Context: an optimization exercise on an open-source flow, tuned for small area. The choices shown serve that exercise and are no tape-out recipe. Function was checked by simulation only, so behaviour that the tests miss may differ from the original. The series may have gaps, and a smaller design here may also do less where the tests do not look.

### Wires at chosen ports, followed through buffers, run 1

(1 px per um)
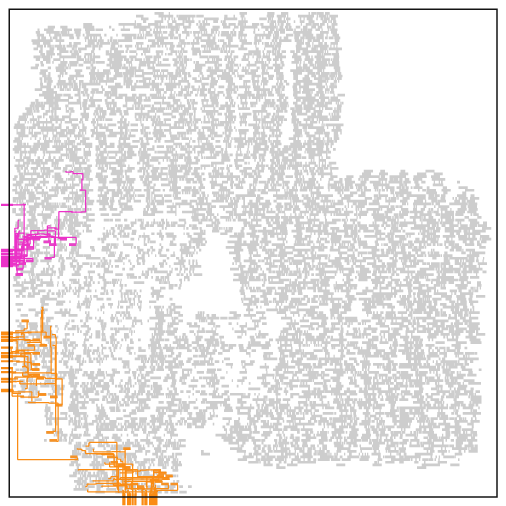
### Where the registers sit, run 1

(1 px per um) Other sequential cells in the stronger grey, the rest of the logic in the fainter grey.
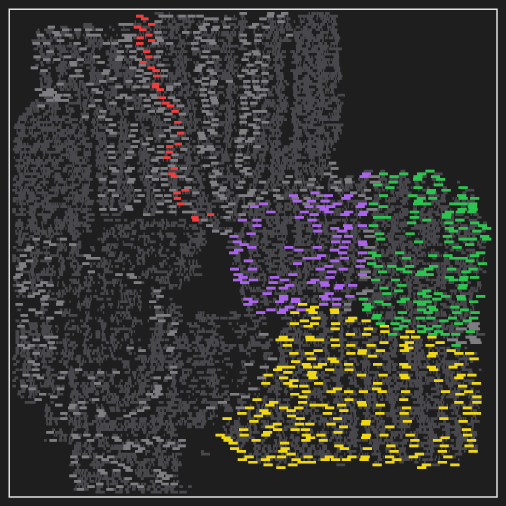
### Clock nets, run 1

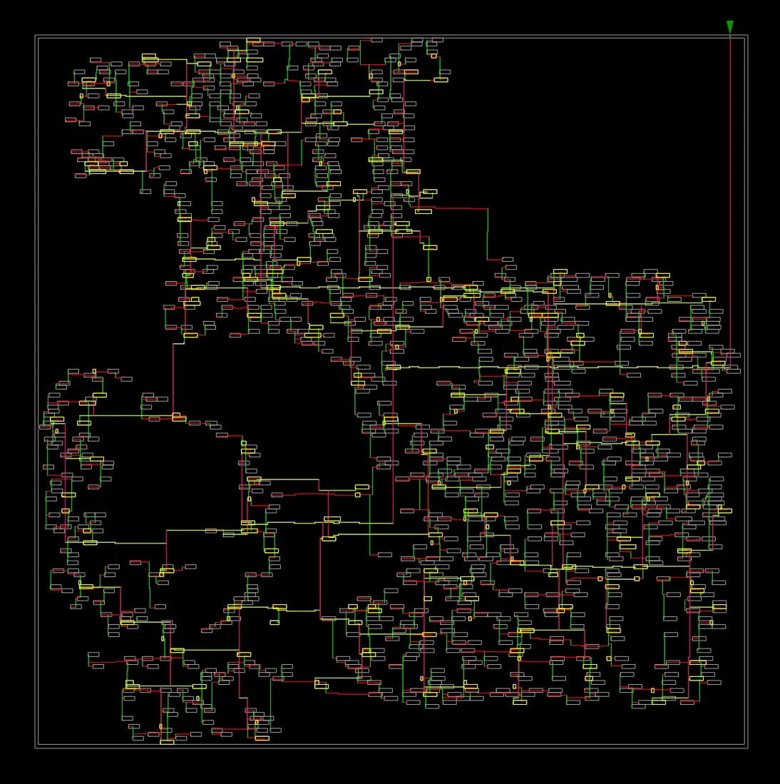
**flow/design.v**
```verilog
`timescale 1ns/100ps
`default_nettype none
module Counter #(
    parameter M = 100
)(
    input wire clk, rst, en,
    output logic [$clog2(M) - 1 : 0] cnt,
    output logic co
);
    assign co = en & (cnt == M - 1);
    always_ff@(posedge clk) begin
        if(rst) cnt <= '0;
        else if(en) begin
            if(cnt < M - 1) cnt <= cnt + 1'b1;
            else cnt <= '0;
        end
    end
endmodule
module CicDownSampler2 (
    input wire clk, rst, eno,
    input wire signed [11:0] in,
    output logic signed [11:0] out
);
    localparam DW = 38;
    logic signed [DW-1:0] i1, i2, i3, candi, d, dly1, c1, dly2, c2, dly3;
    logic signed [11:0] fc3;
    always_ff@(posedge clk) begin
        if(rst) begin
            i1 <= '0; i2 <= '0; i3 <= '0; candi <= '0;
        end
        else begin
            i1 <= i1 + in;
            i2 <= i2 + i1;
            i3 <= i3 + i2;
            candi <= i3;
        end
    end
    wire signed [DW-1:0] c3 = c2 - dly3;
    wire signed [49:0] prod = c3 * 50'sd2147;
    always_ff@(posedge clk) begin
        if(rst) begin
            d <= '0; dly1 <= '0; c1 <= '0; dly2 <= '0; c2 <= '0; dly3 <= '0;
            fc3 <= '0; out <= '0;
        end
        else if(eno) begin
            d <= candi;
            dly1 <= d;
            c1 <= d - dly1;
            dly2 <= c1;
            c2 <= c1 - dly2;
            dly3 <= c2;
            fc3 <= prod[48:37];
            out <= fc3;
        end
    end
endmodule
module FIR_Kaiser_13Taps_LP_0d500_CSDMult_p003813791456755
(
    input [11:0] in,
    output [11:0] out
);
    wire [11:0] shiftSign = (in[11] == 1'b0)? 12'b0 : - 12'b1;
    assign out = + {shiftSign[11:4], in[11:8]} - {shiftSign[11:1], in[11:11]};
endmodule
module FIR_Kaiser_13Taps_LP_0d500_CSDMult_p044784569577449
(
    input [11:0] in,
    output [11:0] out
);
    wire [11:0] shiftSign = (in[11] == 1'b0)? 12'b0 : - 12'b1;
    assign out = ({shiftSign[11:8], in[11:4]} - {shiftSign[11:6], in[11:6]}) - ({shiftSign[11:3], in[11:9]} + {shiftSign[11:1], in[11:11]});
endmodule
module FIR_Kaiser_13Taps_LP_0d500_CSDMult_p290749904641556
(
    input [11:0] in,
    output [11:0] out
);
    wire [11:0] shiftSign = (in[11] == 1'b0)? 12'b0 : - 12'b1;
    assign out = ({shiftSign[11:10], in[11:2]} + {shiftSign[11:7], in[11:5]}) + ({shiftSign[11:5], in[11:7]} + {shiftSign[11:3], in[11:9]} - {shiftSign[11:1], in[11:11]});
endmodule
module FIR_Kaiser_13Taps_LP_0d500_CSDMult_p500000000000000
(
    input [11:0] in,
    output [11:0] out
);
    wire [11:0] shiftSign = (in[11] == 1'b0)? 12'b0 : - 12'b1;
    assign out = + {shiftSign[11:11], in[11:1]};
endmodule
module FIR_Kaiser_13Taps_LP_0d500
(
    input Clock,
    input ClkEn,
    input AsyncRst,
    input signed [11:0] In,
    output reg signed [11:0] Out
);
    reg signed [11:0] delay[11:0];
    wire signed [11:0] prod_0p003813791456755;
    wire signed [11:0] prod_0p044784569577449;
    wire signed [11:0] prod_0p290749904641556;
    wire signed [11:0] prod_0p500000000000000;
    FIR_Kaiser_13Taps_LP_0d500_CSDMult_p003813791456755 mult0p003813791456755(In, prod_0p003813791456755);
    FIR_Kaiser_13Taps_LP_0d500_CSDMult_p044784569577449 mult0p044784569577449(In, prod_0p044784569577449);
    FIR_Kaiser_13Taps_LP_0d500_CSDMult_p290749904641556 mult0p290749904641556(In, prod_0p290749904641556);
    FIR_Kaiser_13Taps_LP_0d500_CSDMult_p500000000000000 mult0p500000000000000(In, prod_0p500000000000000);
    always@(posedge Clock or posedge AsyncRst)
    begin
        if(AsyncRst)
        begin
            delay[0] <= 1'b0;
            delay[1] <= 1'b0;
            delay[2] <= 1'b0;
            delay[3] <= 1'b0;
            delay[4] <= 1'b0;
            delay[5] <= 1'b0;
            delay[6] <= 1'b0;
            delay[7] <= 1'b0;
            delay[8] <= 1'b0;
            delay[9] <= 1'b0;
            delay[10] <= 1'b0;
            delay[11] <= 1'b0;
        end
        else if(ClkEn)
        begin
            Out <= delay[0];
            delay[0] <= delay[1] + prod_0p003813791456755;
            delay[1] <= delay[2];
            delay[2] <= delay[3] - prod_0p044784569577449;
            delay[3] <= delay[4];
            delay[4] <= delay[5] + prod_0p290749904641556;
            delay[5] <= delay[6] + prod_0p500000000000000;
            delay[6] <= delay[7] + prod_0p290749904641556;
            delay[7] <= delay[8];
            delay[8] <= delay[9] - prod_0p044784569577449;
            delay[9] <= delay[10];
            delay[10] <= delay[11] + prod_0p003813791456755;
            delay[11] <= 1'b0;
        end
    end
endmodule
module FIR_Kaiser_17Taps_LP_0d500_CSDMult_p001813036673549
(
    input [11:0] in,
    output [11:0] out
);
    wire [11:0] shiftSign = (in[11] == 1'b0)? 12'b0 : - 12'b1;
    assign out = + {shiftSign[11:3], in[11:9]} - {shiftSign[11:1], in[11:11]};
endmodule
module FIR_Kaiser_17Taps_LP_0d500_CSDMult_p015611065194188
(
    input [11:0] in,
    output [11:0] out
);
    wire [11:0] shiftSign = (in[11] == 1'b0)? 12'b0 : - 12'b1;
    assign out = + {shiftSign[11:6], in[11:6]} - {shiftSign[11:1], in[11:11]};
endmodule
module FIR_Kaiser_17Taps_LP_0d500_CSDMult_p066232043062618
(
    input [11:0] in,
    output [11:0] out
);
    wire [11:0] shiftSign = (in[11] == 1'b0)? 12'b0 : - 12'b1;
    assign out = + {shiftSign[11:8], in[11:4]} + {shiftSign[11:4], in[11:8]} - {shiftSign[11:1], in[11:11]};
endmodule
module FIR_Kaiser_17Taps_LP_0d500_CSDMult_p302544388719490
(
    input [11:0] in,
    output [11:0] out
);
    wire [11:0] shiftSign = (in[11] == 1'b0)? 12'b0 : - 12'b1;
    assign out = ({shiftSign[11:10], in[11:2]} + {shiftSign[11:8], in[11:4]}) - ({shiftSign[11:5], in[11:7]} + {shiftSign[11:3], in[11:9]} + {shiftSign[11:1], in[11:11]});
endmodule
module FIR_Kaiser_17Taps_LP_0d500_CSDMult_p500000000000000
(
    input [11:0] in,
    output [11:0] out
);
    wire [11:0] shiftSign = (in[11] == 1'b0)? 12'b0 : - 12'b1;
    assign out = + {shiftSign[11:11], in[11:1]};
endmodule
module FIR_Kaiser_17Taps_LP_0d500
(
    input Clock,
    input ClkEn,
    input AsyncRst,
    input signed [11:0] In,
    output reg signed [11:0] Out
);
    reg signed [11:0] delay[15:0];
    wire signed [11:0] prod_0p001813036673549;
    wire signed [11:0] prod_0p015611065194188;
    wire signed [11:0] prod_0p066232043062618;
    wire signed [11:0] prod_0p302544388719490;
    wire signed [11:0] prod_0p500000000000000;
    FIR_Kaiser_17Taps_LP_0d500_CSDMult_p001813036673549 mult0p001813036673549(In, prod_0p001813036673549);
    FIR_Kaiser_17Taps_LP_0d500_CSDMult_p015611065194188 mult0p015611065194188(In, prod_0p015611065194188);
    FIR_Kaiser_17Taps_LP_0d500_CSDMult_p066232043062618 mult0p066232043062618(In, prod_0p066232043062618);
    FIR_Kaiser_17Taps_LP_0d500_CSDMult_p302544388719490 mult0p302544388719490(In, prod_0p302544388719490);
    FIR_Kaiser_17Taps_LP_0d500_CSDMult_p500000000000000 mult0p500000000000000(In, prod_0p500000000000000);
    always@(posedge Clock or posedge AsyncRst)
    begin
        if(AsyncRst)
        begin
            delay[0] <= 1'b0;
            delay[1] <= 1'b0;
            delay[2] <= 1'b0;
            delay[3] <= 1'b0;
            delay[4] <= 1'b0;
            delay[5] <= 1'b0;
            delay[6] <= 1'b0;
            delay[7] <= 1'b0;
            delay[8] <= 1'b0;
            delay[9] <= 1'b0;
            delay[10] <= 1'b0;
            delay[11] <= 1'b0;
            delay[12] <= 1'b0;
            delay[13] <= 1'b0;
            delay[14] <= 1'b0;
            delay[15] <= 1'b0;
        end
        else if(ClkEn)
        begin
            Out <= delay[0];
            delay[0] <= delay[1] - prod_0p001813036673549;
            delay[1] <= delay[2];
            delay[2] <= delay[3] + prod_0p015611065194188;
            delay[3] <= delay[4];
            delay[4] <= delay[5] - prod_0p066232043062618;
            delay[5] <= delay[6];
            delay[6] <= delay[7] + prod_0p302544388719490;
            delay[7] <= delay[8] + prod_0p500000000000000;
            delay[8] <= delay[9] + prod_0p302544388719490;
            delay[9] <= delay[10];
            delay[10] <= delay[11] - prod_0p066232043062618;
            delay[11] <= delay[12];
            delay[12] <= delay[13] + prod_0p015611065194188;
            delay[13] <= delay[14];
            delay[14] <= delay[15] - prod_0p001813036673549;
            delay[15] <= 1'b0;
        end
    end
endmodule
module FIR_Kaiser_25Taps_LP_0d125_CSDMult_p000157335600574
(
    input [11:0] in,
    output [11:0] out
);
    wire [11:0] shiftSign = (in[11] == 1'b0)? 12'b0 : - 12'b1;
    assign out = 12'b0;
endmodule
module FIR_Kaiser_25Taps_LP_0d125_CSDMult_p000657966241498
(
    input [11:0] in,
    output [11:0] out
);
    wire [11:0] shiftSign = (in[11] == 1'b0)? 12'b0 : - 12'b1;
    assign out = + {shiftSign[11:1], in[11:11]};
endmodule
module FIR_Kaiser_25Taps_LP_0d125_CSDMult_p001348378900551
(
    input [11:0] in,
    output [11:0] out
);
    wire [11:0] shiftSign = (in[11] == 1'b0)? 12'b0 : - 12'b1;
    assign out = + {shiftSign[11:2], in[11:10]};
endmodule
module FIR_Kaiser_25Taps_LP_0d125_CSDMult_p001574013167120
(
    input [11:0] in,
    output [11:0] out
);
    wire [11:0] shiftSign = (in[11] == 1'b0)? 12'b0 : - 12'b1;
    assign out = + {shiftSign[11:3], in[11:9]} - {shiftSign[11:1], in[11:11]};
endmodule
module FIR_Kaiser_25Taps_LP_0d125_CSDMult_p005213441418913
(
    input [11:0] in,
    output [11:0] out
);
    wire [11:0] shiftSign = (in[11] == 1'b0)? 12'b0 : - 12'b1;
    assign out = + {shiftSign[11:4], in[11:8]} + {shiftSign[11:2], in[11:10]};
endmodule
module FIR_Kaiser_25Taps_LP_0d125_CSDMult_p015833736420368
(
    input [11:0] in,
    output [11:0] out
);
    wire [11:0] shiftSign = (in[11] == 1'b0)? 12'b0 : - 12'b1;
    assign out = + {shiftSign[11:6], in[11:6]};
endmodule
module FIR_Kaiser_25Taps_LP_0d125_CSDMult_p032709156492843
(
    input [11:0] in,
    output [11:0] out
);
    wire [11:0] shiftSign = (in[11] == 1'b0)? 12'b0 : - 12'b1;
    assign out = + {shiftSign[11:7], in[11:5]} + {shiftSign[11:2], in[11:10]};
endmodule
module FIR_Kaiser_25Taps_LP_0d125_CSDMult_p054989358624542
(
    input [11:0] in,
    output [11:0] out
);
    wire [11:0] shiftSign = (in[11] == 1'b0)? 12'b0 : - 12'b1;
    assign out = + {shiftSign[11:8], in[11:4]} - {shiftSign[11:5], in[11:7]};
endmodule
module FIR_Kaiser_25Taps_LP_0d125_CSDMult_p079821695477339
(
    input [11:0] in,
    output [11:0] out
);
    wire [11:0] shiftSign = (in[11] == 1'b0)? 12'b0 : - 12'b1;
    assign out = ({shiftSign[11:8], in[11:4]} + {shiftSign[11:6], in[11:6]}) + ({shiftSign[11:3], in[11:9]} - {shiftSign[11:1], in[11:11]});
endmodule
module FIR_Kaiser_25Taps_LP_0d125_CSDMult_p102795614600693
(
    input [11:0] in,
    output [11:0] out
);
    wire [11:0] shiftSign = (in[11] == 1'b0)? 12'b0 : - 12'b1;
    assign out = ({shiftSign[11:9], in[11:3]} - {shiftSign[11:7], in[11:5]}) + ({shiftSign[11:5], in[11:7]} + {shiftSign[11:2], in[11:10]});
endmodule
module FIR_Kaiser_25Taps_LP_0d125_CSDMult_p119098010057580
(
    input [11:0] in,
    output [11:0] out
);
    wire [11:0] shiftSign = (in[11] == 1'b0)? 12'b0 : - 12'b1;
    assign out = ({shiftSign[11:9], in[11:3]} - {shiftSign[11:5], in[11:7]}) + ({shiftSign[11:3], in[11:9]} - {shiftSign[11:1], in[11:11]});
endmodule
module FIR_Kaiser_25Taps_LP_0d125_CSDMult_p125000000000000
(
    input [11:0] in,
    output [11:0] out
);
    wire [11:0] shiftSign = (in[11] == 1'b0)? 12'b0 : - 12'b1;
    assign out = + {shiftSign[11:9], in[11:3]};
endmodule
module FIR_Kaiser_25Taps_LP_0d125
(
    input Clock,
    input ClkEn,
    input AsyncRst,
    input signed [11:0] In,
    output reg signed [11:0] Out
);
    reg signed [11:0] delay[23:0];
    wire signed [11:0] prod_0p000157335600574;
    wire signed [11:0] prod_0p000657966241498;
    wire signed [11:0] prod_0p001348378900551;
    wire signed [11:0] prod_0p001574013167120;
    wire signed [11:0] prod_0p005213441418913;
    wire signed [11:0] prod_0p015833736420368;
    wire signed [11:0] prod_0p032709156492843;
    wire signed [11:0] prod_0p054989358624542;
    wire signed [11:0] prod_0p079821695477339;
    wire signed [11:0] prod_0p102795614600693;
    wire signed [11:0] prod_0p119098010057580;
    wire signed [11:0] prod_0p125000000000000;
    FIR_Kaiser_25Taps_LP_0d125_CSDMult_p000157335600574 mult0p000157335600574(In, prod_0p000157335600574);
    FIR_Kaiser_25Taps_LP_0d125_CSDMult_p000657966241498 mult0p000657966241498(In, prod_0p000657966241498);
    FIR_Kaiser_25Taps_LP_0d125_CSDMult_p001348378900551 mult0p001348378900551(In, prod_0p001348378900551);
    FIR_Kaiser_25Taps_LP_0d125_CSDMult_p001574013167120 mult0p001574013167120(In, prod_0p001574013167120);
    FIR_Kaiser_25Taps_LP_0d125_CSDMult_p005213441418913 mult0p005213441418913(In, prod_0p005213441418913);
    FIR_Kaiser_25Taps_LP_0d125_CSDMult_p015833736420368 mult0p015833736420368(In, prod_0p015833736420368);
    FIR_Kaiser_25Taps_LP_0d125_CSDMult_p032709156492843 mult0p032709156492843(In, prod_0p032709156492843);
    FIR_Kaiser_25Taps_LP_0d125_CSDMult_p054989358624542 mult0p054989358624542(In, prod_0p054989358624542);
    FIR_Kaiser_25Taps_LP_0d125_CSDMult_p079821695477339 mult0p079821695477339(In, prod_0p079821695477339);
    FIR_Kaiser_25Taps_LP_0d125_CSDMult_p102795614600693 mult0p102795614600693(In, prod_0p102795614600693);
    FIR_Kaiser_25Taps_LP_0d125_CSDMult_p119098010057580 mult0p119098010057580(In, prod_0p119098010057580);
    FIR_Kaiser_25Taps_LP_0d125_CSDMult_p125000000000000 mult0p125000000000000(In, prod_0p125000000000000);
    always@(posedge Clock or posedge AsyncRst)
    begin
        if(AsyncRst)
        begin
            Out <= 1'b0;
            delay[0] <= 1'b0;
            delay[1] <= 1'b0;
            delay[2] <= 1'b0;
            delay[3] <= 1'b0;
            delay[4] <= 1'b0;
            delay[5] <= 1'b0;
            delay[6] <= 1'b0;
            delay[7] <= 1'b0;
            delay[8] <= 1'b0;
            delay[9] <= 1'b0;
            delay[10] <= 1'b0;
            delay[11] <= 1'b0;
            delay[12] <= 1'b0;
            delay[13] <= 1'b0;
            delay[14] <= 1'b0;
            delay[15] <= 1'b0;
            delay[16] <= 1'b0;
            delay[17] <= 1'b0;
            delay[18] <= 1'b0;
            delay[19] <= 1'b0;
            delay[20] <= 1'b0;
            delay[21] <= 1'b0;
            delay[22] <= 1'b0;
            delay[23] <= 1'b0;
        end
        else if(ClkEn)
        begin
            Out <= delay[0] - prod_0p000157335600574;
            delay[0] <= delay[1] - prod_0p000657966241498;
            delay[1] <= delay[2] - prod_0p001348378900551;
            delay[2] <= delay[3] - prod_0p001574013167120;
            delay[3] <= delay[4];
            delay[4] <= delay[5] + prod_0p005213441418913;
            delay[5] <= delay[6] + prod_0p015833736420368;
            delay[6] <= delay[7] + prod_0p032709156492843;
            delay[7] <= delay[8] + prod_0p054989358624542;
            delay[8] <= delay[9] + prod_0p079821695477339;
            delay[9] <= delay[10] + prod_0p102795614600693;
            delay[10] <= delay[11] + prod_0p119098010057580;
            delay[11] <= delay[12] + prod_0p125000000000000;
            delay[12] <= delay[13] + prod_0p119098010057580;
            delay[13] <= delay[14] + prod_0p102795614600693;
            delay[14] <= delay[15] + prod_0p079821695477339;
            delay[15] <= delay[16] + prod_0p054989358624542;
            delay[16] <= delay[17] + prod_0p032709156492843;
            delay[17] <= delay[18] + prod_0p015833736420368;
            delay[18] <= delay[19] + prod_0p005213441418913;
            delay[19] <= delay[20];
            delay[20] <= delay[21] - prod_0p001574013167120;
            delay[21] <= delay[22] - prod_0p001348378900551;
            delay[22] <= delay[23] - prod_0p000657966241498;
            delay[23] <=  - prod_0p000157335600574;
        end
    end
endmodule
module OrthDDS (
    input wire clk, rst,
    input wire [31:0] freq,
    output logic signed [11:0] sin, cos
);
    logic [31:0] phaseAcc;
    logic [9:0] phSum;
    always_ff@(posedge clk) begin
        if(rst) phaseAcc <= '0;
        else phaseAcc <= phaseAcc + freq;
    end
    always_ff@(posedge clk) begin
        if(rst) phSum <= '0;
        else phSum <= phaseAcc[31:22];
    end
    wire [1:0] q = phSum[9:8];
    wire [10:0] a, b;            
    QuarterSin0 rom0(phSum[7:0], a);
    QuarterSin1 rom1(~phSum[7:0], b);
    wire signed [11:0] pa = {1'b0, a}, pb = {1'b0, b};
    always_ff@(posedge clk) begin
        if(rst) begin
            sin <= '0;
            cos <= '0;
        end
        else begin
            case(q)
                2'd0: begin sin <= pa;  cos <= pb;  end
                2'd1: begin sin <= pb;  cos <= -pa; end
                2'd2: begin sin <= -pa; cos <= -pb; end
                default: begin sin <= -pb; cos <= pa; end
            endcase
        end
    end
endmodule
module ADPLL #(
    parameter PW=32, DW=12, AW=10
)(
    input wire clk, rst,     
    input wire signed [DW-1:0] in,
    input wire signed [PW-1:0] base_freq,
    output logic signed [DW-1:0] sin, cos,
    output logic signed [PW-1:0] freq
);
    logic signed [DW-1:0] mix, mix_cic, mix_fir1, mix_fir2, mix_fil;
    always_ff@(posedge clk) begin
        mix <= ((2*DW)'(in) * -sin) >>> (DW-1);
    end
    logic en_250k, en_125k, en_62k5;
    Counter #(400) cnt250k(clk, rst, 1'b1, , en_250k);
    Counter #(2) cnt125k(clk, rst, en_250k, , en_125k);
    Counter #(2) cnt62k5(clk, rst, en_125k, , en_62k5);
    CicDownSampler2 cicDs(clk, rst, en_250k, mix, mix_cic);
    FIR_Kaiser_13Taps_LP_0d500 fir1(clk, en_250k, rst, mix_cic, mix_fir1);
    FIR_Kaiser_17Taps_LP_0d500 fir2(clk, en_125k, rst, mix_fir1, mix_fir2);
    FIR_Kaiser_25Taps_LP_0d125 fir3(clk, en_62k5, rst, mix_fir2, mix_fil);
    wire signed [10:0] s = mix_fil[10:0];
    wire signed [24:0] xp_prod = s * 25'sd10737;
    wire signed [17:0] xi_prod = s * 18'sd69;
    wire signed [14:0] xp = xp_prod[24:10];
    wire signed [7:0] xi = xi_prod[17:10];
    logic signed [32:0] xi_acc;
    logic [31:0] pi_out;
    wire signed [33:0] xi_sum = xi_acc + xi;
    always_ff@(posedge clk) begin
        if(rst) xi_acc <= '0;
        else if(en_62k5) begin
            if(xi_sum > 34'sh080000000) xi_acc <= 33'sh080000000;
            else if(xi_sum < -34'sh080000000) xi_acc <= -33'sh080000000;
            else xi_acc <= xi_sum[32:0];
        end
    end
    always_ff@(posedge clk) begin
        if(rst) pi_out <= '0;
        else if(en_62k5) pi_out <= 32'(xp) + xi_acc[31:0];
    end
    always_ff@(posedge clk) begin
        if(rst) freq <= base_freq;
        else freq <= pi_out + base_freq;
    end
    OrthDDS theDds(clk, rst, freq, sin, cos);
endmodule
module QuarterSin0(
    input wire [7:0] a,
    output logic [10:0] y
);
    always_comb begin
        case(a)
            8'd0: y = 11'd0;
            8'd1: y = 11'd13;
            8'd2: y = 11'd25;
            8'd3: y = 11'd38;
            8'd4: y = 11'd50;
            8'd5: y = 11'd63;
            8'd6: y = 11'd75;
            8'd7: y = 11'd88;
            8'd8: y = 11'd100;
            8'd9: y = 11'd113;
            8'd10: y = 11'd126;
            8'd11: y = 11'd138;
            8'd12: y = 11'd151;
            8'd13: y = 11'd163;
            8'd14: y = 11'd176;
            8'd15: y = 11'd188;
            8'd16: y = 11'd201;
            8'd17: y = 11'd213;
            8'd18: y = 11'd226;
            8'd19: y = 11'd238;
            8'd20: y = 11'd251;
            8'd21: y = 11'd263;
            8'd22: y = 11'd275;
            8'd23: y = 11'd288;
            8'd24: y = 11'd300;
            8'd25: y = 11'd313;
            8'd26: y = 11'd325;
            8'd27: y = 11'd338;
            8'd28: y = 11'd350;
            8'd29: y = 11'd362;
            8'd30: y = 11'd375;
            8'd31: y = 11'd387;
            8'd32: y = 11'd399;
            8'd33: y = 11'd412;
            8'd34: y = 11'd424;
            8'd35: y = 11'd436;
            8'd36: y = 11'd449;
            8'd37: y = 11'd461;
            8'd38: y = 11'd473;
            8'd39: y = 11'd485;
            8'd40: y = 11'd497;
            8'd41: y = 11'd510;
            8'd42: y = 11'd522;
            8'd43: y = 11'd534;
            8'd44: y = 11'd546;
            8'd45: y = 11'd558;
            8'd46: y = 11'd570;
            8'd47: y = 11'd582;
            8'd48: y = 11'd594;
            8'd49: y = 11'd606;
            8'd50: y = 11'd618;
            8'd51: y = 11'd630;
            8'd52: y = 11'd642;
            8'd53: y = 11'd654;
            8'd54: y = 11'd666;
            8'd55: y = 11'd678;
            8'd56: y = 11'd690;
            8'd57: y = 11'd701;
            8'd58: y = 11'd713;
            8'd59: y = 11'd725;
            8'd60: y = 11'd737;
            8'd61: y = 11'd748;
            8'd62: y = 11'd760;
            8'd63: y = 11'd772;
            8'd64: y = 11'd783;
            8'd65: y = 11'd795;
            8'd66: y = 11'd807;
            8'd67: y = 11'd818;
            8'd68: y = 11'd830;
            8'd69: y = 11'd841;
            8'd70: y = 11'd852;
            8'd71: y = 11'd864;
            8'd72: y = 11'd875;
            8'd73: y = 11'd887;
            8'd74: y = 11'd898;
            8'd75: y = 11'd909;
            8'd76: y = 11'd920;
            8'd77: y = 11'd932;
            8'd78: y = 11'd943;
            8'd79: y = 11'd954;
            8'd80: y = 11'd965;
            8'd81: y = 11'd976;
            8'd82: y = 11'd987;
            8'd83: y = 11'd998;
            8'd84: y = 11'd1009;
            8'd85: y = 11'd1020;
            8'd86: y = 11'd1031;
            8'd87: y = 11'd1042;
            8'd88: y = 11'd1052;
            8'd89: y = 11'd1063;
            8'd90: y = 11'd1074;
            8'd91: y = 11'd1085;
            8'd92: y = 11'd1095;
            8'd93: y = 11'd1106;
            8'd94: y = 11'd1116;
            8'd95: y = 11'd1127;
            8'd96: y = 11'd1137;
            8'd97: y = 11'd1148;
            8'd98: y = 11'd1158;
            8'd99: y = 11'd1168;
            8'd100: y = 11'd1179;
            8'd101: y = 11'd1189;
            8'd102: y = 11'd1199;
            8'd103: y = 11'd1209;
            8'd104: y = 11'd1219;
            8'd105: y = 11'd1229;
            8'd106: y = 11'd1239;
            8'd107: y = 11'd1249;
            8'd108: y = 11'd1259;
            8'd109: y = 11'd1269;
            8'd110: y = 11'd1279;
            8'd111: y = 11'd1289;
            8'd112: y = 11'd1299;
            8'd113: y = 11'd1308;
            8'd114: y = 11'd1318;
            8'd115: y = 11'd1328;
            8'd116: y = 11'd1337;
            8'd117: y = 11'd1347;
            8'd118: y = 11'd1356;
            8'd119: y = 11'd1365;
            8'd120: y = 11'd1375;
            8'd121: y = 11'd1384;
            8'd122: y = 11'd1393;
            8'd123: y = 11'd1402;
            8'd124: y = 11'd1411;
            8'd125: y = 11'd1421;
            8'd126: y = 11'd1430;
            8'd127: y = 11'd1439;
            8'd128: y = 11'd1447;
            8'd129: y = 11'd1456;
            8'd130: y = 11'd1465;
            8'd131: y = 11'd1474;
            8'd132: y = 11'd1483;
            8'd133: y = 11'd1491;
            8'd134: y = 11'd1500;
            8'd135: y = 11'd1508;
            8'd136: y = 11'd1517;
            8'd137: y = 11'd1525;
            8'd138: y = 11'd1533;
            8'd139: y = 11'd1542;
            8'd140: y = 11'd1550;
            8'd141: y = 11'd1558;
            8'd142: y = 11'd1566;
            8'd143: y = 11'd1574;
            8'd144: y = 11'd1582;
            8'd145: y = 11'd1590;
            8'd146: y = 11'd1598;
            8'd147: y = 11'd1606;
            8'd148: y = 11'd1614;
            8'd149: y = 11'd1621;
            8'd150: y = 11'd1629;
            8'd151: y = 11'd1637;
            8'd152: y = 11'd1644;
            8'd153: y = 11'd1652;
            8'd154: y = 11'd1659;
            8'd155: y = 11'd1666;
            8'd156: y = 11'd1674;
            8'd157: y = 11'd1681;
            8'd158: y = 11'd1688;
            8'd159: y = 11'd1695;
            8'd160: y = 11'd1702;
            8'd161: y = 11'd1709;
            8'd162: y = 11'd1716;
            8'd163: y = 11'd1723;
            8'd164: y = 11'd1729;
            8'd165: y = 11'd1736;
            8'd166: y = 11'd1743;
            8'd167: y = 11'd1749;
            8'd168: y = 11'd1756;
            8'd169: y = 11'd1762;
            8'd170: y = 11'd1769;
            8'd171: y = 11'd1775;
            8'd172: y = 11'd1781;
            8'd173: y = 11'd1787;
            8'd174: y = 11'd1793;
            8'd175: y = 11'd1799;
            8'd176: y = 11'd1805;
            8'd177: y = 11'd1811;
            8'd178: y = 11'd1817;
            8'd179: y = 11'd1823;
            8'd180: y = 11'd1828;
            8'd181: y = 11'd1834;
            8'd182: y = 11'd1840;
            8'd183: y = 11'd1845;
            8'd184: y = 11'd1850;
            8'd185: y = 11'd1856;
            8'd186: y = 11'd1861;
            8'd187: y = 11'd1866;
            8'd188: y = 11'd1871;
            8'd189: y = 11'd1876;
            8'd190: y = 11'd1881;
            8'd191: y = 11'd1886;
            8'd192: y = 11'd1891;
            8'd193: y = 11'd1896;
            8'd194: y = 11'd1901;
            8'd195: y = 11'd1905;
            8'd196: y = 11'd1910;
            8'd197: y = 11'd1914;
            8'd198: y = 11'd1919;
            8'd199: y = 11'd1923;
            8'd200: y = 11'd1927;
            8'd201: y = 11'd1932;
            8'd202: y = 11'd1936;
            8'd203: y = 11'd1940;
            8'd204: y = 11'd1944;
            8'd205: y = 11'd1948;
            8'd206: y = 11'd1951;
            8'd207: y = 11'd1955;
            8'd208: y = 11'd1959;
            8'd209: y = 11'd1962;
            8'd210: y = 11'd1966;
            8'd211: y = 11'd1969;
            8'd212: y = 11'd1973;
            8'd213: y = 11'd1976;
            8'd214: y = 11'd1979;
            8'd215: y = 11'd1983;
            8'd216: y = 11'd1986;
            8'd217: y = 11'd1989;
            8'd218: y = 11'd1992;
            8'd219: y = 11'd1994;
            8'd220: y = 11'd1997;
            8'd221: y = 11'd2000;
            8'd222: y = 11'd2003;
            8'd223: y = 11'd2005;
            8'd224: y = 11'd2008;
            8'd225: y = 11'd2010;
            8'd226: y = 11'd2012;
            8'd227: y = 11'd2015;
            8'd228: y = 11'd2017;
            8'd229: y = 11'd2019;
            8'd230: y = 11'd2021;
            8'd231: y = 11'd2023;
            8'd232: y = 11'd2025;
            8'd233: y = 11'd2027;
            8'd234: y = 11'd2028;
            8'd235: y = 11'd2030;
            8'd236: y = 11'd2032;
            8'd237: y = 11'd2033;
            8'd238: y = 11'd2035;
            8'd239: y = 11'd2036;
            8'd240: y = 11'd2037;
            8'd241: y = 11'd2038;
            8'd242: y = 11'd2039;
            8'd243: y = 11'd2040;
            8'd244: y = 11'd2041;
            8'd245: y = 11'd2042;
            8'd246: y = 11'd2043;
            8'd247: y = 11'd2044;
            8'd248: y = 11'd2045;
            8'd249: y = 11'd2045;
            8'd250: y = 11'd2046;
            8'd251: y = 11'd2046;
            8'd252: y = 11'd2046;
            8'd253: y = 11'd2047;
            8'd254: y = 11'd2047;
            8'd255: y = 11'd2047;
        endcase
    end
endmodule
module QuarterSin1(
    input wire [7:0] a,
    output logic [10:0] y
);
    always_comb begin
        case(a)
            8'd0: y = 11'd13;
            8'd1: y = 11'd25;
            8'd2: y = 11'd38;
            8'd3: y = 11'd50;
            8'd4: y = 11'd63;
            8'd5: y = 11'd75;
            8'd6: y = 11'd88;
            8'd7: y = 11'd100;
            8'd8: y = 11'd113;
            8'd9: y = 11'd126;
            8'd10: y = 11'd138;
            8'd11: y = 11'd151;
            8'd12: y = 11'd163;
            8'd13: y = 11'd176;
            8'd14: y = 11'd188;
            8'd15: y = 11'd201;
            8'd16: y = 11'd213;
            8'd17: y = 11'd226;
            8'd18: y = 11'd238;
            8'd19: y = 11'd251;
            8'd20: y = 11'd263;
            8'd21: y = 11'd275;
            8'd22: y = 11'd288;
            8'd23: y = 11'd300;
            8'd24: y = 11'd313;
            8'd25: y = 11'd325;
            8'd26: y = 11'd338;
            8'd27: y = 11'd350;
            8'd28: y = 11'd362;
            8'd29: y = 11'd375;
            8'd30: y = 11'd387;
            8'd31: y = 11'd399;
            8'd32: y = 11'd412;
            8'd33: y = 11'd424;
            8'd34: y = 11'd436;
            8'd35: y = 11'd449;
            8'd36: y = 11'd461;
            8'd37: y = 11'd473;
            8'd38: y = 11'd485;
            8'd39: y = 11'd497;
            8'd40: y = 11'd510;
            8'd41: y = 11'd522;
            8'd42: y = 11'd534;
            8'd43: y = 11'd546;
            8'd44: y = 11'd558;
            8'd45: y = 11'd570;
            8'd46: y = 11'd582;
            8'd47: y = 11'd594;
            8'd48: y = 11'd606;
            8'd49: y = 11'd618;
            8'd50: y = 11'd630;
            8'd51: y = 11'd642;
            8'd52: y = 11'd654;
            8'd53: y = 11'd666;
            8'd54: y = 11'd678;
            8'd55: y = 11'd690;
            8'd56: y = 11'd701;
            8'd57: y = 11'd713;
            8'd58: y = 11'd725;
            8'd59: y = 11'd737;
            8'd60: y = 11'd748;
            8'd61: y = 11'd760;
            8'd62: y = 11'd772;
            8'd63: y = 11'd783;
            8'd64: y = 11'd795;
            8'd65: y = 11'd807;
            8'd66: y = 11'd818;
            8'd67: y = 11'd830;
            8'd68: y = 11'd841;
            8'd69: y = 11'd852;
            8'd70: y = 11'd864;
            8'd71: y = 11'd875;
            8'd72: y = 11'd887;
            8'd73: y = 11'd898;
            8'd74: y = 11'd909;
            8'd75: y = 11'd920;
            8'd76: y = 11'd932;
            8'd77: y = 11'd943;
            8'd78: y = 11'd954;
            8'd79: y = 11'd965;
            8'd80: y = 11'd976;
            8'd81: y = 11'd987;
            8'd82: y = 11'd998;
            8'd83: y = 11'd1009;
            8'd84: y = 11'd1020;
            8'd85: y = 11'd1031;
            8'd86: y = 11'd1042;
            8'd87: y = 11'd1052;
            8'd88: y = 11'd1063;
            8'd89: y = 11'd1074;
            8'd90: y = 11'd1085;
            8'd91: y = 11'd1095;
            8'd92: y = 11'd1106;
            8'd93: y = 11'd1116;
            8'd94: y = 11'd1127;
            8'd95: y = 11'd1137;
            8'd96: y = 11'd1148;
            8'd97: y = 11'd1158;
            8'd98: y = 11'd1168;
            8'd99: y = 11'd1179;
            8'd100: y = 11'd1189;
            8'd101: y = 11'd1199;
            8'd102: y = 11'd1209;
            8'd103: y = 11'd1219;
            8'd104: y = 11'd1229;
            8'd105: y = 11'd1239;
            8'd106: y = 11'd1249;
            8'd107: y = 11'd1259;
            8'd108: y = 11'd1269;
            8'd109: y = 11'd1279;
            8'd110: y = 11'd1289;
            8'd111: y = 11'd1299;
            8'd112: y = 11'd1308;
            8'd113: y = 11'd1318;
            8'd114: y = 11'd1328;
            8'd115: y = 11'd1337;
            8'd116: y = 11'd1347;
            8'd117: y = 11'd1356;
            8'd118: y = 11'd1365;
            8'd119: y = 11'd1375;
            8'd120: y = 11'd1384;
            8'd121: y = 11'd1393;
            8'd122: y = 11'd1402;
            8'd123: y = 11'd1411;
            8'd124: y = 11'd1421;
            8'd125: y = 11'd1430;
            8'd126: y = 11'd1439;
            8'd127: y = 11'd1447;
            8'd128: y = 11'd1456;
            8'd129: y = 11'd1465;
            8'd130: y = 11'd1474;
            8'd131: y = 11'd1483;
            8'd132: y = 11'd1491;
            8'd133: y = 11'd1500;
            8'd134: y = 11'd1508;
            8'd135: y = 11'd1517;
            8'd136: y = 11'd1525;
            8'd137: y = 11'd1533;
            8'd138: y = 11'd1542;
            8'd139: y = 11'd1550;
            8'd140: y = 11'd1558;
            8'd141: y = 11'd1566;
            8'd142: y = 11'd1574;
            8'd143: y = 11'd1582;
            8'd144: y = 11'd1590;
            8'd145: y = 11'd1598;
            8'd146: y = 11'd1606;
            8'd147: y = 11'd1614;
            8'd148: y = 11'd1621;
            8'd149: y = 11'd1629;
            8'd150: y = 11'd1637;
            8'd151: y = 11'd1644;
            8'd152: y = 11'd1652;
            8'd153: y = 11'd1659;
            8'd154: y = 11'd1666;
            8'd155: y = 11'd1674;
            8'd156: y = 11'd1681;
            8'd157: y = 11'd1688;
            8'd158: y = 11'd1695;
            8'd159: y = 11'd1702;
            8'd160: y = 11'd1709;
            8'd161: y = 11'd1716;
            8'd162: y = 11'd1723;
            8'd163: y = 11'd1729;
            8'd164: y = 11'd1736;
            8'd165: y = 11'd1743;
            8'd166: y = 11'd1749;
            8'd167: y = 11'd1756;
            8'd168: y = 11'd1762;
            8'd169: y = 11'd1769;
            8'd170: y = 11'd1775;
            8'd171: y = 11'd1781;
            8'd172: y = 11'd1787;
            8'd173: y = 11'd1793;
            8'd174: y = 11'd1799;
            8'd175: y = 11'd1805;
            8'd176: y = 11'd1811;
            8'd177: y = 11'd1817;
            8'd178: y = 11'd1823;
            8'd179: y = 11'd1828;
            8'd180: y = 11'd1834;
            8'd181: y = 11'd1840;
            8'd182: y = 11'd1845;
            8'd183: y = 11'd1850;
            8'd184: y = 11'd1856;
            8'd185: y = 11'd1861;
            8'd186: y = 11'd1866;
            8'd187: y = 11'd1871;
            8'd188: y = 11'd1876;
            8'd189: y = 11'd1881;
            8'd190: y = 11'd1886;
            8'd191: y = 11'd1891;
            8'd192: y = 11'd1896;
            8'd193: y = 11'd1901;
            8'd194: y = 11'd1905;
            8'd195: y = 11'd1910;
            8'd196: y = 11'd1914;
            8'd197: y = 11'd1919;
            8'd198: y = 11'd1923;
            8'd199: y = 11'd1927;
            8'd200: y = 11'd1932;
            8'd201: y = 11'd1936;
            8'd202: y = 11'd1940;
            8'd203: y = 11'd1944;
            8'd204: y = 11'd1948;
            8'd205: y = 11'd1951;
            8'd206: y = 11'd1955;
            8'd207: y = 11'd1959;
            8'd208: y = 11'd1962;
            8'd209: y = 11'd1966;
            8'd210: y = 11'd1969;
            8'd211: y = 11'd1973;
            8'd212: y = 11'd1976;
            8'd213: y = 11'd1979;
            8'd214: y = 11'd1983;
            8'd215: y = 11'd1986;
            8'd216: y = 11'd1989;
            8'd217: y = 11'd1992;
            8'd218: y = 11'd1994;
            8'd219: y = 11'd1997;
            8'd220: y = 11'd2000;
            8'd221: y = 11'd2003;
            8'd222: y = 11'd2005;
            8'd223: y = 11'd2008;
            8'd224: y = 11'd2010;
            8'd225: y = 11'd2012;
            8'd226: y = 11'd2015;
            8'd227: y = 11'd2017;
            8'd228: y = 11'd2019;
            8'd229: y = 11'd2021;
            8'd230: y = 11'd2023;
            8'd231: y = 11'd2025;
            8'd232: y = 11'd2027;
            8'd233: y = 11'd2028;
            8'd234: y = 11'd2030;
            8'd235: y = 11'd2032;
            8'd236: y = 11'd2033;
            8'd237: y = 11'd2035;
            8'd238: y = 11'd2036;
            8'd239: y = 11'd2037;
            8'd240: y = 11'd2038;
            8'd241: y = 11'd2039;
            8'd242: y = 11'd2040;
            8'd243: y = 11'd2041;
            8'd244: y = 11'd2042;
            8'd245: y = 11'd2043;
            8'd246: y = 11'd2044;
            8'd247: y = 11'd2045;
            8'd248: y = 11'd2045;
            8'd249: y = 11'd2046;
            8'd250: y = 11'd2046;
            8'd251: y = 11'd2046;
            8'd252: y = 11'd2047;
            8'd253: y = 11'd2047;
            8'd254: y = 11'd2047;
            8'd255: y = 11'd2047;
        endcase
    end
endmodule
```
**flow/run.sh**
```bash
#!/bin/bash
# synth_recipe.tcl (not shown) runs the flow's synth.tcl, then flattens the netlist and writes it again
# the make line also repeats each setting of config.mk as NAME=value (left out here)
make -C /OpenROAD-flow-scripts/flow DESIGN_CONFIG=/design/flow/config.mk WORK_HOME=/design/flow/orfs CLKGATE_MAP_FILE= SYNTH_SCRIPT=/design/flow/synth_recipe.tcl finish
```
**flow/config.mk**
```make
export PLATFORM = sky130hd
export DESIGN_NAME = ADPLL
export DESIGN_NICKNAME = ADPLL
export VERILOG_FILES = /design/flow/design.v
export SDC_FILE = /design/flow/constraint.sdc
export NUM_CORES = 4
export LEC_CHECK = 0
export CAP_MARGIN = 20
export CORE_MARGIN = 2
export CORE_UTILIZATION = 40
export SLEW_MARGIN = 20
export SYNTH_MEMORY_MAX_BITS = 16384
```
**flow/constraint.sdc**
```tcl
create_clock -name core_clock -period 10.0 [get_ports {clk}]
set_input_delay 2.0000 -clock core_clock [delete_from_list [all_inputs] [get_ports {clk}]]
set_output_delay 2.0000 -clock core_clock [all_outputs]
set_load 0.01 [all_outputs]
```
==> results_dict.tcl, run 1 <==
set metrics [dict create \
    status "timing/DRC/antenna clean" \
    holdWs_ns 0.421 \
    grt_pass1_vias 73800 \
    timing.final.crit_share_pct 88.9 \
    die_area_sq_um 236000 \
    yosysUniqueCellTypes 99 \
    drv_slew 0 \
    r2r_start "fir3.Out[7]$_DFFE_PP0P_" \
    yosys-top-cells-count "nand2_1 (1646), ha_1 (1195), inv_1 (1066)" \
    synth_area_leaders "ha_1 (16%), dfrtp_1 (14%), dfxtp_1 (13%)" \
    synth_compound_area_share_pct 18.3 \
    grt_pass1_wl_um 372000 \
    postPlaceCellArea_sq_um 97000 \
    yosys-mux-area-fraction_pct 1.69 \
    cts.reportedPaths.clkPinSlew_ns 0.06 \
    path_class "reg2reg" \
    crit_family "compound AO/OA/AOI/OAI gates" \
    clk_share_pct 4.79 \
    top_register "fir3.delay" \
    worstHoldStart "cicDs.c1[21]$_SDFFE_PP0P_" \
    skew_ns 0.0751 \
    stdcell_count 14000 \
    dominant-cell-class "multi-input gates" \
    synth_top_area_share_pct 16.1 \
    hold-path-cell-count 2 \
    worstMarginPinSlew_ns 1.11 \
    viasPerCell 5.22 \
    ant_nets 0 \
    ys_seq_area_share_pct 27.9 \
    inv_count 1072 \
    whs_endpoint "cicDs.dly2[21]$_SDFFE_PP0P_" \
    met1_usage_pct 25.5 \
    die_h_um 486 \
    arrival_ns 9.60 \
    fin_crit_ns 8.89 \
    use_met2_pct 31.1 \
    fillers 22800 \
    die_x_um 486 \
    drive_gt1_share_pct 4.84 \
]
About 'Wires at chosen ports, followed through buffers':
freq -> orange  # bits 32, direction output, edge 16 left, 16 bottom, end cells 32, buffers 32, wire 2570 um
sin -> magenta  # bits 12, direction output, edge left, end cells 12, buffers 12, wire 1020 um
I/O pin count: 102
Buffers on Ports: 101

About 'Where the registers sit':
fir1.delay -> purple  # sequential cells 117
fir2.delay -> green  # sequential cells 165, where right middle
fir3.delay -> yellow  # sequential cells 240
cicDs.d -> red  # sequential cells 38
Register Area: 25900 sq um
sequential share of cell area: 25.5%

About 'Clock nets':
Worst-Skew Late Latency: 0.82 ns
Clock Sink Count: 1152
CTS Buf Count: 144

## run 1: cell usage in the layout, fill, tap and decap left out, types with 46 or more instances in the layout
| cell type | n |
|---|---|
| dfrtp_1 | 533 |
| a211oi_1 | 112 |
| fa_1 | 405 |
| a21oi_1 | 973 |
| ha_1 | 1195 |
| mux2_2 | 94 |
| o21bai_1 | 233 |
| and3_1 | 56 |
| clkbuf_16 | 144 |
| nor2_1 | 509 |
| nand2b_1 | 115 |
| inv_1 | 1066 |
| nor3_1 | 122 |
| a21o_1 | 241 |
| nand2_1 | 1645 |
| o21a_1 | 63 |
| o31ai_1 | 46 |
| xor2_1 | 214 |
| nand3_1 | 109 |
| clkdlybuf4s50_1 | 100 |
| o211ai_1 | 53 |
| nor2b_1 | 118 |
| xnor2_1 | 558 |
| and2_1 | 85 |
| buf_4 | 85 |
| a31oi_1 | 54 |
| o21ai_0 | 717 |
| dfxtp_1 | 595 |
## run 1: metal layers
metal | wire length [um] | share of wire [%]
met1 | 107000 | 48
met2 | 102000 | 46
met3 | 7760 | 3.5
met4 | 5530 | 2.5
met5 | 0 | 0
## Run 2: files that changed since run 1, shown whole
==> flow/design.v <==
`timescale 1ns/100ps
`default_nettype none
module WordRing #(parameter W = 12, L = 6, PB = 3)(
    input wire clk, clr, arm, shiftp,
    input wire [W-1:0] term,
    output wire [W-1:0] head,
    output logic [PB-1:0] phase,
    output wire run
);
    logic [W-1:0] r [L];
    logic pending, started;
    assign head = r[0];
    assign run = started | (pending & (phase == '0));
    wire last = (phase == PB'(L - 1));
    wire [W-1:0] base = shiftp ? (last ? '0 : r[1]) : r[0];
    wire [W-1:0] tail = clr ? '0 : run ? base + term : r[0];
    always_ff@(posedge clk) begin
        for(int j = 0; j < L - 1; j++) r[j] <= r[j+1];
        r[L-1] <= tail;
        phase <= (clr | last) ? '0 : phase + 1'b1;
    end
    always_ff@(posedge clk) begin
        if(clr) begin
            pending <= 1'b0;
            started <= 1'b0;
        end
        else begin
            if(arm) pending <= 1'b1;
            else if(run & last) pending <= 1'b0;
            if(run) started <= ~last;
        end
    end
endmodule
module CicDownSampler2 (
    input wire clk, rst, init,
    input wire [3:0] hi,
    input wire [5:0] lo,
    input wire signed [11:0] in,
    output logic [10:0] f
);
    localparam DW = 38;
    logic signed [DW-1:0] i1, i2, i3;
    always_ff@(posedge clk) begin
        if(rst) begin
            i1 <= '0; i2 <= '0; i3 <= '0;
        end
        else begin
            i1 <= i1 + in;
            i2 <= i2 + i1;
            i3 <= i3 + i2;
        end
    end
    logic [39:0] dr, q1, q2, q3;
    wire load = (hi == 4'd9) && (lo == 6'd38);
    wire b0 = (hi == 4'd7) && (lo == 6'd39);
    wire qact = !init && (b0 || (hi == 4'd8 && lo <= 6'd36));
    wire b37 = (hi == 4'd8) && (lo == 6'd36);
    wire mact = !init && ((hi == 4'd8 && lo >= 6'd37) || (hi == 4'd9 && lo <= 6'd7));
    logic dprev, ct, c1, c2, c3, cv, vsign;
    wire d = dr[0];
    wire d1 = b0 ? 1'b0 : dprev;
    wire t = d ^ d1 ^ ct;
    wire ct_n = (d & d1) | (d & ct) | (d1 & ct);
    wire nt = ~t;
    wire n1 = q2[0] ^ nt ^ c1;
    wire c1_n = (q2[0] & nt) | (q2[0] & c1) | (nt & c1);
    wire n2 = q3[0] ^ t ^ c2;
    wire c2_n = (q3[0] & t) | (q3[0] & c2) | (t & c2);
    wire n3 = ~d ^ c3;
    wire c3_n = ~d & c3;
    wire vb = d ^ q1[0] ^ cv;
    wire cv_n = (d & q1[0]) | (d & cv) | (q1[0] & cv);
    always_ff@(posedge clk) begin
        dprev <= d;
        if(qact) begin
            ct <= ct_n; c1 <= c1_n; c2 <= c2_n; c3 <= c3_n; cv <= cv_n;
        end
        else begin
            ct <= 1'b0; c1 <= 1'b1; c2 <= 1'b0; c3 <= 1'b1; cv <= 1'b0;
        end
        if(b37) vsign <= vb;
    end
    always_ff@(posedge clk) begin
        if(load) dr <= {2'b00, i3};
        else dr <= {dr[0], dr[39:1]};
        q1 <= {init ? 1'b0 : qact ? n1 : q1[0], q1[39:1]};
        q2 <= {init ? 1'b0 : qact ? n2 : q2[0], q2[39:1]};
        q3 <= {init ? 1'b0 : qact ? n3 : q3[0], q3[39:1]};
    end
    wire vs = qact ? vb : mact ? vsign : 1'b0;
    logic [10:0] vd;
    logic [2:0] pc;
    wire [3:0] psum = vs + vd[0] + vd[4] + vd[5] + vd[10] + pc;
    always_ff@(posedge clk) begin
        vd <= {vd[9:0], vs};
        pc <= (qact | mact) ? psum[3:1] : 3'd0;
    end
    wire fsh = mact;
    always_ff@(posedge clk) begin
        if(rst) f <= '0;
        else if(fsh) f <= {psum[0], f[10:1]};
    end
endmodule
module FIR_Kaiser_13Taps_LP_0d500
(
    input wire Clock,
    input wire Clr,
    input wire Arm,
    input wire Odd,
    input wire [10:0] In,          
    output logic [10:0] Out        
);
    wire [11:0] in = {In, 1'b0};
    wire [11:0] shiftSign = (in[11] == 1'b0)? 12'b0 : - 12'b1;
    wire [11:0] p0038 = + {shiftSign[11:4], in[11:8]} - {shiftSign[11:1], in[11:11]};
    wire [11:0] p0448 = ({shiftSign[11:8], in[11:4]} - {shiftSign[11:6], in[11:6]}) - ({shiftSign[11:3], in[11:9]} + {shiftSign[11:1], in[11:11]});
    wire [11:0] p29 = ({shiftSign[11:10], in[11:2]} + {shiftSign[11:7], in[11:5]}) + ({shiftSign[11:5], in[11:7]} + {shiftSign[11:3], in[11:9]} - {shiftSign[11:1], in[11:11]});
    wire [11:0] p5 = + {shiftSign[11:11], in[11:1]};
    wire [11:0] head;
    wire [2:0] phase;
    wire run;
    logic [11:0] p;
    logic neg;
    always_comb begin
        neg = 1'b0;
        p = '0;
        if(Odd) begin
            if(phase == 3'd2) p = p5;
        end
        else begin
            case(phase)
                3'd0, 3'd5: p = p0038;
                3'd1, 3'd4: begin p = p0448; neg = 1'b1; end
                3'd2, 3'd3: p = p29;
                default: p = '0;
            endcase
        end
    end
    wire [11:0] term = neg ? -p : p;
    WordRing #(12, 6, 3) ring(Clock, Clr, Arm, Odd, term, head, phase, run);
    always_ff@(posedge Clock) begin
        if(Clr) Out <= '0;
        else if(run && Odd && phase == 3'd0) Out <= head[11:1];
    end
endmodule
module FIR_Kaiser_17Taps_LP_0d500
(
    input wire Clock,
    input wire Clr,
    input wire Arm,
    input wire Odd,
    input wire [10:0] In,          
    output logic [8:0] Out         
);
    wire [11:0] in = {In, 1'b0};
    wire [11:0] shiftSign = (in[11] == 1'b0)? 12'b0 : - 12'b1;
    wire [11:0] p0018 = + {shiftSign[11:3], in[11:9]} - {shiftSign[11:1], in[11:11]};
    wire [11:0] p0156 = + {shiftSign[11:6], in[11:6]} - {shiftSign[11:1], in[11:11]};
    wire [11:0] p066 = + {shiftSign[11:8], in[11:4]} + {shiftSign[11:4], in[11:8]} - {shiftSign[11:1], in[11:11]};
    wire [11:0] p30 = ({shiftSign[11:10], in[11:2]} + {shiftSign[11:8], in[11:4]}) - ({shiftSign[11:5], in[11:7]} + {shiftSign[11:3], in[11:9]} + {shiftSign[11:1], in[11:11]});
    wire [11:0] p5 = + {shiftSign[11:11], in[11:1]};
    wire [11:0] head;
    wire [2:0] phase;
    wire run;
    logic [11:0] p;
    logic neg;
    always_comb begin
        neg = 1'b0;
        p = '0;
        if(Odd) begin
            if(phase == 3'd3) p = p5;
        end
        else begin
            case(phase)
                3'd0, 3'd7: begin p = p0018; neg = 1'b1; end
                3'd1, 3'd6: p = p0156;
                3'd2, 3'd5: begin p = p066; neg = 1'b1; end
                default: p = p30;
            endcase
        end
    end
    wire [11:0] term = neg ? -p : p;
    WordRing #(12, 8, 3) ring(Clock, Clr, Arm, Odd, term, head, phase, run);
    always_ff@(posedge Clock) begin
        if(Clr) Out <= '0;
        else if(run && Odd && phase == 3'd0) Out <= head[11:3];
    end
endmodule
module FIR_Kaiser_25Taps_LP_0d125
(
    input wire Clock,
    input wire Clr,
    input wire Arm,
    input wire [8:0] In,           
    output logic [10:0] Out,       
    output logic [10:0] Prev       
);
    wire [11:0] in = {In, 3'b0};
    wire [11:0] shiftSign = (in[11] == 1'b0)? 12'b0 : - 12'b1;
    wire [11:0] p00066 = + {shiftSign[11:1], in[11:11]};
    wire [11:0] p0013 = + {shiftSign[11:2], in[11:10]};
    wire [11:0] p0016 = + {shiftSign[11:3], in[11:9]} - {shiftSign[11:1], in[11:11]};
    wire [11:0] p0052 = + {shiftSign[11:4], in[11:8]} + {shiftSign[11:2], in[11:10]};
    wire [11:0] p0158 = + {shiftSign[11:6], in[11:6]};
    wire [11:0] p0327 = + {shiftSign[11:7], in[11:5]} + {shiftSign[11:2], in[11:10]};
    wire [11:0] p055 = + {shiftSign[11:8], in[11:4]} - {shiftSign[11:5], in[11:7]};
    wire [11:0] p0798 = ({shiftSign[11:8], in[11:4]} + {shiftSign[11:6], in[11:6]}) + ({shiftSign[11:3], in[11:9]} - {shiftSign[11:1], in[11:11]});
    wire [11:0] p1028 = ({shiftSign[11:9], in[11:3]} - {shiftSign[11:7], in[11:5]}) + ({shiftSign[11:5], in[11:7]} + {shiftSign[11:2], in[11:10]});
    wire [11:0] p119 = ({shiftSign[11:9], in[11:3]} - {shiftSign[11:5], in[11:7]}) + ({shiftSign[11:3], in[11:9]} - {shiftSign[11:1], in[11:11]});
    wire [11:0] p125 = + {shiftSign[11:9], in[11:3]};
    wire [10:0] head;
    wire [4:0] phase;
    wire run;
    logic [11:0] p;
    logic neg;
    always_comb begin
        neg = 1'b0;
        case(phase)
            5'd0, 5'd22: begin p = p00066; neg = 1'b1; end
            5'd1, 5'd21: begin p = p0013; neg = 1'b1; end
            5'd2, 5'd20: begin p = p0016; neg = 1'b1; end
            5'd4, 5'd18: p = p0052;
            5'd5, 5'd17: p = p0158;
            5'd6, 5'd16: p = p0327;
            5'd7, 5'd15: p = p055;
            5'd8, 5'd14: p = p0798;
            5'd9, 5'd13: p = p1028;
            5'd10, 5'd12: p = p119;
            5'd11: p = p125;
            default: p = '0;
        endcase
    end
    wire [10:0] term = neg ? -p[10:0] : p[10:0];
    WordRing #(11, 23, 5) ring(Clock, Clr, Arm, 1'b1, term, head, phase, run);
    always_ff@(posedge Clock) begin
        if(Clr) begin
            Out <= '0;
            Prev <= '0;
        end
        else if(run && phase == 5'd0) begin
            Out <= head;
            Prev <= Out;
        end
    end
endmodule
module OrthDDS (
    input wire clk, rst,
    input wire [31:0] freq,
    output logic signed [11:0] sin, cos
);
    logic [31:0] phaseAcc;
    logic [9:0] phSum;
    always_ff@(posedge clk) begin
        if(rst) phaseAcc <= '0;
        else phaseAcc <= phaseAcc + freq;
    end
    always_ff@(posedge clk) begin
        if(rst) phSum <= '0;
        else phSum <= phaseAcc[31:22];
    end
    wire [1:0] q = phSum[9:8];
    wire [10:0] a, b;            
    QuarterSin0 rom0(phSum[7:0], a);
    QuarterSin1 rom1(~phSum[7:0], b);
    wire signed [11:0] pa = {1'b0, a}, pb = {1'b0, b};
    always_ff@(posedge clk) begin
        if(rst) begin
            sin <= '0;
            cos <= '0;
        end
        else begin
            case(q)
                2'd0: begin sin <= pa;  cos <= pb;  end
                2'd1: begin sin <= pb;  cos <= -pa; end
                2'd2: begin sin <= -pa; cos <= -pb; end
                default: begin sin <= -pb; cos <= pa; end
            endcase
        end
    end
endmodule
module ADPLL #(
    parameter PW=32, DW=12, AW=10
)(
    input wire clk, rst,     
    input wire signed [DW-1:0] in,
    input wire signed [PW-1:0] base_freq,
    output logic signed [DW-1:0] sin, cos,
    output logic signed [PW-1:0] freq
);
    logic signed [DW-1:0] mix;
    always_ff@(posedge clk) begin
        mix <= ((2*DW)'(in) * -sin) >>> (DW-1);
    end
    logic [5:0] lo;
    logic [3:0] hi;
    logic c125, c62, init;
    wire strobe = (hi == 4'd9) && (lo == 6'd39);
    wire en_62k5 = strobe & c125 & c62;
    always_ff@(posedge clk) begin
        if(rst) begin
            lo <= '0; hi <= '0; c125 <= 1'b0; c62 <= 1'b0; init <= 1'b1;
        end
        else begin
            lo <= (lo == 6'd39) ? 6'd0 : lo + 1'b1;
            if(lo == 6'd39) hi <= (hi == 4'd9) ? 4'd0 : hi + 1'b1;
            if(strobe) begin
                c125 <= ~c125;
                if(c125) c62 <= ~c62;
                init <= 1'b0;
            end
        end
    end
    wire [10:0] cic_f, y1, y3, y3_prev;
    wire [8:0] y2;
    CicDownSampler2 cicDs(clk, rst, init, hi, lo, mix, cic_f);
    wire arm3 = !init && !c125 && !c62 && (hi == 4'd0) && (lo == 6'd1);
    wire arm2 = !init && !c125 && (hi == 4'd1) && (lo == 6'd20);
    wire arm1 = !init && (hi == 4'd2) && (lo == 6'd20);
    FIR_Kaiser_25Taps_LP_0d125 fir3(clk, init, arm3, y2, y3, y3_prev);
    FIR_Kaiser_17Taps_LP_0d500 fir2(clk, init, arm2, c62, y1, y2);
    FIR_Kaiser_13Taps_LP_0d500 fir1(clk, init, arm1, c125, cic_f, y1);
    logic signed [10:0] s;
    logic signed [32:0] x_acc;
    wire signed [24:0] xp_prod = s * 25'sd10737;
    wire signed [17:0] xi_prod = s * 18'sd69;
    wire signed [14:0] xp = xp_prod[24:10];
    wire signed [7:0] xi = xi_prod[17:10];
    wire signed [33:0] xi_sum = x_acc + xi;
    always_ff@(posedge clk) begin
        if(rst) begin
            s <= '0;
            x_acc <= '0;
        end
        else if(en_62k5) begin
            s <= y3_prev;
            if(xi_sum > 34'sh080000000) x_acc <= 33'sh080000000;
            else if(xi_sum < -34'sh080000000) x_acc <= -33'sh080000000;
            else x_acc <= xi_sum[32:0];
        end
    end
    always_ff@(posedge clk) begin
        if(rst) freq <= base_freq;
        else freq <= base_freq + 32'(xp) + x_acc[31:0];
    end
    OrthDDS theDds(clk, rst, freq, sin, cos);
endmodule
module QuarterSin0(
    input wire [7:0] a,
    output logic [10:0] y
);
    always_comb begin
        case(a)
            8'd0: y = 11'd0;
            8'd1: y = 11'd13;
            8'd2: y = 11'd25;
            8'd3: y = 11'd38;
            8'd4: y = 11'd50;
            8'd5: y = 11'd63;
            8'd6: y = 11'd75;
            8'd7: y = 11'd88;
            8'd8: y = 11'd100;
            8'd9: y = 11'd113;
            8'd10: y = 11'd126;
            8'd11: y = 11'd138;
            8'd12: y = 11'd151;
            8'd13: y = 11'd163;
            8'd14: y = 11'd176;
            8'd15: y = 11'd188;
            8'd16: y = 11'd201;
            8'd17: y = 11'd213;
            8'd18: y = 11'd226;
            8'd19: y = 11'd238;
            8'd20: y = 11'd251;
            8'd21: y = 11'd263;
            8'd22: y = 11'd275;
            8'd23: y = 11'd288;
            8'd24: y = 11'd300;
            8'd25: y = 11'd313;
            8'd26: y = 11'd325;
            8'd27: y = 11'd338;
            8'd28: y = 11'd350;
            8'd29: y = 11'd362;
            8'd30: y = 11'd375;
            8'd31: y = 11'd387;
            8'd32: y = 11'd399;
            8'd33: y = 11'd412;
            8'd34: y = 11'd424;
            8'd35: y = 11'd436;
            8'd36: y = 11'd449;
            8'd37: y = 11'd461;
            8'd38: y = 11'd473;
            8'd39: y = 11'd485;
            8'd40: y = 11'd497;
            8'd41: y = 11'd510;
            8'd42: y = 11'd522;
            8'd43: y = 11'd534;
            8'd44: y = 11'd546;
            8'd45: y = 11'd558;
            8'd46: y = 11'd570;
            8'd47: y = 11'd582;
            8'd48: y = 11'd594;
            8'd49: y = 11'd606;
            8'd50: y = 11'd618;
            8'd51: y = 11'd630;
            8'd52: y = 11'd642;
            8'd53: y = 11'd654;
            8'd54: y = 11'd666;
            8'd55: y = 11'd678;
            8'd56: y = 11'd690;
            8'd57: y = 11'd701;
            8'd58: y = 11'd713;
            8'd59: y = 11'd725;
            8'd60: y = 11'd737;
            8'd61: y = 11'd748;
            8'd62: y = 11'd760;
            8'd63: y = 11'd772;
            8'd64: y = 11'd783;
            8'd65: y = 11'd795;
            8'd66: y = 11'd807;
            8'd67: y = 11'd818;
            8'd68: y = 11'd830;
            8'd69: y = 11'd841;
            8'd70: y = 11'd852;
            8'd71: y = 11'd864;
            8'd72: y = 11'd875;
            8'd73: y = 11'd887;
            8'd74: y = 11'd898;
            8'd75: y = 11'd909;
            8'd76: y = 11'd920;
            8'd77: y = 11'd932;
            8'd78: y = 11'd943;
            8'd79: y = 11'd954;
            8'd80: y = 11'd965;
            8'd81: y = 11'd976;
            8'd82: y = 11'd987;
            8'd83: y = 11'd998;
            8'd84: y = 11'd1009;
            8'd85: y = 11'd1020;
            8'd86: y = 11'd1031;
            8'd87: y = 11'd1042;
            8'd88: y = 11'd1052;
            8'd89: y = 11'd1063;
            8'd90: y = 11'd1074;
            8'd91: y = 11'd1085;
            8'd92: y = 11'd1095;
            8'd93: y = 11'd1106;
            8'd94: y = 11'd1116;
            8'd95: y = 11'd1127;
            8'd96: y = 11'd1137;
            8'd97: y = 11'd1148;
            8'd98: y = 11'd1158;
            8'd99: y = 11'd1168;
            8'd100: y = 11'd1179;
            8'd101: y = 11'd1189;
            8'd102: y = 11'd1199;
            8'd103: y = 11'd1209;
            8'd104: y = 11'd1219;
            8'd105: y = 11'd1229;
            8'd106: y = 11'd1239;
            8'd107: y = 11'd1249;
            8'd108: y = 11'd1259;
            8'd109: y = 11'd1269;
            8'd110: y = 11'd1279;
            8'd111: y = 11'd1289;
            8'd112: y = 11'd1299;
            8'd113: y = 11'd1308;
            8'd114: y = 11'd1318;
            8'd115: y = 11'd1328;
            8'd116: y = 11'd1337;
            8'd117: y = 11'd1347;
            8'd118: y = 11'd1356;
            8'd119: y = 11'd1365;
            8'd120: y = 11'd1375;
            8'd121: y = 11'd1384;
            8'd122: y = 11'd1393;
            8'd123: y = 11'd1402;
            8'd124: y = 11'd1411;
            8'd125: y = 11'd1421;
            8'd126: y = 11'd1430;
            8'd127: y = 11'd1439;
            8'd128: y = 11'd1447;
            8'd129: y = 11'd1456;
            8'd130: y = 11'd1465;
            8'd131: y = 11'd1474;
            8'd132: y = 11'd1483;
            8'd133: y = 11'd1491;
            8'd134: y = 11'd1500;
            8'd135: y = 11'd1508;
            8'd136: y = 11'd1517;
            8'd137: y = 11'd1525;
            8'd138: y = 11'd1533;
            8'd139: y = 11'd1542;
            8'd140: y = 11'd1550;
            8'd141: y = 11'd1558;
            8'd142: y = 11'd1566;
            8'd143: y = 11'd1574;
            8'd144: y = 11'd1582;
            8'd145: y = 11'd1590;
            8'd146: y = 11'd1598;
            8'd147: y = 11'd1606;
            8'd148: y = 11'd1614;
            8'd149: y = 11'd1621;
            8'd150: y = 11'd1629;
            8'd151: y = 11'd1637;
            8'd152: y = 11'd1644;
            8'd153: y = 11'd1652;
            8'd154: y = 11'd1659;
            8'd155: y = 11'd1666;
            8'd156: y = 11'd1674;
            8'd157: y = 11'd1681;
            8'd158: y = 11'd1688;
            8'd159: y = 11'd1695;
            8'd160: y = 11'd1702;
            8'd161: y = 11'd1709;
            8'd162: y = 11'd1716;
            8'd163: y = 11'd1723;
            8'd164: y = 11'd1729;
            8'd165: y = 11'd1736;
            8'd166: y = 11'd1743;
            8'd167: y = 11'd1749;
            8'd168: y = 11'd1756;
            8'd169: y = 11'd1762;
            8'd170: y = 11'd1769;
            8'd171: y = 11'd1775;
            8'd172: y = 11'd1781;
            8'd173: y = 11'd1787;
            8'd174: y = 11'd1793;
            8'd175: y = 11'd1799;
            8'd176: y = 11'd1805;
            8'd177: y = 11'd1811;
            8'd178: y = 11'd1817;
            8'd179: y = 11'd1823;
            8'd180: y = 11'd1828;
            8'd181: y = 11'd1834;
            8'd182: y = 11'd1840;
            8'd183: y = 11'd1845;
            8'd184: y = 11'd1850;
            8'd185: y = 11'd1856;
            8'd186: y = 11'd1861;
            8'd187: y = 11'd1866;
            8'd188: y = 11'd1871;
            8'd189: y = 11'd1876;
            8'd190: y = 11'd1881;
            8'd191: y = 11'd1886;
            8'd192: y = 11'd1891;
            8'd193: y = 11'd1896;
            8'd194: y = 11'd1901;
            8'd195: y = 11'd1905;
            8'd196: y = 11'd1910;
            8'd197: y = 11'd1914;
            8'd198: y = 11'd1919;
            8'd199: y = 11'd1923;
            8'd200: y = 11'd1927;
            8'd201: y = 11'd1932;
            8'd202: y = 11'd1936;
            8'd203: y = 11'd1940;
            8'd204: y = 11'd1944;
            8'd205: y = 11'd1948;
            8'd206: y = 11'd1951;
            8'd207: y = 11'd1955;
            8'd208: y = 11'd1959;
            8'd209: y = 11'd1962;
            8'd210: y = 11'd1966;
            8'd211: y = 11'd1969;
            8'd212: y = 11'd1973;
            8'd213: y = 11'd1976;
            8'd214: y = 11'd1979;
            8'd215: y = 11'd1983;
            8'd216: y = 11'd1986;
            8'd217: y = 11'd1989;
            8'd218: y = 11'd1992;
            8'd219: y = 11'd1994;
            8'd220: y = 11'd1997;
            8'd221: y = 11'd2000;
            8'd222: y = 11'd2003;
            8'd223: y = 11'd2005;
            8'd224: y = 11'd2008;
            8'd225: y = 11'd2010;
            8'd226: y = 11'd2012;
            8'd227: y = 11'd2015;
            8'd228: y = 11'd2017;
            8'd229: y = 11'd2019;
            8'd230: y = 11'd2021;
            8'd231: y = 11'd2023;
            8'd232: y = 11'd2025;
            8'd233: y = 11'd2027;
            8'd234: y = 11'd2028;
            8'd235: y = 11'd2030;
            8'd236: y = 11'd2032;
            8'd237: y = 11'd2033;
            8'd238: y = 11'd2035;
            8'd239: y = 11'd2036;
            8'd240: y = 11'd2037;
            8'd241: y = 11'd2038;
            8'd242: y = 11'd2039;
            8'd243: y = 11'd2040;
            8'd244: y = 11'd2041;
            8'd245: y = 11'd2042;
            8'd246: y = 11'd2043;
            8'd247: y = 11'd2044;
            8'd248: y = 11'd2045;
            8'd249: y = 11'd2045;
            8'd250: y = 11'd2046;
            8'd251: y = 11'd2046;
            8'd252: y = 11'd2046;
            8'd253: y = 11'd2047;
            8'd254: y = 11'd2047;
            8'd255: y = 11'd2047;
        endcase
    end
endmodule
module QuarterSin1(
    input wire [7:0] a,
    output logic [10:0] y
);
    always_comb begin
        case(a)
            8'd0: y = 11'd13;
            8'd1: y = 11'd25;
            8'd2: y = 11'd38;
            8'd3: y = 11'd50;
            8'd4: y = 11'd63;
            8'd5: y = 11'd75;
            8'd6: y = 11'd88;
            8'd7: y = 11'd100;
            8'd8: y = 11'd113;
            8'd9: y = 11'd126;
            8'd10: y = 11'd138;
            8'd11: y = 11'd151;
            8'd12: y = 11'd163;
            8'd13: y = 11'd176;
            8'd14: y = 11'd188;
            8'd15: y = 11'd201;
            8'd16: y = 11'd213;
            8'd17: y = 11'd226;
            8'd18: y = 11'd238;
            8'd19: y = 11'd251;
            8'd20: y = 11'd263;
            8'd21: y = 11'd275;
            8'd22: y = 11'd288;
            8'd23: y = 11'd300;
            8'd24: y = 11'd313;
            8'd25: y = 11'd325;
            8'd26: y = 11'd338;
            8'd27: y = 11'd350;
            8'd28: y = 11'd362;
            8'd29: y = 11'd375;
            8'd30: y = 11'd387;
            8'd31: y = 11'd399;
            8'd32: y = 11'd412;
            8'd33: y = 11'd424;
            8'd34: y = 11'd436;
            8'd35: y = 11'd449;
            8'd36: y = 11'd461;
            8'd37: y = 11'd473;
            8'd38: y = 11'd485;
            8'd39: y = 11'd497;
            8'd40: y = 11'd510;
            8'd41: y = 11'd522;
            8'd42: y = 11'd534;
            8'd43: y = 11'd546;
            8'd44: y = 11'd558;
            8'd45: y = 11'd570;
            8'd46: y = 11'd582;
            8'd47: y = 11'd594;
            8'd48: y = 11'd606;
            8'd49: y = 11'd618;
            8'd50: y = 11'd630;
            8'd51: y = 11'd642;
            8'd52: y = 11'd654;
            8'd53: y = 11'd666;
            8'd54: y = 11'd678;
            8'd55: y = 11'd690;
            8'd56: y = 11'd701;
            8'd57: y = 11'd713;
            8'd58: y = 11'd725;
            8'd59: y = 11'd737;
            8'd60: y = 11'd748;
            8'd61: y = 11'd760;
            8'd62: y = 11'd772;
            8'd63: y = 11'd783;
            8'd64: y = 11'd795;
            8'd65: y = 11'd807;
            8'd66: y = 11'd818;
            8'd67: y = 11'd830;
            8'd68: y = 11'd841;
            8'd69: y = 11'd852;
            8'd70: y = 11'd864;
            8'd71: y = 11'd875;
            8'd72: y = 11'd887;
            8'd73: y = 11'd898;
            8'd74: y = 11'd909;
            8'd75: y = 11'd920;
            8'd76: y = 11'd932;
            8'd77: y = 11'd943;
            8'd78: y = 11'd954;
            8'd79: y = 11'd965;
            8'd80: y = 11'd976;
            8'd81: y = 11'd987;
            8'd82: y = 11'd998;
            8'd83: y = 11'd1009;
            8'd84: y = 11'd1020;
            8'd85: y = 11'd1031;
            8'd86: y = 11'd1042;
            8'd87: y = 11'd1052;
            8'd88: y = 11'd1063;
            8'd89: y = 11'd1074;
            8'd90: y = 11'd1085;
            8'd91: y = 11'd1095;
            8'd92: y = 11'd1106;
            8'd93: y = 11'd1116;
            8'd94: y = 11'd1127;
            8'd95: y = 11'd1137;
            8'd96: y = 11'd1148;
            8'd97: y = 11'd1158;
            8'd98: y = 11'd1168;
            8'd99: y = 11'd1179;
            8'd100: y = 11'd1189;
            8'd101: y = 11'd1199;
            8'd102: y = 11'd1209;
            8'd103: y = 11'd1219;
            8'd104: y = 11'd1229;
            8'd105: y = 11'd1239;
            8'd106: y = 11'd1249;
            8'd107: y = 11'd1259;
            8'd108: y = 11'd1269;
            8'd109: y = 11'd1279;
            8'd110: y = 11'd1289;
            8'd111: y = 11'd1299;
            8'd112: y = 11'd1308;
            8'd113: y = 11'd1318;
            8'd114: y = 11'd1328;
            8'd115: y = 11'd1337;
            8'd116: y = 11'd1347;
            8'd117: y = 11'd1356;
            8'd118: y = 11'd1365;
            8'd119: y = 11'd1375;
            8'd120: y = 11'd1384;
            8'd121: y = 11'd1393;
            8'd122: y = 11'd1402;
            8'd123: y = 11'd1411;
            8'd124: y = 11'd1421;
            8'd125: y = 11'd1430;
            8'd126: y = 11'd1439;
            8'd127: y = 11'd1447;
            8'd128: y = 11'd1456;
            8'd129: y = 11'd1465;
            8'd130: y = 11'd1474;
            8'd131: y = 11'd1483;
            8'd132: y = 11'd1491;
            8'd133: y = 11'd1500;
            8'd134: y = 11'd1508;
            8'd135: y = 11'd1517;
            8'd136: y = 11'd1525;
            8'd137: y = 11'd1533;
            8'd138: y = 11'd1542;
            8'd139: y = 11'd1550;
            8'd140: y = 11'd1558;
            8'd141: y = 11'd1566;
            8'd142: y = 11'd1574;
            8'd143: y = 11'd1582;
            8'd144: y = 11'd1590;
            8'd145: y = 11'd1598;
            8'd146: y = 11'd1606;
            8'd147: y = 11'd1614;
            8'd148: y = 11'd1621;
            8'd149: y = 11'd1629;
            8'd150: y = 11'd1637;
            8'd151: y = 11'd1644;
            8'd152: y = 11'd1652;
            8'd153: y = 11'd1659;
            8'd154: y = 11'd1666;
            8'd155: y = 11'd1674;
            8'd156: y = 11'd1681;
            8'd157: y = 11'd1688;
            8'd158: y = 11'd1695;
            8'd159: y = 11'd1702;
            8'd160: y = 11'd1709;
            8'd161: y = 11'd1716;
            8'd162: y = 11'd1723;
            8'd163: y = 11'd1729;
            8'd164: y = 11'd1736;
            8'd165: y = 11'd1743;
            8'd166: y = 11'd1749;
            8'd167: y = 11'd1756;
            8'd168: y = 11'd1762;
            8'd169: y = 11'd1769;
            8'd170: y = 11'd1775;
            8'd171: y = 11'd1781;
            8'd172: y = 11'd1787;
            8'd173: y = 11'd1793;
            8'd174: y = 11'd1799;
            8'd175: y = 11'd1805;
            8'd176: y = 11'd1811;
            8'd177: y = 11'd1817;
            8'd178: y = 11'd1823;
            8'd179: y = 11'd1828;
            8'd180: y = 11'd1834;
            8'd181: y = 11'd1840;
            8'd182: y = 11'd1845;
            8'd183: y = 11'd1850;
            8'd184: y = 11'd1856;
            8'd185: y = 11'd1861;
            8'd186: y = 11'd1866;
            8'd187: y = 11'd1871;
            8'd188: y = 11'd1876;
            8'd189: y = 11'd1881;
            8'd190: y = 11'd1886;
            8'd191: y = 11'd1891;
            8'd192: y = 11'd1896;
            8'd193: y = 11'd1901;
            8'd194: y = 11'd1905;
            8'd195: y = 11'd1910;
            8'd196: y = 11'd1914;
            8'd197: y = 11'd1919;
            8'd198: y = 11'd1923;
            8'd199: y = 11'd1927;
            8'd200: y = 11'd1932;
            8'd201: y = 11'd1936;
            8'd202: y = 11'd1940;
            8'd203: y = 11'd1944;
            8'd204: y = 11'd1948;
            8'd205: y = 11'd1951;
            8'd206: y = 11'd1955;
            8'd207: y = 11'd1959;
            8'd208: y = 11'd1962;
            8'd209: y = 11'd1966;
            8'd210: y = 11'd1969;
            8'd211: y = 11'd1973;
            8'd212: y = 11'd1976;
            8'd213: y = 11'd1979;
            8'd214: y = 11'd1983;
            8'd215: y = 11'd1986;
            8'd216: y = 11'd1989;
            8'd217: y = 11'd1992;
            8'd218: y = 11'd1994;
            8'd219: y = 11'd1997;
            8'd220: y = 11'd2000;
            8'd221: y = 11'd2003;
            8'd222: y = 11'd2005;
            8'd223: y = 11'd2008;
            8'd224: y = 11'd2010;
            8'd225: y = 11'd2012;
            8'd226: y = 11'd2015;
            8'd227: y = 11'd2017;
            8'd228: y = 11'd2019;
            8'd229: y = 11'd2021;
            8'd230: y = 11'd2023;
            8'd231: y = 11'd2025;
            8'd232: y = 11'd2027;
            8'd233: y = 11'd2028;
            8'd234: y = 11'd2030;
            8'd235: y = 11'd2032;
            8'd236: y = 11'd2033;
            8'd237: y = 11'd2035;
            8'd238: y = 11'd2036;
            8'd239: y = 11'd2037;
            8'd240: y = 11'd2038;
            8'd241: y = 11'd2039;
            8'd242: y = 11'd2040;
            8'd243: y = 11'd2041;
            8'd244: y = 11'd2042;
            8'd245: y = 11'd2043;
            8'd246: y = 11'd2044;
            8'd247: y = 11'd2045;
            8'd248: y = 11'd2045;
            8'd249: y = 11'd2046;
            8'd250: y = 11'd2046;
            8'd251: y = 11'd2046;
            8'd252: y = 11'd2047;
            8'd253: y = 11'd2047;
            8'd254: y = 11'd2047;
            8'd255: y = 11'd2047;
        endcase
    end
endmodule
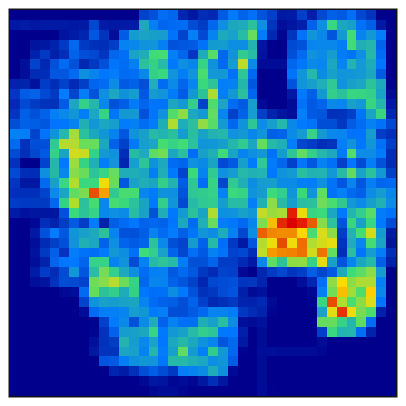
*Wire density map, run 2*
(1 px per um) The die is cut into 39 by 39 equal tiles; dark blue is low, red is high, scaled to the fullest tile. Values are wire area over tile area, all layers added.
emptiest ninth of the die = bottom left
nearly empty tiles = 20%
fullest tile = 0.62
densest ninth of the die = right middle
Total Wirelength: 138000 um
routed len/inst: 16.4 um
total track usage: 18.5%
DR vias: 44200

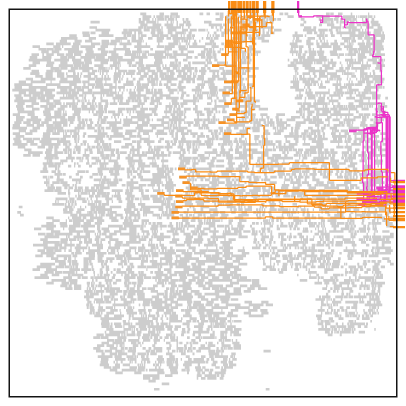
*Wires at chosen ports, followed through buffers, run 2*
(1 px per um)
sin -> magenta  # bits 12, direction output, edge 11 right, 1 top, end cells 12, buffers 12, wire 1520 um
freq -> orange  # bits 32, direction output, edge 20 top, 12 right, end cells 32, buffers 32, wire 4320 um

==> results_dict.tcl, run 2 <==
set metrics [dict create \
    drcViolationCount 0 \
    timing.critical_path.mode_cell "inv_1" \
    bufAreaShareNonClock_pct 2.31 \
    timing.critical_path.fanout_max 17 \
    num-nonclk-buffers 163 \
    hold_class "reg2reg" \
    worstHoldStart "cicDs.q2[2]$_DFF_P_" \
    timing.final.crit_share_pct 91.4 \
    stdcell_count 8431 \
    layout_common_cells "dfxtp_1 (959), nand2_1 (610), ha_1 (585)" \
    cts_root_buf "clkbuf_16" \
    synth_edf_count 1 \
    path_class "reg2reg" \
    nFlopsAndLatches 964 \
    top_register "fir3.ring.r" \
    wl_met1_um 65200 \
    numPlacedInstances 8252 \
    r2r_end "freq[31]$_DFF_P_" \
    postCtsHoldBufs 0 \
    synth_area_sq_um 58400 \
    die_x_um 386 \
    drv_slew 0 \
    inv_count 577 \
    final_common_cell "dfxtp_1" \
    cpMaxStageDelayCell "fa_1" \
    cts.reportedPaths.clkPinSlew_ns 0.07 \
    port_buffers 101 \
    synth_top_area_share_pct 33.0 \
    nets 7373 \
    hold-path-cell-count 0 \
    worstMarginPinSlew_ns 1.11 \
    place_congestion 0.921 \
    dominant-cell-class "multi-input gates" \
    timing.fmax_ghz 0.109 \
    insertion_delay_ns 0.74 \
    die_area_sq_um 149000 \
    highest_layer "met5" \
    setup_tns_ns 0 \
    synth_warnings 14 \
    hold_viol_final 0 \
    viasPerCell 5.24 \
    area_growth_pct 10.9 \
    multiInputGateArea_sq_um 35900 \
    met1_usage_pct 25.4 \
    fin_crit_ns 9.14 \
    rsz0062_at_grt "false" \
    fillers 14100 \
    top_usage_layer "met2" \
    antenna_found_initial 9 \
    ys.flop_type "dfxtp_1" \
    use_met2_pct 30.3 \
    whs_endpoint "cicDs.q2[1]$_DFF_P_" \
    holdWs_ns 0.264 \
    grt_pass1_vias 43300 \
    skew_ns 0.0703 \
    synth_top_cell_by_area "dfxtp_1" \
    largest_reg_flops 253 \
    multi_input_area_share_pct 55.4 \
    yosys-top-cells-count "dfxtp_1 (963), nand2_1 (610), ha_1 (585)" \
    cts.sinks 964 \
    wl_met3_um 6940 \
    arrival_ns 9.80 \
    synth_area_leaders "dfxtp_1 (33%), ha_1 (13%), fa_1 (11%)" \
    cts.path.max_buffers 3 \
    status "timing/DRC/antenna clean" \
    num-multi-input-gates 4631 \
    max_slew_margin_pct 25.4 \
    finalSetupViolCount 0 \
    ys_seq_area_share_pct 33.1 \
    htreeDepth 3 \
    grt_max_degree 186 \
    numCtsBuffers 98 \
    yosysUniqueCellTypes 101 \
    critPathLaunchType "register" \
    wl_met2_um 63200 \
    synthCells 6433 \
    clk_share_pct 5.35 \
    num_io_pins 102 \
    r2r_start "s[7]$_SDFFE_PP0P_" \
    grt_pass1_wl_um 227000 \
    regArea_sq_um 19300 \
    avgSynthCellArea_sq_um 9.08 \
    ant_nets 0 \
    ctsResizeCount 0 \
    cp-end-kind "register" \
    drive_gt1_share_pct 6.06 \
    die_h_um 386 \
    cts_setup_buffers 0 \
    drv_cap 0 \
    drtPass1Iterations 6 \
]
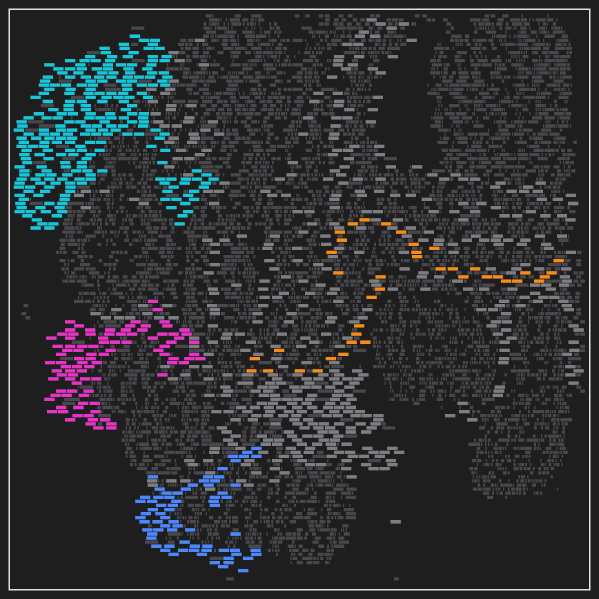
*Where the registers sit, run 2*
(1.5 px per um) Other sequential cells in the stronger grey, the rest of the logic in the fainter grey.
fir1.ring.r -> blue  # sequential cells 72
fir2.ring.r -> magenta  # sequential cells 96, where left middle
fir3.ring.r -> cyan  # sequential cells 253, where top left
cicDs.dr -> orange  # sequential cells 40
fin util: 44.6%
sequential share of cell area: 29.8%

==> run 2: worst max-delay path, delay by kind of cell, from the launching register on <==
kind            cells  cell delay (ns)
compound gates     12             2.93
xor+xnor            3             0.46
fa+ha+maj           8             3.54
buf+inv             7             0.81
flops               1             0.55
mux                 1             0.25
simple gates        3             0.54
==> run 2: kinds of logic (layout without fill, tap and decap cells) <==
kind of cell,after synthesis,after routing,synth area share (%)
AND/OR/NAND/NOR,1782,1782,14.0
AO/OA/AOI/OAI,1458,1458,16.2
flip-flops,964,964,33.1
adder cells (fa/ha/maj),892,892,23.1
buffers and inverters,838,918,5.58
XOR/XNOR,392,392,5.88
multiplexers,107,107,2.20
other,0,1,0
==> run 2: metrics by stage <==
stage	setup slack [ns]	utilization, %	cell area [sq um]
2_1_floorplan	1.08	-	58400
3_3_place_gp	0.901	42.2	61200
3_5_place_dp	0.861	42.2	61200
4_1_cts	0.849	44.6	64700
5_1_grt	0.341	44.6	64700
6_report	0.862	44.6	64700
==> run 2 -> run 3 <==
--- a/flow/design.v
+++ b/flow/design.v
@@ -1,7 +1,33 @@
 `timescale 1ns/100ps
 `default_nettype none
+module Rca #(parameter W = 8)(
+    input wire [W-1:0] a, b,
+    input wire ci,
+    output wire [W-1:0] s,
+    output wire co
+);
+    wire [W:0] c;
+    assign c[0] = ci;
+    for(genvar i = 0; i < W; i++) begin : g
+        assign c[i+1] = (a[i] & b[i]) | (c[i] & (a[i] ^ b[i]));
+    end
+    assign s = a ^ b ^ c[W-1:0];
+    assign co = c[W];
+endmodule
+module Csel #(parameter W = 32, K = 16)(
+    input wire [W-1:0] a, b,
+    input wire ci,
+    output wire [W-1:0] s
+);
+    wire cl, c0, c1;
+    wire [W-K-1:0] h0, h1;
+    Rca #(K) lo(a[K-1:0], b[K-1:0], ci, s[K-1:0], cl);
+    Rca #(W-K) hi0(a[W-1:K], b[W-1:K], 1'b0, h0, c0);
+    Rca #(W-K) hi1(a[W-1:K], b[W-1:K], 1'b1, h1, c1);
+    assign s[W-1:K] = cl ? h1 : h0;
+endmodule
 module WordRing #(parameter W = 12, L = 6, PB = 3)(
-    input wire clk, clr, arm, shiftp,
+    input wire clk, clr, arm, shiftp, neg,
     input wire [W-1:0] term,
     output wire [W-1:0] head,
     output logic [PB-1:0] phase,
@@ -13,7 +39,10 @@
     assign run = started | (pending & (phase == '0));
     wire last = (phase == PB'(L - 1));
     wire [W-1:0] base = shiftp ? (last ? '0 : r[1]) : r[0];
-    wire [W-1:0] tail = clr ? '0 : run ? base + term : r[0];
+    wire [W-1:0] sum;
+    wire co;
+    Rca #(W) add(base, term ^ {W{neg}}, neg, sum, co);
+    wire [W-1:0] tail = clr ? '0 : run ? sum : r[0];
     always_ff@(posedge clk) begin
         for(int j = 0; j < L - 1; j++) r[j] <= r[j+1];
         r[L-1] <= tail;
@@ -40,14 +69,18 @@
 );
     localparam DW = 38;
     logic signed [DW-1:0] i1, i2, i3;
+    wire [DW-1:0] i1n, i2n, i3n;
+    Csel #(DW, 19) a1(i1, DW'(in), 1'b0, i1n);
+    Csel #(DW, 19) a2(i2, i1, 1'b0, i2n);
+    Csel #(DW, 19) a3(i3, i2, 1'b0, i3n);
     always_ff@(posedge clk) begin
         if(rst) begin
             i1 <= '0; i2 <= '0; i3 <= '0;
         end
         else begin
-            i1 <= i1 + in;
-            i2 <= i2 + i1;
-            i3 <= i3 + i2;
+            i1 <= i1n;
+            i2 <= i2n;
+            i3 <= i3n;
         end
     end
     logic [39:0] dr, q1, q2, q3;
@@ -136,8 +169,7 @@
             endcase
         end
     end
-    wire [11:0] term = neg ? -p : p;
-    WordRing #(12, 6, 3) ring(Clock, Clr, Arm, Odd, term, head, phase, run);
+    WordRing #(12, 6, 3) ring(Clock, Clr, Arm, Odd, neg, p, head, phase, run);
     always_ff@(posedge Clock) begin
         if(Clr) Out <= '0;
         else if(run && Odd && phase == 3'd0) Out <= head[11:1];
@@ -179,8 +211,7 @@
             endcase
         end
     end
-    wire [11:0] term = neg ? -p : p;
-    WordRing #(12, 8, 3) ring(Clock, Clr, Arm, Odd, term, head, phase, run);
+    WordRing #(12, 8, 3) ring(Clock, Clr, Arm, Odd, neg, p, head, phase, run);
     always_ff@(posedge Clock) begin
         if(Clr) Out <= '0;
         else if(run && Odd && phase == 3'd0) Out <= head[11:3];
@@ -230,8 +261,7 @@
             default: p = '0;
         endcase
     end
-    wire [10:0] term = neg ? -p[10:0] : p[10:0];
-    WordRing #(11, 23, 5) ring(Clock, Clr, Arm, 1'b1, term, head, phase, run);
+    WordRing #(11, 23, 5) ring(Clock, Clr, Arm, 1'b1, neg, p[10:0], head, phase, run);
     always_ff@(posedge Clock) begin
         if(Clr) begin
             Out <= '0;
@@ -249,10 +279,12 @@
     output logic signed [11:0] sin, cos
 );
     logic [31:0] phaseAcc;
+    wire [31:0] phaseNext;
+    Csel #(32, 16) acc(phaseAcc, freq, 1'b0, phaseNext);
     logic [9:0] phSum;
     always_ff@(posedge clk) begin
         if(rst) phaseAcc <= '0;
-        else phaseAcc <= phaseAcc + freq;
+        else phaseAcc <= phaseNext;
     end
     always_ff@(posedge clk) begin
         if(rst) phSum <= '0;
@@ -325,7 +357,8 @@
     wire signed [17:0] xi_prod = s * 18'sd69;
     wire signed [14:0] xp = xp_prod[24:10];
     wire signed [7:0] xi = xi_prod[17:10];
-    wire signed [33:0] xi_sum = x_acc + xi;
+    wire signed [33:0] xi_sum;
+    Csel #(34, 17) xadd(34'(x_acc), 34'(xi), 1'b0, xi_sum);
     always_ff@(posedge clk) begin
         if(rst) begin
             s <= '0;
@@ -338,9 +371,14 @@
             else x_acc <= xi_sum[32:0];
         end
     end
+    wire [31:0] fa = base_freq, fb = 32'(xp), fc = x_acc[31:0];
+    wire [31:0] fs = fa ^ fb ^ fc;
+    wire [31:0] fcy = (fa & fb) | (fa & fc) | (fb & fc);
+    wire [31:0] freq_next;
+    Csel #(32, 16) fadd(fs, {fcy[30:0], 1'b0}, 1'b0, freq_next);
     always_ff@(posedge clk) begin
         if(rst) freq <= base_freq;
-        else freq <= base_freq + 32'(xp) + x_acc[31:0];
+        else freq <= freq_next;
     end
     OrthDDS theDds(clk, rst, freq, sin, cos);
 endmodule
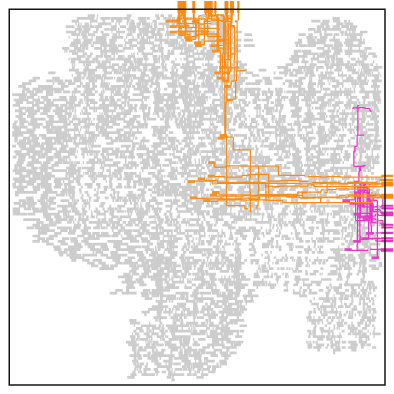
*Wires at chosen ports, followed through buffers, run 3*
(1 px per um)
sin -> magenta  # bits 12, direction output, edge right, end cells 12, buffers 12, wire 920 um
freq -> orange  # bits 32, direction output, edge 24 top, 8 right, end cells 32, buffers 32, wire 3340 um

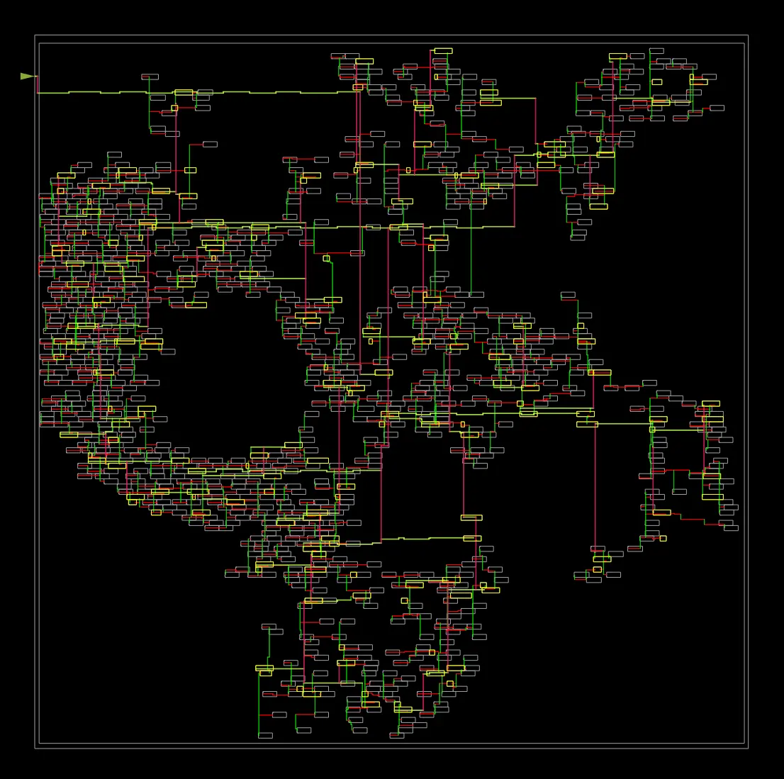
*Clock nets, run 3*
Clock Sink Count: 964
FFs & Latches: 964
clock buf count: 122
Worst-Skew Late Latency: 0.75 ns
CTS Buf Count: 99

==> results_dict.tcl, run 3 <==
set metrics [dict create \
    area_growth_pct 16.1 \
    synth_top_family_by_area "adder cells" \
    hold-path-cell-count 0 \
    ys_seq_area_share_pct 35.2 \
    antenna_found_initial 4 \
    stdcell_count 7723 \
    drive_gt1_share_pct 12.6 \
    regArea_sq_um 19300 \
    cp.depth 44 \
    port_buffers 101 \
    max_slew_margin_pct 33.8 \
    nets 6793 \
    synth_warnings 14 \
    hold_viol_final 0 \
    so_faults "setup timing" \
    die_h_um 374 \
    synth_top_cell_by_area "dfxtp_1" \
    synth_xor_area_share_pct 4.08 \
    cpMaxStageDelayCell "fa_2" \
    crit_buf_inv 4 \
    whs_endpoint "cicDs.q2[37]$_DFF_P_" \
    status "failed layout checks" \
    post-place-ws_ns -1.94 \
    fin_util_pct 46.9 \
    viasPerCell 5.14 \
    timing.fmax_ghz 0.0843 \
    drv_slew 0 \
    synthCells 5682 \
    grt_pass1_wl_um 217000 \
    synth_edf_count 1 \
    synthAdderAreaFrac_pct 26.3 \
    holdWs_ns 0.277 \
    path_class "reg2reg" \
    skew_ns 0.0737 \
    die_x_um 374 \
    finalSetupViolCount 49 \
    r2r_start "s[4]$_SDFFE_PP0P_" \
    worstHoldStart "cicDs.q2[38]$_DFF_P_" \
    numPlacedInstances 7480 \
    fin_crit_ns 11.86 \
    ant_nets 0 \
    via_count 39700 \
    place_congestion 0.902 \
    synth_compound_area_share_pct 12.6 \
    rsz0062_at_grt "true" \
    num_io_pins 102 \
    setup_tns_ns -51.51 \
    cts.reportedPaths.clkPinSlew_ns 0.06 \
    worst_slack_ns -1.86 \
    final_area_sq_um 63700 \
    r2r_end "freq[31]$_DFF_P_" \
    timing.critical_path.fanout_max 2 \
    avgSynthCellArea_sq_um 9.65 \
    final_common_cell "dfxtp_1" \
    yosysUniqueCellTypes 88 \
]
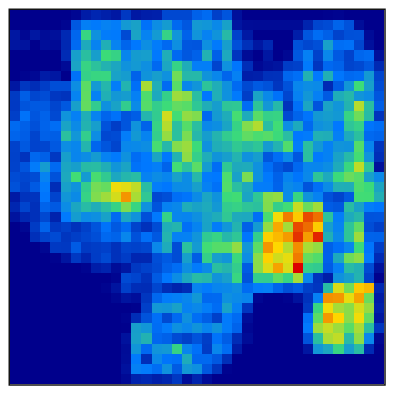
*Wire density map, run 3*
(1 px per um) The die is cut into 37 by 37 equal tiles; dark blue is low, red is high, scaled to the fullest tile. Values are wire area over tile area, all layers added.
densest ninth of the die = right middle
mean over tiles = 0.15
tiles over half the peak = 11%
fullest tile = 0.62
nearly empty tiles = 21%
emptiest ninth of the die = bottom left
total track usage: 19.1%
routed len/inst: 17.3 um
Total Wirelength: 134000 um

## run 3: routing by layer
| metal | up-vias | wire length (um) | track usage, % |
|---|---|---|---|
| li1 | 19300 | - | - |
| met3 | 216 | 6220 | 2.50 |
| met1 | 19200 | 62300 | 26.5 |
| met2 | 1000 | 62100 | 31.3 |
| met4 | 0 | 3220 | 5.10 |
| met5 | - | 0 | 0 |
## run 3: what timing repair did
| item | 4_1_cts | 5_1_grt |
|---|---|---|
| cloned | 5 | 1 |
| hold buffers | 0 | 0 |
| pin swaps | 124 | 83 |
| buffers inserted | 34 | 19 |
| hold endpoints to repair | 0 | 0 |
| endpoints found under the setup margin | 56 | 56 |
| gates resized for setup | 105 | 62 |
## run 3: area by class of cell
class / instances / share of cell area, %
Timing Repair Buffer: 334 / 4.75
Sequential cell: 964 / 30.4
Inverter: 622 / 3.67
Clock inverter: 65 / 1.51
Clock buffer: 122 / 4.20
Multi-Input combinational cell: 3835 / 52.0
Tap cell: 1781 / 3.50
==> run 3 -> run 4 <==
--- a/flow/design.v
+++ b/flow/design.v
@@ -320,8 +320,10 @@
     output logic signed [PW-1:0] freq
 );
     logic signed [DW-1:0] mix;
+    wire [DW-1:0] mix_n;
+    MixMul mul(in, sin, mix_n);
     always_ff@(posedge clk) begin
-        mix <= ((2*DW)'(in) * -sin) >>> (DW-1);
+        mix <= mix_n;
     end
     logic [5:0] lo;
     logic [3:0] hi;
@@ -351,21 +353,23 @@
     FIR_Kaiser_25Taps_LP_0d125 fir3(clk, init, arm3, y2, y3, y3_prev);
     FIR_Kaiser_17Taps_LP_0d500 fir2(clk, init, arm2, c62, y1, y2);
     FIR_Kaiser_13Taps_LP_0d500 fir1(clk, init, arm1, c125, cic_f, y1);
-    logic signed [10:0] s;
+    logic signed [14:0] xp;
+    logic signed [7:0] xi;
     logic signed [32:0] x_acc;
-    wire signed [24:0] xp_prod = s * 25'sd10737;
-    wire signed [17:0] xi_prod = s * 18'sd69;
-    wire signed [14:0] xp = xp_prod[24:10];
-    wire signed [7:0] xi = xi_prod[17:10];
+    wire signed [10:0] y3s = y3_prev;
+    wire signed [24:0] xp_prod = y3s * 25'sd10737;
+    wire signed [17:0] xi_prod = y3s * 18'sd69;
     wire signed [33:0] xi_sum;
     Csel #(34, 17) xadd(34'(x_acc), 34'(xi), 1'b0, xi_sum);
     always_ff@(posedge clk) begin
         if(rst) begin
-            s <= '0;
+            xp <= '0;
+            xi <= '0;
             x_acc <= '0;
         end
         else if(en_62k5) begin
-            s <= y3_prev;
+            xp <= xp_prod[24:10];
+            xi <= xi_prod[17:10];
             if(xi_sum > 34'sh080000000) x_acc <= 33'sh080000000;
             else if(xi_sum < -34'sh080000000) x_acc <= -33'sh080000000;
             else x_acc <= xi_sum[32:0];
@@ -382,6 +386,282 @@
     end
     OrthDDS theDds(clk, rst, freq, sin, cos);
 endmodule
+module MixMul(
+    input wire [11:0] a, b,
+    output wire [11:0] y
+);
+    wire t1 = (a[1] & ~b[10]) ^ (a[2] & ~b[9]);
+    wire t2 = (a[1] & ~b[10]) & (a[2] & ~b[9]);
+    wire t3 = (a[0] & ~b[8]) ^ (a[1] & ~b[7]);
+    wire t4 = (a[0] & ~b[8]) & (a[1] & ~b[7]);
+    wire t5 = (a[0] & ~b[9]) ^ (a[1] & ~b[8]) ^ (a[2] & ~b[7]);
+    wire t6 = ((a[0] & ~b[9]) & (a[1] & ~b[8])) | ((a[0] & ~b[9]) & (a[2] & ~b[7])) | ((a[1] & ~b[8]) & (a[2] & ~b[7]));
+    wire t7 = (a[3] & ~b[6]) ^ (a[4] & ~b[5]);
+    wire t8 = (a[3] & ~b[6]) & (a[4] & ~b[5]);
+    wire t9 = (a[0] & ~b[10]) ^ (a[1] & ~b[9]) ^ (a[2] & ~b[8]);
+    wire t10 = ((a[0] & ~b[10]) & (a[1] & ~b[9])) | ((a[0] & ~b[10]) & (a[2] & ~b[8])) | ((a[1] & ~b[9]) & (a[2] & ~b[8]));
+    wire t11 = (a[3] & ~b[7]) ^ (a[4] & ~b[6]) ^ (a[5] & ~b[5]);
+    wire t12 = ((a[3] & ~b[7]) & (a[4] & ~b[6])) | ((a[3] & ~b[7]) & (a[5] & ~b[5])) | ((a[4] & ~b[6]) & (a[5] & ~b[5]));
+    wire t13 = (a[6] & ~b[4]) ^ (a[7] & ~b[3]);
+    wire t14 = (a[6] & ~b[4]) & (a[7] & ~b[3]);
+    wire t15 = (a[3] & ~b[8]) ^ (a[4] & ~b[7]) ^ (a[5] & ~b[6]);
+    wire t16 = ((a[3] & ~b[8]) & (a[4] & ~b[7])) | ((a[3] & ~b[8]) & (a[5] & ~b[6])) | ((a[4] & ~b[7]) & (a[5] & ~b[6]));
+    wire t17 = (a[6] & ~b[5]) ^ (a[7] & ~b[4]) ^ (a[8] & ~b[3]);
+    wire t18 = ((a[6] & ~b[5]) & (a[7] & ~b[4])) | ((a[6] & ~b[5]) & (a[8] & ~b[3])) | ((a[7] & ~b[4]) & (a[8] & ~b[3]));
+    wire t19 = (a[9] & ~b[2]) ^ (a[10] & ~b[1]) ^ ~(a[11] & ~b[0]);
+    wire t20 = ((a[9] & ~b[2]) & (a[10] & ~b[1])) | ((a[9] & ~b[2]) & ~(a[11] & ~b[0])) | ((a[10] & ~b[1]) & ~(a[11] & ~b[0]));
+    wire t21 = ~(a[0] & ~b[11]) ^ ~a[11];
+    wire t22 = ~(a[0] & ~b[11]) & ~a[11];
+    wire t23 = (a[2] & ~b[10]) ^ (a[3] & ~b[9]) ^ (a[4] & ~b[8]);
+    wire t24 = ((a[2] & ~b[10]) & (a[3] & ~b[9])) | ((a[2] & ~b[10]) & (a[4] & ~b[8])) | ((a[3] & ~b[9]) & (a[4] & ~b[8]));
+    wire t25 = (a[5] & ~b[7]) ^ (a[6] & ~b[6]) ^ (a[7] & ~b[5]);
+    wire t26 = ((a[5] & ~b[7]) & (a[6] & ~b[6])) | ((a[5] & ~b[7]) & (a[7] & ~b[5])) | ((a[6] & ~b[6]) & (a[7] & ~b[5]));
+    wire t27 = (a[8] & ~b[4]) ^ (a[9] & ~b[3]) ^ (a[10] & ~b[2]);
+    wire t28 = ((a[8] & ~b[4]) & (a[9] & ~b[3])) | ((a[8] & ~b[4]) & (a[10] & ~b[2])) | ((a[9] & ~b[3]) & (a[10] & ~b[2]));
+    wire t29 = ~(a[11] & ~b[1]) ^ ~(a[1] & ~b[11]);
+    wire t30 = ~(a[11] & ~b[1]) & ~(a[1] & ~b[11]);
+    wire t31 = (a[3] & ~b[10]) ^ (a[4] & ~b[9]) ^ (a[5] & ~b[8]);
+    wire t32 = ((a[3] & ~b[10]) & (a[4] & ~b[9])) | ((a[3] & ~b[10]) & (a[5] & ~b[8])) | ((a[4] & ~b[9]) & (a[5] & ~b[8]));
+    wire t33 = (a[6] & ~b[7]) ^ (a[7] & ~b[6]) ^ (a[8] & ~b[5]);
+    wire t34 = ((a[6] & ~b[7]) & (a[7] & ~b[6])) | ((a[6] & ~b[7]) & (a[8] & ~b[5])) | ((a[7] & ~b[6]) & (a[8] & ~b[5]));
+    wire t35 = (a[9] & ~b[4]) ^ (a[10] & ~b[3]);
+    wire t36 = (a[9] & ~b[4]) & (a[10] & ~b[3]);
+    wire t37 = (a[4] & ~b[10]) ^ (a[5] & ~b[9]) ^ (a[6] & ~b[8]);
+    wire t38 = ((a[4] & ~b[10]) & (a[5] & ~b[9])) | ((a[4] & ~b[10]) & (a[6] & ~b[8])) | ((a[5] & ~b[9]) & (a[6] & ~b[8]));
+    wire t39 = (a[7] & ~b[7]) ^ (a[8] & ~b[6]);
+    wire t40 = (a[7] & ~b[7]) & (a[8] & ~b[6]);
+    wire t41 = (a[5] & ~b[10]) ^ (a[6] & ~b[9]);
+    wire t42 = (a[5] & ~b[10]) & (a[6] & ~b[9]);
+    wire t43 = (a[0] & ~b[5]) ^ (a[1] & ~b[4]);
+    wire t44 = (a[0] & ~b[5]) & (a[1] & ~b[4]);
+    wire t45 = (a[0] & ~b[6]) ^ (a[1] & ~b[5]) ^ (a[2] & ~b[4]);
+    wire t46 = ((a[0] & ~b[6]) & (a[1] & ~b[5])) | ((a[0] & ~b[6]) & (a[2] & ~b[4])) | ((a[1] & ~b[5]) & (a[2] & ~b[4]));
+    wire t47 = (a[3] & ~b[3]) ^ (a[4] & ~b[2]);
+    wire t48 = (a[3] & ~b[3]) & (a[4] & ~b[2]);
+    wire t49 = (a[0] & ~b[7]) ^ (a[1] & ~b[6]) ^ (a[2] & ~b[5]);
+    wire t50 = ((a[0] & ~b[7]) & (a[1] & ~b[6])) | ((a[0] & ~b[7]) & (a[2] & ~b[5])) | ((a[1] & ~b[6]) & (a[2] & ~b[5]));
+    wire t51 = (a[3] & ~b[4]) ^ (a[4] & ~b[3]) ^ (a[5] & ~b[2]);
+    wire t52 = ((a[3] & ~b[4]) & (a[4] & ~b[3])) | ((a[3] & ~b[4]) & (a[5] & ~b[2])) | ((a[4] & ~b[3]) & (a[5] & ~b[2]));
+    wire t53 = (a[6] & ~b[1]) ^ (a[7] & ~b[0]);
+    wire t54 = (a[6] & ~b[1]) & (a[7] & ~b[0]);
+    wire t55 = (a[2] & ~b[6]) ^ (a[3] & ~b[5]) ^ (a[4] & ~b[4]);
+    wire t56 = ((a[2] & ~b[6]) & (a[3] & ~b[5])) | ((a[2] & ~b[6]) & (a[4] & ~b[4])) | ((a[3] & ~b[5]) & (a[4] & ~b[4]));
+    wire t57 = (a[5] & ~b[3]) ^ (a[6] & ~b[2]) ^ (a[7] & ~b[1]);
+    wire t58 = ((a[5] & ~b[3]) & (a[6] & ~b[2])) | ((a[5] & ~b[3]) & (a[7] & ~b[1])) | ((a[6] & ~b[2]) & (a[7] & ~b[1]));
+    wire t59 = (a[8] & ~b[0]) ^ a[8] ^ t3;
+    wire t60 = ((a[8] & ~b[0]) & a[8]) | ((a[8] & ~b[0]) & t3) | (a[8] & t3);
+    wire t61 = (a[5] & ~b[4]) ^ (a[6] & ~b[3]) ^ (a[7] & ~b[2]);
+    wire t62 = ((a[5] & ~b[4]) & (a[6] & ~b[3])) | ((a[5] & ~b[4]) & (a[7] & ~b[2])) | ((a[6] & ~b[3]) & (a[7] & ~b[2]));
+    wire t63 = (a[8] & ~b[1]) ^ (a[9] & ~b[0]) ^ a[9];
+    wire t64 = ((a[8] & ~b[1]) & (a[9] & ~b[0])) | ((a[8] & ~b[1]) & a[9]) | ((a[9] & ~b[0]) & a[9]);
+    wire t65 = t4 ^ t5 ^ t7;
+    wire t66 = (t4 & t5) | (t4 & t7) | (t5 & t7);
+    wire t67 = (a[8] & ~b[2]) ^ (a[9] & ~b[1]) ^ (a[10] & ~b[0]);
+    wire t68 = ((a[8] & ~b[2]) & (a[9] & ~b[1])) | ((a[8] & ~b[2]) & (a[10] & ~b[0])) | ((a[9] & ~b[1]) & (a[10] & ~b[0]));
+    wire t69 = a[10] ^ t6 ^ t8;
+    wire t70 = (a[10] & t6) | (a[10] & t8) | (t6 & t8);
+    wire t71 = t9 ^ t11 ^ t13;
+    wire t72 = (t9 & t11) | (t9 & t13) | (t11 & t13);
+    wire t73 = 1'b1 ^ t1 ^ t10;
+    wire t74 = (1'b1 & t1) | (1'b1 & t10) | (t1 & t10);
+    wire t75 = t12 ^ t14 ^ t15;
+    wire t76 = (t12 & t14) | (t12 & t15) | (t14 & t15);
+    wire t77 = t17 ^ t19 ^ t21;
+    wire t78 = (t17 & t19) | (t17 & t21) | (t19 & t21);
+    wire t79 = t2 ^ t16 ^ t18;
+    wire t80 = (t2 & t16) | (t2 & t18) | (t16 & t18);
+    wire t81 = t20 ^ t22 ^ t23;
+    wire t82 = (t20 & t22) | (t20 & t23) | (t22 & t23);
+    wire t83 = t25 ^ t27 ^ t29;
+    wire t84 = (t25 & t27) | (t25 & t29) | (t27 & t29);
+    wire t85 = ~(a[11] & ~b[2]) ^ ~(a[2] & ~b[11]) ^ t24;
+    wire t86 = (~(a[11] & ~b[2]) & ~(a[2] & ~b[11])) | (~(a[11] & ~b[2]) & t24) | (~(a[2] & ~b[11]) & t24);
+    wire t87 = t26 ^ t28 ^ t30;
+    wire t88 = (t26 & t28) | (t26 & t30) | (t28 & t30);
+    wire t89 = t31 ^ t33 ^ t35;
+    wire t90 = (t31 & t33) | (t31 & t35) | (t33 & t35);
+    wire t91 = (a[9] & ~b[5]) ^ (a[10] & ~b[4]) ^ ~(a[11] & ~b[3]);
+    wire t92 = ((a[9] & ~b[5]) & (a[10] & ~b[4])) | ((a[9] & ~b[5]) & ~(a[11] & ~b[3])) | ((a[10] & ~b[4]) & ~(a[11] & ~b[3]));
+    wire t93 = ~(a[3] & ~b[11]) ^ t32 ^ t34;
+    wire t94 = (~(a[3] & ~b[11]) & t32) | (~(a[3] & ~b[11]) & t34) | (t32 & t34);
+    wire t95 = t36 ^ t37 ^ t39;
+    wire t96 = (t36 & t37) | (t36 & t39) | (t37 & t39);
+    wire t97 = (a[7] & ~b[8]) ^ (a[8] & ~b[7]) ^ (a[9] & ~b[6]);
+    wire t98 = ((a[7] & ~b[8]) & (a[8] & ~b[7])) | ((a[7] & ~b[8]) & (a[9] & ~b[6])) | ((a[8] & ~b[7]) & (a[9] & ~b[6]));
+    wire t99 = (a[10] & ~b[5]) ^ ~(a[11] & ~b[4]) ^ ~(a[4] & ~b[11]);
+    wire t100 = ((a[10] & ~b[5]) & ~(a[11] & ~b[4])) | ((a[10] & ~b[5]) & ~(a[4] & ~b[11])) | (~(a[11] & ~b[4]) & ~(a[4] & ~b[11]));
+    wire t101 = t38 ^ t40 ^ t41;
+    wire t102 = (t38 & t40) | (t38 & t41) | (t40 & t41);
+    wire t103 = (a[6] & ~b[10]) ^ (a[7] & ~b[9]) ^ (a[8] & ~b[8]);
+    wire t104 = ((a[6] & ~b[10]) & (a[7] & ~b[9])) | ((a[6] & ~b[10]) & (a[8] & ~b[8])) | ((a[7] & ~b[9]) & (a[8] & ~b[8]));
+    wire t105 = (a[9] & ~b[7]) ^ (a[10] & ~b[6]) ^ ~(a[11] & ~b[5]);
+    wire t106 = ((a[9] & ~b[7]) & (a[10] & ~b[6])) | ((a[9] & ~b[7]) & ~(a[11] & ~b[5])) | ((a[10] & ~b[6]) & ~(a[11] & ~b[5]));
+    wire t107 = ~(a[5] & ~b[11]) ^ t42;
+    wire t108 = ~(a[5] & ~b[11]) & t42;
+    wire t109 = (a[7] & ~b[10]) ^ (a[8] & ~b[9]) ^ (a[9] & ~b[8]);
+    wire t110 = ((a[7] & ~b[10]) & (a[8] & ~b[9])) | ((a[7] & ~b[10]) & (a[9] & ~b[8])) | ((a[8] & ~b[9]) & (a[9] & ~b[8]));
+    wire t111 = (a[10] & ~b[7]) ^ ~(a[11] & ~b[6]);
+    wire t112 = (a[10] & ~b[7]) & ~(a[11] & ~b[6]);
+    wire t113 = (a[8] & ~b[10]) ^ (a[9] & ~b[9]);
+    wire t114 = (a[8] & ~b[10]) & (a[9] & ~b[9]);
+    wire t115 = (a[0] & ~b[3]) ^ (a[1] & ~b[2]);
+    wire t116 = (a[0] & ~b[3]) & (a[1] & ~b[2]);
+    wire t117 = (a[0] & ~b[4]) ^ (a[1] & ~b[3]) ^ (a[2] & ~b[2]);
+    wire t118 = ((a[0] & ~b[4]) & (a[1] & ~b[3])) | ((a[0] & ~b[4]) & (a[2] & ~b[2])) | ((a[1] & ~b[3]) & (a[2] & ~b[2]));
+    wire t119 = (a[3] & ~b[1]) ^ (a[4] & ~b[0]);
+    wire t120 = (a[3] & ~b[1]) & (a[4] & ~b[0]);
+    wire t121 = (a[2] & ~b[3]) ^ (a[3] & ~b[2]) ^ (a[4] & ~b[1]);
+    wire t122 = ((a[2] & ~b[3]) & (a[3] & ~b[2])) | ((a[2] & ~b[3]) & (a[4] & ~b[1])) | ((a[3] & ~b[2]) & (a[4] & ~b[1]));
+    wire t123 = (a[5] & ~b[0]) ^ a[5] ^ t43;
+    wire t124 = ((a[5] & ~b[0]) & a[5]) | ((a[5] & ~b[0]) & t43) | (a[5] & t43);
+    wire t125 = (a[5] & ~b[1]) ^ (a[6] & ~b[0]) ^ a[6];
+    wire t126 = ((a[5] & ~b[1]) & (a[6] & ~b[0])) | ((a[5] & ~b[1]) & a[6]) | ((a[6] & ~b[0]) & a[6]);
+    wire t127 = t44 ^ t45 ^ t47;
+    wire t128 = (t44 & t45) | (t44 & t47) | (t45 & t47);
+    wire t129 = a[7] ^ t46 ^ t48;
+    wire t130 = (a[7] & t46) | (a[7] & t48) | (t46 & t48);
+    wire t131 = t49 ^ t51 ^ t53;
+    wire t132 = (t49 & t51) | (t49 & t53) | (t51 & t53);
+    wire t133 = t50 ^ t52 ^ t54;
+    wire t134 = (t50 & t52) | (t50 & t54) | (t52 & t54);
+    wire t135 = t55 ^ t57 ^ t59;
+    wire t136 = (t55 & t57) | (t55 & t59) | (t57 & t59);
+    wire t137 = t56 ^ t58 ^ t60;
+    wire t138 = (t56 & t58) | (t56 & t60) | (t58 & t60);
+    wire t139 = t61 ^ t63 ^ t65;
+    wire t140 = (t61 & t63) | (t61 & t65) | (t63 & t65);
+    wire t141 = t62 ^ t64 ^ t66;
+    wire t142 = (t62 & t64) | (t62 & t66) | (t64 & t66);
+    wire t143 = t67 ^ t69 ^ t71;
+    wire t144 = (t67 & t69) | (t67 & t71) | (t69 & t71);
+    wire t145 = t68 ^ t70 ^ t72;
+    wire t146 = (t68 & t70) | (t68 & t72) | (t70 & t72);
+    wire t147 = t73 ^ t75 ^ t77;
+    wire t148 = (t73 & t75) | (t73 & t77) | (t75 & t77);
+    wire t149 = t74 ^ t76 ^ t78;
+    wire t150 = (t74 & t76) | (t74 & t78) | (t76 & t78);
+    wire t151 = t79 ^ t81 ^ t83;
+    wire t152 = (t79 & t81) | (t79 & t83) | (t81 & t83);
+    wire t153 = t80 ^ t82 ^ t84;
+    wire t154 = (t80 & t82) | (t80 & t84) | (t82 & t84);
+    wire t155 = t85 ^ t87 ^ t89;
+    wire t156 = (t85 & t87) | (t85 & t89) | (t87 & t89);
+    wire t157 = t86 ^ t88 ^ t90;
+    wire t158 = (t86 & t88) | (t86 & t90) | (t88 & t90);
+    wire t159 = t91 ^ t93 ^ t95;
+    wire t160 = (t91 & t93) | (t91 & t95) | (t93 & t95);
+    wire t161 = t92 ^ t94 ^ t96;
+    wire t162 = (t92 & t94) | (t92 & t96) | (t94 & t96);
+    wire t163 = t97 ^ t99 ^ t101;
+    wire t164 = (t97 & t99) | (t97 & t101) | (t99 & t101);
+    wire t165 = t98 ^ t100 ^ t102;
+    wire t166 = (t98 & t100) | (t98 & t102) | (t100 & t102);
+    wire t167 = t103 ^ t105 ^ t107;
+    wire t168 = (t103 & t105) | (t103 & t107) | (t105 & t107);
+    wire t169 = ~(a[6] & ~b[11]) ^ t104 ^ t106;
+    wire t170 = (~(a[6] & ~b[11]) & t104) | (~(a[6] & ~b[11]) & t106) | (t104 & t106);
+    wire t171 = t108 ^ t109 ^ t111;
+    wire t172 = (t108 & t109) | (t108 & t111) | (t109 & t111);
+    wire t173 = (a[10] & ~b[8]) ^ ~(a[11] & ~b[7]) ^ ~(a[7] & ~b[11]);
+    wire t174 = ((a[10] & ~b[8]) & ~(a[11] & ~b[7])) | ((a[10] & ~b[8]) & ~(a[7] & ~b[11])) | (~(a[11] & ~b[7]) & ~(a[7] & ~b[11]));
+    wire t175 = t110 ^ t112 ^ t113;
+    wire t176 = (t110 & t112) | (t110 & t113) | (t112 & t113);
+    wire t177 = (a[9] & ~b[10]) ^ (a[10] & ~b[9]) ^ ~(a[11] & ~b[8]);
+    wire t178 = ((a[9] & ~b[10]) & (a[10] & ~b[9])) | ((a[9] & ~b[10]) & ~(a[11] & ~b[8])) | ((a[10] & ~b[9]) & ~(a[11] & ~b[8]));
+    wire t179 = ~(a[8] & ~b[11]) ^ t114;
+    wire t180 = ~(a[8] & ~b[11]) & t114;
+    wire t181 = (a[10] & ~b[10]) ^ ~(a[11] & ~b[9]);
+    wire t182 = (a[10] & ~b[10]) & ~(a[11] & ~b[9]);
+    wire t183 = (a[0] & ~b[2]) ^ (a[1] & ~b[1]);
+    wire t184 = (a[0] & ~b[2]) & (a[1] & ~b[1]);
+    wire t185 = (a[2] & ~b[1]) ^ (a[3] & ~b[0]) ^ a[3];
+    wire t186 = ((a[2] & ~b[1]) & (a[3] & ~b[0])) | ((a[2] & ~b[1]) & a[3]) | ((a[3] & ~b[0]) & a[3]);
+    wire t187 = a[4] ^ t116 ^ t117;
+    wire t188 = (a[4] & t116) | (a[4] & t117) | (t116 & t117);
+    wire t189 = t118 ^ t120 ^ t121;
+    wire t190 = (t118 & t120) | (t118 & t121) | (t120 & t121);
+    wire t191 = t122 ^ t124 ^ t125;
+    wire t192 = (t122 & t124) | (t122 & t125) | (t124 & t125);
+    wire t193 = t126 ^ t128 ^ t129;
+    wire t194 = (t126 & t128) | (t126 & t129) | (t128 & t129);
+    wire t195 = t130 ^ t132 ^ t133;
+    wire t196 = (t130 & t132) | (t130 & t133) | (t132 & t133);
+    wire t197 = t134 ^ t136 ^ t137;
+    wire t198 = (t134 & t136) | (t134 & t137) | (t136 & t137);
+    wire t199 = t138 ^ t140 ^ t141;
+    wire t200 = (t138 & t140) | (t138 & t141) | (t140 & t141);
+    wire t201 = t142 ^ t144 ^ t145;
+    wire t202 = (t142 & t144) | (t142 & t145) | (t144 & t145);
+    wire t203 = t146 ^ t148 ^ t149;
+    wire t204 = (t146 & t148) | (t146 & t149) | (t148 & t149);
+    wire t205 = t150 ^ t152 ^ t153;
+    wire t206 = (t150 & t152) | (t150 & t153) | (t152 & t153);
+    wire t207 = t154 ^ t156 ^ t157;
+    wire t208 = (t154 & t156) | (t154 & t157) | (t156 & t157);
+    wire t209 = t158 ^ t160 ^ t161;
+    wire t210 = (t158 & t160) | (t158 & t161) | (t160 & t161);
+    wire t211 = t162 ^ t164 ^ t165;
+    wire t212 = (t162 & t164) | (t162 & t165) | (t164 & t165);
+    wire t213 = t166 ^ t168 ^ t169;
+    wire t214 = (t166 & t168) | (t166 & t169) | (t168 & t169);
+    wire t215 = t170 ^ t172 ^ t173;
+    wire t216 = (t170 & t172) | (t170 & t173) | (t172 & t173);
+    wire t217 = t174 ^ t176 ^ t177;
+    wire t218 = (t174 & t176) | (t174 & t177) | (t176 & t177);
+    wire t219 = ~(a[9] & ~b[11]) ^ t178 ^ t180;
+    wire t220 = (~(a[9] & ~b[11]) & t178) | (~(a[9] & ~b[11]) & t180) | (t178 & t180);
+    wire t221 = ~(a[11] & ~b[10]) ^ ~(a[10] & ~b[11]);
+    wire t222 = ~(a[11] & ~b[10]) & ~(a[10] & ~b[11]);
+    wire t223 = (a[0] & ~b[1]) ^ (a[1] & ~b[0]);
+    wire t224 = (a[0] & ~b[1]) & (a[1] & ~b[0]);
+    wire t225 = (a[2] & ~b[0]) ^ a[2] ^ t183;
+    wire t226 = ((a[2] & ~b[0]) & a[2]) | ((a[2] & ~b[0]) & t183) | (a[2] & t183);
+    wire t227 = t115 ^ t184 ^ t185;
+    wire t228 = (t115 & t184) | (t115 & t185) | (t184 & t185);
+    wire t229 = t119 ^ t186 ^ t187;
+    wire t230 = (t119 & t186) | (t119 & t187) | (t186 & t187);
+    wire t231 = t123 ^ t188 ^ t189;
+    wire t232 = (t123 & t188) | (t123 & t189) | (t188 & t189);
+    wire t233 = t127 ^ t190 ^ t191;
+    wire t234 = (t127 & t190) | (t127 & t191) | (t190 & t191);
+    wire t235 = t131 ^ t192 ^ t193;
+    wire t236 = (t131 & t192) | (t131 & t193) | (t192 & t193);
+    wire t237 = t135 ^ t194 ^ t195;
+    wire t238 = (t135 & t194) | (t135 & t195) | (t194 & t195);
+    wire t239 = t139 ^ t196 ^ t197;
+    wire t240 = (t139 & t196) | (t139 & t197) | (t196 & t197);
+    wire t241 = t143 ^ t198 ^ t199;
+    wire t242 = (t143 & t198) | (t143 & t199) | (t198 & t199);
+    wire t243 = t147 ^ t200 ^ t201;
+    wire t244 = (t147 & t200) | (t147 & t201) | (t200 & t201);
+    wire t245 = t151 ^ t202 ^ t203;
+    wire t246 = (t151 & t202) | (t151 & t203) | (t202 & t203);
+    wire t247 = t155 ^ t204 ^ t205;
+    wire t248 = (t155 & t204) | (t155 & t205) | (t204 & t205);
+    wire t249 = t159 ^ t206 ^ t207;
+    wire t250 = (t159 & t206) | (t159 & t207) | (t206 & t207);
+    wire t251 = t163 ^ t208 ^ t209;
+    wire t252 = (t163 & t208) | (t163 & t209) | (t208 & t209);
+    wire t253 = t167 ^ t210 ^ t211;
+    wire t254 = (t167 & t210) | (t167 & t211) | (t210 & t211);
+    wire t255 = t171 ^ t212 ^ t213;
+    wire t256 = (t171 & t212) | (t171 & t213) | (t212 & t213);
+    wire t257 = t175 ^ t214 ^ t215;
+    wire t258 = (t175 & t214) | (t175 & t215) | (t214 & t215);
+    wire t259 = t179 ^ t216 ^ t217;
+    wire t260 = (t179 & t216) | (t179 & t217) | (t216 & t217);
+    wire t261 = t181 ^ t218 ^ t219;
+    wire t262 = (t181 & t218) | (t181 & t219) | (t218 & t219);
+    wire t263 = t182 ^ t220 ^ t221;
+    wire t264 = (t182 & t220) | (t182 & t221) | (t220 & t221);
+    wire t265 = (a[11] & ~b[11]) ^ t222;
+    wire t266 = (a[11] & ~b[11]) & t222;
+    wire [22:0] ra = {t264, t262, t260, t258, t256, t254, t252, t250, t248, t246, t244, t242, t240, t238, t236, t234, t232, t230, t228, t226, t224, a[1], (a[0] & ~b[0])};
+    wire [22:0] rb = {t265, t263, t261, t259, t257, t255, t253, t251, t249, t247, t245, t243, t241, t239, t237, t235, t233, t231, t229, t227, t225, t223, a[0]};
+    wire [22:0] sum;
+    Csel #(23, 12) fin(ra, rb, 1'b0, sum);
+    assign y = sum[22:11];
+endmodule
 module QuarterSin0(
     input wire [7:0] a,
     output logic [10:0] y
==> results_dict.tcl, run 4 <==
set metrics [dict create \
    status "timing/DRC/antenna clean" \
    yosysUniqueCellTypes 115 \
    cts_root_buf "clkbuf_16" \
    fillers 12500 \
    synth_xor_area_share_pct 4.21 \
    largest_reg_flops 253 \
    top_register "fir3.ring.r" \
    place_congestion 0.925 \
    crit_buf_inv 5 \
    crit_family "adder cells" \
    yosys-mux-area-fraction_pct 2.72 \
    synth_area_leaders "dfxtp_1 (37%), fa_1 (15%), ha_1 (11%)" \
    synthAdderAreaFrac_pct 25.2 \
    ctsResizeCount 32 \
    grt_pass1_vias 36600 \
    synth_area_sq_um 53100 \
    num-multi-input-gates 3653 \
    synth_edf_count 1 \
    layout_common_cells "dfxtp_1 (971), inv_1 (452), ha_1 (445)" \
    synth-simple-area-share_pct 12.9 \
    grt_pass1_wl_um 199000 \
    yosys-top-cells-count "dfxtp_1 (975), inv_1 (454), ha_1 (446)" \
    drcViolationCount 0 \
    postPlaceCellArea_sq_um 56100 \
    dominant-cell-class "multi-input gates" \
    arrival_ns 10.27 \
    holdWs_ns 0.303 \
    stdcell_count 7237 \
    num-nonclk-buffers 210 \
    whs_endpoint "fir3.ring.r[20][7]$_DFF_P_" \
    sh_seq_area_pct 32.8 \
    antenna_found_initial 0 \
    finalSetupViolCount 0 \
    synthCells 5337 \
    avgSynthCellArea_sq_um 9.95 \
    viasPerCell 5.12 \
    critPathLaunchType "input pin" \
    grt_max_degree 113 \
    port_buffers 101 \
    synth_top_area_share_pct 36.8 \
    post-place-ws_ns -0.934 \
    max_slew_margin_pct 25.5 \
    cts.path.max_buffers 3 \
    hold_viol_final 0 \
    regArea_sq_um 19600 \
    cp-end-kind "register" \
    postCtsHoldBufs 0 \
    fin_crit_ns 9.69 \
    final_common_cell "dfxtp_1" \
    worst_slack_ns 0.311 \
    synth_top_family_by_area "adder cells" \
    r2r_start "x_acc[0]$_SDFFE_PP0P_" \
    worstHoldStart "fir3.ring.r[21][7]$_DFF_P_" \
]
==> run 4: cell types whose count changed in the layout (fill, tap and decap cells not counted), sizes merged, moves of 44 or more <==
cell / previous run / this run
inv: 628 / 466
nand2: 480 / 338
buf: 233 / 110
nor2b: 149 / 237
and2: 68 / 20
fa: 433 / 389
==> run 4: worst max path at each step <==
stage                            from                 endpoint  slack [ns]  cells past startpoint
6_report                 base_freq[0]         freq[31]$_DFF_P_        0.31                     34
5_1_grt        cicDs.i2[0]$_SDFF_PP0_  cicDs.i2[37]$_SDFF_PP0_       -0.02                     33
4_1_cts        cicDs.i1[0]$_SDFF_PP0_  cicDs.i1[37]$_SDFF_PP0_        0.01                     32
3_3_place_gp             base_freq[1]         freq[31]$_DFF_P_       -0.92                     32
3_5_place_dp             base_freq[1]         freq[31]$_DFF_P_       -0.93                     32
2_1_floorplan  cicDs.i1[0]$_SDFF_PP0_  cicDs.i1[37]$_SDFF_PP0_       -0.07                     31
==> run 4: metal layers <==
layer | wire (um) | global-route usage [%]
met1 | 57900 | 25.8
met2 | 54000 | 28.2
met3 | 6690 | 2.85
met4 | 3000 | 4.82
met5 | 0 | 0
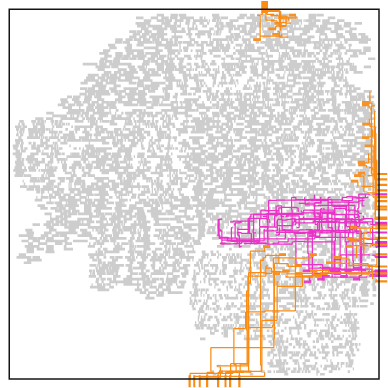
*Wires at chosen ports, followed through buffers, run 4*
(1 px per um)
freq -> orange  # bits 32, direction output, edge 18 right, 8 bottom, 6 top, end cells 32, buffers 34, wire 3040 um
sin -> magenta  # bits 12, direction output, edge right, end cells 12, buffers 13, wire 3720 um

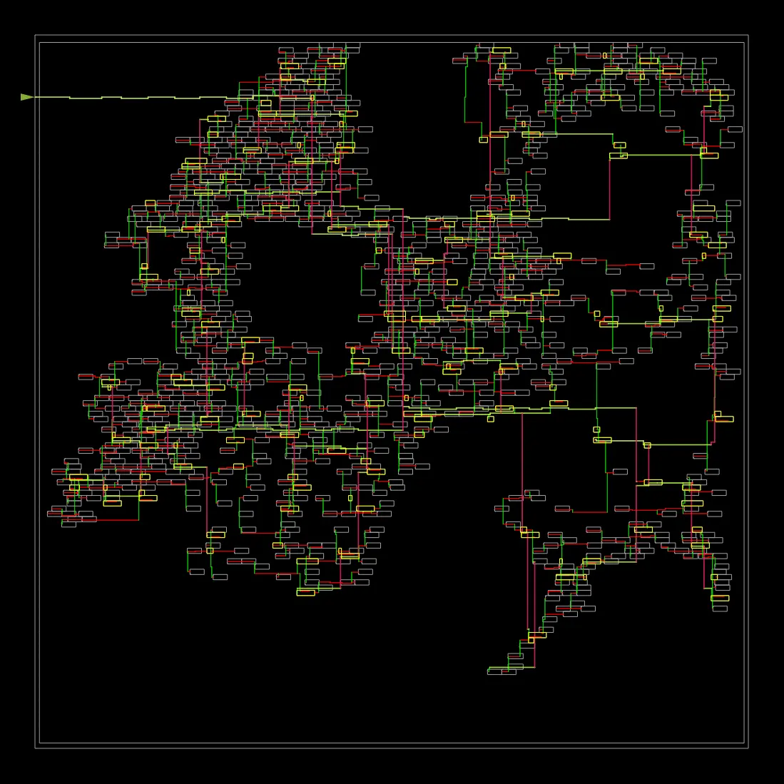
*Clock nets, run 4*
clock buf count: 138
skew final: 0.0332 ns
Worst-Skew Late Latency: 0.70 ns
FFs & Latches: 976

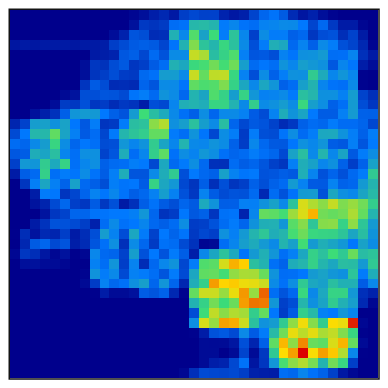
*Wire density map, run 4*
(1 px per um) The die is cut into 37 by 37 equal tiles; dark blue is low, red is high, scaled to the fullest tile. Values are wire area over tile area, all layers added.
fullest tile = 0.63
nearly empty tiles = 22%
emptiest ninth of the die = bottom left
DR vias: 37000
Total Wirelength: 122000 um
routed len/inst: 16.8 um
total track usage: 18.0%

### Where the registers sit, run 4

(1.5 px per um) Other sequential cells in the stronger grey, the rest of the logic in the fainter grey.
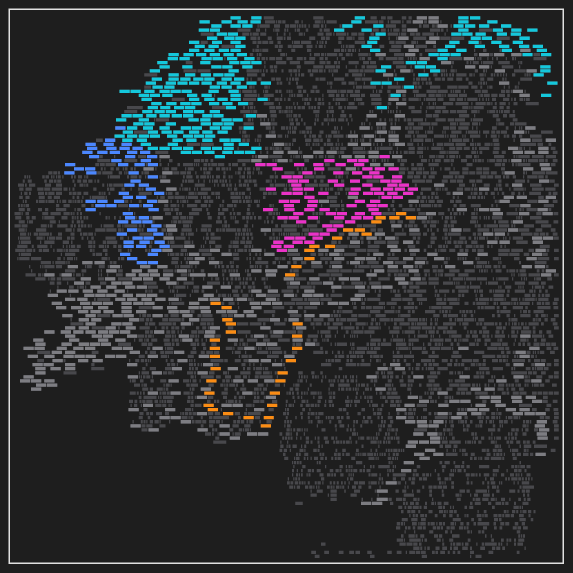

==> run 4 -> run 5 <==
--- a/flow/design.v
+++ b/flow/design.v
@@ -26,11 +26,12 @@
     Rca #(W-K) hi1(a[W-1:K], b[W-1:K], 1'b1, h1, c1);
     assign s[W-1:K] = cl ? h1 : h0;
 endmodule
-module WordRing #(parameter W = 12, L = 6, PB = 3)(
+module WordRing #(parameter W = 12, L = 6, PB = 3, NP = 1, QB = 1)(
     input wire clk, clr, arm, shiftp, neg,
     input wire [W-1:0] term,
     output wire [W-1:0] head,
     output logic [PB-1:0] phase,
+    output logic [QB-1:0] pass,
     output wire run
 );
     logic [W-1:0] r [L];
@@ -38,7 +39,8 @@
     assign head = r[0];
     assign run = started | (pending & (phase == '0));
     wire last = (phase == PB'(L - 1));
-    wire [W-1:0] base = shiftp ? (last ? '0 : r[1]) : r[0];
+    wire lastpass = (pass == QB'(NP - 1));
+    wire [W-1:0] base = (shiftp && pass == '0) ? (last ? '0 : r[1]) : r[0];
     wire [W-1:0] sum;
     wire co;
     Rca #(W) add(base, term ^ {W{neg}}, neg, sum, co);
@@ -52,11 +54,15 @@
         if(clr) begin
             pending <= 1'b0;
             started <= 1'b0;
+            pass <= '0;
         end
         else begin
             if(arm) pending <= 1'b1;
-            else if(run & last) pending <= 1'b0;
-            if(run) started <= ~last;
+            else if(run & last & lastpass) pending <= 1'b0;
+            if(run) begin
+                started <= ~(last & lastpass);
+                if(last) pass <= lastpass ? '0 : pass + 1'b1;
+            end
         end
     end
 endmodule
@@ -68,23 +74,31 @@
     output logic [10:0] f
 );
     localparam DW = 38;
-    logic signed [DW-1:0] i1, i2, i3;
-    wire [DW-1:0] i1n, i2n, i3n;
-    Csel #(DW, 19) a1(i1, DW'(in), 1'b0, i1n);
-    Csel #(DW, 19) a2(i2, i1, 1'b0, i2n);
-    Csel #(DW, 19) a3(i3, i2, 1'b0, i3n);
+    logic [18:0] l1, l2, l3, h1, h2, h3;
+    logic c1r, c2r, c3r, xs;
+    wire [18:0] l1n, l2n, l3n, h1n, h2n, h3n;
+    wire c1n, c2n, c3n, u1, u2, u3;
+    Rca #(19) al1(l1, 19'(in), 1'b0, l1n, c1n);
+    Rca #(19) ah1(h1, {19{xs}}, c1r, h1n, u1);
+    Rca #(19) al2(l2, l1, 1'b0, l2n, c2n);
+    Rca #(19) ah2(h2, h1, c2r, h2n, u2);
+    Rca #(19) al3(l3, l2, 1'b0, l3n, c3n);
+    Rca #(19) ah3(h3, h2, c3r, h3n, u3);
     always_ff@(posedge clk) begin
         if(rst) begin
-            i1 <= '0; i2 <= '0; i3 <= '0;
+            l1 <= '0; l2 <= '0; l3 <= '0; h1 <= '0; h2 <= '0; h3 <= '0;
+            c1r <= 1'b0; c2r <= 1'b0; c3r <= 1'b0; xs <= 1'b0;
         end
         else begin
-            i1 <= i1n;
-            i2 <= i2n;
-            i3 <= i3n;
+            l1 <= l1n; l2 <= l2n; l3 <= l3n;
+            h1 <= h1n; h2 <= h2n; h3 <= h3n;
+            c1r <= c1n; c2r <= c2n; c3r <= c3n;
+            xs <= in[11];
         end
     end
     logic [39:0] dr, q1, q2, q3;
     wire load = (hi == 4'd9) && (lo == 6'd38);
+    wire loadh = (hi == 4'd9) && (lo == 6'd39);
     wire b0 = (hi == 4'd7) && (lo == 6'd39);
     wire qact = !init && (b0 || (hi == 4'd8 && lo <= 6'd36));
     wire b37 = (hi == 4'd8) && (lo == 6'd36);
@@ -114,7 +128,8 @@
         if(b37) vsign <= vb;
     end
     always_ff@(posedge clk) begin
-        if(load) dr <= {2'b00, i3};
+        if(load) dr <= {dr[0], dr[39:20], l3};
+        else if(loadh) dr <= {dr[0], dr[39], dr[38], h3, dr[18:1]};
         else dr <= {dr[0], dr[39:1]};
         q1 <= {init ? 1'b0 : qact ? n1 : q1[0], q1[39:1]};
         q2 <= {init ? 1'b0 : qact ? n2 : q2[0], q2[39:1]};
@@ -140,39 +155,65 @@
     input wire Clr,
     input wire Arm,
     input wire Odd,
-    input wire [10:0] In,          
+    input wire [11:0] Term,        
+    output wire Run,
+    output logic En,
+    output logic [3:0] Sh,
+    output logic Ng,
     output logic [10:0] Out        
 );
-    wire [11:0] in = {In, 1'b0};
-    wire [11:0] shiftSign = (in[11] == 1'b0)? 12'b0 : - 12'b1;
-    wire [11:0] p0038 = + {shiftSign[11:4], in[11:8]} - {shiftSign[11:1], in[11:11]};
-    wire [11:0] p0448 = ({shiftSign[11:8], in[11:4]} - {shiftSign[11:6], in[11:6]}) - ({shiftSign[11:3], in[11:9]} + {shiftSign[11:1], in[11:11]});
-    wire [11:0] p29 = ({shiftSign[11:10], in[11:2]} + {shiftSign[11:7], in[11:5]}) + ({shiftSign[11:5], in[11:7]} + {shiftSign[11:3], in[11:9]} - {shiftSign[11:1], in[11:11]});
-    wire [11:0] p5 = + {shiftSign[11:11], in[11:1]};
     wire [11:0] head;
     wire [2:0] phase;
-    wire run;
-    logic [11:0] p;
-    logic neg;
+    wire [2:0] pass;
+    logic en, ng;
+    logic [3:0] sh;
     always_comb begin
-        neg = 1'b0;
-        p = '0;
+        en = 1'b0; sh = 4'd0; ng = 1'b0;
         if(Odd) begin
-            if(phase == 3'd2) p = p5;
+            case({pass, phase})
+                {3'd0, 3'd2}: begin en = 1'b1; sh = 4'd1; ng = 1'b0; end
+                default: ;
+            endcase
         end
         else begin
-            case(phase)
-                3'd0, 3'd5: p = p0038;
-                3'd1, 3'd4: begin p = p0448; neg = 1'b1; end
-                3'd2, 3'd3: p = p29;
-                default: p = '0;
+            case({pass, phase})
+                {3'd0, 3'd0}: begin en = 1'b1; sh = 4'd8; ng = 1'b0; end
+                {3'd1, 3'd0}: begin en = 1'b1; sh = 4'd11; ng = 1'b1; end
+                {3'd0, 3'd1}: begin en = 1'b1; sh = 4'd4; ng = 1'b1; end
+                {3'd1, 3'd1}: begin en = 1'b1; sh = 4'd6; ng = 1'b0; end
+                {3'd2, 3'd1}: begin en = 1'b1; sh = 4'd9; ng = 1'b0; end
+                {3'd3, 3'd1}: begin en = 1'b1; sh = 4'd11; ng = 1'b0; end
+                {3'd0, 3'd2}: begin en = 1'b1; sh = 4'd2; ng = 1'b0; end
+                {3'd1, 3'd2}: begin en = 1'b1; sh = 4'd5; ng = 1'b0; end
+                {3'd2, 3'd2}: begin en = 1'b1; sh = 4'd7; ng = 1'b0; end
+                {3'd3, 3'd2}: begin en = 1'b1; sh = 4'd9; ng = 1'b0; end
+                {3'd4, 3'd2}: begin en = 1'b1; sh = 4'd11; ng = 1'b1; end
+                {3'd0, 3'd3}: begin en = 1'b1; sh = 4'd2; ng = 1'b0; end
+                {3'd1, 3'd3}: begin en = 1'b1; sh = 4'd5; ng = 1'b0; end
+                {3'd2, 3'd3}: begin en = 1'b1; sh = 4'd7; ng = 1'b0; end
+                {3'd3, 3'd3}: begin en = 1'b1; sh = 4'd9; ng = 1'b0; end
+                {3'd4, 3'd3}: begin en = 1'b1; sh = 4'd11; ng = 1'b1; end
+                {3'd0, 3'd4}: begin en = 1'b1; sh = 4'd4; ng = 1'b1; end
+                {3'd1, 3'd4}: begin en = 1'b1; sh = 4'd6; ng = 1'b0; end
+                {3'd2, 3'd4}: begin en = 1'b1; sh = 4'd9; ng = 1'b0; end
+                {3'd3, 3'd4}: begin en = 1'b1; sh = 4'd11; ng = 1'b0; end
+                {3'd0, 3'd5}: begin en = 1'b1; sh = 4'd8; ng = 1'b0; end
+                {3'd1, 3'd5}: begin en = 1'b1; sh = 4'd11; ng = 1'b1; end
+                default: ;
             endcase
         end
     end
-    WordRing #(12, 6, 3) ring(Clock, Clr, Arm, Odd, neg, p, head, phase, run);
+    assign En = Run & en;
+    assign Sh = Run ? sh : 4'd0;
+    assign Ng = Run & en & ng;
+    WordRing #(12, 6, 3, 5, 3) ring(Clock, Clr, Arm, Odd, Ng, Term, head, phase, pass, Run);
     always_ff@(posedge Clock) begin
-        if(Clr) Out <= '0;
-        else if(run && Odd && phase == 3'd0) Out <= head[11:1];
+        if(Clr) begin
+            Out <= '0;
+        end
+        else if(Run && Odd && pass == 3'd0 && phase == 3'd0) begin
+            Out <= head[11:1];
+        end
     end
 endmodule
 module FIR_Kaiser_17Taps_LP_0d500
@@ -181,40 +222,67 @@
     input wire Clr,
     input wire Arm,
     input wire Odd,
-    input wire [10:0] In,          
+    input wire [11:0] Term,        
+    output wire Run,
+    output logic En,
+    output logic [3:0] Sh,
+    output logic Ng,
     output logic [8:0] Out         
 );
-    wire [11:0] in = {In, 1'b0};
-    wire [11:0] shiftSign = (in[11] == 1'b0)? 12'b0 : - 12'b1;
-    wire [11:0] p0018 = + {shiftSign[11:3], in[11:9]} - {shiftSign[11:1], in[11:11]};
-    wire [11:0] p0156 = + {shiftSign[11:6], in[11:6]} - {shiftSign[11:1], in[11:11]};
-    wire [11:0] p066 = + {shiftSign[11:8], in[11:4]} + {shiftSign[11:4], in[11:8]} - {shiftSign[11:1], in[11:11]};
-    wire [11:0] p30 = ({shiftSign[11:10], in[11:2]} + {shiftSign[11:8], in[11:4]}) - ({shiftSign[11:5], in[11:7]} + {shiftSign[11:3], in[11:9]} + {shiftSign[11:1], in[11:11]});
-    wire [11:0] p5 = + {shiftSign[11:11], in[11:1]};
     wire [11:0] head;
     wire [2:0] phase;
-    wire run;
-    logic [11:0] p;
-    logic neg;
+    wire [2:0] pass;
+    logic en, ng;
+    logic [3:0] sh;
     always_comb begin
-        neg = 1'b0;
-        p = '0;
+        en = 1'b0; sh = 4'd0; ng = 1'b0;
         if(Odd) begin
-            if(phase == 3'd3) p = p5;
+            case({pass, phase})
+                {3'd0, 3'd3}: begin en = 1'b1; sh = 4'd1; ng = 1'b0; end
+                default: ;
+            endcase
         end
         else begin
-            case(phase)
-                3'd0, 3'd7: begin p = p0018; neg = 1'b1; end
-                3'd1, 3'd6: p = p0156;
-                3'd2, 3'd5: begin p = p066; neg = 1'b1; end
-                default: p = p30;
+            case({pass, phase})
+                {3'd0, 3'd0}: begin en = 1'b1; sh = 4'd9; ng = 1'b1; end
+                {3'd1, 3'd0}: begin en = 1'b1; sh = 4'd11; ng = 1'b0; end
+                {3'd0, 3'd1}: begin en = 1'b1; sh = 4'd6; ng = 1'b0; end
+                {3'd1, 3'd1}: begin en = 1'b1; sh = 4'd11; ng = 1'b1; end
+                {3'd0, 3'd2}: begin en = 1'b1; sh = 4'd4; ng = 1'b1; end
+                {3'd1, 3'd2}: begin en = 1'b1; sh = 4'd8; ng = 1'b1; end
+                {3'd2, 3'd2}: begin en = 1'b1; sh = 4'd11; ng = 1'b0; end
+                {3'd0, 3'd3}: begin en = 1'b1; sh = 4'd2; ng = 1'b0; end
+                {3'd1, 3'd3}: begin en = 1'b1; sh = 4'd4; ng = 1'b0; end
+                {3'd2, 3'd3}: begin en = 1'b1; sh = 4'd7; ng = 1'b1; end
+                {3'd3, 3'd3}: begin en = 1'b1; sh = 4'd9; ng = 1'b1; end
+                {3'd4, 3'd3}: begin en = 1'b1; sh = 4'd11; ng = 1'b1; end
+                {3'd0, 3'd4}: begin en = 1'b1; sh = 4'd2; ng = 1'b0; end
+                {3'd1, 3'd4}: begin en = 1'b1; sh = 4'd4; ng = 1'b0; end
+                {3'd2, 3'd4}: begin en = 1'b1; sh = 4'd7; ng = 1'b1; end
+                {3'd3, 3'd4}: begin en = 1'b1; sh = 4'd9; ng = 1'b1; end
+                {3'd4, 3'd4}: begin en = 1'b1; sh = 4'd11; ng = 1'b1; end
+                {3'd0, 3'd5}: begin en = 1'b1; sh = 4'd4; ng = 1'b1; end
+                {3'd1, 3'd5}: begin en = 1'b1; sh = 4'd8; ng = 1'b1; end
+                {3'd2, 3'd5}: begin en = 1'b1; sh = 4'd11; ng = 1'b0; end
+                {3'd0, 3'd6}: begin en = 1'b1; sh = 4'd6; ng = 1'b0; end
+                {3'd1, 3'd6}: begin en = 1'b1; sh = 4'd11; ng = 1'b1; end
+                {3'd0, 3'd7}: begin en = 1'b1; sh = 4'd9; ng = 1'b1; end
+                {3'd1, 3'd7}: begin en = 1'b1; sh = 4'd11; ng = 1'b0; end
+                default: ;
             endcase
         end
     end
-    WordRing #(12, 8, 3) ring(Clock, Clr, Arm, Odd, neg, p, head, phase, run);
+    assign En = Run & en;
+    assign Sh = Run ? sh : 4'd0;
+    assign Ng = Run & en & ng;
+    WordRing #(12, 8, 3, 5, 3) ring(Clock, Clr, Arm, Odd, Ng, Term, head, phase, pass, Run);
     always_ff@(posedge Clock) begin
-        if(Clr) Out <= '0;
-        else if(run && Odd && phase == 3'd0) Out <= head[11:3];
+        if(Clr) begin
+            Out <= '0;
+        end
+        else if(Run && Odd && pass == 3'd0 && phase == 3'd0) begin
+            Out <= head[11:3];
+        end
     end
 endmodule
 module FIR_Kaiser_25Taps_LP_0d125
@@ -222,52 +290,82 @@
     input wire Clock,
     input wire Clr,
     input wire Arm,
-    input wire [8:0] In,           
+    input wire [10:0] Term,        
+    output wire Run,
+    output logic En,
+    output logic [3:0] Sh,
+    output logic Ng,
     output logic [10:0] Out,       
     output logic [10:0] Prev       
 );
-    wire [11:0] in = {In, 3'b0};
-    wire [11:0] shiftSign = (in[11] == 1'b0)? 12'b0 : - 12'b1;
-    wire [11:0] p00066 = + {shiftSign[11:1], in[11:11]};
-    wire [11:0] p0013 = + {shiftSign[11:2], in[11:10]};
-    wire [11:0] p0016 = + {shiftSign[11:3], in[11:9]} - {shiftSign[11:1], in[11:11]};
-    wire [11:0] p0052 = + {shiftSign[11:4], in[11:8]} + {shiftSign[11:2], in[11:10]};
-    wire [11:0] p0158 = + {shiftSign[11:6], in[11:6]};
-    wire [11:0] p0327 = + {shiftSign[11:7], in[11:5]} + {shiftSign[11:2], in[11:10]};
-    wire [11:0] p055 = + {shiftSign[11:8], in[11:4]} - {shiftSign[11:5], in[11:7]};
-    wire [11:0] p0798 = ({shiftSign[11:8], in[11:4]} + {shiftSign[11:6], in[11:6]}) + ({shiftSign[11:3], in[11:9]} - {shiftSign[11:1], in[11:11]});
-    wire [11:0] p1028 = ({shiftSign[11:9], in[11:3]} - {shiftSign[11:7], in[11:5]}) + ({shiftSign[11:5], in[11:7]} + {shiftSign[11:2], in[11:10]});
-    wire [11:0] p119 = ({shiftSign[11:9], in[11:3]} - {shiftSign[11:5], in[11:7]}) + ({shiftSign[11:3], in[11:9]} - {shiftSign[11:1], in[11:11]});
-    wire [11:0] p125 = + {shiftSign[11:9], in[11:3]};
     wire [10:0] head;
     wire [4:0] phase;
-    wire run;
-    logic [11:0] p;
-    logic neg;
+    wire [1:0] pass;
+    logic en, ng;
+    logic [3:0] sh;
     always_comb begin
-        neg = 1'b0;
-        case(phase)
-            5'd0, 5'd22: begin p = p00066; neg = 1'b1; end
-            5'd1, 5'd21: begin p = p0013; neg = 1'b1; end
-            5'd2, 5'd20: begin p = p0016; neg = 1'b1; end
-            5'd4, 5'd18: p = p0052;
-            5'd5, 5'd17: p = p0158;
-            5'd6, 5'd16: p = p0327;
-            5'd7, 5'd15: p = p055;
-            5'd8, 5'd14: p = p0798;
-            5'd9, 5'd13: p = p1028;
-            5'd10, 5'd12: p = p119;
-            5'd11: p = p125;
-            default: p = '0;
+        en = 1'b0; sh = 4'd0; ng = 1'b0;
+        case({pass, phase})
+            {2'd0, 5'd0}: begin en = 1'b1; sh = 4'd11; ng = 1'b1; end
+            {2'd0, 5'd1}: begin en = 1'b1; sh = 4'd10; ng = 1'b1; end
+            {2'd0, 5'd2}: begin en = 1'b1; sh = 4'd9; ng = 1'b1; end
+            {2'd1, 5'd2}: begin en = 1'b1; sh = 4'd11; ng = 1'b0; end
+            {2'd0, 5'd4}: begin en = 1'b1; sh = 4'd8; ng = 1'b0; end
+            {2'd1, 5'd4}: begin en = 1'b1; sh = 4'd10; ng = 1'b0; end
+            {2'd0, 5'd5}: begin en = 1'b1; sh = 4'd6; ng = 1'b0; end
+            {2'd0, 5'd6}: begin en = 1'b1; sh = 4'd5; ng = 1'b0; end
+            {2'd1, 5'd6}: begin en = 1'b1; sh = 4'd10; ng = 1'b0; end
+            {2'd0, 5'd7}: begin en = 1'b1; sh = 4'd4; ng = 1'b0; end
+            {2'd1, 5'd7}: begin en = 1'b1; sh = 4'd7; ng = 1'b1; end
+            {2'd0, 5'd8}: begin en = 1'b1; sh = 4'd4; ng = 1'b0; end
+            {2'd1, 5'd8}: begin en = 1'b1; sh = 4'd6; ng = 1'b0; end
+            {2'd2, 5'd8}: begin en = 1'b1; sh = 4'd9; ng = 1'b0; end
+            {2'd3, 5'd8}: begin en = 1'b1; sh = 4'd11; ng = 1'b1; end
+            {2'd0, 5'd9}: begin en = 1'b1; sh = 4'd3; ng = 1'b0; end
+            {2'd1, 5'd9}: begin en = 1'b1; sh = 4'd5; ng = 1'b1; end
+            {2'd2, 5'd9}: begin en = 1'b1; sh = 4'd7; ng = 1'b0; end
+            {2'd3, 5'd9}: begin en = 1'b1; sh = 4'd10; ng = 1'b0; end
+            {2'd0, 5'd10}: begin en = 1'b1; sh = 4'd3; ng = 1'b0; end
+            {2'd1, 5'd10}: begin en = 1'b1; sh = 4'd7; ng = 1'b1; end
+            {2'd2, 5'd10}: begin en = 1'b1; sh = 4'd9; ng = 1'b0; end
+            {2'd3, 5'd10}: begin en = 1'b1; sh = 4'd11; ng = 1'b1; end
+            {2'd0, 5'd11}: begin en = 1'b1; sh = 4'd3; ng = 1'b0; end
+            {2'd0, 5'd12}: begin en = 1'b1; sh = 4'd3; ng = 1'b0; end
+            {2'd1, 5'd12}: begin en = 1'b1; sh = 4'd7; ng = 1'b1; end
+            {2'd2, 5'd12}: begin en = 1'b1; sh = 4'd9; ng = 1'b0; end
+            {2'd3, 5'd12}: begin en = 1'b1; sh = 4'd11; ng = 1'b1; end
+            {2'd0, 5'd13}: begin en = 1'b1; sh = 4'd3; ng = 1'b0; end
+            {2'd1, 5'd13}: begin en = 1'b1; sh = 4'd5; ng = 1'b1; end
+            {2'd2, 5'd13}: begin en = 1'b1; sh = 4'd7; ng = 1'b0; end
+            {2'd3, 5'd13}: begin en = 1'b1; sh = 4'd10; ng = 1'b0; end
+            {2'd0, 5'd14}: begin en = 1'b1; sh = 4'd4; ng = 1'b0; end
+            {2'd1, 5'd14}: begin en = 1'b1; sh = 4'd6; ng = 1'b0; end
+            {2'd2, 5'd14}: begin en = 1'b1; sh = 4'd9; ng = 1'b0; end
+            {2'd3, 5'd14}: begin en = 1'b1; sh = 4'd11; ng = 1'b1; end
+            {2'd0, 5'd15}: begin en = 1'b1; sh = 4'd4; ng = 1'b0; end
+            {2'd1, 5'd15}: begin en = 1'b1; sh = 4'd7; ng = 1'b1; end
+            {2'd0, 5'd16}: begin en = 1'b1; sh = 4'd5; ng = 1'b0; end
+            {2'd1, 5'd16}: begin en = 1'b1; sh = 4'd10; ng = 1'b0; end
+            {2'd0, 5'd17}: begin en = 1'b1; sh = 4'd6; ng = 1'b0; end
+            {2'd0, 5'd18}: begin en = 1'b1; sh = 4'd8; ng = 1'b0; end
+            {2'd1, 5'd18}: begin en = 1'b1; sh = 4'd10; ng = 1'b0; end
+            {2'd0, 5'd20}: begin en = 1'b1; sh = 4'd9; ng = 1'b1; end
+            {2'd1, 5'd20}: begin en = 1'b1; sh = 4'd11; ng = 1'b0; end
+            {2'd0, 5'd21}: begin en = 1'b1; sh = 4'd10; ng = 1'b1; end
+            {2'd0, 5'd22}: begin en = 1'b1; sh = 4'd11; ng = 1'b1; end
+            default: ;
         endcase
     end
-    WordRing #(11, 23, 5) ring(Clock, Clr, Arm, 1'b1, neg, p[10:0], head, phase, run);
+    assign En = Run & en;
+    assign Sh = Run ? sh : 4'd0;
+    assign Ng = Run & en & ng;
+    WordRing #(11, 23, 5, 4, 2) ring(Clock, Clr, Arm, 1'b1, Ng, Term, head, phase, pass, Run);
     always_ff@(posedge Clock) begin
         if(Clr) begin
             Out <= '0;
             Prev <= '0;
         end
-        else if(run && phase == 5'd0) begin
+        else if(Run &&  pass == 2'd0 && phase == 5'd0) begin
             Out <= head;
             Prev <= Out;
         end
@@ -348,19 +446,25 @@
     wire [8:0] y2;
     CicDownSampler2 cicDs(clk, rst, init, hi, lo, mix, cic_f);
     wire arm3 = !init && !c125 && !c62 && (hi == 4'd0) && (lo == 6'd1);
-    wire arm2 = !init && !c125 && (hi == 4'd1) && (lo == 6'd20);
-    wire arm1 = !init && (hi == 4'd2) && (lo == 6'd20);
-    FIR_Kaiser_25Taps_LP_0d125 fir3(clk, init, arm3, y2, y3, y3_prev);
-    FIR_Kaiser_17Taps_LP_0d500 fir2(clk, init, arm2, c62, y1, y2);
-    FIR_Kaiser_13Taps_LP_0d500 fir1(clk, init, arm1, c125, cic_f, y1);
+    wire arm2 = !init && !c125 && (hi == 4'd3) && (lo == 6'd0);
+    wire arm1 = !init && (hi == 4'd4) && (lo == 6'd10);
+    wire run1, run2, run3, en1, en2, en3, ng1, ng2, ng3;
+    wire [3:0] sh1, sh2, sh3;
+    wire [11:0] xsel = ({12{run1}} & {cic_f, 1'b0}) | ({12{run2}} & {y1, 1'b0})
+                     | ({12{run3}} & {y2, 3'b000});
+    wire signed [11:0] xs = xsel;
+    wire [3:0] sh = sh1 | sh2 | sh3;
+    wire [11:0] term = (en1 | en2 | en3) ? 12'(xs >>> sh) : 12'd0;
+    FIR_Kaiser_25Taps_LP_0d125 fir3(clk, init, arm3, term[10:0], run3, en3, sh3, ng3, y3, y3_prev);
+    FIR_Kaiser_17Taps_LP_0d500 fir2(clk, init, arm2, c62, term, run2, en2, sh2, ng2, y2);
+    FIR_Kaiser_13Taps_LP_0d500 fir1(clk, init, arm1, c125, term, run1, en1, sh1, ng1, y1);
     logic signed [14:0] xp;
     logic signed [7:0] xi;
     logic signed [32:0] x_acc;
     wire signed [10:0] y3s = y3_prev;
     wire signed [24:0] xp_prod = y3s * 25'sd10737;
     wire signed [17:0] xi_prod = y3s * 18'sd69;
-    wire signed [33:0] xi_sum;
-    Csel #(34, 17) xadd(34'(x_acc), 34'(xi), 1'b0, xi_sum);
+    wire signed [33:0] xi_sum = x_acc + xi;
     always_ff@(posedge clk) begin
         if(rst) begin
             xp <= '0;
@@ -375,14 +479,9 @@
             else x_acc <= xi_sum[32:0];
         end
     end
-    wire [31:0] fa = base_freq, fb = 32'(xp), fc = x_acc[31:0];
-    wire [31:0] fs = fa ^ fb ^ fc;
-    wire [31:0] fcy = (fa & fb) | (fa & fc) | (fb & fc);
-    wire [31:0] freq_next;
-    Csel #(32, 16) fadd(fs, {fcy[30:0], 1'b0}, 1'b0, freq_next);
     always_ff@(posedge clk) begin
         if(rst) freq <= base_freq;
-        else freq <= freq_next;
+        else freq <= base_freq + 32'(xp) + x_acc[31:0];
     end
     OrthDDS theDds(clk, rst, freq, sin, cos);
 endmodule
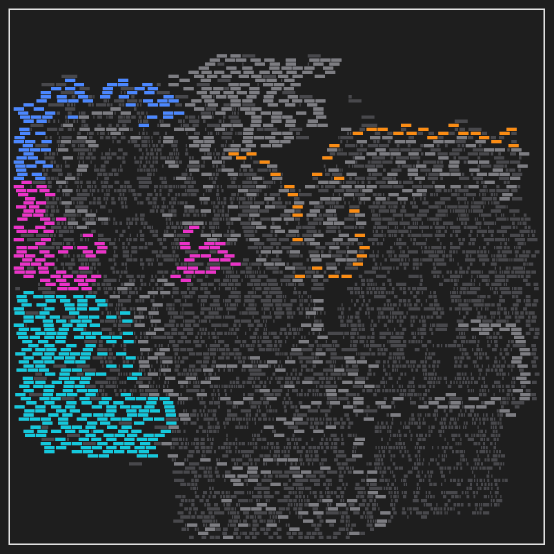
*Where the registers sit, run 5*
(1.5 px per um) Other sequential cells in the stronger grey, the rest of the logic in the fainter grey.
fir1.ring.r -> blue  # sequential cells 72, where top left
cicDs.dr -> orange  # sequential cells 40
fir2.ring.r -> magenta  # sequential cells 96
fir3.ring.r -> cyan  # sequential cells 253
fin util: 45.0%
sequential share of cell area: 35.7%

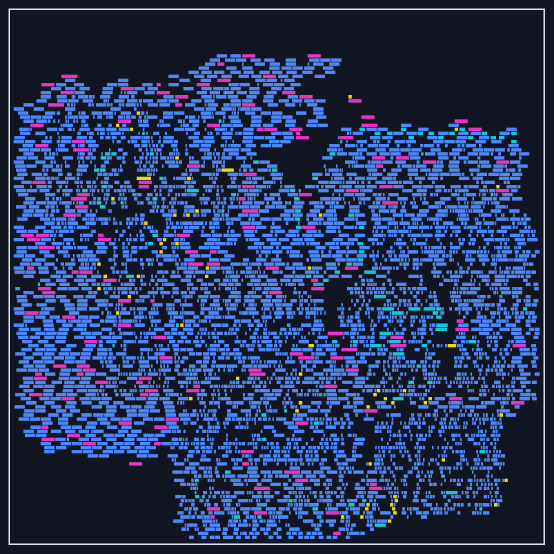
*Sizing map, run 5*
(1.5 px per um)
_2 cells -> cyan  # cells 116, share 2.3%, most used mux2_2
_3 and _4 cells -> yellow  # cells 60, share 1.2%, most used buf_4
_6 and larger -> magenta  # cells 143, share 2.8%, most used clkbuf_16
_0 and _1 cells -> blue  # cells 4720, share 94%, most used dfxtp_1
area grow syn2layout: 12.1%
post-route cell area: 55500 sq um
nonclk buf count: 148

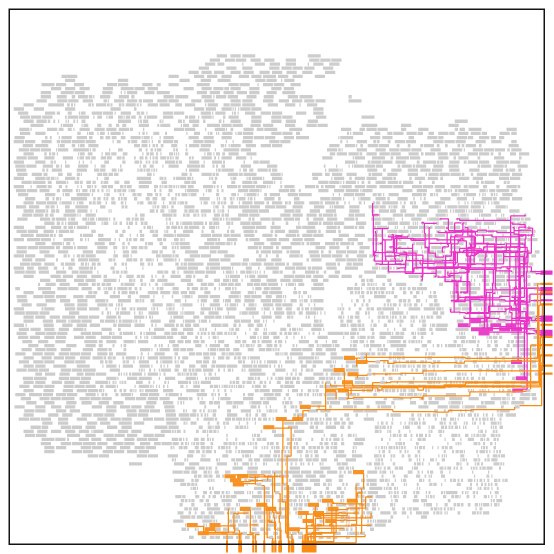
*Wires at chosen ports, followed through buffers, run 5*
(1.5 px per um)
sin -> magenta  # bits 12, direction output, edge right, end cells 12, buffers 12, wire 3240 um
freq -> orange  # bits 32, direction output, edge 23 bottom, 9 right, end cells 32, buffers 32, wire 2920 um

==> results_dict.tcl, run 5 <==
set metrics [dict create \
    status "timing/DRC/antenna clean" \
    synthCells 4969 \
    ant_nets 0 \
    numCtsBuffers 100 \
    die_area_sq_um 127000 \
    r2r_start "freq[0]$_DFF_P_" \
    viasPerCell 5.17 \
    met1_usage_pct 24.7 \
    multiInputGateArea_sq_um 27400 \
    worst_slack_ns 0.578 \
    ys_seq_area_share_pct 40.0 \
    finalSetupViolCount 0 \
    setup_tns_ns 0 \
    wl_um 110000 \
    final_common_cell "dfxtp_1" \
    path_class "reg2reg" \
    top_usage_layer "met2" \
    grtUsageTotal_pct 17.6 \
    synth_area_leaders "dfxtp_1 (40%), fa_1 (14%), ha_1 (7.9%)" \
    cts.reportedPaths.clkPinSlew_ns 0.06 \
    fillers 11600 \
    fin_crit_ns 9.42 \
    crit_path_end "theDds.phaseAcc[31]$_SDFF_PP0_" \
    cts_setup_buffers 0 \
    regArea_sq_um 19800 \
    wl_met2_um 49000 \
    synth_top_cell_by_area "dfxtp_1" \
    timing.final.crit_share_pct 94.2 \
    skew_ns 0.0262 \
    ys.flop_type "dfxtp_1" \
    critPathLaunchType "register" \
    tap_cells 1637 \
    numPlacedInstances 6492 \
    holdWs_ns 0.315 \
    drtPass1Iterations 9 \
    drv_cap 0 \
    multi_input_area_share_pct 49.4 \
    hold_class "reg2reg" \
    wl_met3_um 6190 \
    place_congestion 0.896 \
    drive_gt1_share_pct 6.33 \
    crit_buf_inv 1 \
    synth_area_sq_um 49500 \
    max_slew_margin_pct 35.3 \
    hold_viol_final 0 \
    inv_count 350 \
    grt_max_degree 91 \
    num-multi-input-gates 3370 \
    top_register "fir3.ring.r" \
    cp.depth 30 \
    htreeDepth 3 \
    die_x_um 356 \
    grt_pass1_wl_um 182000 \
    via_count 34500 \
    wl_met1_um 52000 \
    timing.fmax_ghz 0.106 \
    r2r_end "theDds.phaseAcc[31]$_SDFF_PP0_" \
    yosysUniqueCellTypes 95 \
    cpMaxStageDelayCell "fa_1" \
    timing.critical_path.mode_cell "fa_1" \
    num_io_pins 102 \
    port_buffers 101 \
    crit_family "adder cells" \
    setup.worst_path.start "freq[0]$_DFF_P_" \
    timing.critical_path.fanout_max 3 \
    grtUsageMet3_pct 2.93 \
    highest_layer "met4" \
    antenna_found_initial 2 \
    synth_warnings 14 \
    synth_top_area_share_pct 39.9 \
    bufAreaShareNonClock_pct 2.47 \
    die_h_um 356 \
    postCtsHoldBufs 0 \
    rsz0062_at_grt "false" \
]
## run 5: how the worst min path moves through the flow
stage | slack (ns) | startpoint | cells past startpoint | to
detailed placement | 0.31 | cicDs.q1[4]$_DFF_P_ | 0 | cicDs.q1[3]$_DFF_P_
global placement | 0.31 | fir3.ring.r[15][2]$_DFF_P_ | 0 | fir3.ring.r[14][2]$_DFF_P_
CTS | 0.32 | fir3.ring.r[11][8]$_DFF_P_ | 0 | fir3.ring.r[10][8]$_DFF_P_
global route | 0.33 | cicDs.q1[25]$_DFF_P_ | 0 | cicDs.q1[24]$_DFF_P_
finish | 0.31 | cicDs.q3[6]$_DFF_P_ | 0 | cicDs.q3[5]$_DFF_P_
floorplan | 0.31 | cicDs.dr[38]$_DFF_P_ | 0 | cicDs.dr[37]$_DFF_P_
## run 5: cells by family after synthesis
kind of cell    count (synthesis)  synth area share (%)
mux                           155                  3.63
xor+xnor                      190                  3.36
simple gates                 1361                  13.6
compound gates               1011                  13.1
fa+ha+maj                     653                  21.7
buf+inv                       612                  4.74
flops                         987                  40.0
==> run 5 -> run 6 <==
--- a/flow/design.v
+++ b/flow/design.v
@@ -295,6 +295,7 @@
     output logic En,
     output logic [3:0] Sh,
     output logic Ng,
+    input wire Shr,                
     output logic [10:0] Out,       
     output logic [10:0] Prev       
 );
@@ -369,6 +370,9 @@
             Out <= head;
             Prev <= Out;
         end
+        else if(Shr) begin
+            Prev <= {Prev[10], Prev[10:1]};
+        end
     end
 endmodule
 module OrthDDS (
@@ -455,33 +459,80 @@
     wire signed [11:0] xs = xsel;
     wire [3:0] sh = sh1 | sh2 | sh3;
     wire [11:0] term = (en1 | en2 | en3) ? 12'(xs >>> sh) : 12'd0;
-    FIR_Kaiser_25Taps_LP_0d125 fir3(clk, init, arm3, term[10:0], run3, en3, sh3, ng3, y3, y3_prev);
+    FIR_Kaiser_25Taps_LP_0d125 fir3(clk, init, arm3, term[10:0], run3, en3, sh3, ng3, pr, y3, y3_prev);
     FIR_Kaiser_17Taps_LP_0d500 fir2(clk, init, arm2, c62, term, run2, en2, sh2, ng2, y2);
     FIR_Kaiser_13Taps_LP_0d500 fir1(clk, init, arm1, c125, term, run1, en1, sh1, ng1, y1);
-    logic signed [14:0] xp;
-    logic signed [7:0] xi;
-    logic signed [32:0] x_acc;
-    wire signed [10:0] y3s = y3_prev;
-    wire signed [24:0] xp_prod = y3s * 25'sd10737;
-    wire signed [17:0] xi_prod = y3s * 18'sd69;
-    wire signed [33:0] xi_sum = x_acc + xi;
+    logic pr;
+    logic [5:0] j;
     always_ff@(posedge clk) begin
-        if(rst) begin
-            xp <= '0;
-            xi <= '0;
-            x_acc <= '0;
-        end
-        else if(en_62k5) begin
-            xp <= xp_prod[24:10];
-            xi <= xi_prod[17:10];
-            if(xi_sum > 34'sh080000000) x_acc <= 33'sh080000000;
-            else if(xi_sum < -34'sh080000000) x_acc <= -33'sh080000000;
-            else x_acc <= xi_sum[32:0];
+        if(init) begin
+            pr <= 1'b0;
+            j <= '0;
+        end
+        else if(c125 && c62 && hi == 4'd8 && lo == 6'd37) begin
+            pr <= 1'b1;
+            j <= '0;
+        end
+        else if(pr) begin
+            j <= j + 1'b1;
+            if(j == 6'd42) pr <= 1'b0;
+        end
+    end
+    wire st = pr & y3_prev[0];
+    logic [12:0] dl;
+    logic [2:0] mc;
+    logic [1:0] nc;
+    wire [3:0] msum = dl[12] + dl[10] + dl[8] + !dl[3] + st + mc;
+    wire [2:0] nsum = dl[5] + dl[1] + st + nc;
+    always_ff@(posedge clk) begin
+        dl <= {dl[11:0], st};
+        mc <= pr ? msum[3:1] : 3'd1;
+        nc <= pr ? nsum[2:1] : 2'd0;
+    end
+    logic [39:0] xr;
+    logic [31:0] psh;
+    logic [31:0] p;
+    logic pc, xc, nzr, s31, ovp, ovn;
+    wire upd = pr && j >= 6'd10;
+    wire xh = xr[0];
+    wire pb = msum[0] ^ xh ^ pc;
+    wire xb = nsum[0] ^ xh ^ xc;
+    wire clampw = (ovp | ovn) && ((hi == 4'd0 && lo >= 6'd8) || (hi == 4'd1 && lo == 6'd0));
+    wire cbit = (lo == 6'd39) || (ovn && lo == 6'd0);
+    always_ff@(posedge clk) begin
+        xr <= {init ? 1'b0 : upd ? xb : clampw ? cbit : xh, xr[39:1]};
+        psh <= {pb, psh[31:1]};
+        if(upd) begin
+            pc <= (msum[0] & xh) | (msum[0] & pc) | (xh & pc);
+            xc <= (nsum[0] & xh) | (nsum[0] & xc) | (xh & xc);
+        end
+        else begin
+            pc <= 1'b0;
+            xc <= 1'b0;
+        end
+        if(upd && j <= 6'd40) nzr <= nzr | xb;
+        else if(!pr) nzr <= 1'b0;
+        if(j == 6'd41) s31 <= xb;
+        if(init) begin
+            ovp <= 1'b0;
+            ovn <= 1'b0;
         end
+        else if(pr && j == 6'd42) begin
+            ovp <= !xb & s31 & nzr;
+            ovn <= xb & !s31;
+        end
+        else if(hi == 4'd1 && lo == 6'd1) begin
+            ovp <= 1'b0;
+            ovn <= 1'b0;
+        end
+    end
+    always_ff@(posedge clk) begin
+        if(rst) p <= '0;
+        else if(en_62k5) p <= {pb, psh[31:1]};
     end
     always_ff@(posedge clk) begin
         if(rst) freq <= base_freq;
-        else freq <= base_freq + 32'(xp) + x_acc[31:0];
+        else freq <= base_freq + p;
     end
     OrthDDS theDds(clk, rst, freq, sin, cos);
 endmodule
--- a/flow/config.mk
+++ b/flow/config.mk
@@ -7,6 +7,8 @@
 export LEC_CHECK = 0
 export CAP_MARGIN = 20
 export CORE_MARGIN = 2
-export CORE_UTILIZATION = 40
+export CORE_UTILIZATION = 65
+export CTS_BUF_LIST = sky130_fd_sc_hd__clkbuf_4 sky130_fd_sc_hd__clkbuf_8
+export PLACE_DENSITY = 0.75
 export SLEW_MARGIN = 20
 export SYNTH_MEMORY_MAX_BITS = 16384
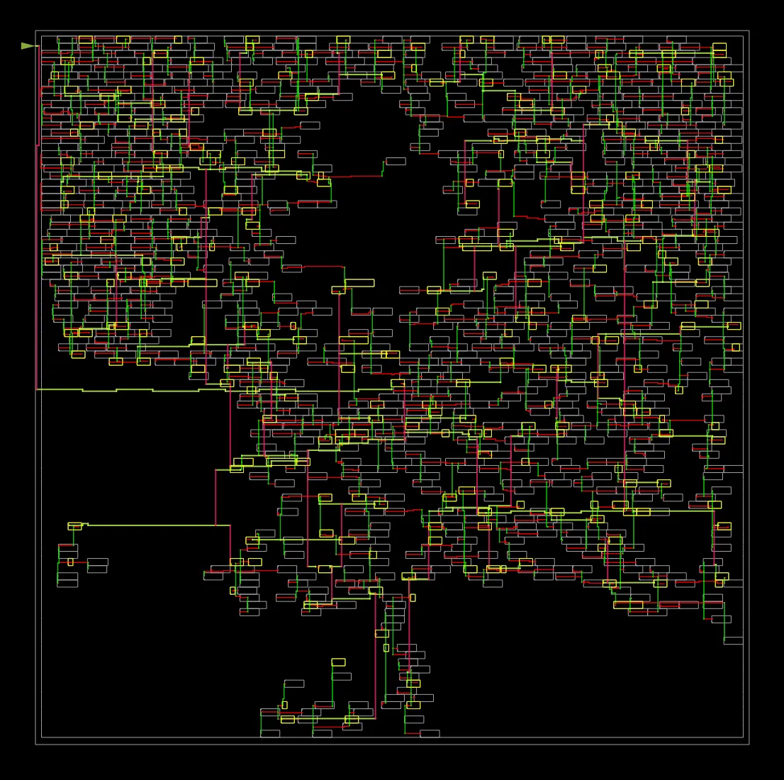
*Clock nets, run 6*
Worst-Skew Late Latency: 0.82 ns
Clock Sink Count: 1065

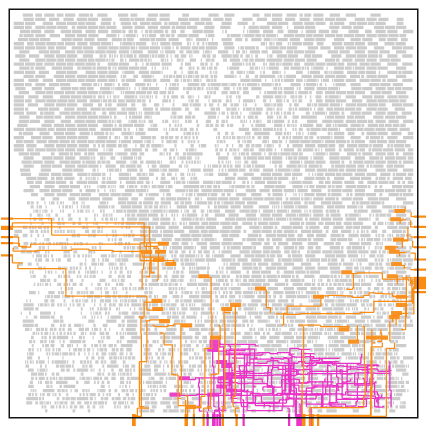
*Wires at chosen ports, followed through buffers, run 6*
(1.5 px per um)
freq -> orange  # bits 32, direction output, edge 13 right, 13 bottom, 6 left, end cells 32, buffers 32, wire 2650 um
sin -> magenta  # bits 12, direction output, edge bottom, end cells 12, buffers 12, wire 2750 um

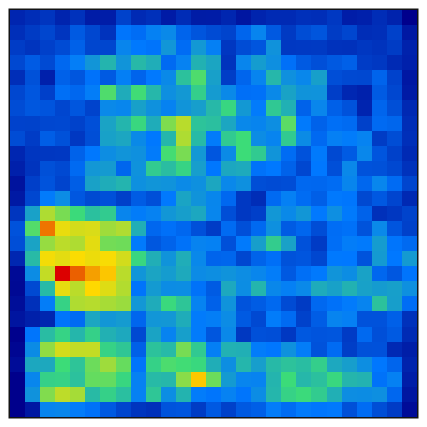
*Wire density map, run 6*
(1.5 px per um) The die is cut into 27 by 27 equal tiles; dark blue is low, red is high, scaled to the fullest tile. Values are wire area over tile area, all layers added.
emptiest ninth of the die = top right
nearly empty tiles = 1.0%
mean over tiles = 0.22
DR vias: 32300
routed len/inst: 17.7 um

==> results_dict.tcl, run 6 <==
set metrics [dict create \
    cts_root_buf "clkbuf_8" \
    timing.fmax_ghz 0.105 \
    synth_top_cell_by_area "dfxtp_1" \
    die_h_um 271 \
    worstMarginPinSlew_ns 1.28 \
    timing.critical_path.fanout_max 3 \
    fillers 5115 \
    nets 5101 \
    postPlaceCellArea_sq_um 47900 \
    cts_setup_buffers 0 \
    place_congestion 0.994 \
    cts.path.max_buffers 3 \
    grtUsageMet3_pct 5.48 \
    synth_area_sq_um 46500 \
    synthAdderAreaFrac_pct 16.5 \
    cpMaxStageDelayCell "fa_1" \
    final_common_cell "dfxtp_1" \
    fin_crit_ns 9.50 \
    drive_gt1_share_pct 9.40 \
    area_growth_pct 10.7 \
    synthCells 4575 \
    synth_xor_area_share_pct 2.21 \
    synth_warnings 14 \
    hold_viol_final 0 \
    max_slew_margin_pct 13.8 \
    ys_seq_area_share_pct 45.9 \
    yosys-top-cells-count "dfxtp_1 (1062), nand2_1 (335), nor2_1 (315)" \
    holdWs_ns 0.298 \
    ctsResizeCount 0 \
    top_usage_layer "met2" \
    numPlacedInstances 5395 \
    htreeDepth 4 \
    num_io_pins 102 \
    use_met2_pct 42.2 \
    rsz0062_at_grt "false" \
    drv_slew 0 \
    grtUsageTotal_pct 27.5 \
    synth_compound_area_share_pct 12.8 \
    timing.critical_path.mode_cell "fa_1" \
    die_area_sq_um 73600 \
    setup_tns_ns 0 \
    worst_slack_ns 0.503 \
    viasPerCell 5.69 \
    layout_common_cells "dfxtp_1 (1057), nand2_1 (335), nor2_1 (315)" \
    synth_edf_count 3 \
    avgSynthCellArea_sq_um 10.2 \
    drcViolationCount 0 \
    synth_top_area_share_pct 45.7 \
    drv_cap 0 \
    slowest_delay_ns 0.45 \
    grt_pass1_vias 31400 \
    final_area_sq_um 51500 \
    synth_top_family_by_area "adder cells" \
    yosysUniqueCellTypes 98 \
    wl_met3_um 6800 \
    cts.reportedPaths.clkPinSlew_ns 0.06 \
    wl_met1_um 46100 \
    wl_um 100000 \
    yosys-mux-area-fraction_pct 3.76 \
    met1_usage_pct 39.3 \
    status "timing/DRC/antenna clean" \
    postCtsHoldBufs 0 \
    cp-end-kind "register" \
    ant_nets 0 \
    synth_area_leaders "dfxtp_1 (46%), fa_1 (12%), ha_1 (4.8%)" \
    stdcell_count 5679 \
    antenna_found_initial 3 \
    numCtsBuffers 158 \
    post-place-ws_ns 0.253 \
    drtPass1Iterations 8 \
    grt_max_degree 226 \
    critPathLaunchType "register" \
    fin_util_pct 72.3 \
    skew_ns 0.0510 \
    wl_met2_um 45100 \
    largest_reg_flops 253 \
    synth-simple-area-share_pct 13.9 \
    grt_pass1_wl_um 165000 \
    arrival_ns 10.17 \
    finalSetupViolCount 0 \
    path_class "reg2reg" \
    top_register "fir3.ring.r" \
]
-- run 6: final cells by class --
class / instances / area [sq um] / share of cell area [%]
multi-input combinational: 2947 / 22900 / 44.6
sequential: 1065 / 21400 / 41.5
clock buffer: 242 / 3040 / 5.91
timing repair buffer: 136 / 1290 / 2.52
tap: 950 / 1190 / 2.31
inverter: 297 / 1110 / 2.17
clock inverter: 38 / 497 / 0.965
antenna: 4 / 10.0 / 0.0195
-- run 6: final timing paths --
check,start,end,slack [ns],cells past startpoint
worst max-delay path,freq[0]$_DFF_P_,theDds.phaseAcc[31]$_SDFF_PP0_,0.50,29
worst min-delay path,fir3.ring.r[4][1]$_DFF_P_,fir3.ring.r[3][1]$_DFF_P_,0.30,0
worst max register to register,freq[0]$_DFF_P_,theDds.phaseAcc[31]$_SDFF_PP0_,0.50,29
worst min register to register,fir3.ring.r[4][1]$_DFF_P_,fir3.ring.r[3][1]$_DFF_P_,0.30,0
-- run 6: worst max-delay path, delay by kind of cell (launching register included) --
family	cells	cell delay, ns
flops	1	0.31
xor+xnor	1	0.16
compound gates	8	1.82
buf+inv	1	0.08
simple gates	2	0.19
fa+ha+maj	17	6.82
==> run 6 -> run 7 <==
==> flow/config.mk (replaced) <==
export PLATFORM = sky130hd
export DESIGN_NAME = ADPLL
export DESIGN_NICKNAME = ADPLL
export VERILOG_FILES = /design/flow/design.v
export SDC_FILE = /design/flow/constraint.sdc
export NUM_CORES = 4
export LEC_CHECK = 0
export CAP_MARGIN = 20
export CORE_MARGIN = 2
export CORE_UTILIZATION = 40
export SLEW_MARGIN = 20
export SYNTH_MEMORY_MAX_BITS = 16384
==> results_dict.tcl, run 7 <==
set metrics [dict create \
    synth_xor_area_share_pct 2.21 \
    synth_warnings 14 \
    holdWs_ns 0.300 \
    synth_area_leaders "dfxtp_1 (46%), fa_1 (12%), ha_1 (4.8%)" \
    timing.fmax_ghz 0.106 \
    synthAdderAreaFrac_pct 16.5 \
    post-place-ws_ns 0.403 \
    cts.reportedPaths.clkPinSlew_ns 0.06 \
    cpMaxStageDelayCell "fa_1" \
    synth_compound_area_share_pct 12.8 \
    r2r_end "theDds.phaseAcc[31]$_SDFF_PP0_" \
    stdcell_count 6179 \
    reg2reg_slack_ns 0.55 \
    synthCells 4575 \
    cts.path.max_buffers 3 \
    synth_top_cell_by_area "dfxtp_1" \
    reg2reg_depth 30 \
    grt_pass1_vias 30900 \
    numCtsBuffers 105 \
    worst_slack_ns 0.549 \
    ys.flop_type "dfxtp_1" \
    ant_nets 0 \
    grt_pass1_wl_um 169000 \
    finalSetupViolCount 0 \
    synth_edf_count 3 \
    viasPerCell 5.12 \
    grt_max_degree 113 \
    timing.final.crit_share_pct 94.5 \
    synth_area_sq_um 46500 \
    critPathLaunchType "register" \
    antenna_found_initial 1 \
    setup_tns_ns 0 \
    drive_gt1_share_pct 7.60 \
    avgSynthCellArea_sq_um 10.2 \
    postPlaceCellArea_sq_um 48700 \
    r2r_start "freq[0]$_DFF_P_" \
    slowest_delay_ns 0.44 \
    layout_common_cells "dfxtp_1 (1057), nand2_1 (335), nor2_1 (315)" \
    die_h_um 345 \
    cts.sinks 1065 \
    crit_family "adder cells" \
    yosys-top-cells-count "dfxtp_1 (1062), nand2_1 (335), nor2_1 (315)" \
    final_common_cell "dfxtp_1" \
    cts_root_buf "clkbuf_16" \
    die_area_sq_um 119000 \
    skew_ns 0.0352 \
    insertion_delay_ns 0.69 \
    place_congestion 0.916 \
    timing.critical_path.fanout_max 4 \
    num_io_pins 102 \
    whs_endpoint "cicDs.q2[38]$_DFF_P_" \
    largest_reg_flops 253 \
    worstMarginPinSlew_ns 1.05 \
    fin_util_pct 45.4 \
    ys_seq_area_share_pct 45.9 \
    crit_buf_inv 2 \
    drv_slew 0 \
    port_buffers 101 \
    diodes 0 \
    setup.worst_path.start "freq[0]$_DFF_P_" \
    timing.critical_path.mode_cell "fa_1" \
    hold_viol_final 0 \
    path_class "reg2reg" \
    top_register "fir3.ring.r" \
    worstHoldStart "cicDs.q2[39]$_SDFF_PP0_" \
    crit_path_end "theDds.phaseAcc[31]$_SDFF_PP0_" \
    synth_top_family_by_area "adder cells" \
    status "timing/DRC/antenna clean" \
    yosysUniqueCellTypes 98 \
    overflow 0 \
    nets 5063 \
    cp.depth 30 \
    arrival_ns 9.97 \
    drv_cap 0 \
    cp-end-kind "register" \
    fin_crit_ns 9.45 \
    numPlacedInstances 5984 \
    yosys-mux-area-fraction_pct 3.76 \
    synth-simple-area-share_pct 13.9 \
    hold_class "reg2reg" \
    htreeDepth 3 \
    max_slew_margin_pct 30.3 \
    synth_top_area_share_pct 45.7 \
    drtPass1Iterations 6 \
    die_x_um 345 \
    hold-path-cell-count 0 \
    drcViolationCount 0 \
    postCtsHoldBufs 0 \
]
## run 7: cell counts after synthesis
Identical to the previous run, type by type.
## run 7: cells by family after synthesis
group           after synthesis
compound gates              928
xor+xnor                    117
fa+ha+maj                   450
buf+inv                     563
flops                      1065
mux                         146
simple gates               1306
## run 7: what timing repair did
| item | in CTS | in global routing |
|---|---|---|
| setup buffers | 0 | 0 |
| resized for setup | 0 | 2 |
| setup endpoints to repair | 0 | 2 |
## run 7: area by class of cell
| cell class | instances | area [sq um] |
|---|---|---|
| clock buffers | 140 | 2930 |
| clock inverters | 55 | 878 |
| fillers | 10800 | 63200 |
| inverters | 297 | 1110 |
| multi-input cells | 2947 | 22900 |
| flip-flops and latches | 1065 | 21400 |
| well taps | 1524 | 1910 |
| repair buffers | 151 | 1390 |
## run 7: layer usage
metal / GRT usage [%] / routed length, um
met3: 2.72 / 5770
met1: 25.0 / 49600
met5: 0 / 0
met4: 5.01 / 2270
met2: 27.6 / 46500
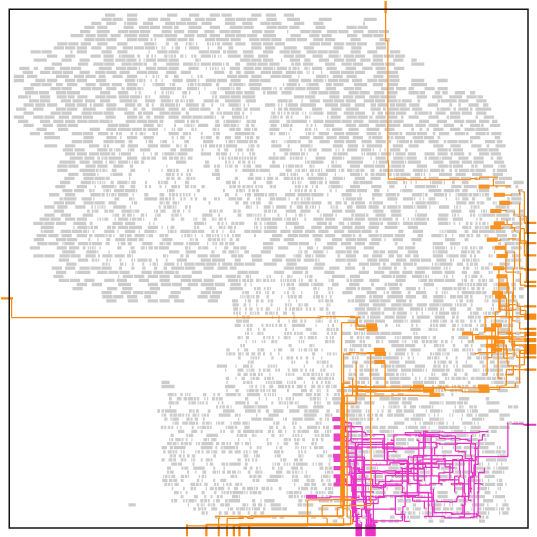
*Wires at chosen ports, followed through buffers, run 7*
(1.5 px per um)
sin -> magenta  # bits 12, direction output, edge 11 bottom, 1 right, end cells 12, buffers 12, wire 2900 um
freq -> orange  # bits 32, direction output, edge 23 right, 7 bottom, 1 top, 1 left, end cells 32, buffers 32, wire 3320 um

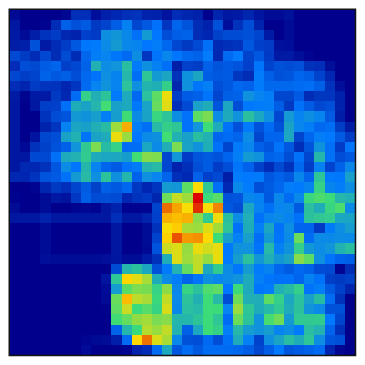
*Wire density map, run 7*
(1 px per um) The die is cut into 34 by 34 equal tiles; dark blue is low, red is high, scaled to the fullest tile. Values are wire area over tile area, all layers added.
mean over tiles = 0.14
densest ninth of the die = bottom middle
tiles over half the peak = 9.0%
nearly empty tiles = 18%
emptiest ninth of the die = bottom left
Total Wirelength: 104000 um
routed len/inst: 16.8 um
total track usage: 17.6%
DR vias: 31600

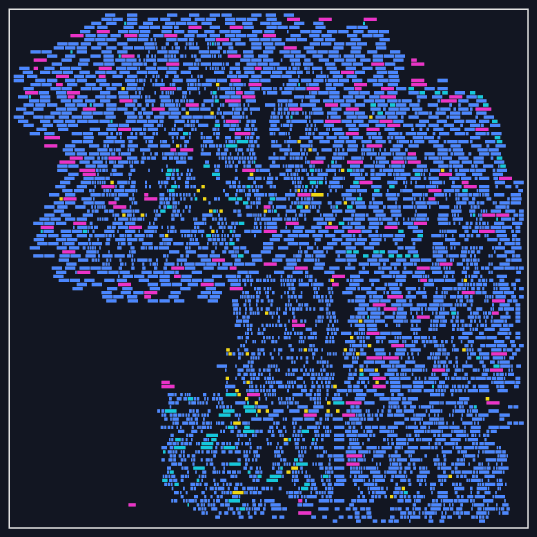
*Sizing map, run 7*
(1.5 px per um)
_6 and larger -> magenta  # cells 152, share 3.3%, most used clkbuf_16
_2 cells -> cyan  # cells 136, share 2.9%, most used mux2_2
_0 and _1 cells -> blue  # cells 4301, share 92%, most used dfxtp_1
_3 and _4 cells -> yellow  # cells 66, share 1.4%, most used buf_4
nonclk buf count: 151
area grow syn2layout: 13.0%
post-route cell area: 52500 sq um

==> run 8: too many edits to list; what changed since run 7 <==
flow/design.v: 1344 -> 1528 lines; modules unchanged: 5
  WordRing: edited, 40 -> 38 lines
  FIR_Kaiser_13Taps_LP_0d500: edited, 67 -> 68 lines
  FIR_Kaiser_17Taps_LP_0d500: edited, 69 -> 70 lines
  FIR_Kaiser_25Taps_LP_0d125: edited, 90 -> 124 lines
  ADPLL: edited, 124 -> 132 lines
  QuarterSin0: edited, 265 -> 336 lines
  QuarterSin1: edited, 265 -> 336 lines
==> module QuarterSin1 as of run 8 <==
module QuarterSin1(
    input wire [7:0] a,
    output wire [10:0] y
);
    logic [10:0] c;
    logic [5:0] f;
    always_comb begin
        case(a[7:2])
            6'd0: c = 11'd13;
            6'd1: c = 11'd63;
            6'd2: c = 11'd113;
            6'd3: c = 11'd163;
            6'd4: c = 11'd213;
            6'd5: c = 11'd263;
            6'd6: c = 11'd313;
            6'd7: c = 11'd362;
            6'd8: c = 11'd412;
            6'd9: c = 11'd461;
            6'd10: c = 11'd510;
            6'd11: c = 11'd558;
            6'd12: c = 11'd606;
            6'd13: c = 11'd654;
            6'd14: c = 11'd701;
            6'd15: c = 11'd748;
            6'd16: c = 11'd795;
            6'd17: c = 11'd841;
            6'd18: c = 11'd887;
            6'd19: c = 11'd932;
            6'd20: c = 11'd976;
            6'd21: c = 11'd1020;
            6'd22: c = 11'd1063;
            6'd23: c = 11'd1106;
            6'd24: c = 11'd1148;
            6'd25: c = 11'd1189;
            6'd26: c = 11'd1229;
            6'd27: c = 11'd1269;
            6'd28: c = 11'd1308;
            6'd29: c = 11'd1347;
            6'd30: c = 11'd1384;
            6'd31: c = 11'd1421;
            6'd32: c = 11'd1456;
            6'd33: c = 11'd1491;
            6'd34: c = 11'd1525;
            6'd35: c = 11'd1558;
            6'd36: c = 11'd1590;
            6'd37: c = 11'd1621;
            6'd38: c = 11'd1652;
            6'd39: c = 11'd1681;
            6'd40: c = 11'd1709;
            6'd41: c = 11'd1736;
            6'd42: c = 11'd1762;
            6'd43: c = 11'd1787;
            6'd44: c = 11'd1811;
            6'd45: c = 11'd1834;
            6'd46: c = 11'd1856;
            6'd47: c = 11'd1876;
            6'd48: c = 11'd1896;
            6'd49: c = 11'd1914;
            6'd50: c = 11'd1932;
            6'd51: c = 11'd1948;
            6'd52: c = 11'd1962;
            6'd53: c = 11'd1976;
            6'd54: c = 11'd1989;
            6'd55: c = 11'd2000;
            6'd56: c = 11'd2010;
            6'd57: c = 11'd2019;
            6'd58: c = 11'd2027;
            6'd59: c = 11'd2033;
            6'd60: c = 11'd2038;
            6'd61: c = 11'd2042;
            6'd62: c = 11'd2045;
            6'd63: c = 11'd2047;
        endcase
    end
    always_comb begin
        case(a)
            8'd0: f = 6'd0;
            8'd1: f = 6'd12;
            8'd2: f = 6'd25;
            8'd3: f = 6'd37;
            8'd4: f = 6'd0;
            8'd5: f = 6'd12;
            8'd6: f = 6'd25;
            8'd7: f = 6'd37;
            8'd8: f = 6'd0;
            8'd9: f = 6'd13;
            8'd10: f = 6'd25;
            8'd11: f = 6'd38;
            8'd12: f = 6'd0;
            8'd13: f = 6'd13;
            8'd14: f = 6'd25;
            8'd15: f = 6'd38;
            8'd16: f = 6'd0;
            8'd17: f = 6'd13;
            8'd18: f = 6'd25;
            8'd19: f = 6'd38;
            8'd20: f = 6'd0;
            8'd21: f = 6'd12;
            8'd22: f = 6'd25;
            8'd23: f = 6'd37;
            8'd24: f = 6'd0;
            8'd25: f = 6'd12;
            8'd26: f = 6'd25;
            8'd27: f = 6'd37;
            8'd28: f = 6'd0;
            8'd29: f = 6'd13;
            8'd30: f = 6'd25;
            8'd31: f = 6'd37;
            8'd32: f = 6'd0;
            8'd33: f = 6'd12;
            8'd34: f = 6'd24;
            8'd35: f = 6'd37;
            8'd36: f = 6'd0;
            8'd37: f = 6'd12;
            8'd38: f = 6'd24;
            8'd39: f = 6'd36;
            8'd40: f = 6'd0;
            8'd41: f = 6'd12;
            8'd42: f = 6'd24;
            8'd43: f = 6'd36;
            8'd44: f = 6'd0;
            8'd45: f = 6'd12;
            8'd46: f = 6'd24;
            8'd47: f = 6'd36;
            8'd48: f = 6'd0;
            8'd49: f = 6'd12;
            8'd50: f = 6'd24;
            8'd51: f = 6'd36;
            8'd52: f = 6'd0;
            8'd53: f = 6'd12;
            8'd54: f = 6'd24;
            8'd55: f = 6'd36;
            8'd56: f = 6'd0;
            8'd57: f = 6'd12;
            8'd58: f = 6'd24;
            8'd59: f = 6'd36;
            8'd60: f = 6'd0;
            8'd61: f = 6'd12;
            8'd62: f = 6'd24;
            8'd63: f = 6'd35;
            8'd64: f = 6'd0;
            8'd65: f = 6'd12;
            8'd66: f = 6'd23;
            8'd67: f = 6'd35;
            8'd68: f = 6'd0;
            8'd69: f = 6'd11;
            8'd70: f = 6'd23;
            8'd71: f = 6'd34;
            8'd72: f = 6'd0;
            8'd73: f = 6'd11;
            8'd74: f = 6'd22;
            8'd75: f = 6'd33;
            8'd76: f = 6'd0;
            8'd77: f = 6'd11;
            8'd78: f = 6'd22;
            8'd79: f = 6'd33;
            8'd80: f = 6'd0;
            8'd81: f = 6'd11;
            8'd82: f = 6'd22;
            8'd83: f = 6'd33;
            8'd84: f = 6'd0;
            8'd85: f = 6'd11;
            8'd86: f = 6'd22;
            8'd87: f = 6'd32;
            8'd88: f = 6'd0;
            8'd89: f = 6'd11;
            8'd90: f = 6'd22;
            8'd91: f = 6'd32;
            8'd92: f = 6'd0;
            8'd93: f = 6'd10;
            8'd94: f = 6'd21;
            8'd95: f = 6'd31;
            8'd96: f = 6'd0;
            8'd97: f = 6'd10;
            8'd98: f = 6'd20;
            8'd99: f = 6'd31;
            8'd100: f = 6'd0;
            8'd101: f = 6'd10;
            8'd102: f = 6'd20;
            8'd103: f = 6'd30;
            8'd104: f = 6'd0;
            8'd105: f = 6'd10;
            8'd106: f = 6'd20;
            8'd107: f = 6'd30;
            8'd108: f = 6'd0;
            8'd109: f = 6'd10;
            8'd110: f = 6'd20;
            8'd111: f = 6'd30;
            8'd112: f = 6'd0;
            8'd113: f = 6'd10;
            8'd114: f = 6'd20;
            8'd115: f = 6'd29;
            8'd116: f = 6'd0;
            8'd117: f = 6'd9;
            8'd118: f = 6'd18;
            8'd119: f = 6'd28;
            8'd120: f = 6'd0;
            8'd121: f = 6'd9;
            8'd122: f = 6'd18;
            8'd123: f = 6'd27;
            8'd124: f = 6'd0;
            8'd125: f = 6'd9;
            8'd126: f = 6'd18;
            8'd127: f = 6'd26;
            8'd128: f = 6'd0;
            8'd129: f = 6'd9;
            8'd130: f = 6'd18;
            8'd131: f = 6'd27;
            8'd132: f = 6'd0;
            8'd133: f = 6'd9;
            8'd134: f = 6'd17;
            8'd135: f = 6'd26;
            8'd136: f = 6'd0;
            8'd137: f = 6'd8;
            8'd138: f = 6'd17;
            8'd139: f = 6'd25;
            8'd140: f = 6'd0;
            8'd141: f = 6'd8;
            8'd142: f = 6'd16;
            8'd143: f = 6'd24;
            8'd144: f = 6'd0;
            8'd145: f = 6'd8;
            8'd146: f = 6'd16;
            8'd147: f = 6'd24;
            8'd148: f = 6'd0;
            8'd149: f = 6'd8;
            8'd150: f = 6'd16;
            8'd151: f = 6'd23;
            8'd152: f = 6'd0;
            8'd153: f = 6'd7;
            8'd154: f = 6'd14;
            8'd155: f = 6'd22;
            8'd156: f = 6'd0;
            8'd157: f = 6'd7;
            8'd158: f = 6'd14;
            8'd159: f = 6'd21;
            8'd160: f = 6'd0;
            8'd161: f = 6'd7;
            8'd162: f = 6'd14;
            8'd163: f = 6'd20;
            8'd164: f = 6'd0;
            8'd165: f = 6'd7;
            8'd166: f = 6'd13;
            8'd167: f = 6'd20;
            8'd168: f = 6'd0;
            8'd169: f = 6'd7;
            8'd170: f = 6'd13;
            8'd171: f = 6'd19;
            8'd172: f = 6'd0;
            8'd173: f = 6'd6;
            8'd174: f = 6'd12;
            8'd175: f = 6'd18;
            8'd176: f = 6'd0;
            8'd177: f = 6'd6;
            8'd178: f = 6'd12;
            8'd179: f = 6'd17;
            8'd180: f = 6'd0;
            8'd181: f = 6'd6;
            8'd182: f = 6'd11;
            8'd183: f = 6'd16;
            8'd184: f = 6'd0;
            8'd185: f = 6'd5;
            8'd186: f = 6'd10;
            8'd187: f = 6'd15;
            8'd188: f = 6'd0;
            8'd189: f = 6'd5;
            8'd190: f = 6'd10;
            8'd191: f = 6'd15;
            8'd192: f = 6'd0;
            8'd193: f = 6'd5;
            8'd194: f = 6'd9;
            8'd195: f = 6'd14;
            8'd196: f = 6'd0;
            8'd197: f = 6'd5;
            8'd198: f = 6'd9;
            8'd199: f = 6'd13;
            8'd200: f = 6'd0;
            8'd201: f = 6'd4;
            8'd202: f = 6'd8;
            8'd203: f = 6'd12;
            8'd204: f = 6'd0;
            8'd205: f = 6'd3;
            8'd206: f = 6'd7;
            8'd207: f = 6'd11;
            8'd208: f = 6'd0;
            8'd209: f = 6'd4;
            8'd210: f = 6'd7;
            8'd211: f = 6'd11;
            8'd212: f = 6'd0;
            8'd213: f = 6'd3;
            8'd214: f = 6'd7;
            8'd215: f = 6'd10;
            8'd216: f = 6'd0;
            8'd217: f = 6'd3;
            8'd218: f = 6'd5;
            8'd219: f = 6'd8;
            8'd220: f = 6'd0;
            8'd221: f = 6'd3;
            8'd222: f = 6'd5;
            8'd223: f = 6'd8;
            8'd224: f = 6'd0;
            8'd225: f = 6'd2;
            8'd226: f = 6'd5;
            8'd227: f = 6'd7;
            8'd228: f = 6'd0;
            8'd229: f = 6'd2;
            8'd230: f = 6'd4;
            8'd231: f = 6'd6;
            8'd232: f = 6'd0;
            8'd233: f = 6'd1;
            8'd234: f = 6'd3;
            8'd235: f = 6'd5;
            8'd236: f = 6'd0;
            8'd237: f = 6'd2;
            8'd238: f = 6'd3;
            8'd239: f = 6'd4;
            8'd240: f = 6'd0;
            8'd241: f = 6'd1;
            8'd242: f = 6'd2;
            8'd243: f = 6'd3;
            8'd244: f = 6'd0;
            8'd245: f = 6'd1;
            8'd246: f = 6'd2;
            8'd247: f = 6'd3;
            8'd248: f = 6'd0;
            8'd249: f = 6'd1;
            8'd250: f = 6'd1;
            8'd251: f = 6'd1;
            8'd252: f = 6'd0;
            8'd253: f = 6'd0;
            8'd254: f = 6'd0;
            8'd255: f = 6'd0;
        endcase
    end
    assign y = c + f;
endmodule
==> module WordRing as of run 8 <==
module WordRing #(parameter W = 12, L = 6, PB = 3, NP = 1, QB = 1)(
    input wire clk, clr, arm, shiftp,
    input wire [W-1:0] sum,        
    output wire [W-1:0] base,
    output wire [W-1:0] head,
    output logic [PB-1:0] phase,
    output logic [QB-1:0] pass,
    output wire run
);
    logic [W-1:0] r [L];
    logic pending, started;
    assign head = r[0];
    assign run = started | (pending & (phase == '0));
    wire last = (phase == PB'(L - 1));
    wire lastpass = (pass == QB'(NP - 1));
    assign base = (shiftp && pass == '0) ? (last ? '0 : r[1]) : r[0];
    wire [W-1:0] tail = clr ? '0 : run ? sum : r[0];
    always_ff@(posedge clk) begin
        for(int j = 0; j < L - 1; j++) r[j] <= r[j+1];
        r[L-1] <= tail;
        phase <= (clr | last) ? '0 : phase + 1'b1;
    end
    always_ff@(posedge clk) begin
        if(clr) begin
            pending <= 1'b0;
            started <= 1'b0;
            pass <= '0;
        end
        else begin
            if(arm) pending <= 1'b1;
            else if(run & last & lastpass) pending <= 1'b0;
            if(run) begin
                started <= ~(last & lastpass);
                if(last) pass <= lastpass ? '0 : pass + 1'b1;
            end
        end
    end
endmodule
==> module FIR_Kaiser_13Taps_LP_0d500 as of run 8 <==
module FIR_Kaiser_13Taps_LP_0d500
(
    input wire Clock,
    input wire Clr,
    input wire Arm,
    input wire Odd,
    input wire [11:0] Sum,         
    output wire [11:0] Base,       
    output wire Run,
    output logic En,
    output logic [3:0] Sh,
    output logic Ng,
    output logic [10:0] Out        
);
    wire [11:0] head;
    wire [2:0] phase;
    wire [2:0] pass;
    logic en, ng;
    logic [3:0] sh;
    always_comb begin
        en = 1'b0; sh = 4'd0; ng = 1'b0;
        if(Odd) begin
            case({pass, phase})
                {3'd0, 3'd2}: begin en = 1'b1; sh = 4'd1; ng = 1'b0; end
                default: ;
            endcase
        end
        else begin
            case({pass, phase})
                {3'd0, 3'd0}: begin en = 1'b1; sh = 4'd8; ng = 1'b0; end
                {3'd1, 3'd0}: begin en = 1'b1; sh = 4'd11; ng = 1'b1; end
                {3'd0, 3'd1}: begin en = 1'b1; sh = 4'd4; ng = 1'b1; end
                {3'd1, 3'd1}: begin en = 1'b1; sh = 4'd6; ng = 1'b0; end
                {3'd2, 3'd1}: begin en = 1'b1; sh = 4'd9; ng = 1'b0; end
                {3'd3, 3'd1}: begin en = 1'b1; sh = 4'd11; ng = 1'b0; end
                {3'd0, 3'd2}: begin en = 1'b1; sh = 4'd2; ng = 1'b0; end
                {3'd1, 3'd2}: begin en = 1'b1; sh = 4'd5; ng = 1'b0; end
                {3'd2, 3'd2}: begin en = 1'b1; sh = 4'd7; ng = 1'b0; end
                {3'd3, 3'd2}: begin en = 1'b1; sh = 4'd9; ng = 1'b0; end
                {3'd4, 3'd2}: begin en = 1'b1; sh = 4'd11; ng = 1'b1; end
                {3'd0, 3'd3}: begin en = 1'b1; sh = 4'd2; ng = 1'b0; end
                {3'd1, 3'd3}: begin en = 1'b1; sh = 4'd5; ng = 1'b0; end
                {3'd2, 3'd3}: begin en = 1'b1; sh = 4'd7; ng = 1'b0; end
                {3'd3, 3'd3}: begin en = 1'b1; sh = 4'd9; ng = 1'b0; end
                {3'd4, 3'd3}: begin en = 1'b1; sh = 4'd11; ng = 1'b1; end
                {3'd0, 3'd4}: begin en = 1'b1; sh = 4'd4; ng = 1'b1; end
                {3'd1, 3'd4}: begin en = 1'b1; sh = 4'd6; ng = 1'b0; end
                {3'd2, 3'd4}: begin en = 1'b1; sh = 4'd9; ng = 1'b0; end
                {3'd3, 3'd4}: begin en = 1'b1; sh = 4'd11; ng = 1'b0; end
                {3'd0, 3'd5}: begin en = 1'b1; sh = 4'd8; ng = 1'b0; end
                {3'd1, 3'd5}: begin en = 1'b1; sh = 4'd11; ng = 1'b1; end
                default: ;
            endcase
        end
    end
    assign En = Run & en;
    assign Sh = Run ? sh : 4'd0;
    assign Ng = Run & en & ng;
    WordRing #(12, 6, 3, 5, 3) ring(Clock, Clr, Arm, Odd, Sum, Base, head, phase, pass, Run);
    always_ff@(posedge Clock) begin
        if(Clr) begin
            Out <= '0;
        end
        else if(Run && Odd && pass == 3'd0 && phase == 3'd0) begin
            Out <= head[11:1];
        end
    end
endmodule
==> module FIR_Kaiser_17Taps_LP_0d500 as of run 8 <==
module FIR_Kaiser_17Taps_LP_0d500
(
    input wire Clock,
    input wire Clr,
    input wire Arm,
    input wire Odd,
    input wire [11:0] Sum,         
    output wire [11:0] Base,       
    output wire Run,
    output logic En,
    output logic [3:0] Sh,
    output logic Ng,
    output logic [8:0] Out         
);
    wire [11:0] head;
    wire [2:0] phase;
    wire [2:0] pass;
    logic en, ng;
    logic [3:0] sh;
    always_comb begin
        en = 1'b0; sh = 4'd0; ng = 1'b0;
        if(Odd) begin
            case({pass, phase})
                {3'd0, 3'd3}: begin en = 1'b1; sh = 4'd1; ng = 1'b0; end
                default: ;
            endcase
        end
        else begin
            case({pass, phase})
                {3'd0, 3'd0}: begin en = 1'b1; sh = 4'd9; ng = 1'b1; end
                {3'd1, 3'd0}: begin en = 1'b1; sh = 4'd11; ng = 1'b0; end
                {3'd0, 3'd1}: begin en = 1'b1; sh = 4'd6; ng = 1'b0; end
                {3'd1, 3'd1}: begin en = 1'b1; sh = 4'd11; ng = 1'b1; end
                {3'd0, 3'd2}: begin en = 1'b1; sh = 4'd4; ng = 1'b1; end
                {3'd1, 3'd2}: begin en = 1'b1; sh = 4'd8; ng = 1'b1; end
                {3'd2, 3'd2}: begin en = 1'b1; sh = 4'd11; ng = 1'b0; end
                {3'd0, 3'd3}: begin en = 1'b1; sh = 4'd2; ng = 1'b0; end
                {3'd1, 3'd3}: begin en = 1'b1; sh = 4'd4; ng = 1'b0; end
                {3'd2, 3'd3}: begin en = 1'b1; sh = 4'd7; ng = 1'b1; end
                {3'd3, 3'd3}: begin en = 1'b1; sh = 4'd9; ng = 1'b1; end
                {3'd4, 3'd3}: begin en = 1'b1; sh = 4'd11; ng = 1'b1; end
                {3'd0, 3'd4}: begin en = 1'b1; sh = 4'd2; ng = 1'b0; end
                {3'd1, 3'd4}: begin en = 1'b1; sh = 4'd4; ng = 1'b0; end
                {3'd2, 3'd4}: begin en = 1'b1; sh = 4'd7; ng = 1'b1; end
                {3'd3, 3'd4}: begin en = 1'b1; sh = 4'd9; ng = 1'b1; end
                {3'd4, 3'd4}: begin en = 1'b1; sh = 4'd11; ng = 1'b1; end
                {3'd0, 3'd5}: begin en = 1'b1; sh = 4'd4; ng = 1'b1; end
                {3'd1, 3'd5}: begin en = 1'b1; sh = 4'd8; ng = 1'b1; end
                {3'd2, 3'd5}: begin en = 1'b1; sh = 4'd11; ng = 1'b0; end
                {3'd0, 3'd6}: begin en = 1'b1; sh = 4'd6; ng = 1'b0; end
                {3'd1, 3'd6}: begin en = 1'b1; sh = 4'd11; ng = 1'b1; end
                {3'd0, 3'd7}: begin en = 1'b1; sh = 4'd9; ng = 1'b1; end
                {3'd1, 3'd7}: begin en = 1'b1; sh = 4'd11; ng = 1'b0; end
                default: ;
            endcase
        end
    end
    assign En = Run & en;
    assign Sh = Run ? sh : 4'd0;
    assign Ng = Run & en & ng;
    WordRing #(12, 8, 3, 5, 3) ring(Clock, Clr, Arm, Odd, Sum, Base, head, phase, pass, Run);
    always_ff@(posedge Clock) begin
        if(Clr) begin
            Out <= '0;
        end
        else if(Run && Odd && pass == 3'd0 && phase == 3'd0) begin
            Out <= head[11:3];
        end
    end
endmodule
--- a/flow/config.mk
+++ b/flow/config.mk
@@ -8,5 +8,9 @@
 export CAP_MARGIN = 20
 export CORE_MARGIN = 2
-export CORE_UTILIZATION = 40
+export CORE_UTILIZATION = 65
+export CTS_BUF_LIST = sky130_fd_sc_hd__clkbuf_8
+export CTS_CLUSTER_DIAMETER = 50
+export CTS_CLUSTER_SIZE = 20
+export PLACE_DENSITY = 0.75
 export SLEW_MARGIN = 20
 export SYNTH_MEMORY_MAX_BITS = 16384
==> results_dict.tcl, run 8 <==
set metrics [dict create \
    ctsResizeCount 0 \
    nets 4873 \
    avgSynthCellArea_sq_um 10.2 \
    synth_area_sq_um 44600 \
    cts.sinks 1037 \
    die_x_um 266 \
    yosysUniqueCellTypes 94 \
    ys_seq_area_share_pct 46.6 \
    htreeDepth 3 \
    die_area_sq_um 70800 \
    timing.critical_path.mode_cell "fa_1" \
    drive_gt1_share_pct 6.48 \
    largest_reg_flops 207 \
    timing.final.crit_share_pct 94.5 \
    top_usage_layer "met2" \
    cp.depth 29 \
    wl_met3_um 4450 \
    worstHoldStart "fir2.ring.r[4][0]$_DFF_P_" \
    num_io_pins 102 \
    path_class "reg2reg" \
    cts.reportedPaths.clkPinSlew_ns 0.10 \
    drv_cap 0 \
    whs_endpoint "fir2.ring.r[3][0]$_DFF_P_" \
    setup.worst_path.start "freq[0]$_DFF_P_" \
    overflow 0 \
    status "timing/DRC/antenna clean" \
    fin_crit_ns 9.45 \
    grt_pass1_wl_um 147000 \
    crit_path_end "theDds.phaseAcc[30]$_SDFF_PP0_" \
    holdWs_ns 0.303 \
    cp-end-kind "register" \
    reg2reg_slack_ns 0.55 \
    top_register "fir3.r" \
    wl_um 88700 \
    r2r_start "freq[0]$_DFF_P_" \
    ys.flop_type "dfxtp_1" \
    use_met2_pct 41.8 \
]
[run 8: cell families (layout without fill, tap and decap cells)]
group	Yosys count	count (layout)	synth area share, %
DFF	1037	1037	46.6
xor gates and xnor gates	117	117	2.30
other	0	3	0
and+or+nand+nor	1265	1265	13.7
AOI/OAI and AO/OA	853	853	12.0
muxes	163	163	4.18
adders and majority gates	441	441	16.7
buffers and inverters	517	570	4.49
[run 8: final cells by class]
class | count | area [sq um] | area share [%]
Sequential cell | 1037 | 20800 | 43.2
Multi-Input combinational cell | 2839 | 21900 | 45.4
Inverter | 280 | 1050 | 2.18
Antenna cell | 3 | 7.51 | 0.0156
Clock inverter | 57 | 769 | 1.60
Clock buffer | 92 | 1270 | 2.63
Tap cell | 882 | 1100 | 2.29
Timing Repair Buffer | 141 | 1320 | 2.74
[run 8: metrics by stage]
step / worst slack, ns / area [sq um] / std cells / utilization (%)
floorplan: 0.899 / 44600 / 4393 / -
global placement: 0.397 / 46100 / 5179 / 67.6
detailed placement: 0.318 / 46100 / 5179 / 67.6
CTS: 0.220 / 48100 / 5328 / 70.6
global route: 0.0208 / 48200 / 5330 / 70.6
finish: 0.553 / 48200 / 5331 / 70.6
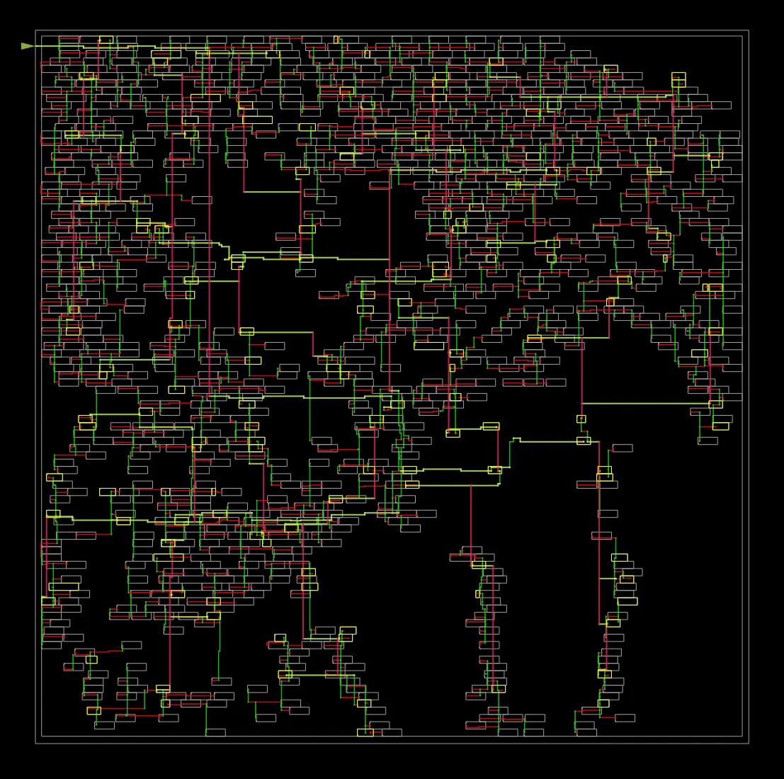
*Clock nets, run 8*
FFs & Latches: 1037
Worst-Skew Late Latency: 0.75 ns
skew final: 0.0568 ns

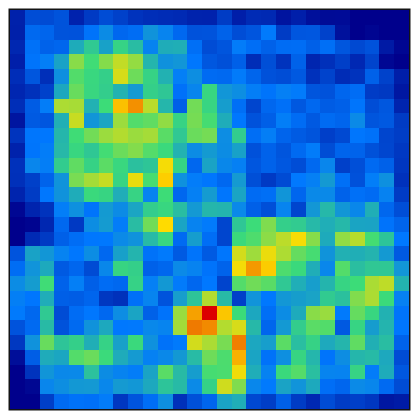
*Wire density map, run 8*
(1.5 px per um) The die is cut into 27 by 27 equal tiles; dark blue is low, red is high, scaled to the fullest tile. Values are wire area over tile area, all layers added.
tiles over half the peak = 15%
mean over tiles = 0.20
fullest tile = 0.64
nearly empty tiles = 2.7%
densest ninth of the die = bottom middle
total track usage: 25.3%
DR vias: 30100

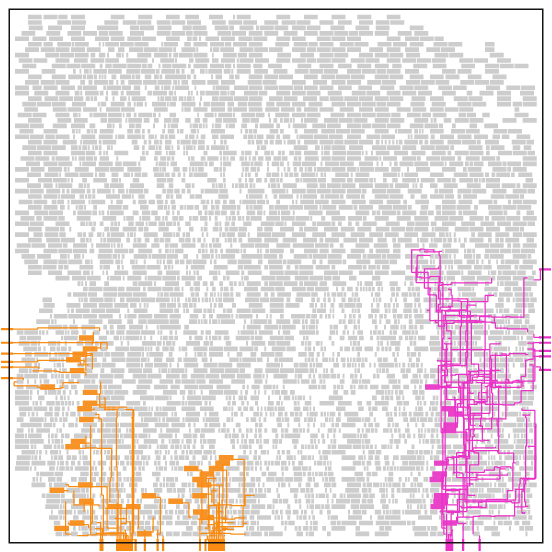
*Wires at chosen ports, followed through buffers, run 8*
(2 px per um)
freq -> orange  # bits 32, direction output, edge 26 bottom, 6 left, end cells 32, buffers 32, wire 1560 um
sin -> magenta  # bits 12, direction output, edge 6 bottom, 6 right, end cells 12, buffers 12, wire 2890 um

### Sizing map, run 8

(2 px per um)
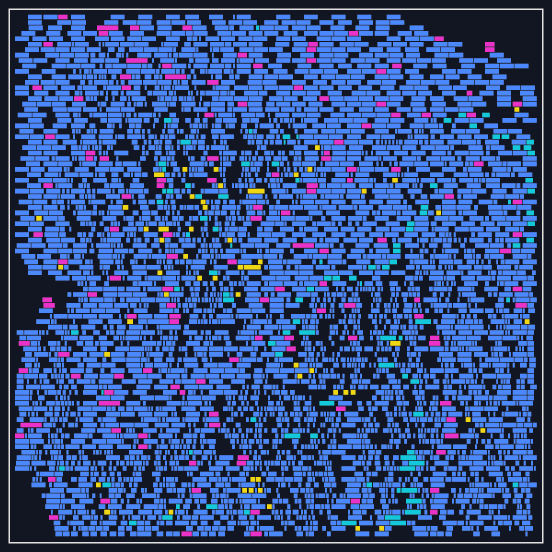

==> run 8 -> run 9 <==
--- a/flow/config.mk
+++ b/flow/config.mk
@@ -8,9 +8,9 @@
 export CAP_MARGIN = 20
 export CORE_MARGIN = 2
 export CORE_UTILIZATION = 65
-export CTS_BUF_LIST = sky130_fd_sc_hd__clkbuf_8
-export CTS_CLUSTER_DIAMETER = 50
-export CTS_CLUSTER_SIZE = 20
+export CTS_BUF_LIST = sky130_fd_sc_hd__clkbuf_16
+export CTS_CLUSTER_DIAMETER = 60
+export CTS_CLUSTER_SIZE = 30
 export PLACE_DENSITY = 0.75
 export SLEW_MARGIN = 20
 export SYNTH_MEMORY_MAX_BITS = 16384
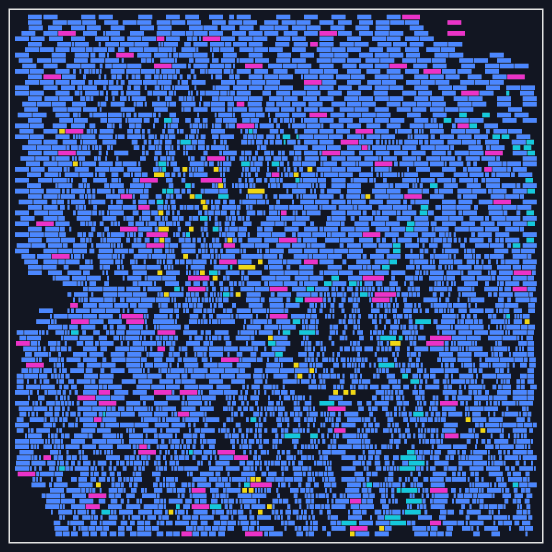
*Sizing map, run 9*
(2 px per um)
_6 and larger -> magenta  # cells 98, share 2.2%, most used clkbuf_16
_3 and _4 cells -> yellow  # cells 47, share 1.1%, most used buf_4
_0 and _1 cells -> blue  # cells 4159, share 95%, most used dfxtp_1
_2 cells -> cyan  # cells 95, share 2.2%, most used mux2_2
nonclk buf count: 141
area grow syn2layout: 8.34%
PnR worst setup slack: 0.442 ns

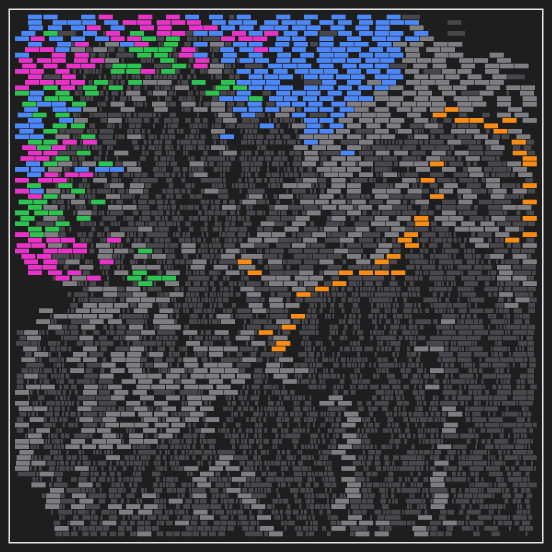
*Where the registers sit, run 9*
(2 px per um) Other sequential cells in the stronger grey, the rest of the logic in the fainter grey.
fir2.ring.r -> magenta  # sequential cells 96
fir3.r -> blue  # sequential cells 207, where a band across the top
cicDs.dr -> orange  # sequential cells 40
fir1.ring.r -> green  # sequential cells 72, where top left
not coloured = 622
Register Area: 20800 sq um
sequential share of cell area: 43.0%
fin util: 70.8%

==> results_dict.tcl, run 9 <==
set metrics [dict create \
    nets 4845 \
    hold-path-cell-count 0 \
    drv_cap 0 \
    die_x_um 266 \
    synth_warnings 13 \
    status "timing/DRC/antenna clean" \
    drv_slew 0 \
    synth_top_area_share_pct 46.4 \
    grtUsageMet3_pct 2.87 \
    synthCells 4393 \
    final_area_sq_um 48300 \
    yosysUniqueCellTypes 94 \
    wl_met3_um 4470 \
    numPlacedInstances 5179 \
    final_common_cell "dfxtp_1" \
    synth_top_cell_by_area "dfxtp_1" \
    overflow 0 \
    synthAdderAreaFrac_pct 16.7 \
    yosys-mux-area-fraction_pct 4.18 \
    grt_pass1_vias 29200 \
    avgSynthCellArea_sq_um 10.2 \
    yosys-top-cells-count "dfxtp_1 (1034), nand2_1 (359), nor2_1 (338)" \
    timing.final.crit_share_pct 95.6 \
    met1_usage_pct 34.6 \
    ant_nets 0 \
    highest_layer "met4" \
    drcViolationCount 0 \
    worstMarginPinSlew_ns 1.00 \
    grt_pass1_wl_um 147000 \
    postPlaceCellArea_sq_um 46100 \
    drtPass1Iterations 6 \
    arrival_ns 10.07 \
    finalSetupViolCount 0 \
    ys_seq_area_share_pct 46.6 \
    cp-end-kind "register" \
    slowest_delay_ns 0.48 \
    synth_compound_area_share_pct 12.0 \
    antenna_found_initial 0 \
    wl_met1_um 39800 \
]
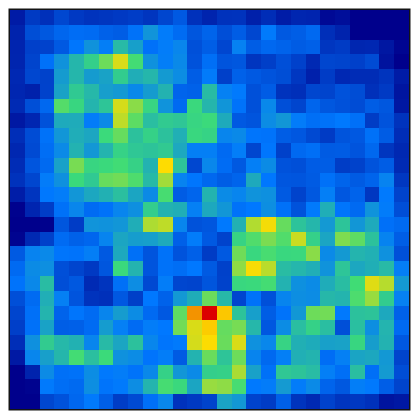
*Wire density map, run 9*
(1.5 px per um) The die is cut into 27 by 27 equal tiles; dark blue is low, red is high, scaled to the fullest tile. Values are wire area over tile area, all layers added.
tiles over half the peak = 8.8%
fullest tile = 0.72
densest ninth of the die = bottom middle
emptiest ninth of the die = top right
DR vias: 29800
Total Wirelength: 89100 um

==> run 9: final timing paths <==
check                                startpoint                             end  slack [ns]
worst min-delay path             xr[16]$_DFF_P_                  xr[15]$_DFF_P_        0.32
worst max-delay path            freq[0]$_DFF_P_  theDds.phaseAcc[30]$_SDFF_PP0_        0.44
worst min register to register   xr[16]$_DFF_P_                  xr[15]$_DFF_P_        0.32
worst max register to register  freq[0]$_DFF_P_  theDds.phaseAcc[30]$_SDFF_PP0_        0.44
==> run 9: what timing repair did <==
| item | in CTS | in global routing |
|---|---|---|
| hold buffers | 0 | 0 |
| setup endpoints to repair | 0 | 2 |
| resized for setup | 0 | 4 |
==> run 9: final cells by class <==
cell class	instances	area, sq um
Inverter	280	1050
Clock inverter	42	702
Tap cell	882	1100
Multi-Input combinational cell	2839	21900
Timing Repair Buffer	141	1320
Sequential cell	1037	20800
Clock buffer	60	1500
Fill cell	5107	19900
==> run 9: worst reg2reg max path, delay by kind of cell (launching register included) <==
kind | cells | cell delay, ns
compound gates | 6 | 1.31
fa+ha+maj | 17 | 6.85
buf+inv | 2 | 0.25
flops | 1 | 0.32
simple gates | 4 | 0.66
==> run 9 -> run 10 <==
==> flow/config.mk (replaced) <==
export PLATFORM = sky130hd
export DESIGN_NAME = ADPLL
export DESIGN_NICKNAME = ADPLL
export VERILOG_FILES = /design/flow/design.v
export SDC_FILE = /design/flow/constraint.sdc
export NUM_CORES = 4
export LEC_CHECK = 0
export CAP_MARGIN = 20
export CORE_MARGIN = 2
export CORE_UTILIZATION = 40
export SLEW_MARGIN = 20
export SYNTH_MEMORY_MAX_BITS = 16384
==> results_dict.tcl, run 10 <==
set metrics [dict create \
    status "timing/DRC/antenna clean" \
    slowest_delay_ns 0.61 \
    crit_path_end "theDds.phaseAcc[30]$_SDFF_PP0_" \
    wl_met2_um 43000 \
    wl_met3_um 3990 \
    synth_area_leaders "dfxtp_1 (46%), fa_1 (11%), ha_1 (5.2%)" \
    hold_class "reg2reg" \
    port_buffers 101 \
    die_area_sq_um 114000 \
    fillers 10300 \
    max_slew_margin_pct 30.9 \
    ys.flop_type "dfxtp_1" \
    cts.sinks 1037 \
    ant_nets 0 \
    drtPass1Iterations 5 \
    yosysUniqueCellTypes 94 \
    met1_usage_pct 23.4 \
    wire_per_inst_um 15.7 \
    worstMarginPinSlew_ns 1.04 \
    htreeDepth 3 \
    start_util_pct 40.3 \
    die_h_um 338 \
    stdcell_count 5965 \
    cts.path.max_buffers 3 \
    synth_top_family_by_area "adder cells" \
    grt_pass1_vias 29300 \
    final_common_cell "dfxtp_1" \
    wl_met1_um 44800 \
    top_register "fir3.r" \
    cpMaxStageDelayCell "o41ai_1" \
    synth_xor_area_share_pct 2.30 \
    worstHoldStart "fir3.r[8][8]$_DFF_P_" \
    grt_pass1_wl_um 156000 \
    nets 4882 \
    fin_crit_ns 9.48 \
    top_usage_layer "met2" \
    reg2reg_slack_ns 0.52 \
    cts.reportedPaths.clkPinSlew_ns 0.07 \
    synth_top_cell_by_area "dfxtp_1" \
    rows 122 \
    synth_compound_area_share_pct 12.0 \
    hold_viol_final 0 \
    viasPerCell 4.99 \
    holdWs_ns 0.304 \
    overflow 0 \
    synth-simple-area-share_pct 13.7 \
    drcViolationCount 0 \
    cts_setup_buffers 0 \
    grt_max_degree 125 \
    cts_tree "built" \
    numCtsBuffers 101 \
    largest_reg_flops 207 \
    insertion_delay_ns 0.71 \
    r2r_start "freq[0]$_DFF_P_" \
    num_io_pins 102 \
    use_met2_pct 26.8 \
    rsz0062_at_grt "false" \
    whs_endpoint "fir3.r[7][8]$_DFF_P_" \
    finalSetupViolCount 0 \
    yosys-top-cells-count "dfxtp_1 (1034), nand2_1 (359), nor2_1 (338)" \
    synth_edf_count 3 \
    timing.critical_path.mode_cell "fa_1" \
    post-place-ws_ns 0.455 \
    synthArstFlopShare_pct 0 \
    drv_cap 0 \
    r2r_end "theDds.phaseAcc[30]$_SDFF_PP0_" \
    setup_tns_ns 0 \
    die_x_um 338 \
    syn-num-nets 4880 \
    synthAdderAreaFrac_pct 16.7 \
    ys_seq_area_share_pct 46.6 \
    synth_area_sq_um 44600 \
    synthCells 4393 \
    highest_layer "met4" \
    postPlaceCellArea_sq_um 46800 \
    cp-end-kind "register" \
    yosys_register_bits 1037 \
    path_class "reg2reg" \
    numPlacedInstances 5780 \
    timing.critical_path.fanout_max 3 \
    cts_root_buf "clkbuf_16" \
    drv_slew 0 \
    reg2reg_depth 28 \
    place_congestion 0.882 \
    drive_gt1_share_pct 6.66 \
    postCtsHoldBufs 0 \
    setup.worst_path.start "freq[0]$_DFF_P_" \
    skew_ns 0.0587 \
    synth_top_area_share_pct 46.4 \
    timing.fmax_ghz 0.106 \
    critPathLaunchType "register" \
    antenna_found_initial 1 \
    layout_common_cells "dfxtp_1 (1031), nand2_1 (358), nor2_1 (338)" \
    timing.final.crit_share_pct 94.8 \
    synth_warnings 13 \
    hold-path-cell-count 0 \
    yosys-mux-area-fraction_pct 4.18 \
    grtUsageMet3_pct 2.32 \
    avgSynthCellArea_sq_um 10.2 \
    arrival_ns 9.99 \
]
==> run 10: cell types whose count changed in the layout (fill, tap and decap cells not counted), sizes merged <==
cell | previous run | this run
inv | 298 | 275
clkinv | 20 | 36
clkbuf | 60 | 134
diode | 0 | 1
clkinvlp | 2 | 7
buf | 41 | 36
bufinv | 2 | 12
==> run 10: timing repair <==
action / 4_1_cts / 5_1_grt
resized for setup: 0 / 2
hold endpoints to repair: 0 / 0
endpoints found under the setup margin: 0 / 2
==> run 10: area by class of cell <==
cell class	instances	area [sq um]	area share (%)
diodes	1	2.50	0.00497
clock buffers	134	2790	5.54
clock inverters	50	756	1.50
inverters	280	1050	2.09
multi-input cells	2839	21900	43.4
flip-flops and latches	1037	20800	41.3
well taps	1488	1860	3.69
repair buffers	136	1280	2.54
==> run 10: worst max-delay path, delay by kind of cell (launching register included) <==
kind                       cells  cell delay, ns
adders and majority gates     17            6.85
AOI/OAI and AO/OA              6            1.44
and+or+nand+nor                4            0.64
DFF                            1            0.32
buffers and inverters          1            0.08
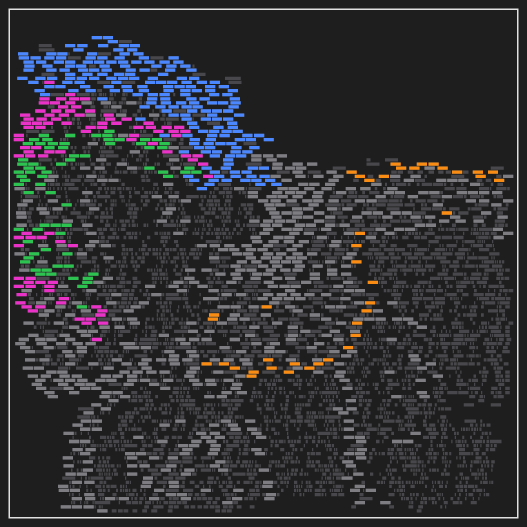
*Where the registers sit, run 10*
(1.5 px per um) Other sequential cells in the stronger grey, the rest of the logic in the fainter grey.
cicDs.dr -> orange  # sequential cells 40
fir3.r -> blue  # sequential cells 207
fir2.ring.r -> magenta  # sequential cells 96
fir1.ring.r -> green  # sequential cells 72
not coloured = 622
sequential share of cell area: 41.3%
fin util: 45.5%

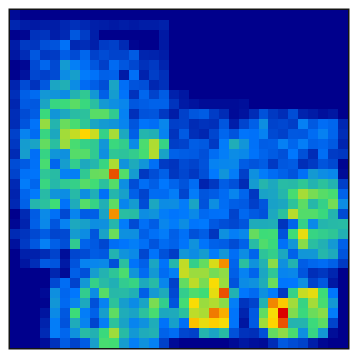
*Wire density map, run 10*
(1 px per um) The die is cut into 34 by 34 equal tiles; dark blue is low, red is high, scaled to the fullest tile. Values are wire area over tile area, all layers added.
tiles over half the peak = 9.8%
emptiest ninth of the die = top right
mean over tiles = 0.13
fullest tile = 0.57
nearly empty tiles = 21%
Total Wirelength: 93700 um
DR vias: 29800
total track usage: 16.6%

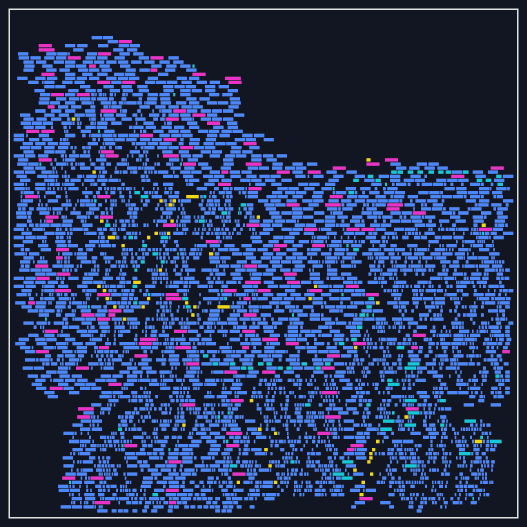
*Sizing map, run 10*
(1.5 px per um)
_0 and _1 cells -> blue  # cells 4178, share 93%, most used dfxtp_1
_6 and larger -> magenta  # cells 135, share 3.0%, most used clkbuf_16
_3 and _4 cells -> yellow  # cells 53, share 1.2%, most used buf_4
_2 cells -> cyan  # cells 110, share 2.5%, most used mux2_2
post-route cell area: 50400 sq um
area grow syn2layout: 12.9%
nonclk buf count: 136
PnR worst setup slack: 0.524 ns

--- run 11: outline of the changes from run 10 ---
flow/design.v: 1528 -> 1528 lines; modules unchanged: 9
  CicDownSampler2: edited, 83 -> 76 lines
  OrthDDS: edited, 37 -> 44 lines
  QuarterSin0: edited, 336 -> 336 lines
==> module OrthDDS as of run 11 <==
module OrthDDS (
    input wire clk, rst,
    input wire [31:0] freq,
    output logic signed [11:0] sin, cos
);
    logic [31:0] phaseAcc;
    wire [31:0] phaseNext;
    Csel #(32, 16) acc(phaseAcc, freq, 1'b0, phaseNext);
    logic [9:0] phSum;
    always_ff@(posedge clk) begin
        if(rst) phaseAcc <= '0;
        else phaseAcc <= phaseNext;
    end
    always_ff@(posedge clk) begin
        if(rst) phSum <= '0;
        else phSum <= phaseAcc[31:22];
    end
    wire [10:0] a, b;            
    QuarterSin0 rom0(~phSum[7:0], a);
    QuarterSin1 rom1(~phSum[7:0], b);
    logic [10:0] ra, rb;
    logic [1:0] q;
    always_ff@(posedge clk) begin
        if(rst) begin
            ra <= '0;
            rb <= '0;
            q <= '0;
        end
        else begin
            ra <= a;
            rb <= b;
            q <= phSum[9:8];
        end
    end
    wire signed [11:0] pa = {1'b0, ra}, pb = {1'b0, rb};
    always_comb begin
        case(q)
            2'd0: begin sin = pa;  cos = pb;  end
            2'd1: begin sin = pb;  cos = -pa; end
            2'd2: begin sin = -pa; cos = -pb; end
            default: begin sin = -pb; cos = pa; end
        endcase
    end
endmodule
==> module CicDownSampler2 as of run 11 <==
module CicDownSampler2 (
    input wire clk, rst, init,
    input wire [3:0] hi,
    input wire [5:0] lo,
    input wire signed [11:0] in,
    output logic [10:0] f
);
    localparam DW = 38;
    logic [18:0] l1, l2, l3, h1, h2, h3;
    logic [39:0] dr, q1, q2;
    wire load = (hi == 4'd9) && (lo == 6'd38);
    wire loadh = (hi == 4'd9) && (lo == 6'd39);
    logic c1r, c2r, c3r, xs;
    wire [18:0] l1n, l2n, l3n, h1n, h2n, h3n;
    wire c1n, c2n, c3n, u1, u2, u3;
    Rca #(19) al1(l1, 19'(in), 1'b0, l1n, c1n);
    Rca #(19) ah1(h1, {19{xs}}, c1r, h1n, u1);
    Rca #(19) al2(l2, l1, 1'b0, l2n, c2n);
    Rca #(19) ah2(h2, h1, c2r, h2n, u2);
    Rca #(19) al3(load ? 19'd0 : l3, l2, 1'b0, l3n, c3n);
    Rca #(19) ah3(loadh ? 19'd0 : h3, h2, c3r, h3n, u3);
    always_ff@(posedge clk) begin
        if(rst) begin
            l1 <= '0; l2 <= '0; l3 <= '0; h1 <= '0; h2 <= '0; h3 <= '0;
            c1r <= 1'b0; c2r <= 1'b0; c3r <= 1'b0; xs <= 1'b0;
        end
        else begin
            l1 <= l1n; l2 <= l2n; l3 <= l3n;
            h1 <= h1n; h2 <= h2n; h3 <= h3n;
            c1r <= c1n; c2r <= c2n; c3r <= c3n;
            xs <= in[11];
        end
    end
    wire b0 = (hi == 4'd7) && (lo == 6'd39);
    wire qact = !init && (b0 || (hi == 4'd8 && lo <= 6'd36));
    wire b37 = (hi == 4'd8) && (lo == 6'd36);
    wire mact = !init && ((hi == 4'd8 && lo >= 6'd37) || (hi == 4'd9 && lo <= 6'd7));
    logic dprev, c1, cv, vsign;
    wire d = dr[0];
    wire d1 = b0 ? 1'b0 : dprev;      
    wire nt = ~d1;
    wire n1 = q2[0] ^ nt ^ c1;
    wire c1_n = (q2[0] & nt) | (q2[0] & c1) | (nt & c1);
    wire vb = d ^ q1[0] ^ cv;
    wire cv_n = (d & q1[0]) | (d & cv) | (q1[0] & cv);
    always_ff@(posedge clk) begin
        dprev <= d;
        if(qact) begin
            c1 <= c1_n; cv <= cv_n;
        end
        else begin
            c1 <= 1'b1; cv <= 1'b0;
        end
        if(b37) vsign <= vb;
    end
    always_ff@(posedge clk) begin
        if(load) dr <= {dr[0], dr[39:20], l3};
        else if(loadh) dr <= {dr[0], dr[39], dr[38], h3, dr[18:1]};
        else dr <= {dr[0], dr[39:1]};
        q1 <= {init ? 1'b0 : qact ? n1 : q1[0], q1[39:1]};
        q2 <= {init ? 1'b0 : qact ? d : q2[0], q2[39:1]};
    end
    wire vs = qact ? vb : mact ? vsign : 1'b0;
    logic [10:0] vd;
    logic [2:0] pc;
    wire [3:0] psum = vs + vd[0] + vd[4] + vd[5] + vd[10] + pc;
    always_ff@(posedge clk) begin
        vd <= {vd[9:0], vs};
        pc <= (qact | mact) ? psum[3:1] : 3'd0;
    end
    wire fsh = mact;
    always_ff@(posedge clk) begin
        if(rst) f <= '0;
        else if(fsh) f <= {psum[0], f[10:1]};
    end
endmodule
--- a/flow/config.mk
+++ b/flow/config.mk
@@ -8,5 +8,9 @@
 export CAP_MARGIN = 20
 export CORE_MARGIN = 2
-export CORE_UTILIZATION = 40
+export CORE_UTILIZATION = 65
+export CTS_BUF_LIST = sky130_fd_sc_hd__clkbuf_16
+export CTS_CLUSTER_DIAMETER = 60
+export CTS_CLUSTER_SIZE = 30
+export PLACE_DENSITY = 0.75
 export SLEW_MARGIN = 20
 export SYNTH_MEMORY_MAX_BITS = 16384
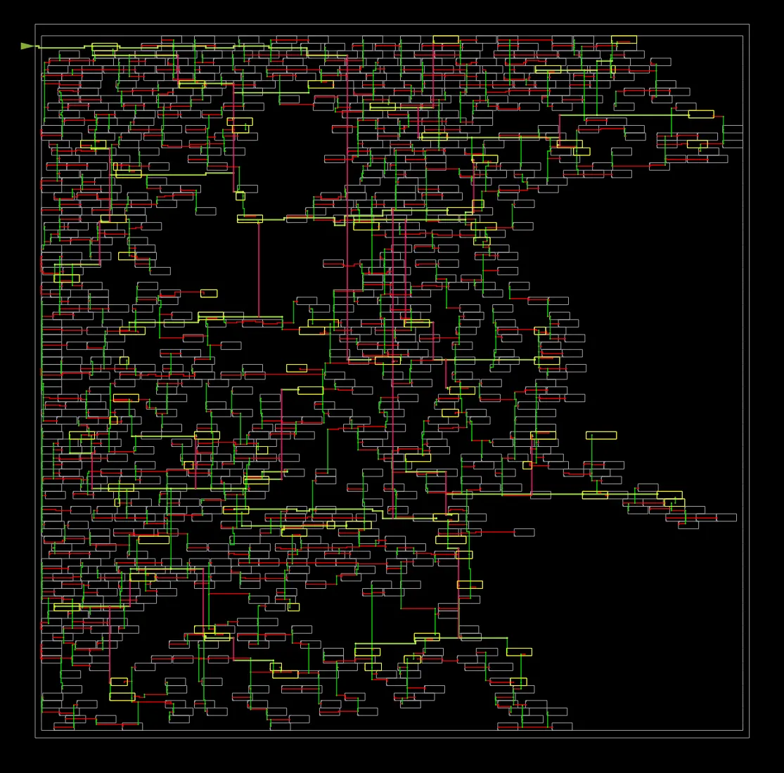
*Clock nets, run 11*
CTS Buf Count: 50
Clock Sink Count: 977
skew final: 0.0505 ns
clock buf count: 50
Worst-Skew Late Latency: 0.64 ns

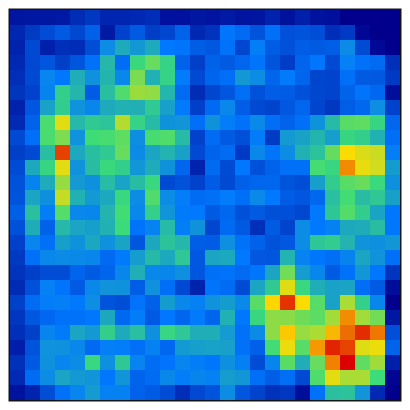
*Wire density map, run 11*
(1.5 px per um) The die is cut into 26 by 26 equal tiles; dark blue is low, red is high, scaled to the fullest tile. Values are wire area over tile area, all layers added.
densest ninth of the die = bottom right
nearly empty tiles = 1.8%
tiles over half the peak = 12%
fullest tile = 0.71
Total Wirelength: 87600 um
total track usage: 26.3%
DR vias: 28900
routed len/inst: 17.0 um

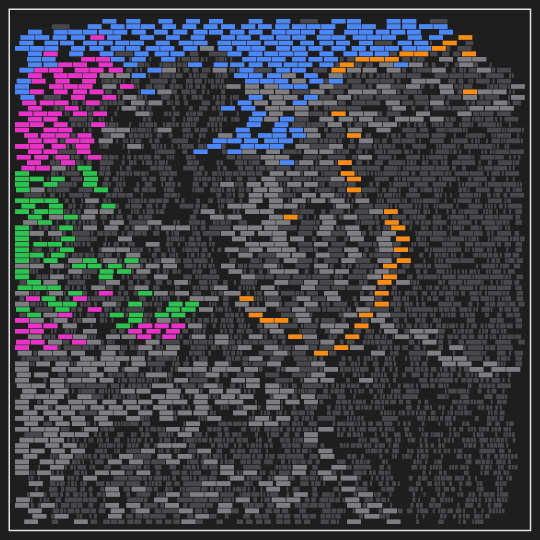
*Where the registers sit, run 11*
(2 px per um) Other sequential cells in the stronger grey, the rest of the logic in the fainter grey.
cicDs.dr -> orange  # sequential cells 40
fir2.ring.r -> magenta  # sequential cells 96
fir1.ring.r -> green  # sequential cells 72, where left middle
fir3.r -> blue  # sequential cells 207
not coloured = 562
fin util: 71.3%
sequential share of cell area: 42.6%
Register Area: 19600 sq um

==> results_dict.tcl, run 11 <==
set metrics [dict create \
    yosys_register_bits 977 \
    holdWs_ns 0.317 \
    timing.final.crit_share_pct 95.3 \
    largest_reg_flops 207 \
    cts.path.max_buffers 3 \
    avgSynthCellArea_sq_um 9.98 \
    nets 4730 \
    finalSetupViolCount 0 \
    drive_gt1_share_pct 5.41 \
    max_slew_margin_pct 19.2 \
    hold-path-cell-count 0 \
    hold_viol_final 0 \
    yosys-mux-area-fraction_pct 3.59 \
    drv_slew 0 \
    stdcell_count 5141 \
    worst_slack_ns 0.471 \
    port_buffers 101 \
    synthAdderAreaFrac_pct 17.1 \
    drcViolationCount 0 \
    wl_met3_um 4940 \
    start_util_pct 65.9 \
    synth_area_sq_um 42600 \
    status "timing/DRC/antenna clean" \
    timing.critical_path.mode_cell "fa_1" \
    syn-num-nets 4743 \
    use_met2_pct 42.4 \
    postCtsHoldBufs 0 \
    timing.critical_path.fanout_max 2 \
    num_io_pins 102 \
    grt_pass1_wl_um 145000 \
    final_area_sq_um 46000 \
    htreeDepth 2 \
    rsz0062_at_grt "false" \
    yosys-top-cells-count "dfxtp_1 (974), nand2_1 (408), nor2_1 (356)" \
    arrival_ns 9.99 \
    post-place-ws_ns 0.122 \
    diodes 0 \
    cpMaxStageDelayCell "fa_1" \
    synth-simple-area-share_pct 14.6 \
    place_congestion 0.947 \
    setup_tns_ns 0 \
    grt_max_degree 115 \
    synth_top_cell_by_area "dfxtp_1" \
    synth_top_family_by_area "adder cells" \
    drtPass1Iterations 6 \
]
run 11: critical path, delay by kind of cell, from the launching register on:
kind                     cells  cell delay (ns)
flip-flops                   1             0.33
AO/OA/AOI/OAI                7             1.80
AND/OR/NAND/NOR              3             0.37
XOR/XNOR                     2             0.31
adder cells (fa/ha/maj)     17             6.40
buffers and inverters        2             0.12
run 11: final cells by class:
class | instances | area, sq um
Clock buffer | 50 | 1250
Clock inverter | 33 | 498
Fill cell | 4847 | 18600
Inverter | 290 | 1090
Multi-Input combinational cell | 2780 | 21100
Sequential cell | 977 | 19600
Tap cell | 855 | 1070
Timing Repair Buffer | 156 | 1430
run 11: worst paths after layout:
path / from / to / slack (ns)
max: freq[0]$_DFF_P_ / theDds.phaseAcc[31]$_SDFF_PP0_ / 0.47
min: cicDs.q1[39]$_SDFF_PP0_ / cicDs.q1[38]$_DFF_P_ / 0.32
max reg2reg: freq[0]$_DFF_P_ / theDds.phaseAcc[31]$_SDFF_PP0_ / 0.47
min reg2reg: cicDs.q1[39]$_SDFF_PP0_ / cicDs.q1[38]$_DFF_P_ / 0.32
run 11: what timing repair did:
action	in CTS	in global routing
endpoints found under the setup margin	0	4
setup buffers	0	1
gates resized for setup	0	8
==> run 11 -> run 12 <==
--- a/flow/design.v
+++ b/flow/design.v
@@ -69,6 +69,8 @@
     input wire [3:0] hi,
     input wire [5:0] lo,
     input wire signed [11:0] in,
+    input wire [12:0] dl,          
+    output wire vs,                
     output logic [10:0] f
 );
     localparam DW = 38;
@@ -97,10 +99,10 @@
             xs <= in[11];
         end
     end
-    wire b0 = (hi == 4'd7) && (lo == 6'd39);
-    wire qact = !init && (b0 || (hi == 4'd8 && lo <= 6'd36));
-    wire b37 = (hi == 4'd8) && (lo == 6'd36);
-    wire mact = !init && ((hi == 4'd8 && lo >= 6'd37) || (hi == 4'd9 && lo <= 6'd7));
+    wire b0 = (hi == 4'd6) && (lo == 6'd39);
+    wire qact = !init && (b0 || (hi == 4'd7 && lo <= 6'd36));
+    wire b37 = (hi == 4'd7) && (lo == 6'd36);
+    wire mact = !init && ((hi == 4'd7 && lo >= 6'd37) || (hi == 4'd8 && lo <= 6'd7));
     logic dprev, c1, cv, vsign;
     wire d = dr[0];
     wire d1 = b0 ? 1'b0 : dprev;      
@@ -126,12 +128,10 @@
         q1 <= {init ? 1'b0 : qact ? n1 : q1[0], q1[39:1]};
         q2 <= {init ? 1'b0 : qact ? d : q2[0], q2[39:1]};
     end
-    wire vs = qact ? vb : mact ? vsign : 1'b0;
-    logic [10:0] vd;
+    assign vs = qact ? vb : mact ? vsign : 1'b0;
     logic [2:0] pc;
-    wire [3:0] psum = vs + vd[0] + vd[4] + vd[5] + vd[10] + pc;
+    wire [3:0] psum = vs + dl[0] + dl[4] + dl[5] + dl[10] + pc;
     always_ff@(posedge clk) begin
-        vd <= {vd[9:0], vs};
         pc <= (qact | mact) ? psum[3:1] : 3'd0;
     end
     wire fsh = mact;
@@ -292,7 +292,6 @@
     output logic [3:0] Sh,
     output logic Ng,
     input wire Shr,                
-    output logic [10:0] Out,       
     output logic [10:0] Prev       
 );
     logic [8:0] r [23];
@@ -385,17 +384,15 @@
         end
     end
     always_ff@(posedge Clock) begin
-        if(Arm) acc <= 11'd0;
+        if(Clr | Arm) acc <= 11'd0;
         else if(Run && !lastpass) acc <= Sum;
     end
     always_ff@(posedge Clock) begin
         if(Clr) begin
-            Out <= '0;
             Prev <= '0;
         end
-        else if(Run && lastpass && phase == 5'd0) begin
-            Out <= acc;
-            Prev <= Out;
+        else if(Arm) begin
+            Prev <= acc;
         end
         else if(Shr) begin
             Prev <= {Prev[10], Prev[10:1]};
@@ -480,9 +477,11 @@
             end
         end
     end
-    wire [10:0] cic_f, y1, y3, y3_prev;
+    wire [10:0] cic_f, y1, y3_prev;
     wire [8:0] y2;
-    CicDownSampler2 cicDs(clk, rst, init, hi, lo, mix, cic_f);
+    logic [12:0] dl;
+    wire cvs;
+    CicDownSampler2 cicDs(clk, rst, init, hi, lo, mix, dl, cvs, cic_f);
     wire arm3 = !init && !c125 && !c62 && (hi == 4'd0) && (lo == 6'd1);
     wire arm2 = !init && !c125 && (hi == 4'd3) && (lo == 6'd30);
     wire arm1 = !init && (hi == 4'd5) && (lo == 6'd0);
@@ -501,33 +500,24 @@
     wire [11:0] rsum;
     wire rco;
     Rca #(12) radd(bsel, term ^ {12{ng}}, ng, rsum, rco);
-    FIR_Kaiser_25Taps_LP_0d125 fir3(clk, init, arm3, y2, rsum[10:0], base3, head3, run3, en3, sh3, ng3, pr, y3, y3_prev);
+    FIR_Kaiser_25Taps_LP_0d125 fir3(clk, init, arm3, y2, rsum[10:0], base3, head3, run3, en3, sh3, ng3, pr, y3_prev);
     FIR_Kaiser_17Taps_LP_0d500 fir2(clk, init, arm2, c62, rsum, base2, run2, en2, sh2, ng2, y2);
     FIR_Kaiser_13Taps_LP_0d500 fir1(clk, init, arm1, c125, rsum, base1, run1, en1, sh1, ng1, y1);
     logic pr;
-    logic [5:0] j;
+    wire j42 = (hi == 4'd0) && (lo == 6'd0);
+    wire j41 = (hi == 4'd9) && (lo == 6'd39);
     always_ff@(posedge clk) begin
-        if(init) begin
-            pr <= 1'b0;
-            j <= '0;
-        end
-        else if(c125 && c62 && hi == 4'd8 && lo == 6'd37) begin
-            pr <= 1'b1;
-            j <= '0;
-        end
-        else if(pr) begin
-            j <= j + 1'b1;
-            if(j == 6'd42) pr <= 1'b0;
-        end
+        if(init) pr <= 1'b0;
+        else if(c125 && c62 && hi == 4'd8 && lo == 6'd37) pr <= 1'b1;
+        else if(j42) pr <= 1'b0;
     end
     wire st = pr & y3_prev[0];
-    logic [12:0] dl;
     logic [2:0] mc;
     logic [1:0] nc;
     wire [3:0] msum = dl[12] + dl[10] + dl[8] + !dl[3] + st + mc;
     wire [2:0] nsum = dl[5] + dl[1] + st + nc;
     always_ff@(posedge clk) begin
-        dl <= {dl[11:0], st};
+        dl <= {dl[11:0], st | cvs};
         mc <= pr ? msum[3:1] : 3'd1;
         nc <= pr ? nsum[2:1] : 2'd0;
     end
@@ -535,7 +525,7 @@
     logic [31:0] psh;
     logic [31:0] p;
     logic pc, xc, nzr, s31, ovp, ovn;
-    wire upd = pr && j >= 6'd10;
+    wire upd = pr && ((hi == 4'd9 && lo >= 6'd8) || j42);
     wire xh = xr[0];
     wire pb = msum[0] ^ xh ^ pc;
     wire xb = nsum[0] ^ xh ^ xc;
@@ -552,14 +542,14 @@
             pc <= 1'b0;
             xc <= 1'b0;
         end
-        if(upd && j <= 6'd40) nzr <= nzr | xb;
+        if(upd && !j41 && !j42) nzr <= nzr | xb;
         else if(!pr) nzr <= 1'b0;
-        if(j == 6'd41) s31 <= xb;
+        if(j41) s31 <= xb;
         if(init) begin
             ovp <= 1'b0;
             ovn <= 1'b0;
         end
-        else if(pr && j == 6'd42) begin
+        else if(pr && j42) begin
             ovp <= !xb & s31 & nzr;
             ovn <= xb & !s31;
         end
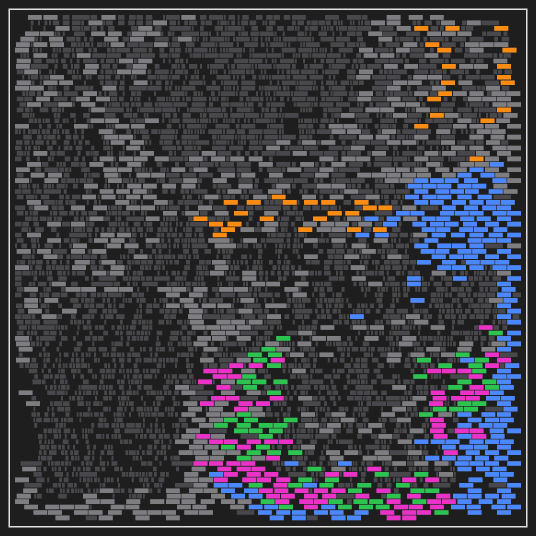
*Where the registers sit, run 12*
(2 px per um) Other sequential cells in the stronger grey, the rest of the logic in the fainter grey.
fir2.ring.r -> magenta  # sequential cells 96
fir3.r -> blue  # sequential cells 207
cicDs.dr -> orange  # sequential cells 40
fir1.ring.r -> green  # sequential cells 72
not coloured = 534
fin util: 70.8%
Register Area: 19000 sq um
sequential share of cell area: 41.9%

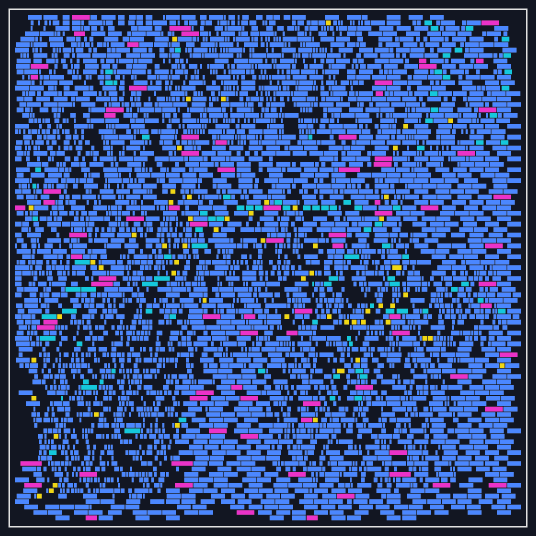
*Sizing map, run 12*
(2 px per um)
_0 and _1 cells -> blue  # cells 3981, share 94%, most used dfxtp_1
_3 and _4 cells -> yellow  # cells 58, share 1.4%, most used buf_4
_6 and larger -> magenta  # cells 82, share 1.9%, most used clkbuf_16
_2 cells -> cyan  # cells 92, share 2.2%, most used mux2_2
PnR worst setup slack: 0.536 ns
area grow syn2layout: 8.28%
nonclk buf count: 154

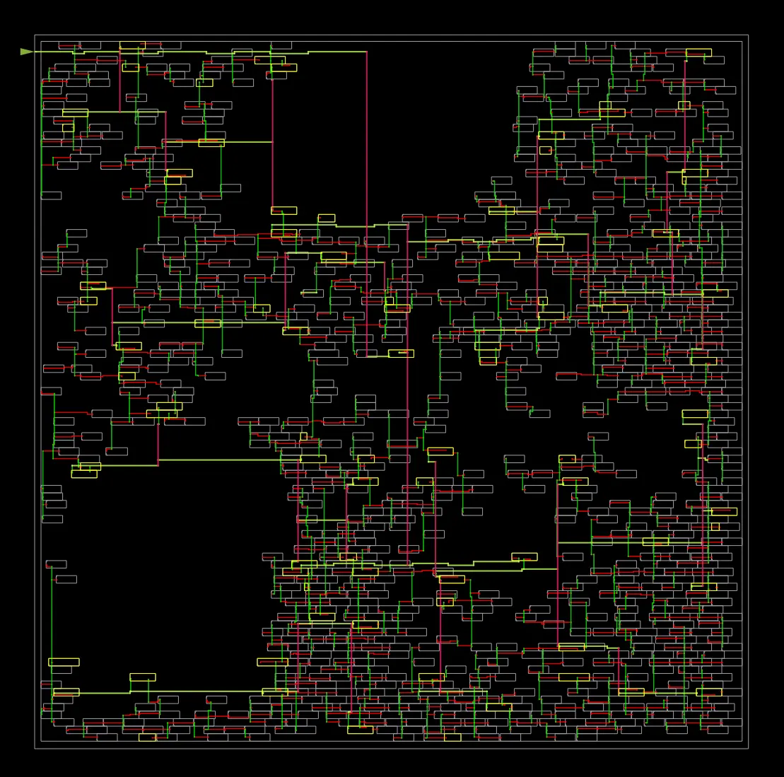
*Clock nets, run 12*
skew final: 0.0240 ns
FFs & Latches: 949
clock buf count: 53

==> results_dict.tcl, run 12 <==
set metrics [dict create \
    status "timing/DRC/antenna clean" \
    drv_slew 0 \
    yosys_register_bits 949 \
    arrival_ns 9.96 \
    ys.flop_type "dfxtp_1" \
    cp.depth 31 \
    rsz0062_at_grt "false" \
    synthArstFlopShare_pct 0 \
    path_class "reg2reg" \
    cts.path.max_buffers 3 \
    start_util_pct 65.4 \
    die_area_sq_um 66600 \
    critPathLaunchType "register" \
    wl_met2_um 41000 \
    crit_path_end "theDds.phaseAcc[31]$_SDFF_PP0_" \
    setup_tns_ns 0 \
    drtPass1Iterations 5 \
    top_usage_layer "met2" \
    htreeDepth 2 \
    synthCells 4201 \
    synth.most_common_cell "dfxtp_1" \
    final_common_cell "dfxtp_1" \
    highest_layer "met5" \
    numCtsBuffers 50 \
    cts_setup_buffers 0 \
    synth_top_area_share_pct 45.1 \
    timing.critical_path.mode_cell "fa_1" \
    hold-path-cell-count 0 \
    whs_endpoint "fir2.ring.r[1][9]$_DFF_P_" \
    cts_root_buf "clkbuf_16" \
    drive_gt1_share_pct 5.51 \
    use_met2_pct 43.1 \
    wl_met1_um 40900 \
    met1_usage_pct 39.2 \
    grt_pass1_wl_um 149000 \
    r2r_end "theDds.phaseAcc[31]$_SDFF_PP0_" \
    port_buffers 101 \
    crit_family "adder cells" \
    cp-end-kind "register" \
    ant_nets 0 \
    layout_common_cells "dfxtp_1 (940), nand2_1 (401), nor2_1 (318)" \
    synth_area_sq_um 41900 \
    cts_tree "built" \
    drv_cap 0 \
    worstHoldStart "fir2.ring.r[2][9]$_DFF_P_" \
    fin_crit_ns 9.46 \
    synth_warnings 13 \
    cts.sinks 949 \
    setup.worst_path.start "freq[0]$_DFF_P_" \
    wire_per_inst_um 17.9 \
    insertion_delay_ns 0.64 \
    postCtsHoldBufs 0 \
    top_regs "fir3.r (207), fir2.ring.r (96), fir1.ring.r (72)" \
    finalSetupViolCount 0 \
    max_slew_margin_pct 30.7 \
    viasPerCell 5.67 \
    grtUsageMet3_pct 5.65 \
    synth_top_cell_by_area "dfxtp_1" \
    ys_seq_area_share_pct 45.4 \
    synth_edf_count 3 \
    hold_viol_final 0 \
    syn-num-nets 4673 \
    timing.critical_path.fanout_max 3 \
    die_x_um 258 \
    largest_reg_flops 207 \
    synth_area_leaders "dfxtp_1 (45%), fa_1 (12%), ha_1 (5.1%)" \
    num_io_pins 102 \
    grtUsageTotal_pct 27.6 \
    hold_class "reg2reg" \
    nets 4651 \
    yosysUniqueCellTypes 85 \
    antenna_found_initial 7 \
    crit_buf_inv 2 \
    wl_met3_um 6430 \
    top_register "fir3.r" \
    timing.fmax_ghz 0.106 \
    overflow 0 \
    worstMarginPinSlew_ns 1.04 \
    rows 93 \
    avgSynthCellArea_sq_um 9.98 \
    cts.reportedPaths.clkPinSlew_ns 0.10 \
    fillers 4791 \
    timing.final.crit_share_pct 94.6 \
    place_congestion 0.940 \
    reg2reg_slack_ns 0.54 \
    drcViolationCount 0 \
    die_h_um 258 \
    slowest_delay_ns 0.47 \
    via_count 28700 \
    reg2reg_depth 31 \
    holdWs_ns 0.325 \
    cpMaxStageDelayCell "fa_1" \
    grt_pass1_vias 28000 \
]
## run 12: stage by stage
stage                     cell area, sq um  setup slack [ns]  cells  utilization, %
after global routing                 45400            0.0353   5068            70.8
after detailed placement             43500             0.347   4982            67.9
after floorplan                      41900             0.857   4201               -
after global placement               43500             0.535   4982            67.9
final                                45400             0.536   5068            70.8
after CTS                            45400             0.387   5068            70.8
## run 12: kinds of logic (layout without fill, tap and decap cells)
family,Yosys count,after routing,share of synthesized area [%]
simple gates,1251,1251,14.3
flops,949,949,45.4
compound gates,792,792,12.2
buf+inv,526,538,4.81
fa+ha+maj,426,426,17.3
mux,134,134,3.53
xor+xnor,123,123,2.57
## run 12: final cells by class
type	count	area, sq um	share of cell area (%)
well taps	855	1070	2.36
clock inverters	33	543	1.20
inverters	298	1120	2.46
multi-input cells	2726	20900	46.0
repair buffers	154	1410	3.11
flip-flops and latches	949	19000	41.9
clock buffers	53	1330	2.92
## run 12: repair_timing
item                                   CTS  global route
setup endpoints to repair                0             1
resized for setup                        0             1
endpoints found under the hold margin    0             0
==> run 12 -> run 13 <==
--- a/flow/config.mk
+++ b/flow/config.mk
@@ -5,6 +5,7 @@
 export SDC_FILE = /design/flow/constraint.sdc
 export NUM_CORES = 4
 export LEC_CHECK = 0
+export ABC_AREA = 1
 export CAP_MARGIN = 20
 export CORE_MARGIN = 2
 export CORE_UTILIZATION = 65
==> results_dict.tcl, run 13 <==
set metrics [dict create \
    status "timing/DRC/antenna clean" \
    synth.most_common_cell "dfxtp_1" \
    synth_warnings 13 \
    wl_met1_um 42300 \
    path_class "reg2reg" \
    ctsResizeCount 0 \
    hold-path-cell-count 0 \
    critPathLaunchType "register" \
    rows 92 \
    drive_gt1_share_pct 4.83 \
    syn-num-nets 5155 \
    grt_pass1_vias 30600 \
    numPlacedInstances 5510 \
    avgSynthCellArea_sq_um 8.86 \
    synth_area_leaders "dfxtp_1 (46%), fa_1 (12%), inv_1 (6.4%)" \
    ant_nets 0 \
    diodes 0 \
    final_common_cell "dfxtp_1" \
    start_util_pct 65.8 \
    setup_tns_ns 0 \
    fillers 4893 \
    postCtsHoldBufs 0 \
    drtPass1Iterations 6 \
    max_slew_margin_pct 22.3 \
    dominant-cell-class "flip-flops and latches" \
    crit_family "adder cells" \
    wl_met2_um 48000 \
    die_x_um 257 \
    reg2reg_depth 45 \
    r2r_start "freq[0]$_DFF_P_" \
    grt_pass1_wl_um 163000 \
    num_io_pins 102 \
    port_buffers 101 \
    skew_ns 0.0322 \
    num-multi-input-gates 2843 \
    cts.reportedPaths.clkPinSlew_ns 0.10 \
    cts_root_buf "clkbuf_16" \
    ys_seq_area_share_pct 45.9 \
    multi_input_area_share_pct 42.5 \
    cts.path.max_buffers 3 \
    antenna_found_initial 5 \
    place_congestion 0.989 \
    synth_top_area_share_pct 45.6 \
    worstMarginPinSlew_ns 1.14 \
    timing.critical_path.fanout_max 3 \
]
==> run 13: worst max path at each step <==
stage                                                end  depth (start not counted)                from  slack (ns)
final                     theDds.phaseAcc[31]$_SDFF_PP0_                         45     freq[0]$_DFF_P_        0.64
after detailed placement  theDds.phaseAcc[31]$_SDFF_PP0_                         45     freq[0]$_DFF_P_        0.53
after global routing      theDds.phaseAcc[31]$_SDFF_PP0_                         45     freq[0]$_DFF_P_        0.06
after global placement    theDds.phaseAcc[31]$_SDFF_PP0_                         45     freq[0]$_DFF_P_        0.75
after CTS                 theDds.phaseAcc[31]$_SDFF_PP0_                         45     freq[0]$_DFF_P_        0.49
after floorplan                  cicDs.l3[18]$_SDFF_PP0_                         33  hi[0]$_SDFFE_PP0P_        0.93
==> run 13: kinds of logic (layout without fill, tap and decap cells) <==
kind of cell / after synthesis / count (layout) / share of synthesized area, %
simple gates: 1496 / 1496 / 15.0
mux: 2 / 2 / 0.0513
compound gates: 861 / 861 / 12.1
xor+xnor: 58 / 58 / 1.22
buf+inv: 891 / 953 / 8.33
flops: 949 / 949 / 45.9
fa+ha+maj: 426 / 426 / 17.4
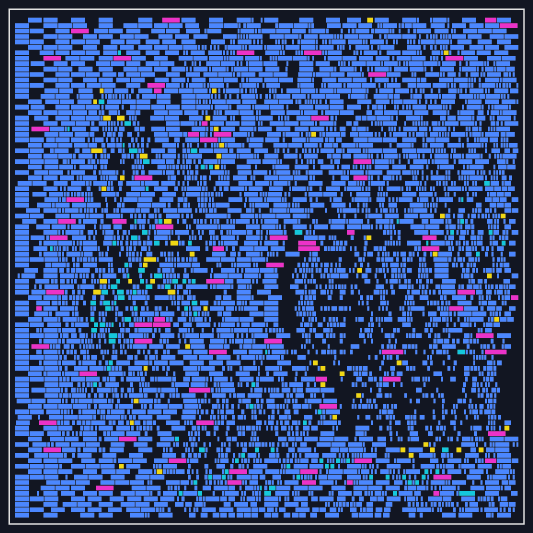
*Sizing map, run 13*
(2 px per um)
_3 and _4 cells -> yellow  # cells 55, share 1.2%, most used buf_4
_0 and _1 cells -> blue  # cells 4516, share 95%, most used dfxtp_1
_2 cells -> cyan  # cells 103, share 2.2%, most used nand2_2
_6 and larger -> magenta  # cells 71, share 1.5%, most used clkbuf_16
post-route cell area: 44800 sq um
area grow syn2layout: 7.97%
PnR worst setup slack: 0.636 ns
nonclk buf count: 137

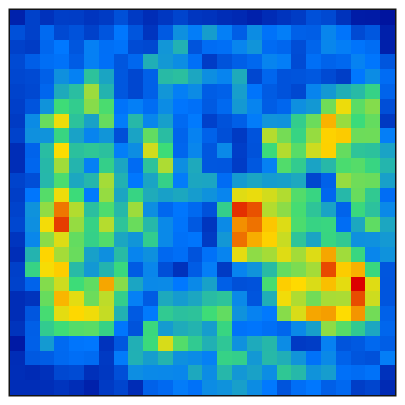
*Wire density map, run 13*
(1.5 px per um) The die is cut into 26 by 26 equal tiles; dark blue is low, red is high, scaled to the fullest tile. Values are wire area over tile area, all layers added.
densest ninth of the die = right middle
tiles over half the peak = 21%
mean over tiles = 0.25
fullest tile = 0.72
DR vias: 31000
Total Wirelength: 101000 um
routed len/inst: 18.0 um
total track usage: 30.7%

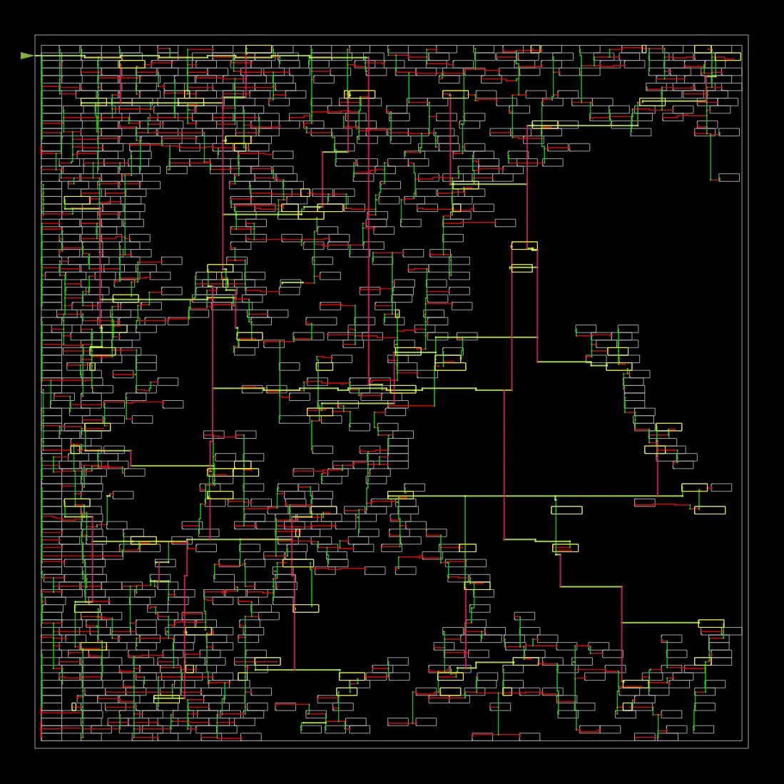
*Clock nets, run 13*
CTS Buf Count: 47
Clock Sink Count: 949
Worst-Skew Late Latency: 0.65 ns
clock buf count: 48


## Gallery

Wires at chosen ports, followed through buffers.
picture 1
(2 px per um)
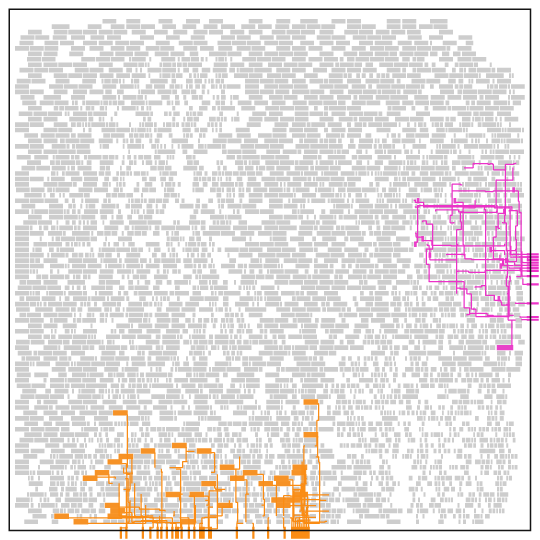
picture 2
(2 px per um)
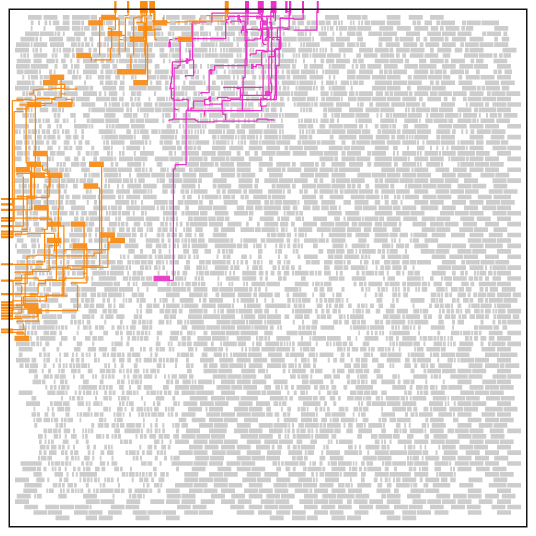
picture 3
(2 px per um)
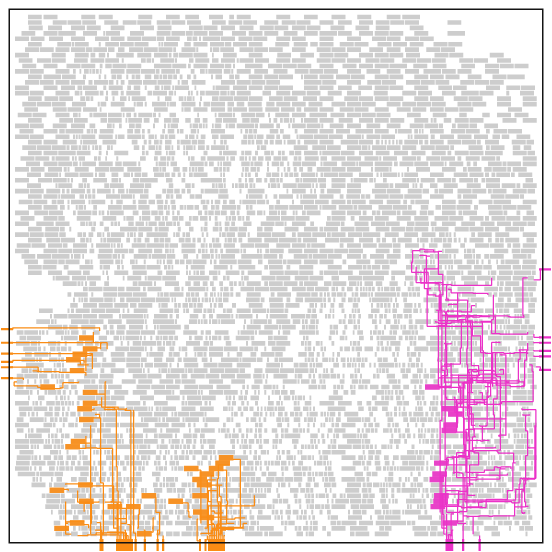
picture 4
(1.5 px per um)
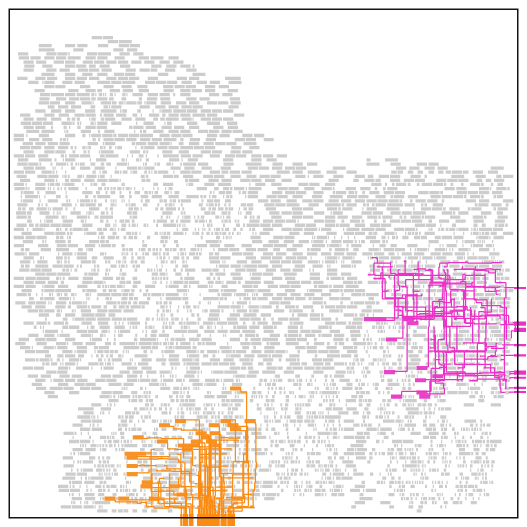
picture 5
(2 px per um)
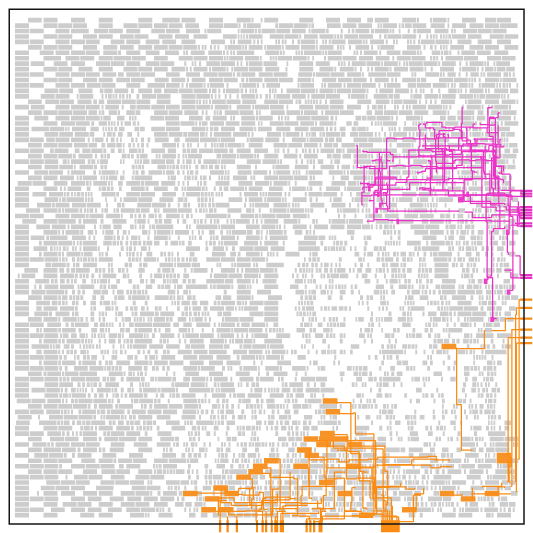
The one with the largest die is picture 4.
Picture 3 comes from run 9.
Picture 5 comes from run 13.
Picture 1 comes from run 11.
Picture 4 comes from run 10.
Picture 2 comes from run 12.

Key to picture 1:
sin -> magenta  # bits 12, direction output, edge right, end cells 12, buffers 12, wire 1120 um
freq -> orange  # bits 32, direction output, edge bottom, end cells 32, buffers 32, wire 1290 um


## Gallery

Clock nets.
(a)
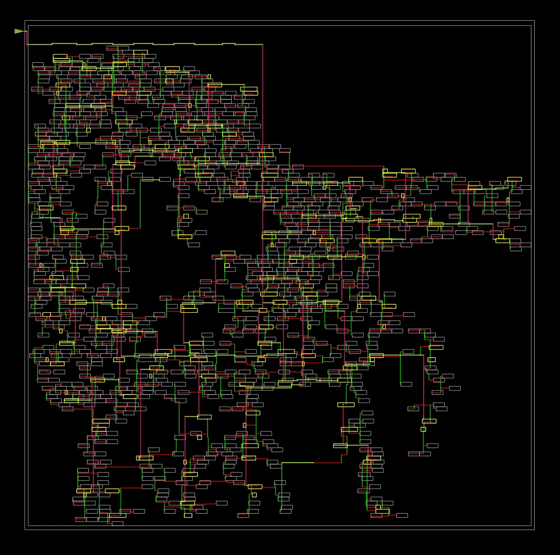
(b)
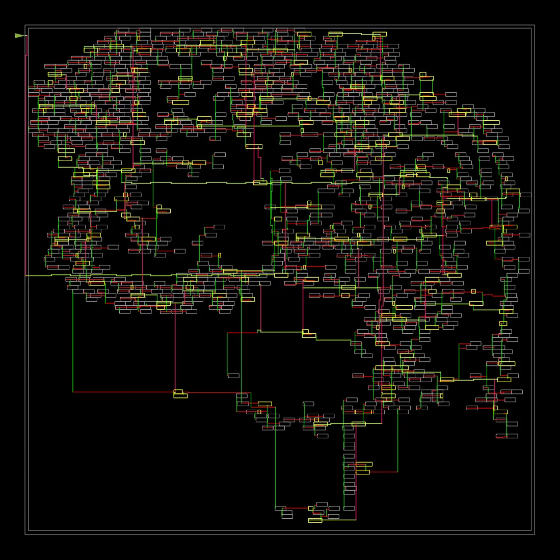
(c)
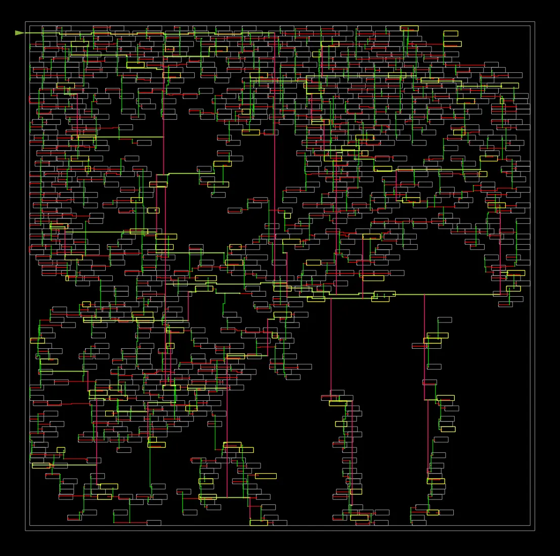
(d)
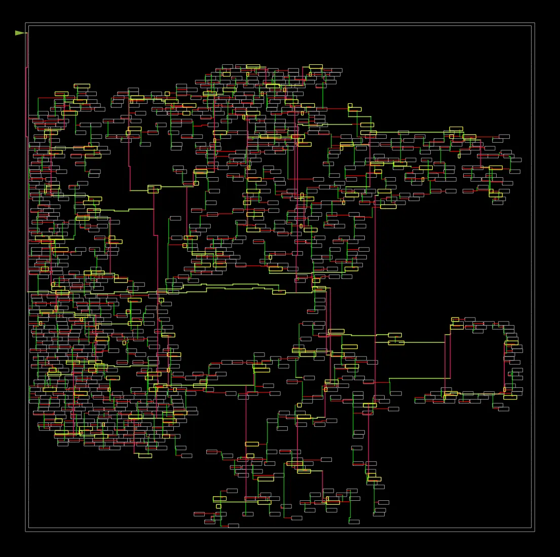
(d) is run 5.
(b) is run 7.
(c) is run 9.
(a) is run 10.
Of these, fewest clock buffers: (c)

## what the ideal ports hide
In the flow no input, the clock included, has a driving cell. The finished layouts below were timed again as built, in two steps.
Step 1 (the two cells are an assumption about what drives the block):
set clk [get_ports {clk}]
set_driving_cell -lib_cell sky130_fd_sc_hd__clkbuf_16 $clk
set_driving_cell -lib_cell sky130_fd_sc_hd__buf_2 [delete_from_list [all_inputs] $clk]
Step 2 also shifts input and output timing later by t, the mid clock arrival at the registers, as if the neighbouring blocks saw the same clock.
a / b / c = ideal ports / drivers / drivers and shift; a / b = the first two.
run	t, ns	setup WS [ns]	worst hold slack (ns)	worst register clock-pin slew, ns
run 1	0.879	1.107 / 1.107 / 1.107	0.421 / 0.421 / 0.421	0.07 / 0.07
run 2	0.778	0.862 / 0.862 / 0.862	0.264 / 0.264 / 0.264	0.07 / 0.07
run 3	0.793	-1.859 / -1.859 / -1.859	0.277 / 0.277 / 0.277	0.07 / 0.07
run 4	0.745	0.311 / 0.354 / -0.391	0.303 / 0.303 / 0.303	0.07 / 0.07
run 5	0.744	0.578 / 0.578 / 0.578	0.315 / 0.315 / 0.315	0.07 / 0.07
run 6	0.849	0.503 / 0.503 / 0.503	0.298 / 0.298 / 0.298	0.07 / 0.07
run 7	0.736	0.549 / 0.549 / 0.549	0.300 / 0.300 / 0.300	0.08 / 0.08
run 8	0.785	0.553 / 0.553 / 0.553	0.303 / 0.303 / 0.303	0.11 / 0.11
run 9	0.726	0.442 / 0.442 / 0.442	0.321 / 0.321 / 0.321	0.10 / 0.10
run 10	0.736	0.524 / 0.524 / 0.524	0.304 / 0.304 / 0.304	0.07 / 0.07
run 11	0.668	0.471 / 0.471 / 0.471	0.317 / 0.317 / 0.317	0.11 / 0.11
run 12	0.685	0.536 / 0.536 / 0.536	0.325 / 0.325 / 0.325	0.11 / 0.11
run 13	0.703	0.636 / 0.636 / 0.636	0.318 / 0.318 / 0.318	0.11 / 0.11
With both steps, setup timing fails in run 4, where it was met with ideal ports. The setup slack of run 4, which loses most, moves by +0.043 ns with the drivers and by -0.702 ns with both steps.
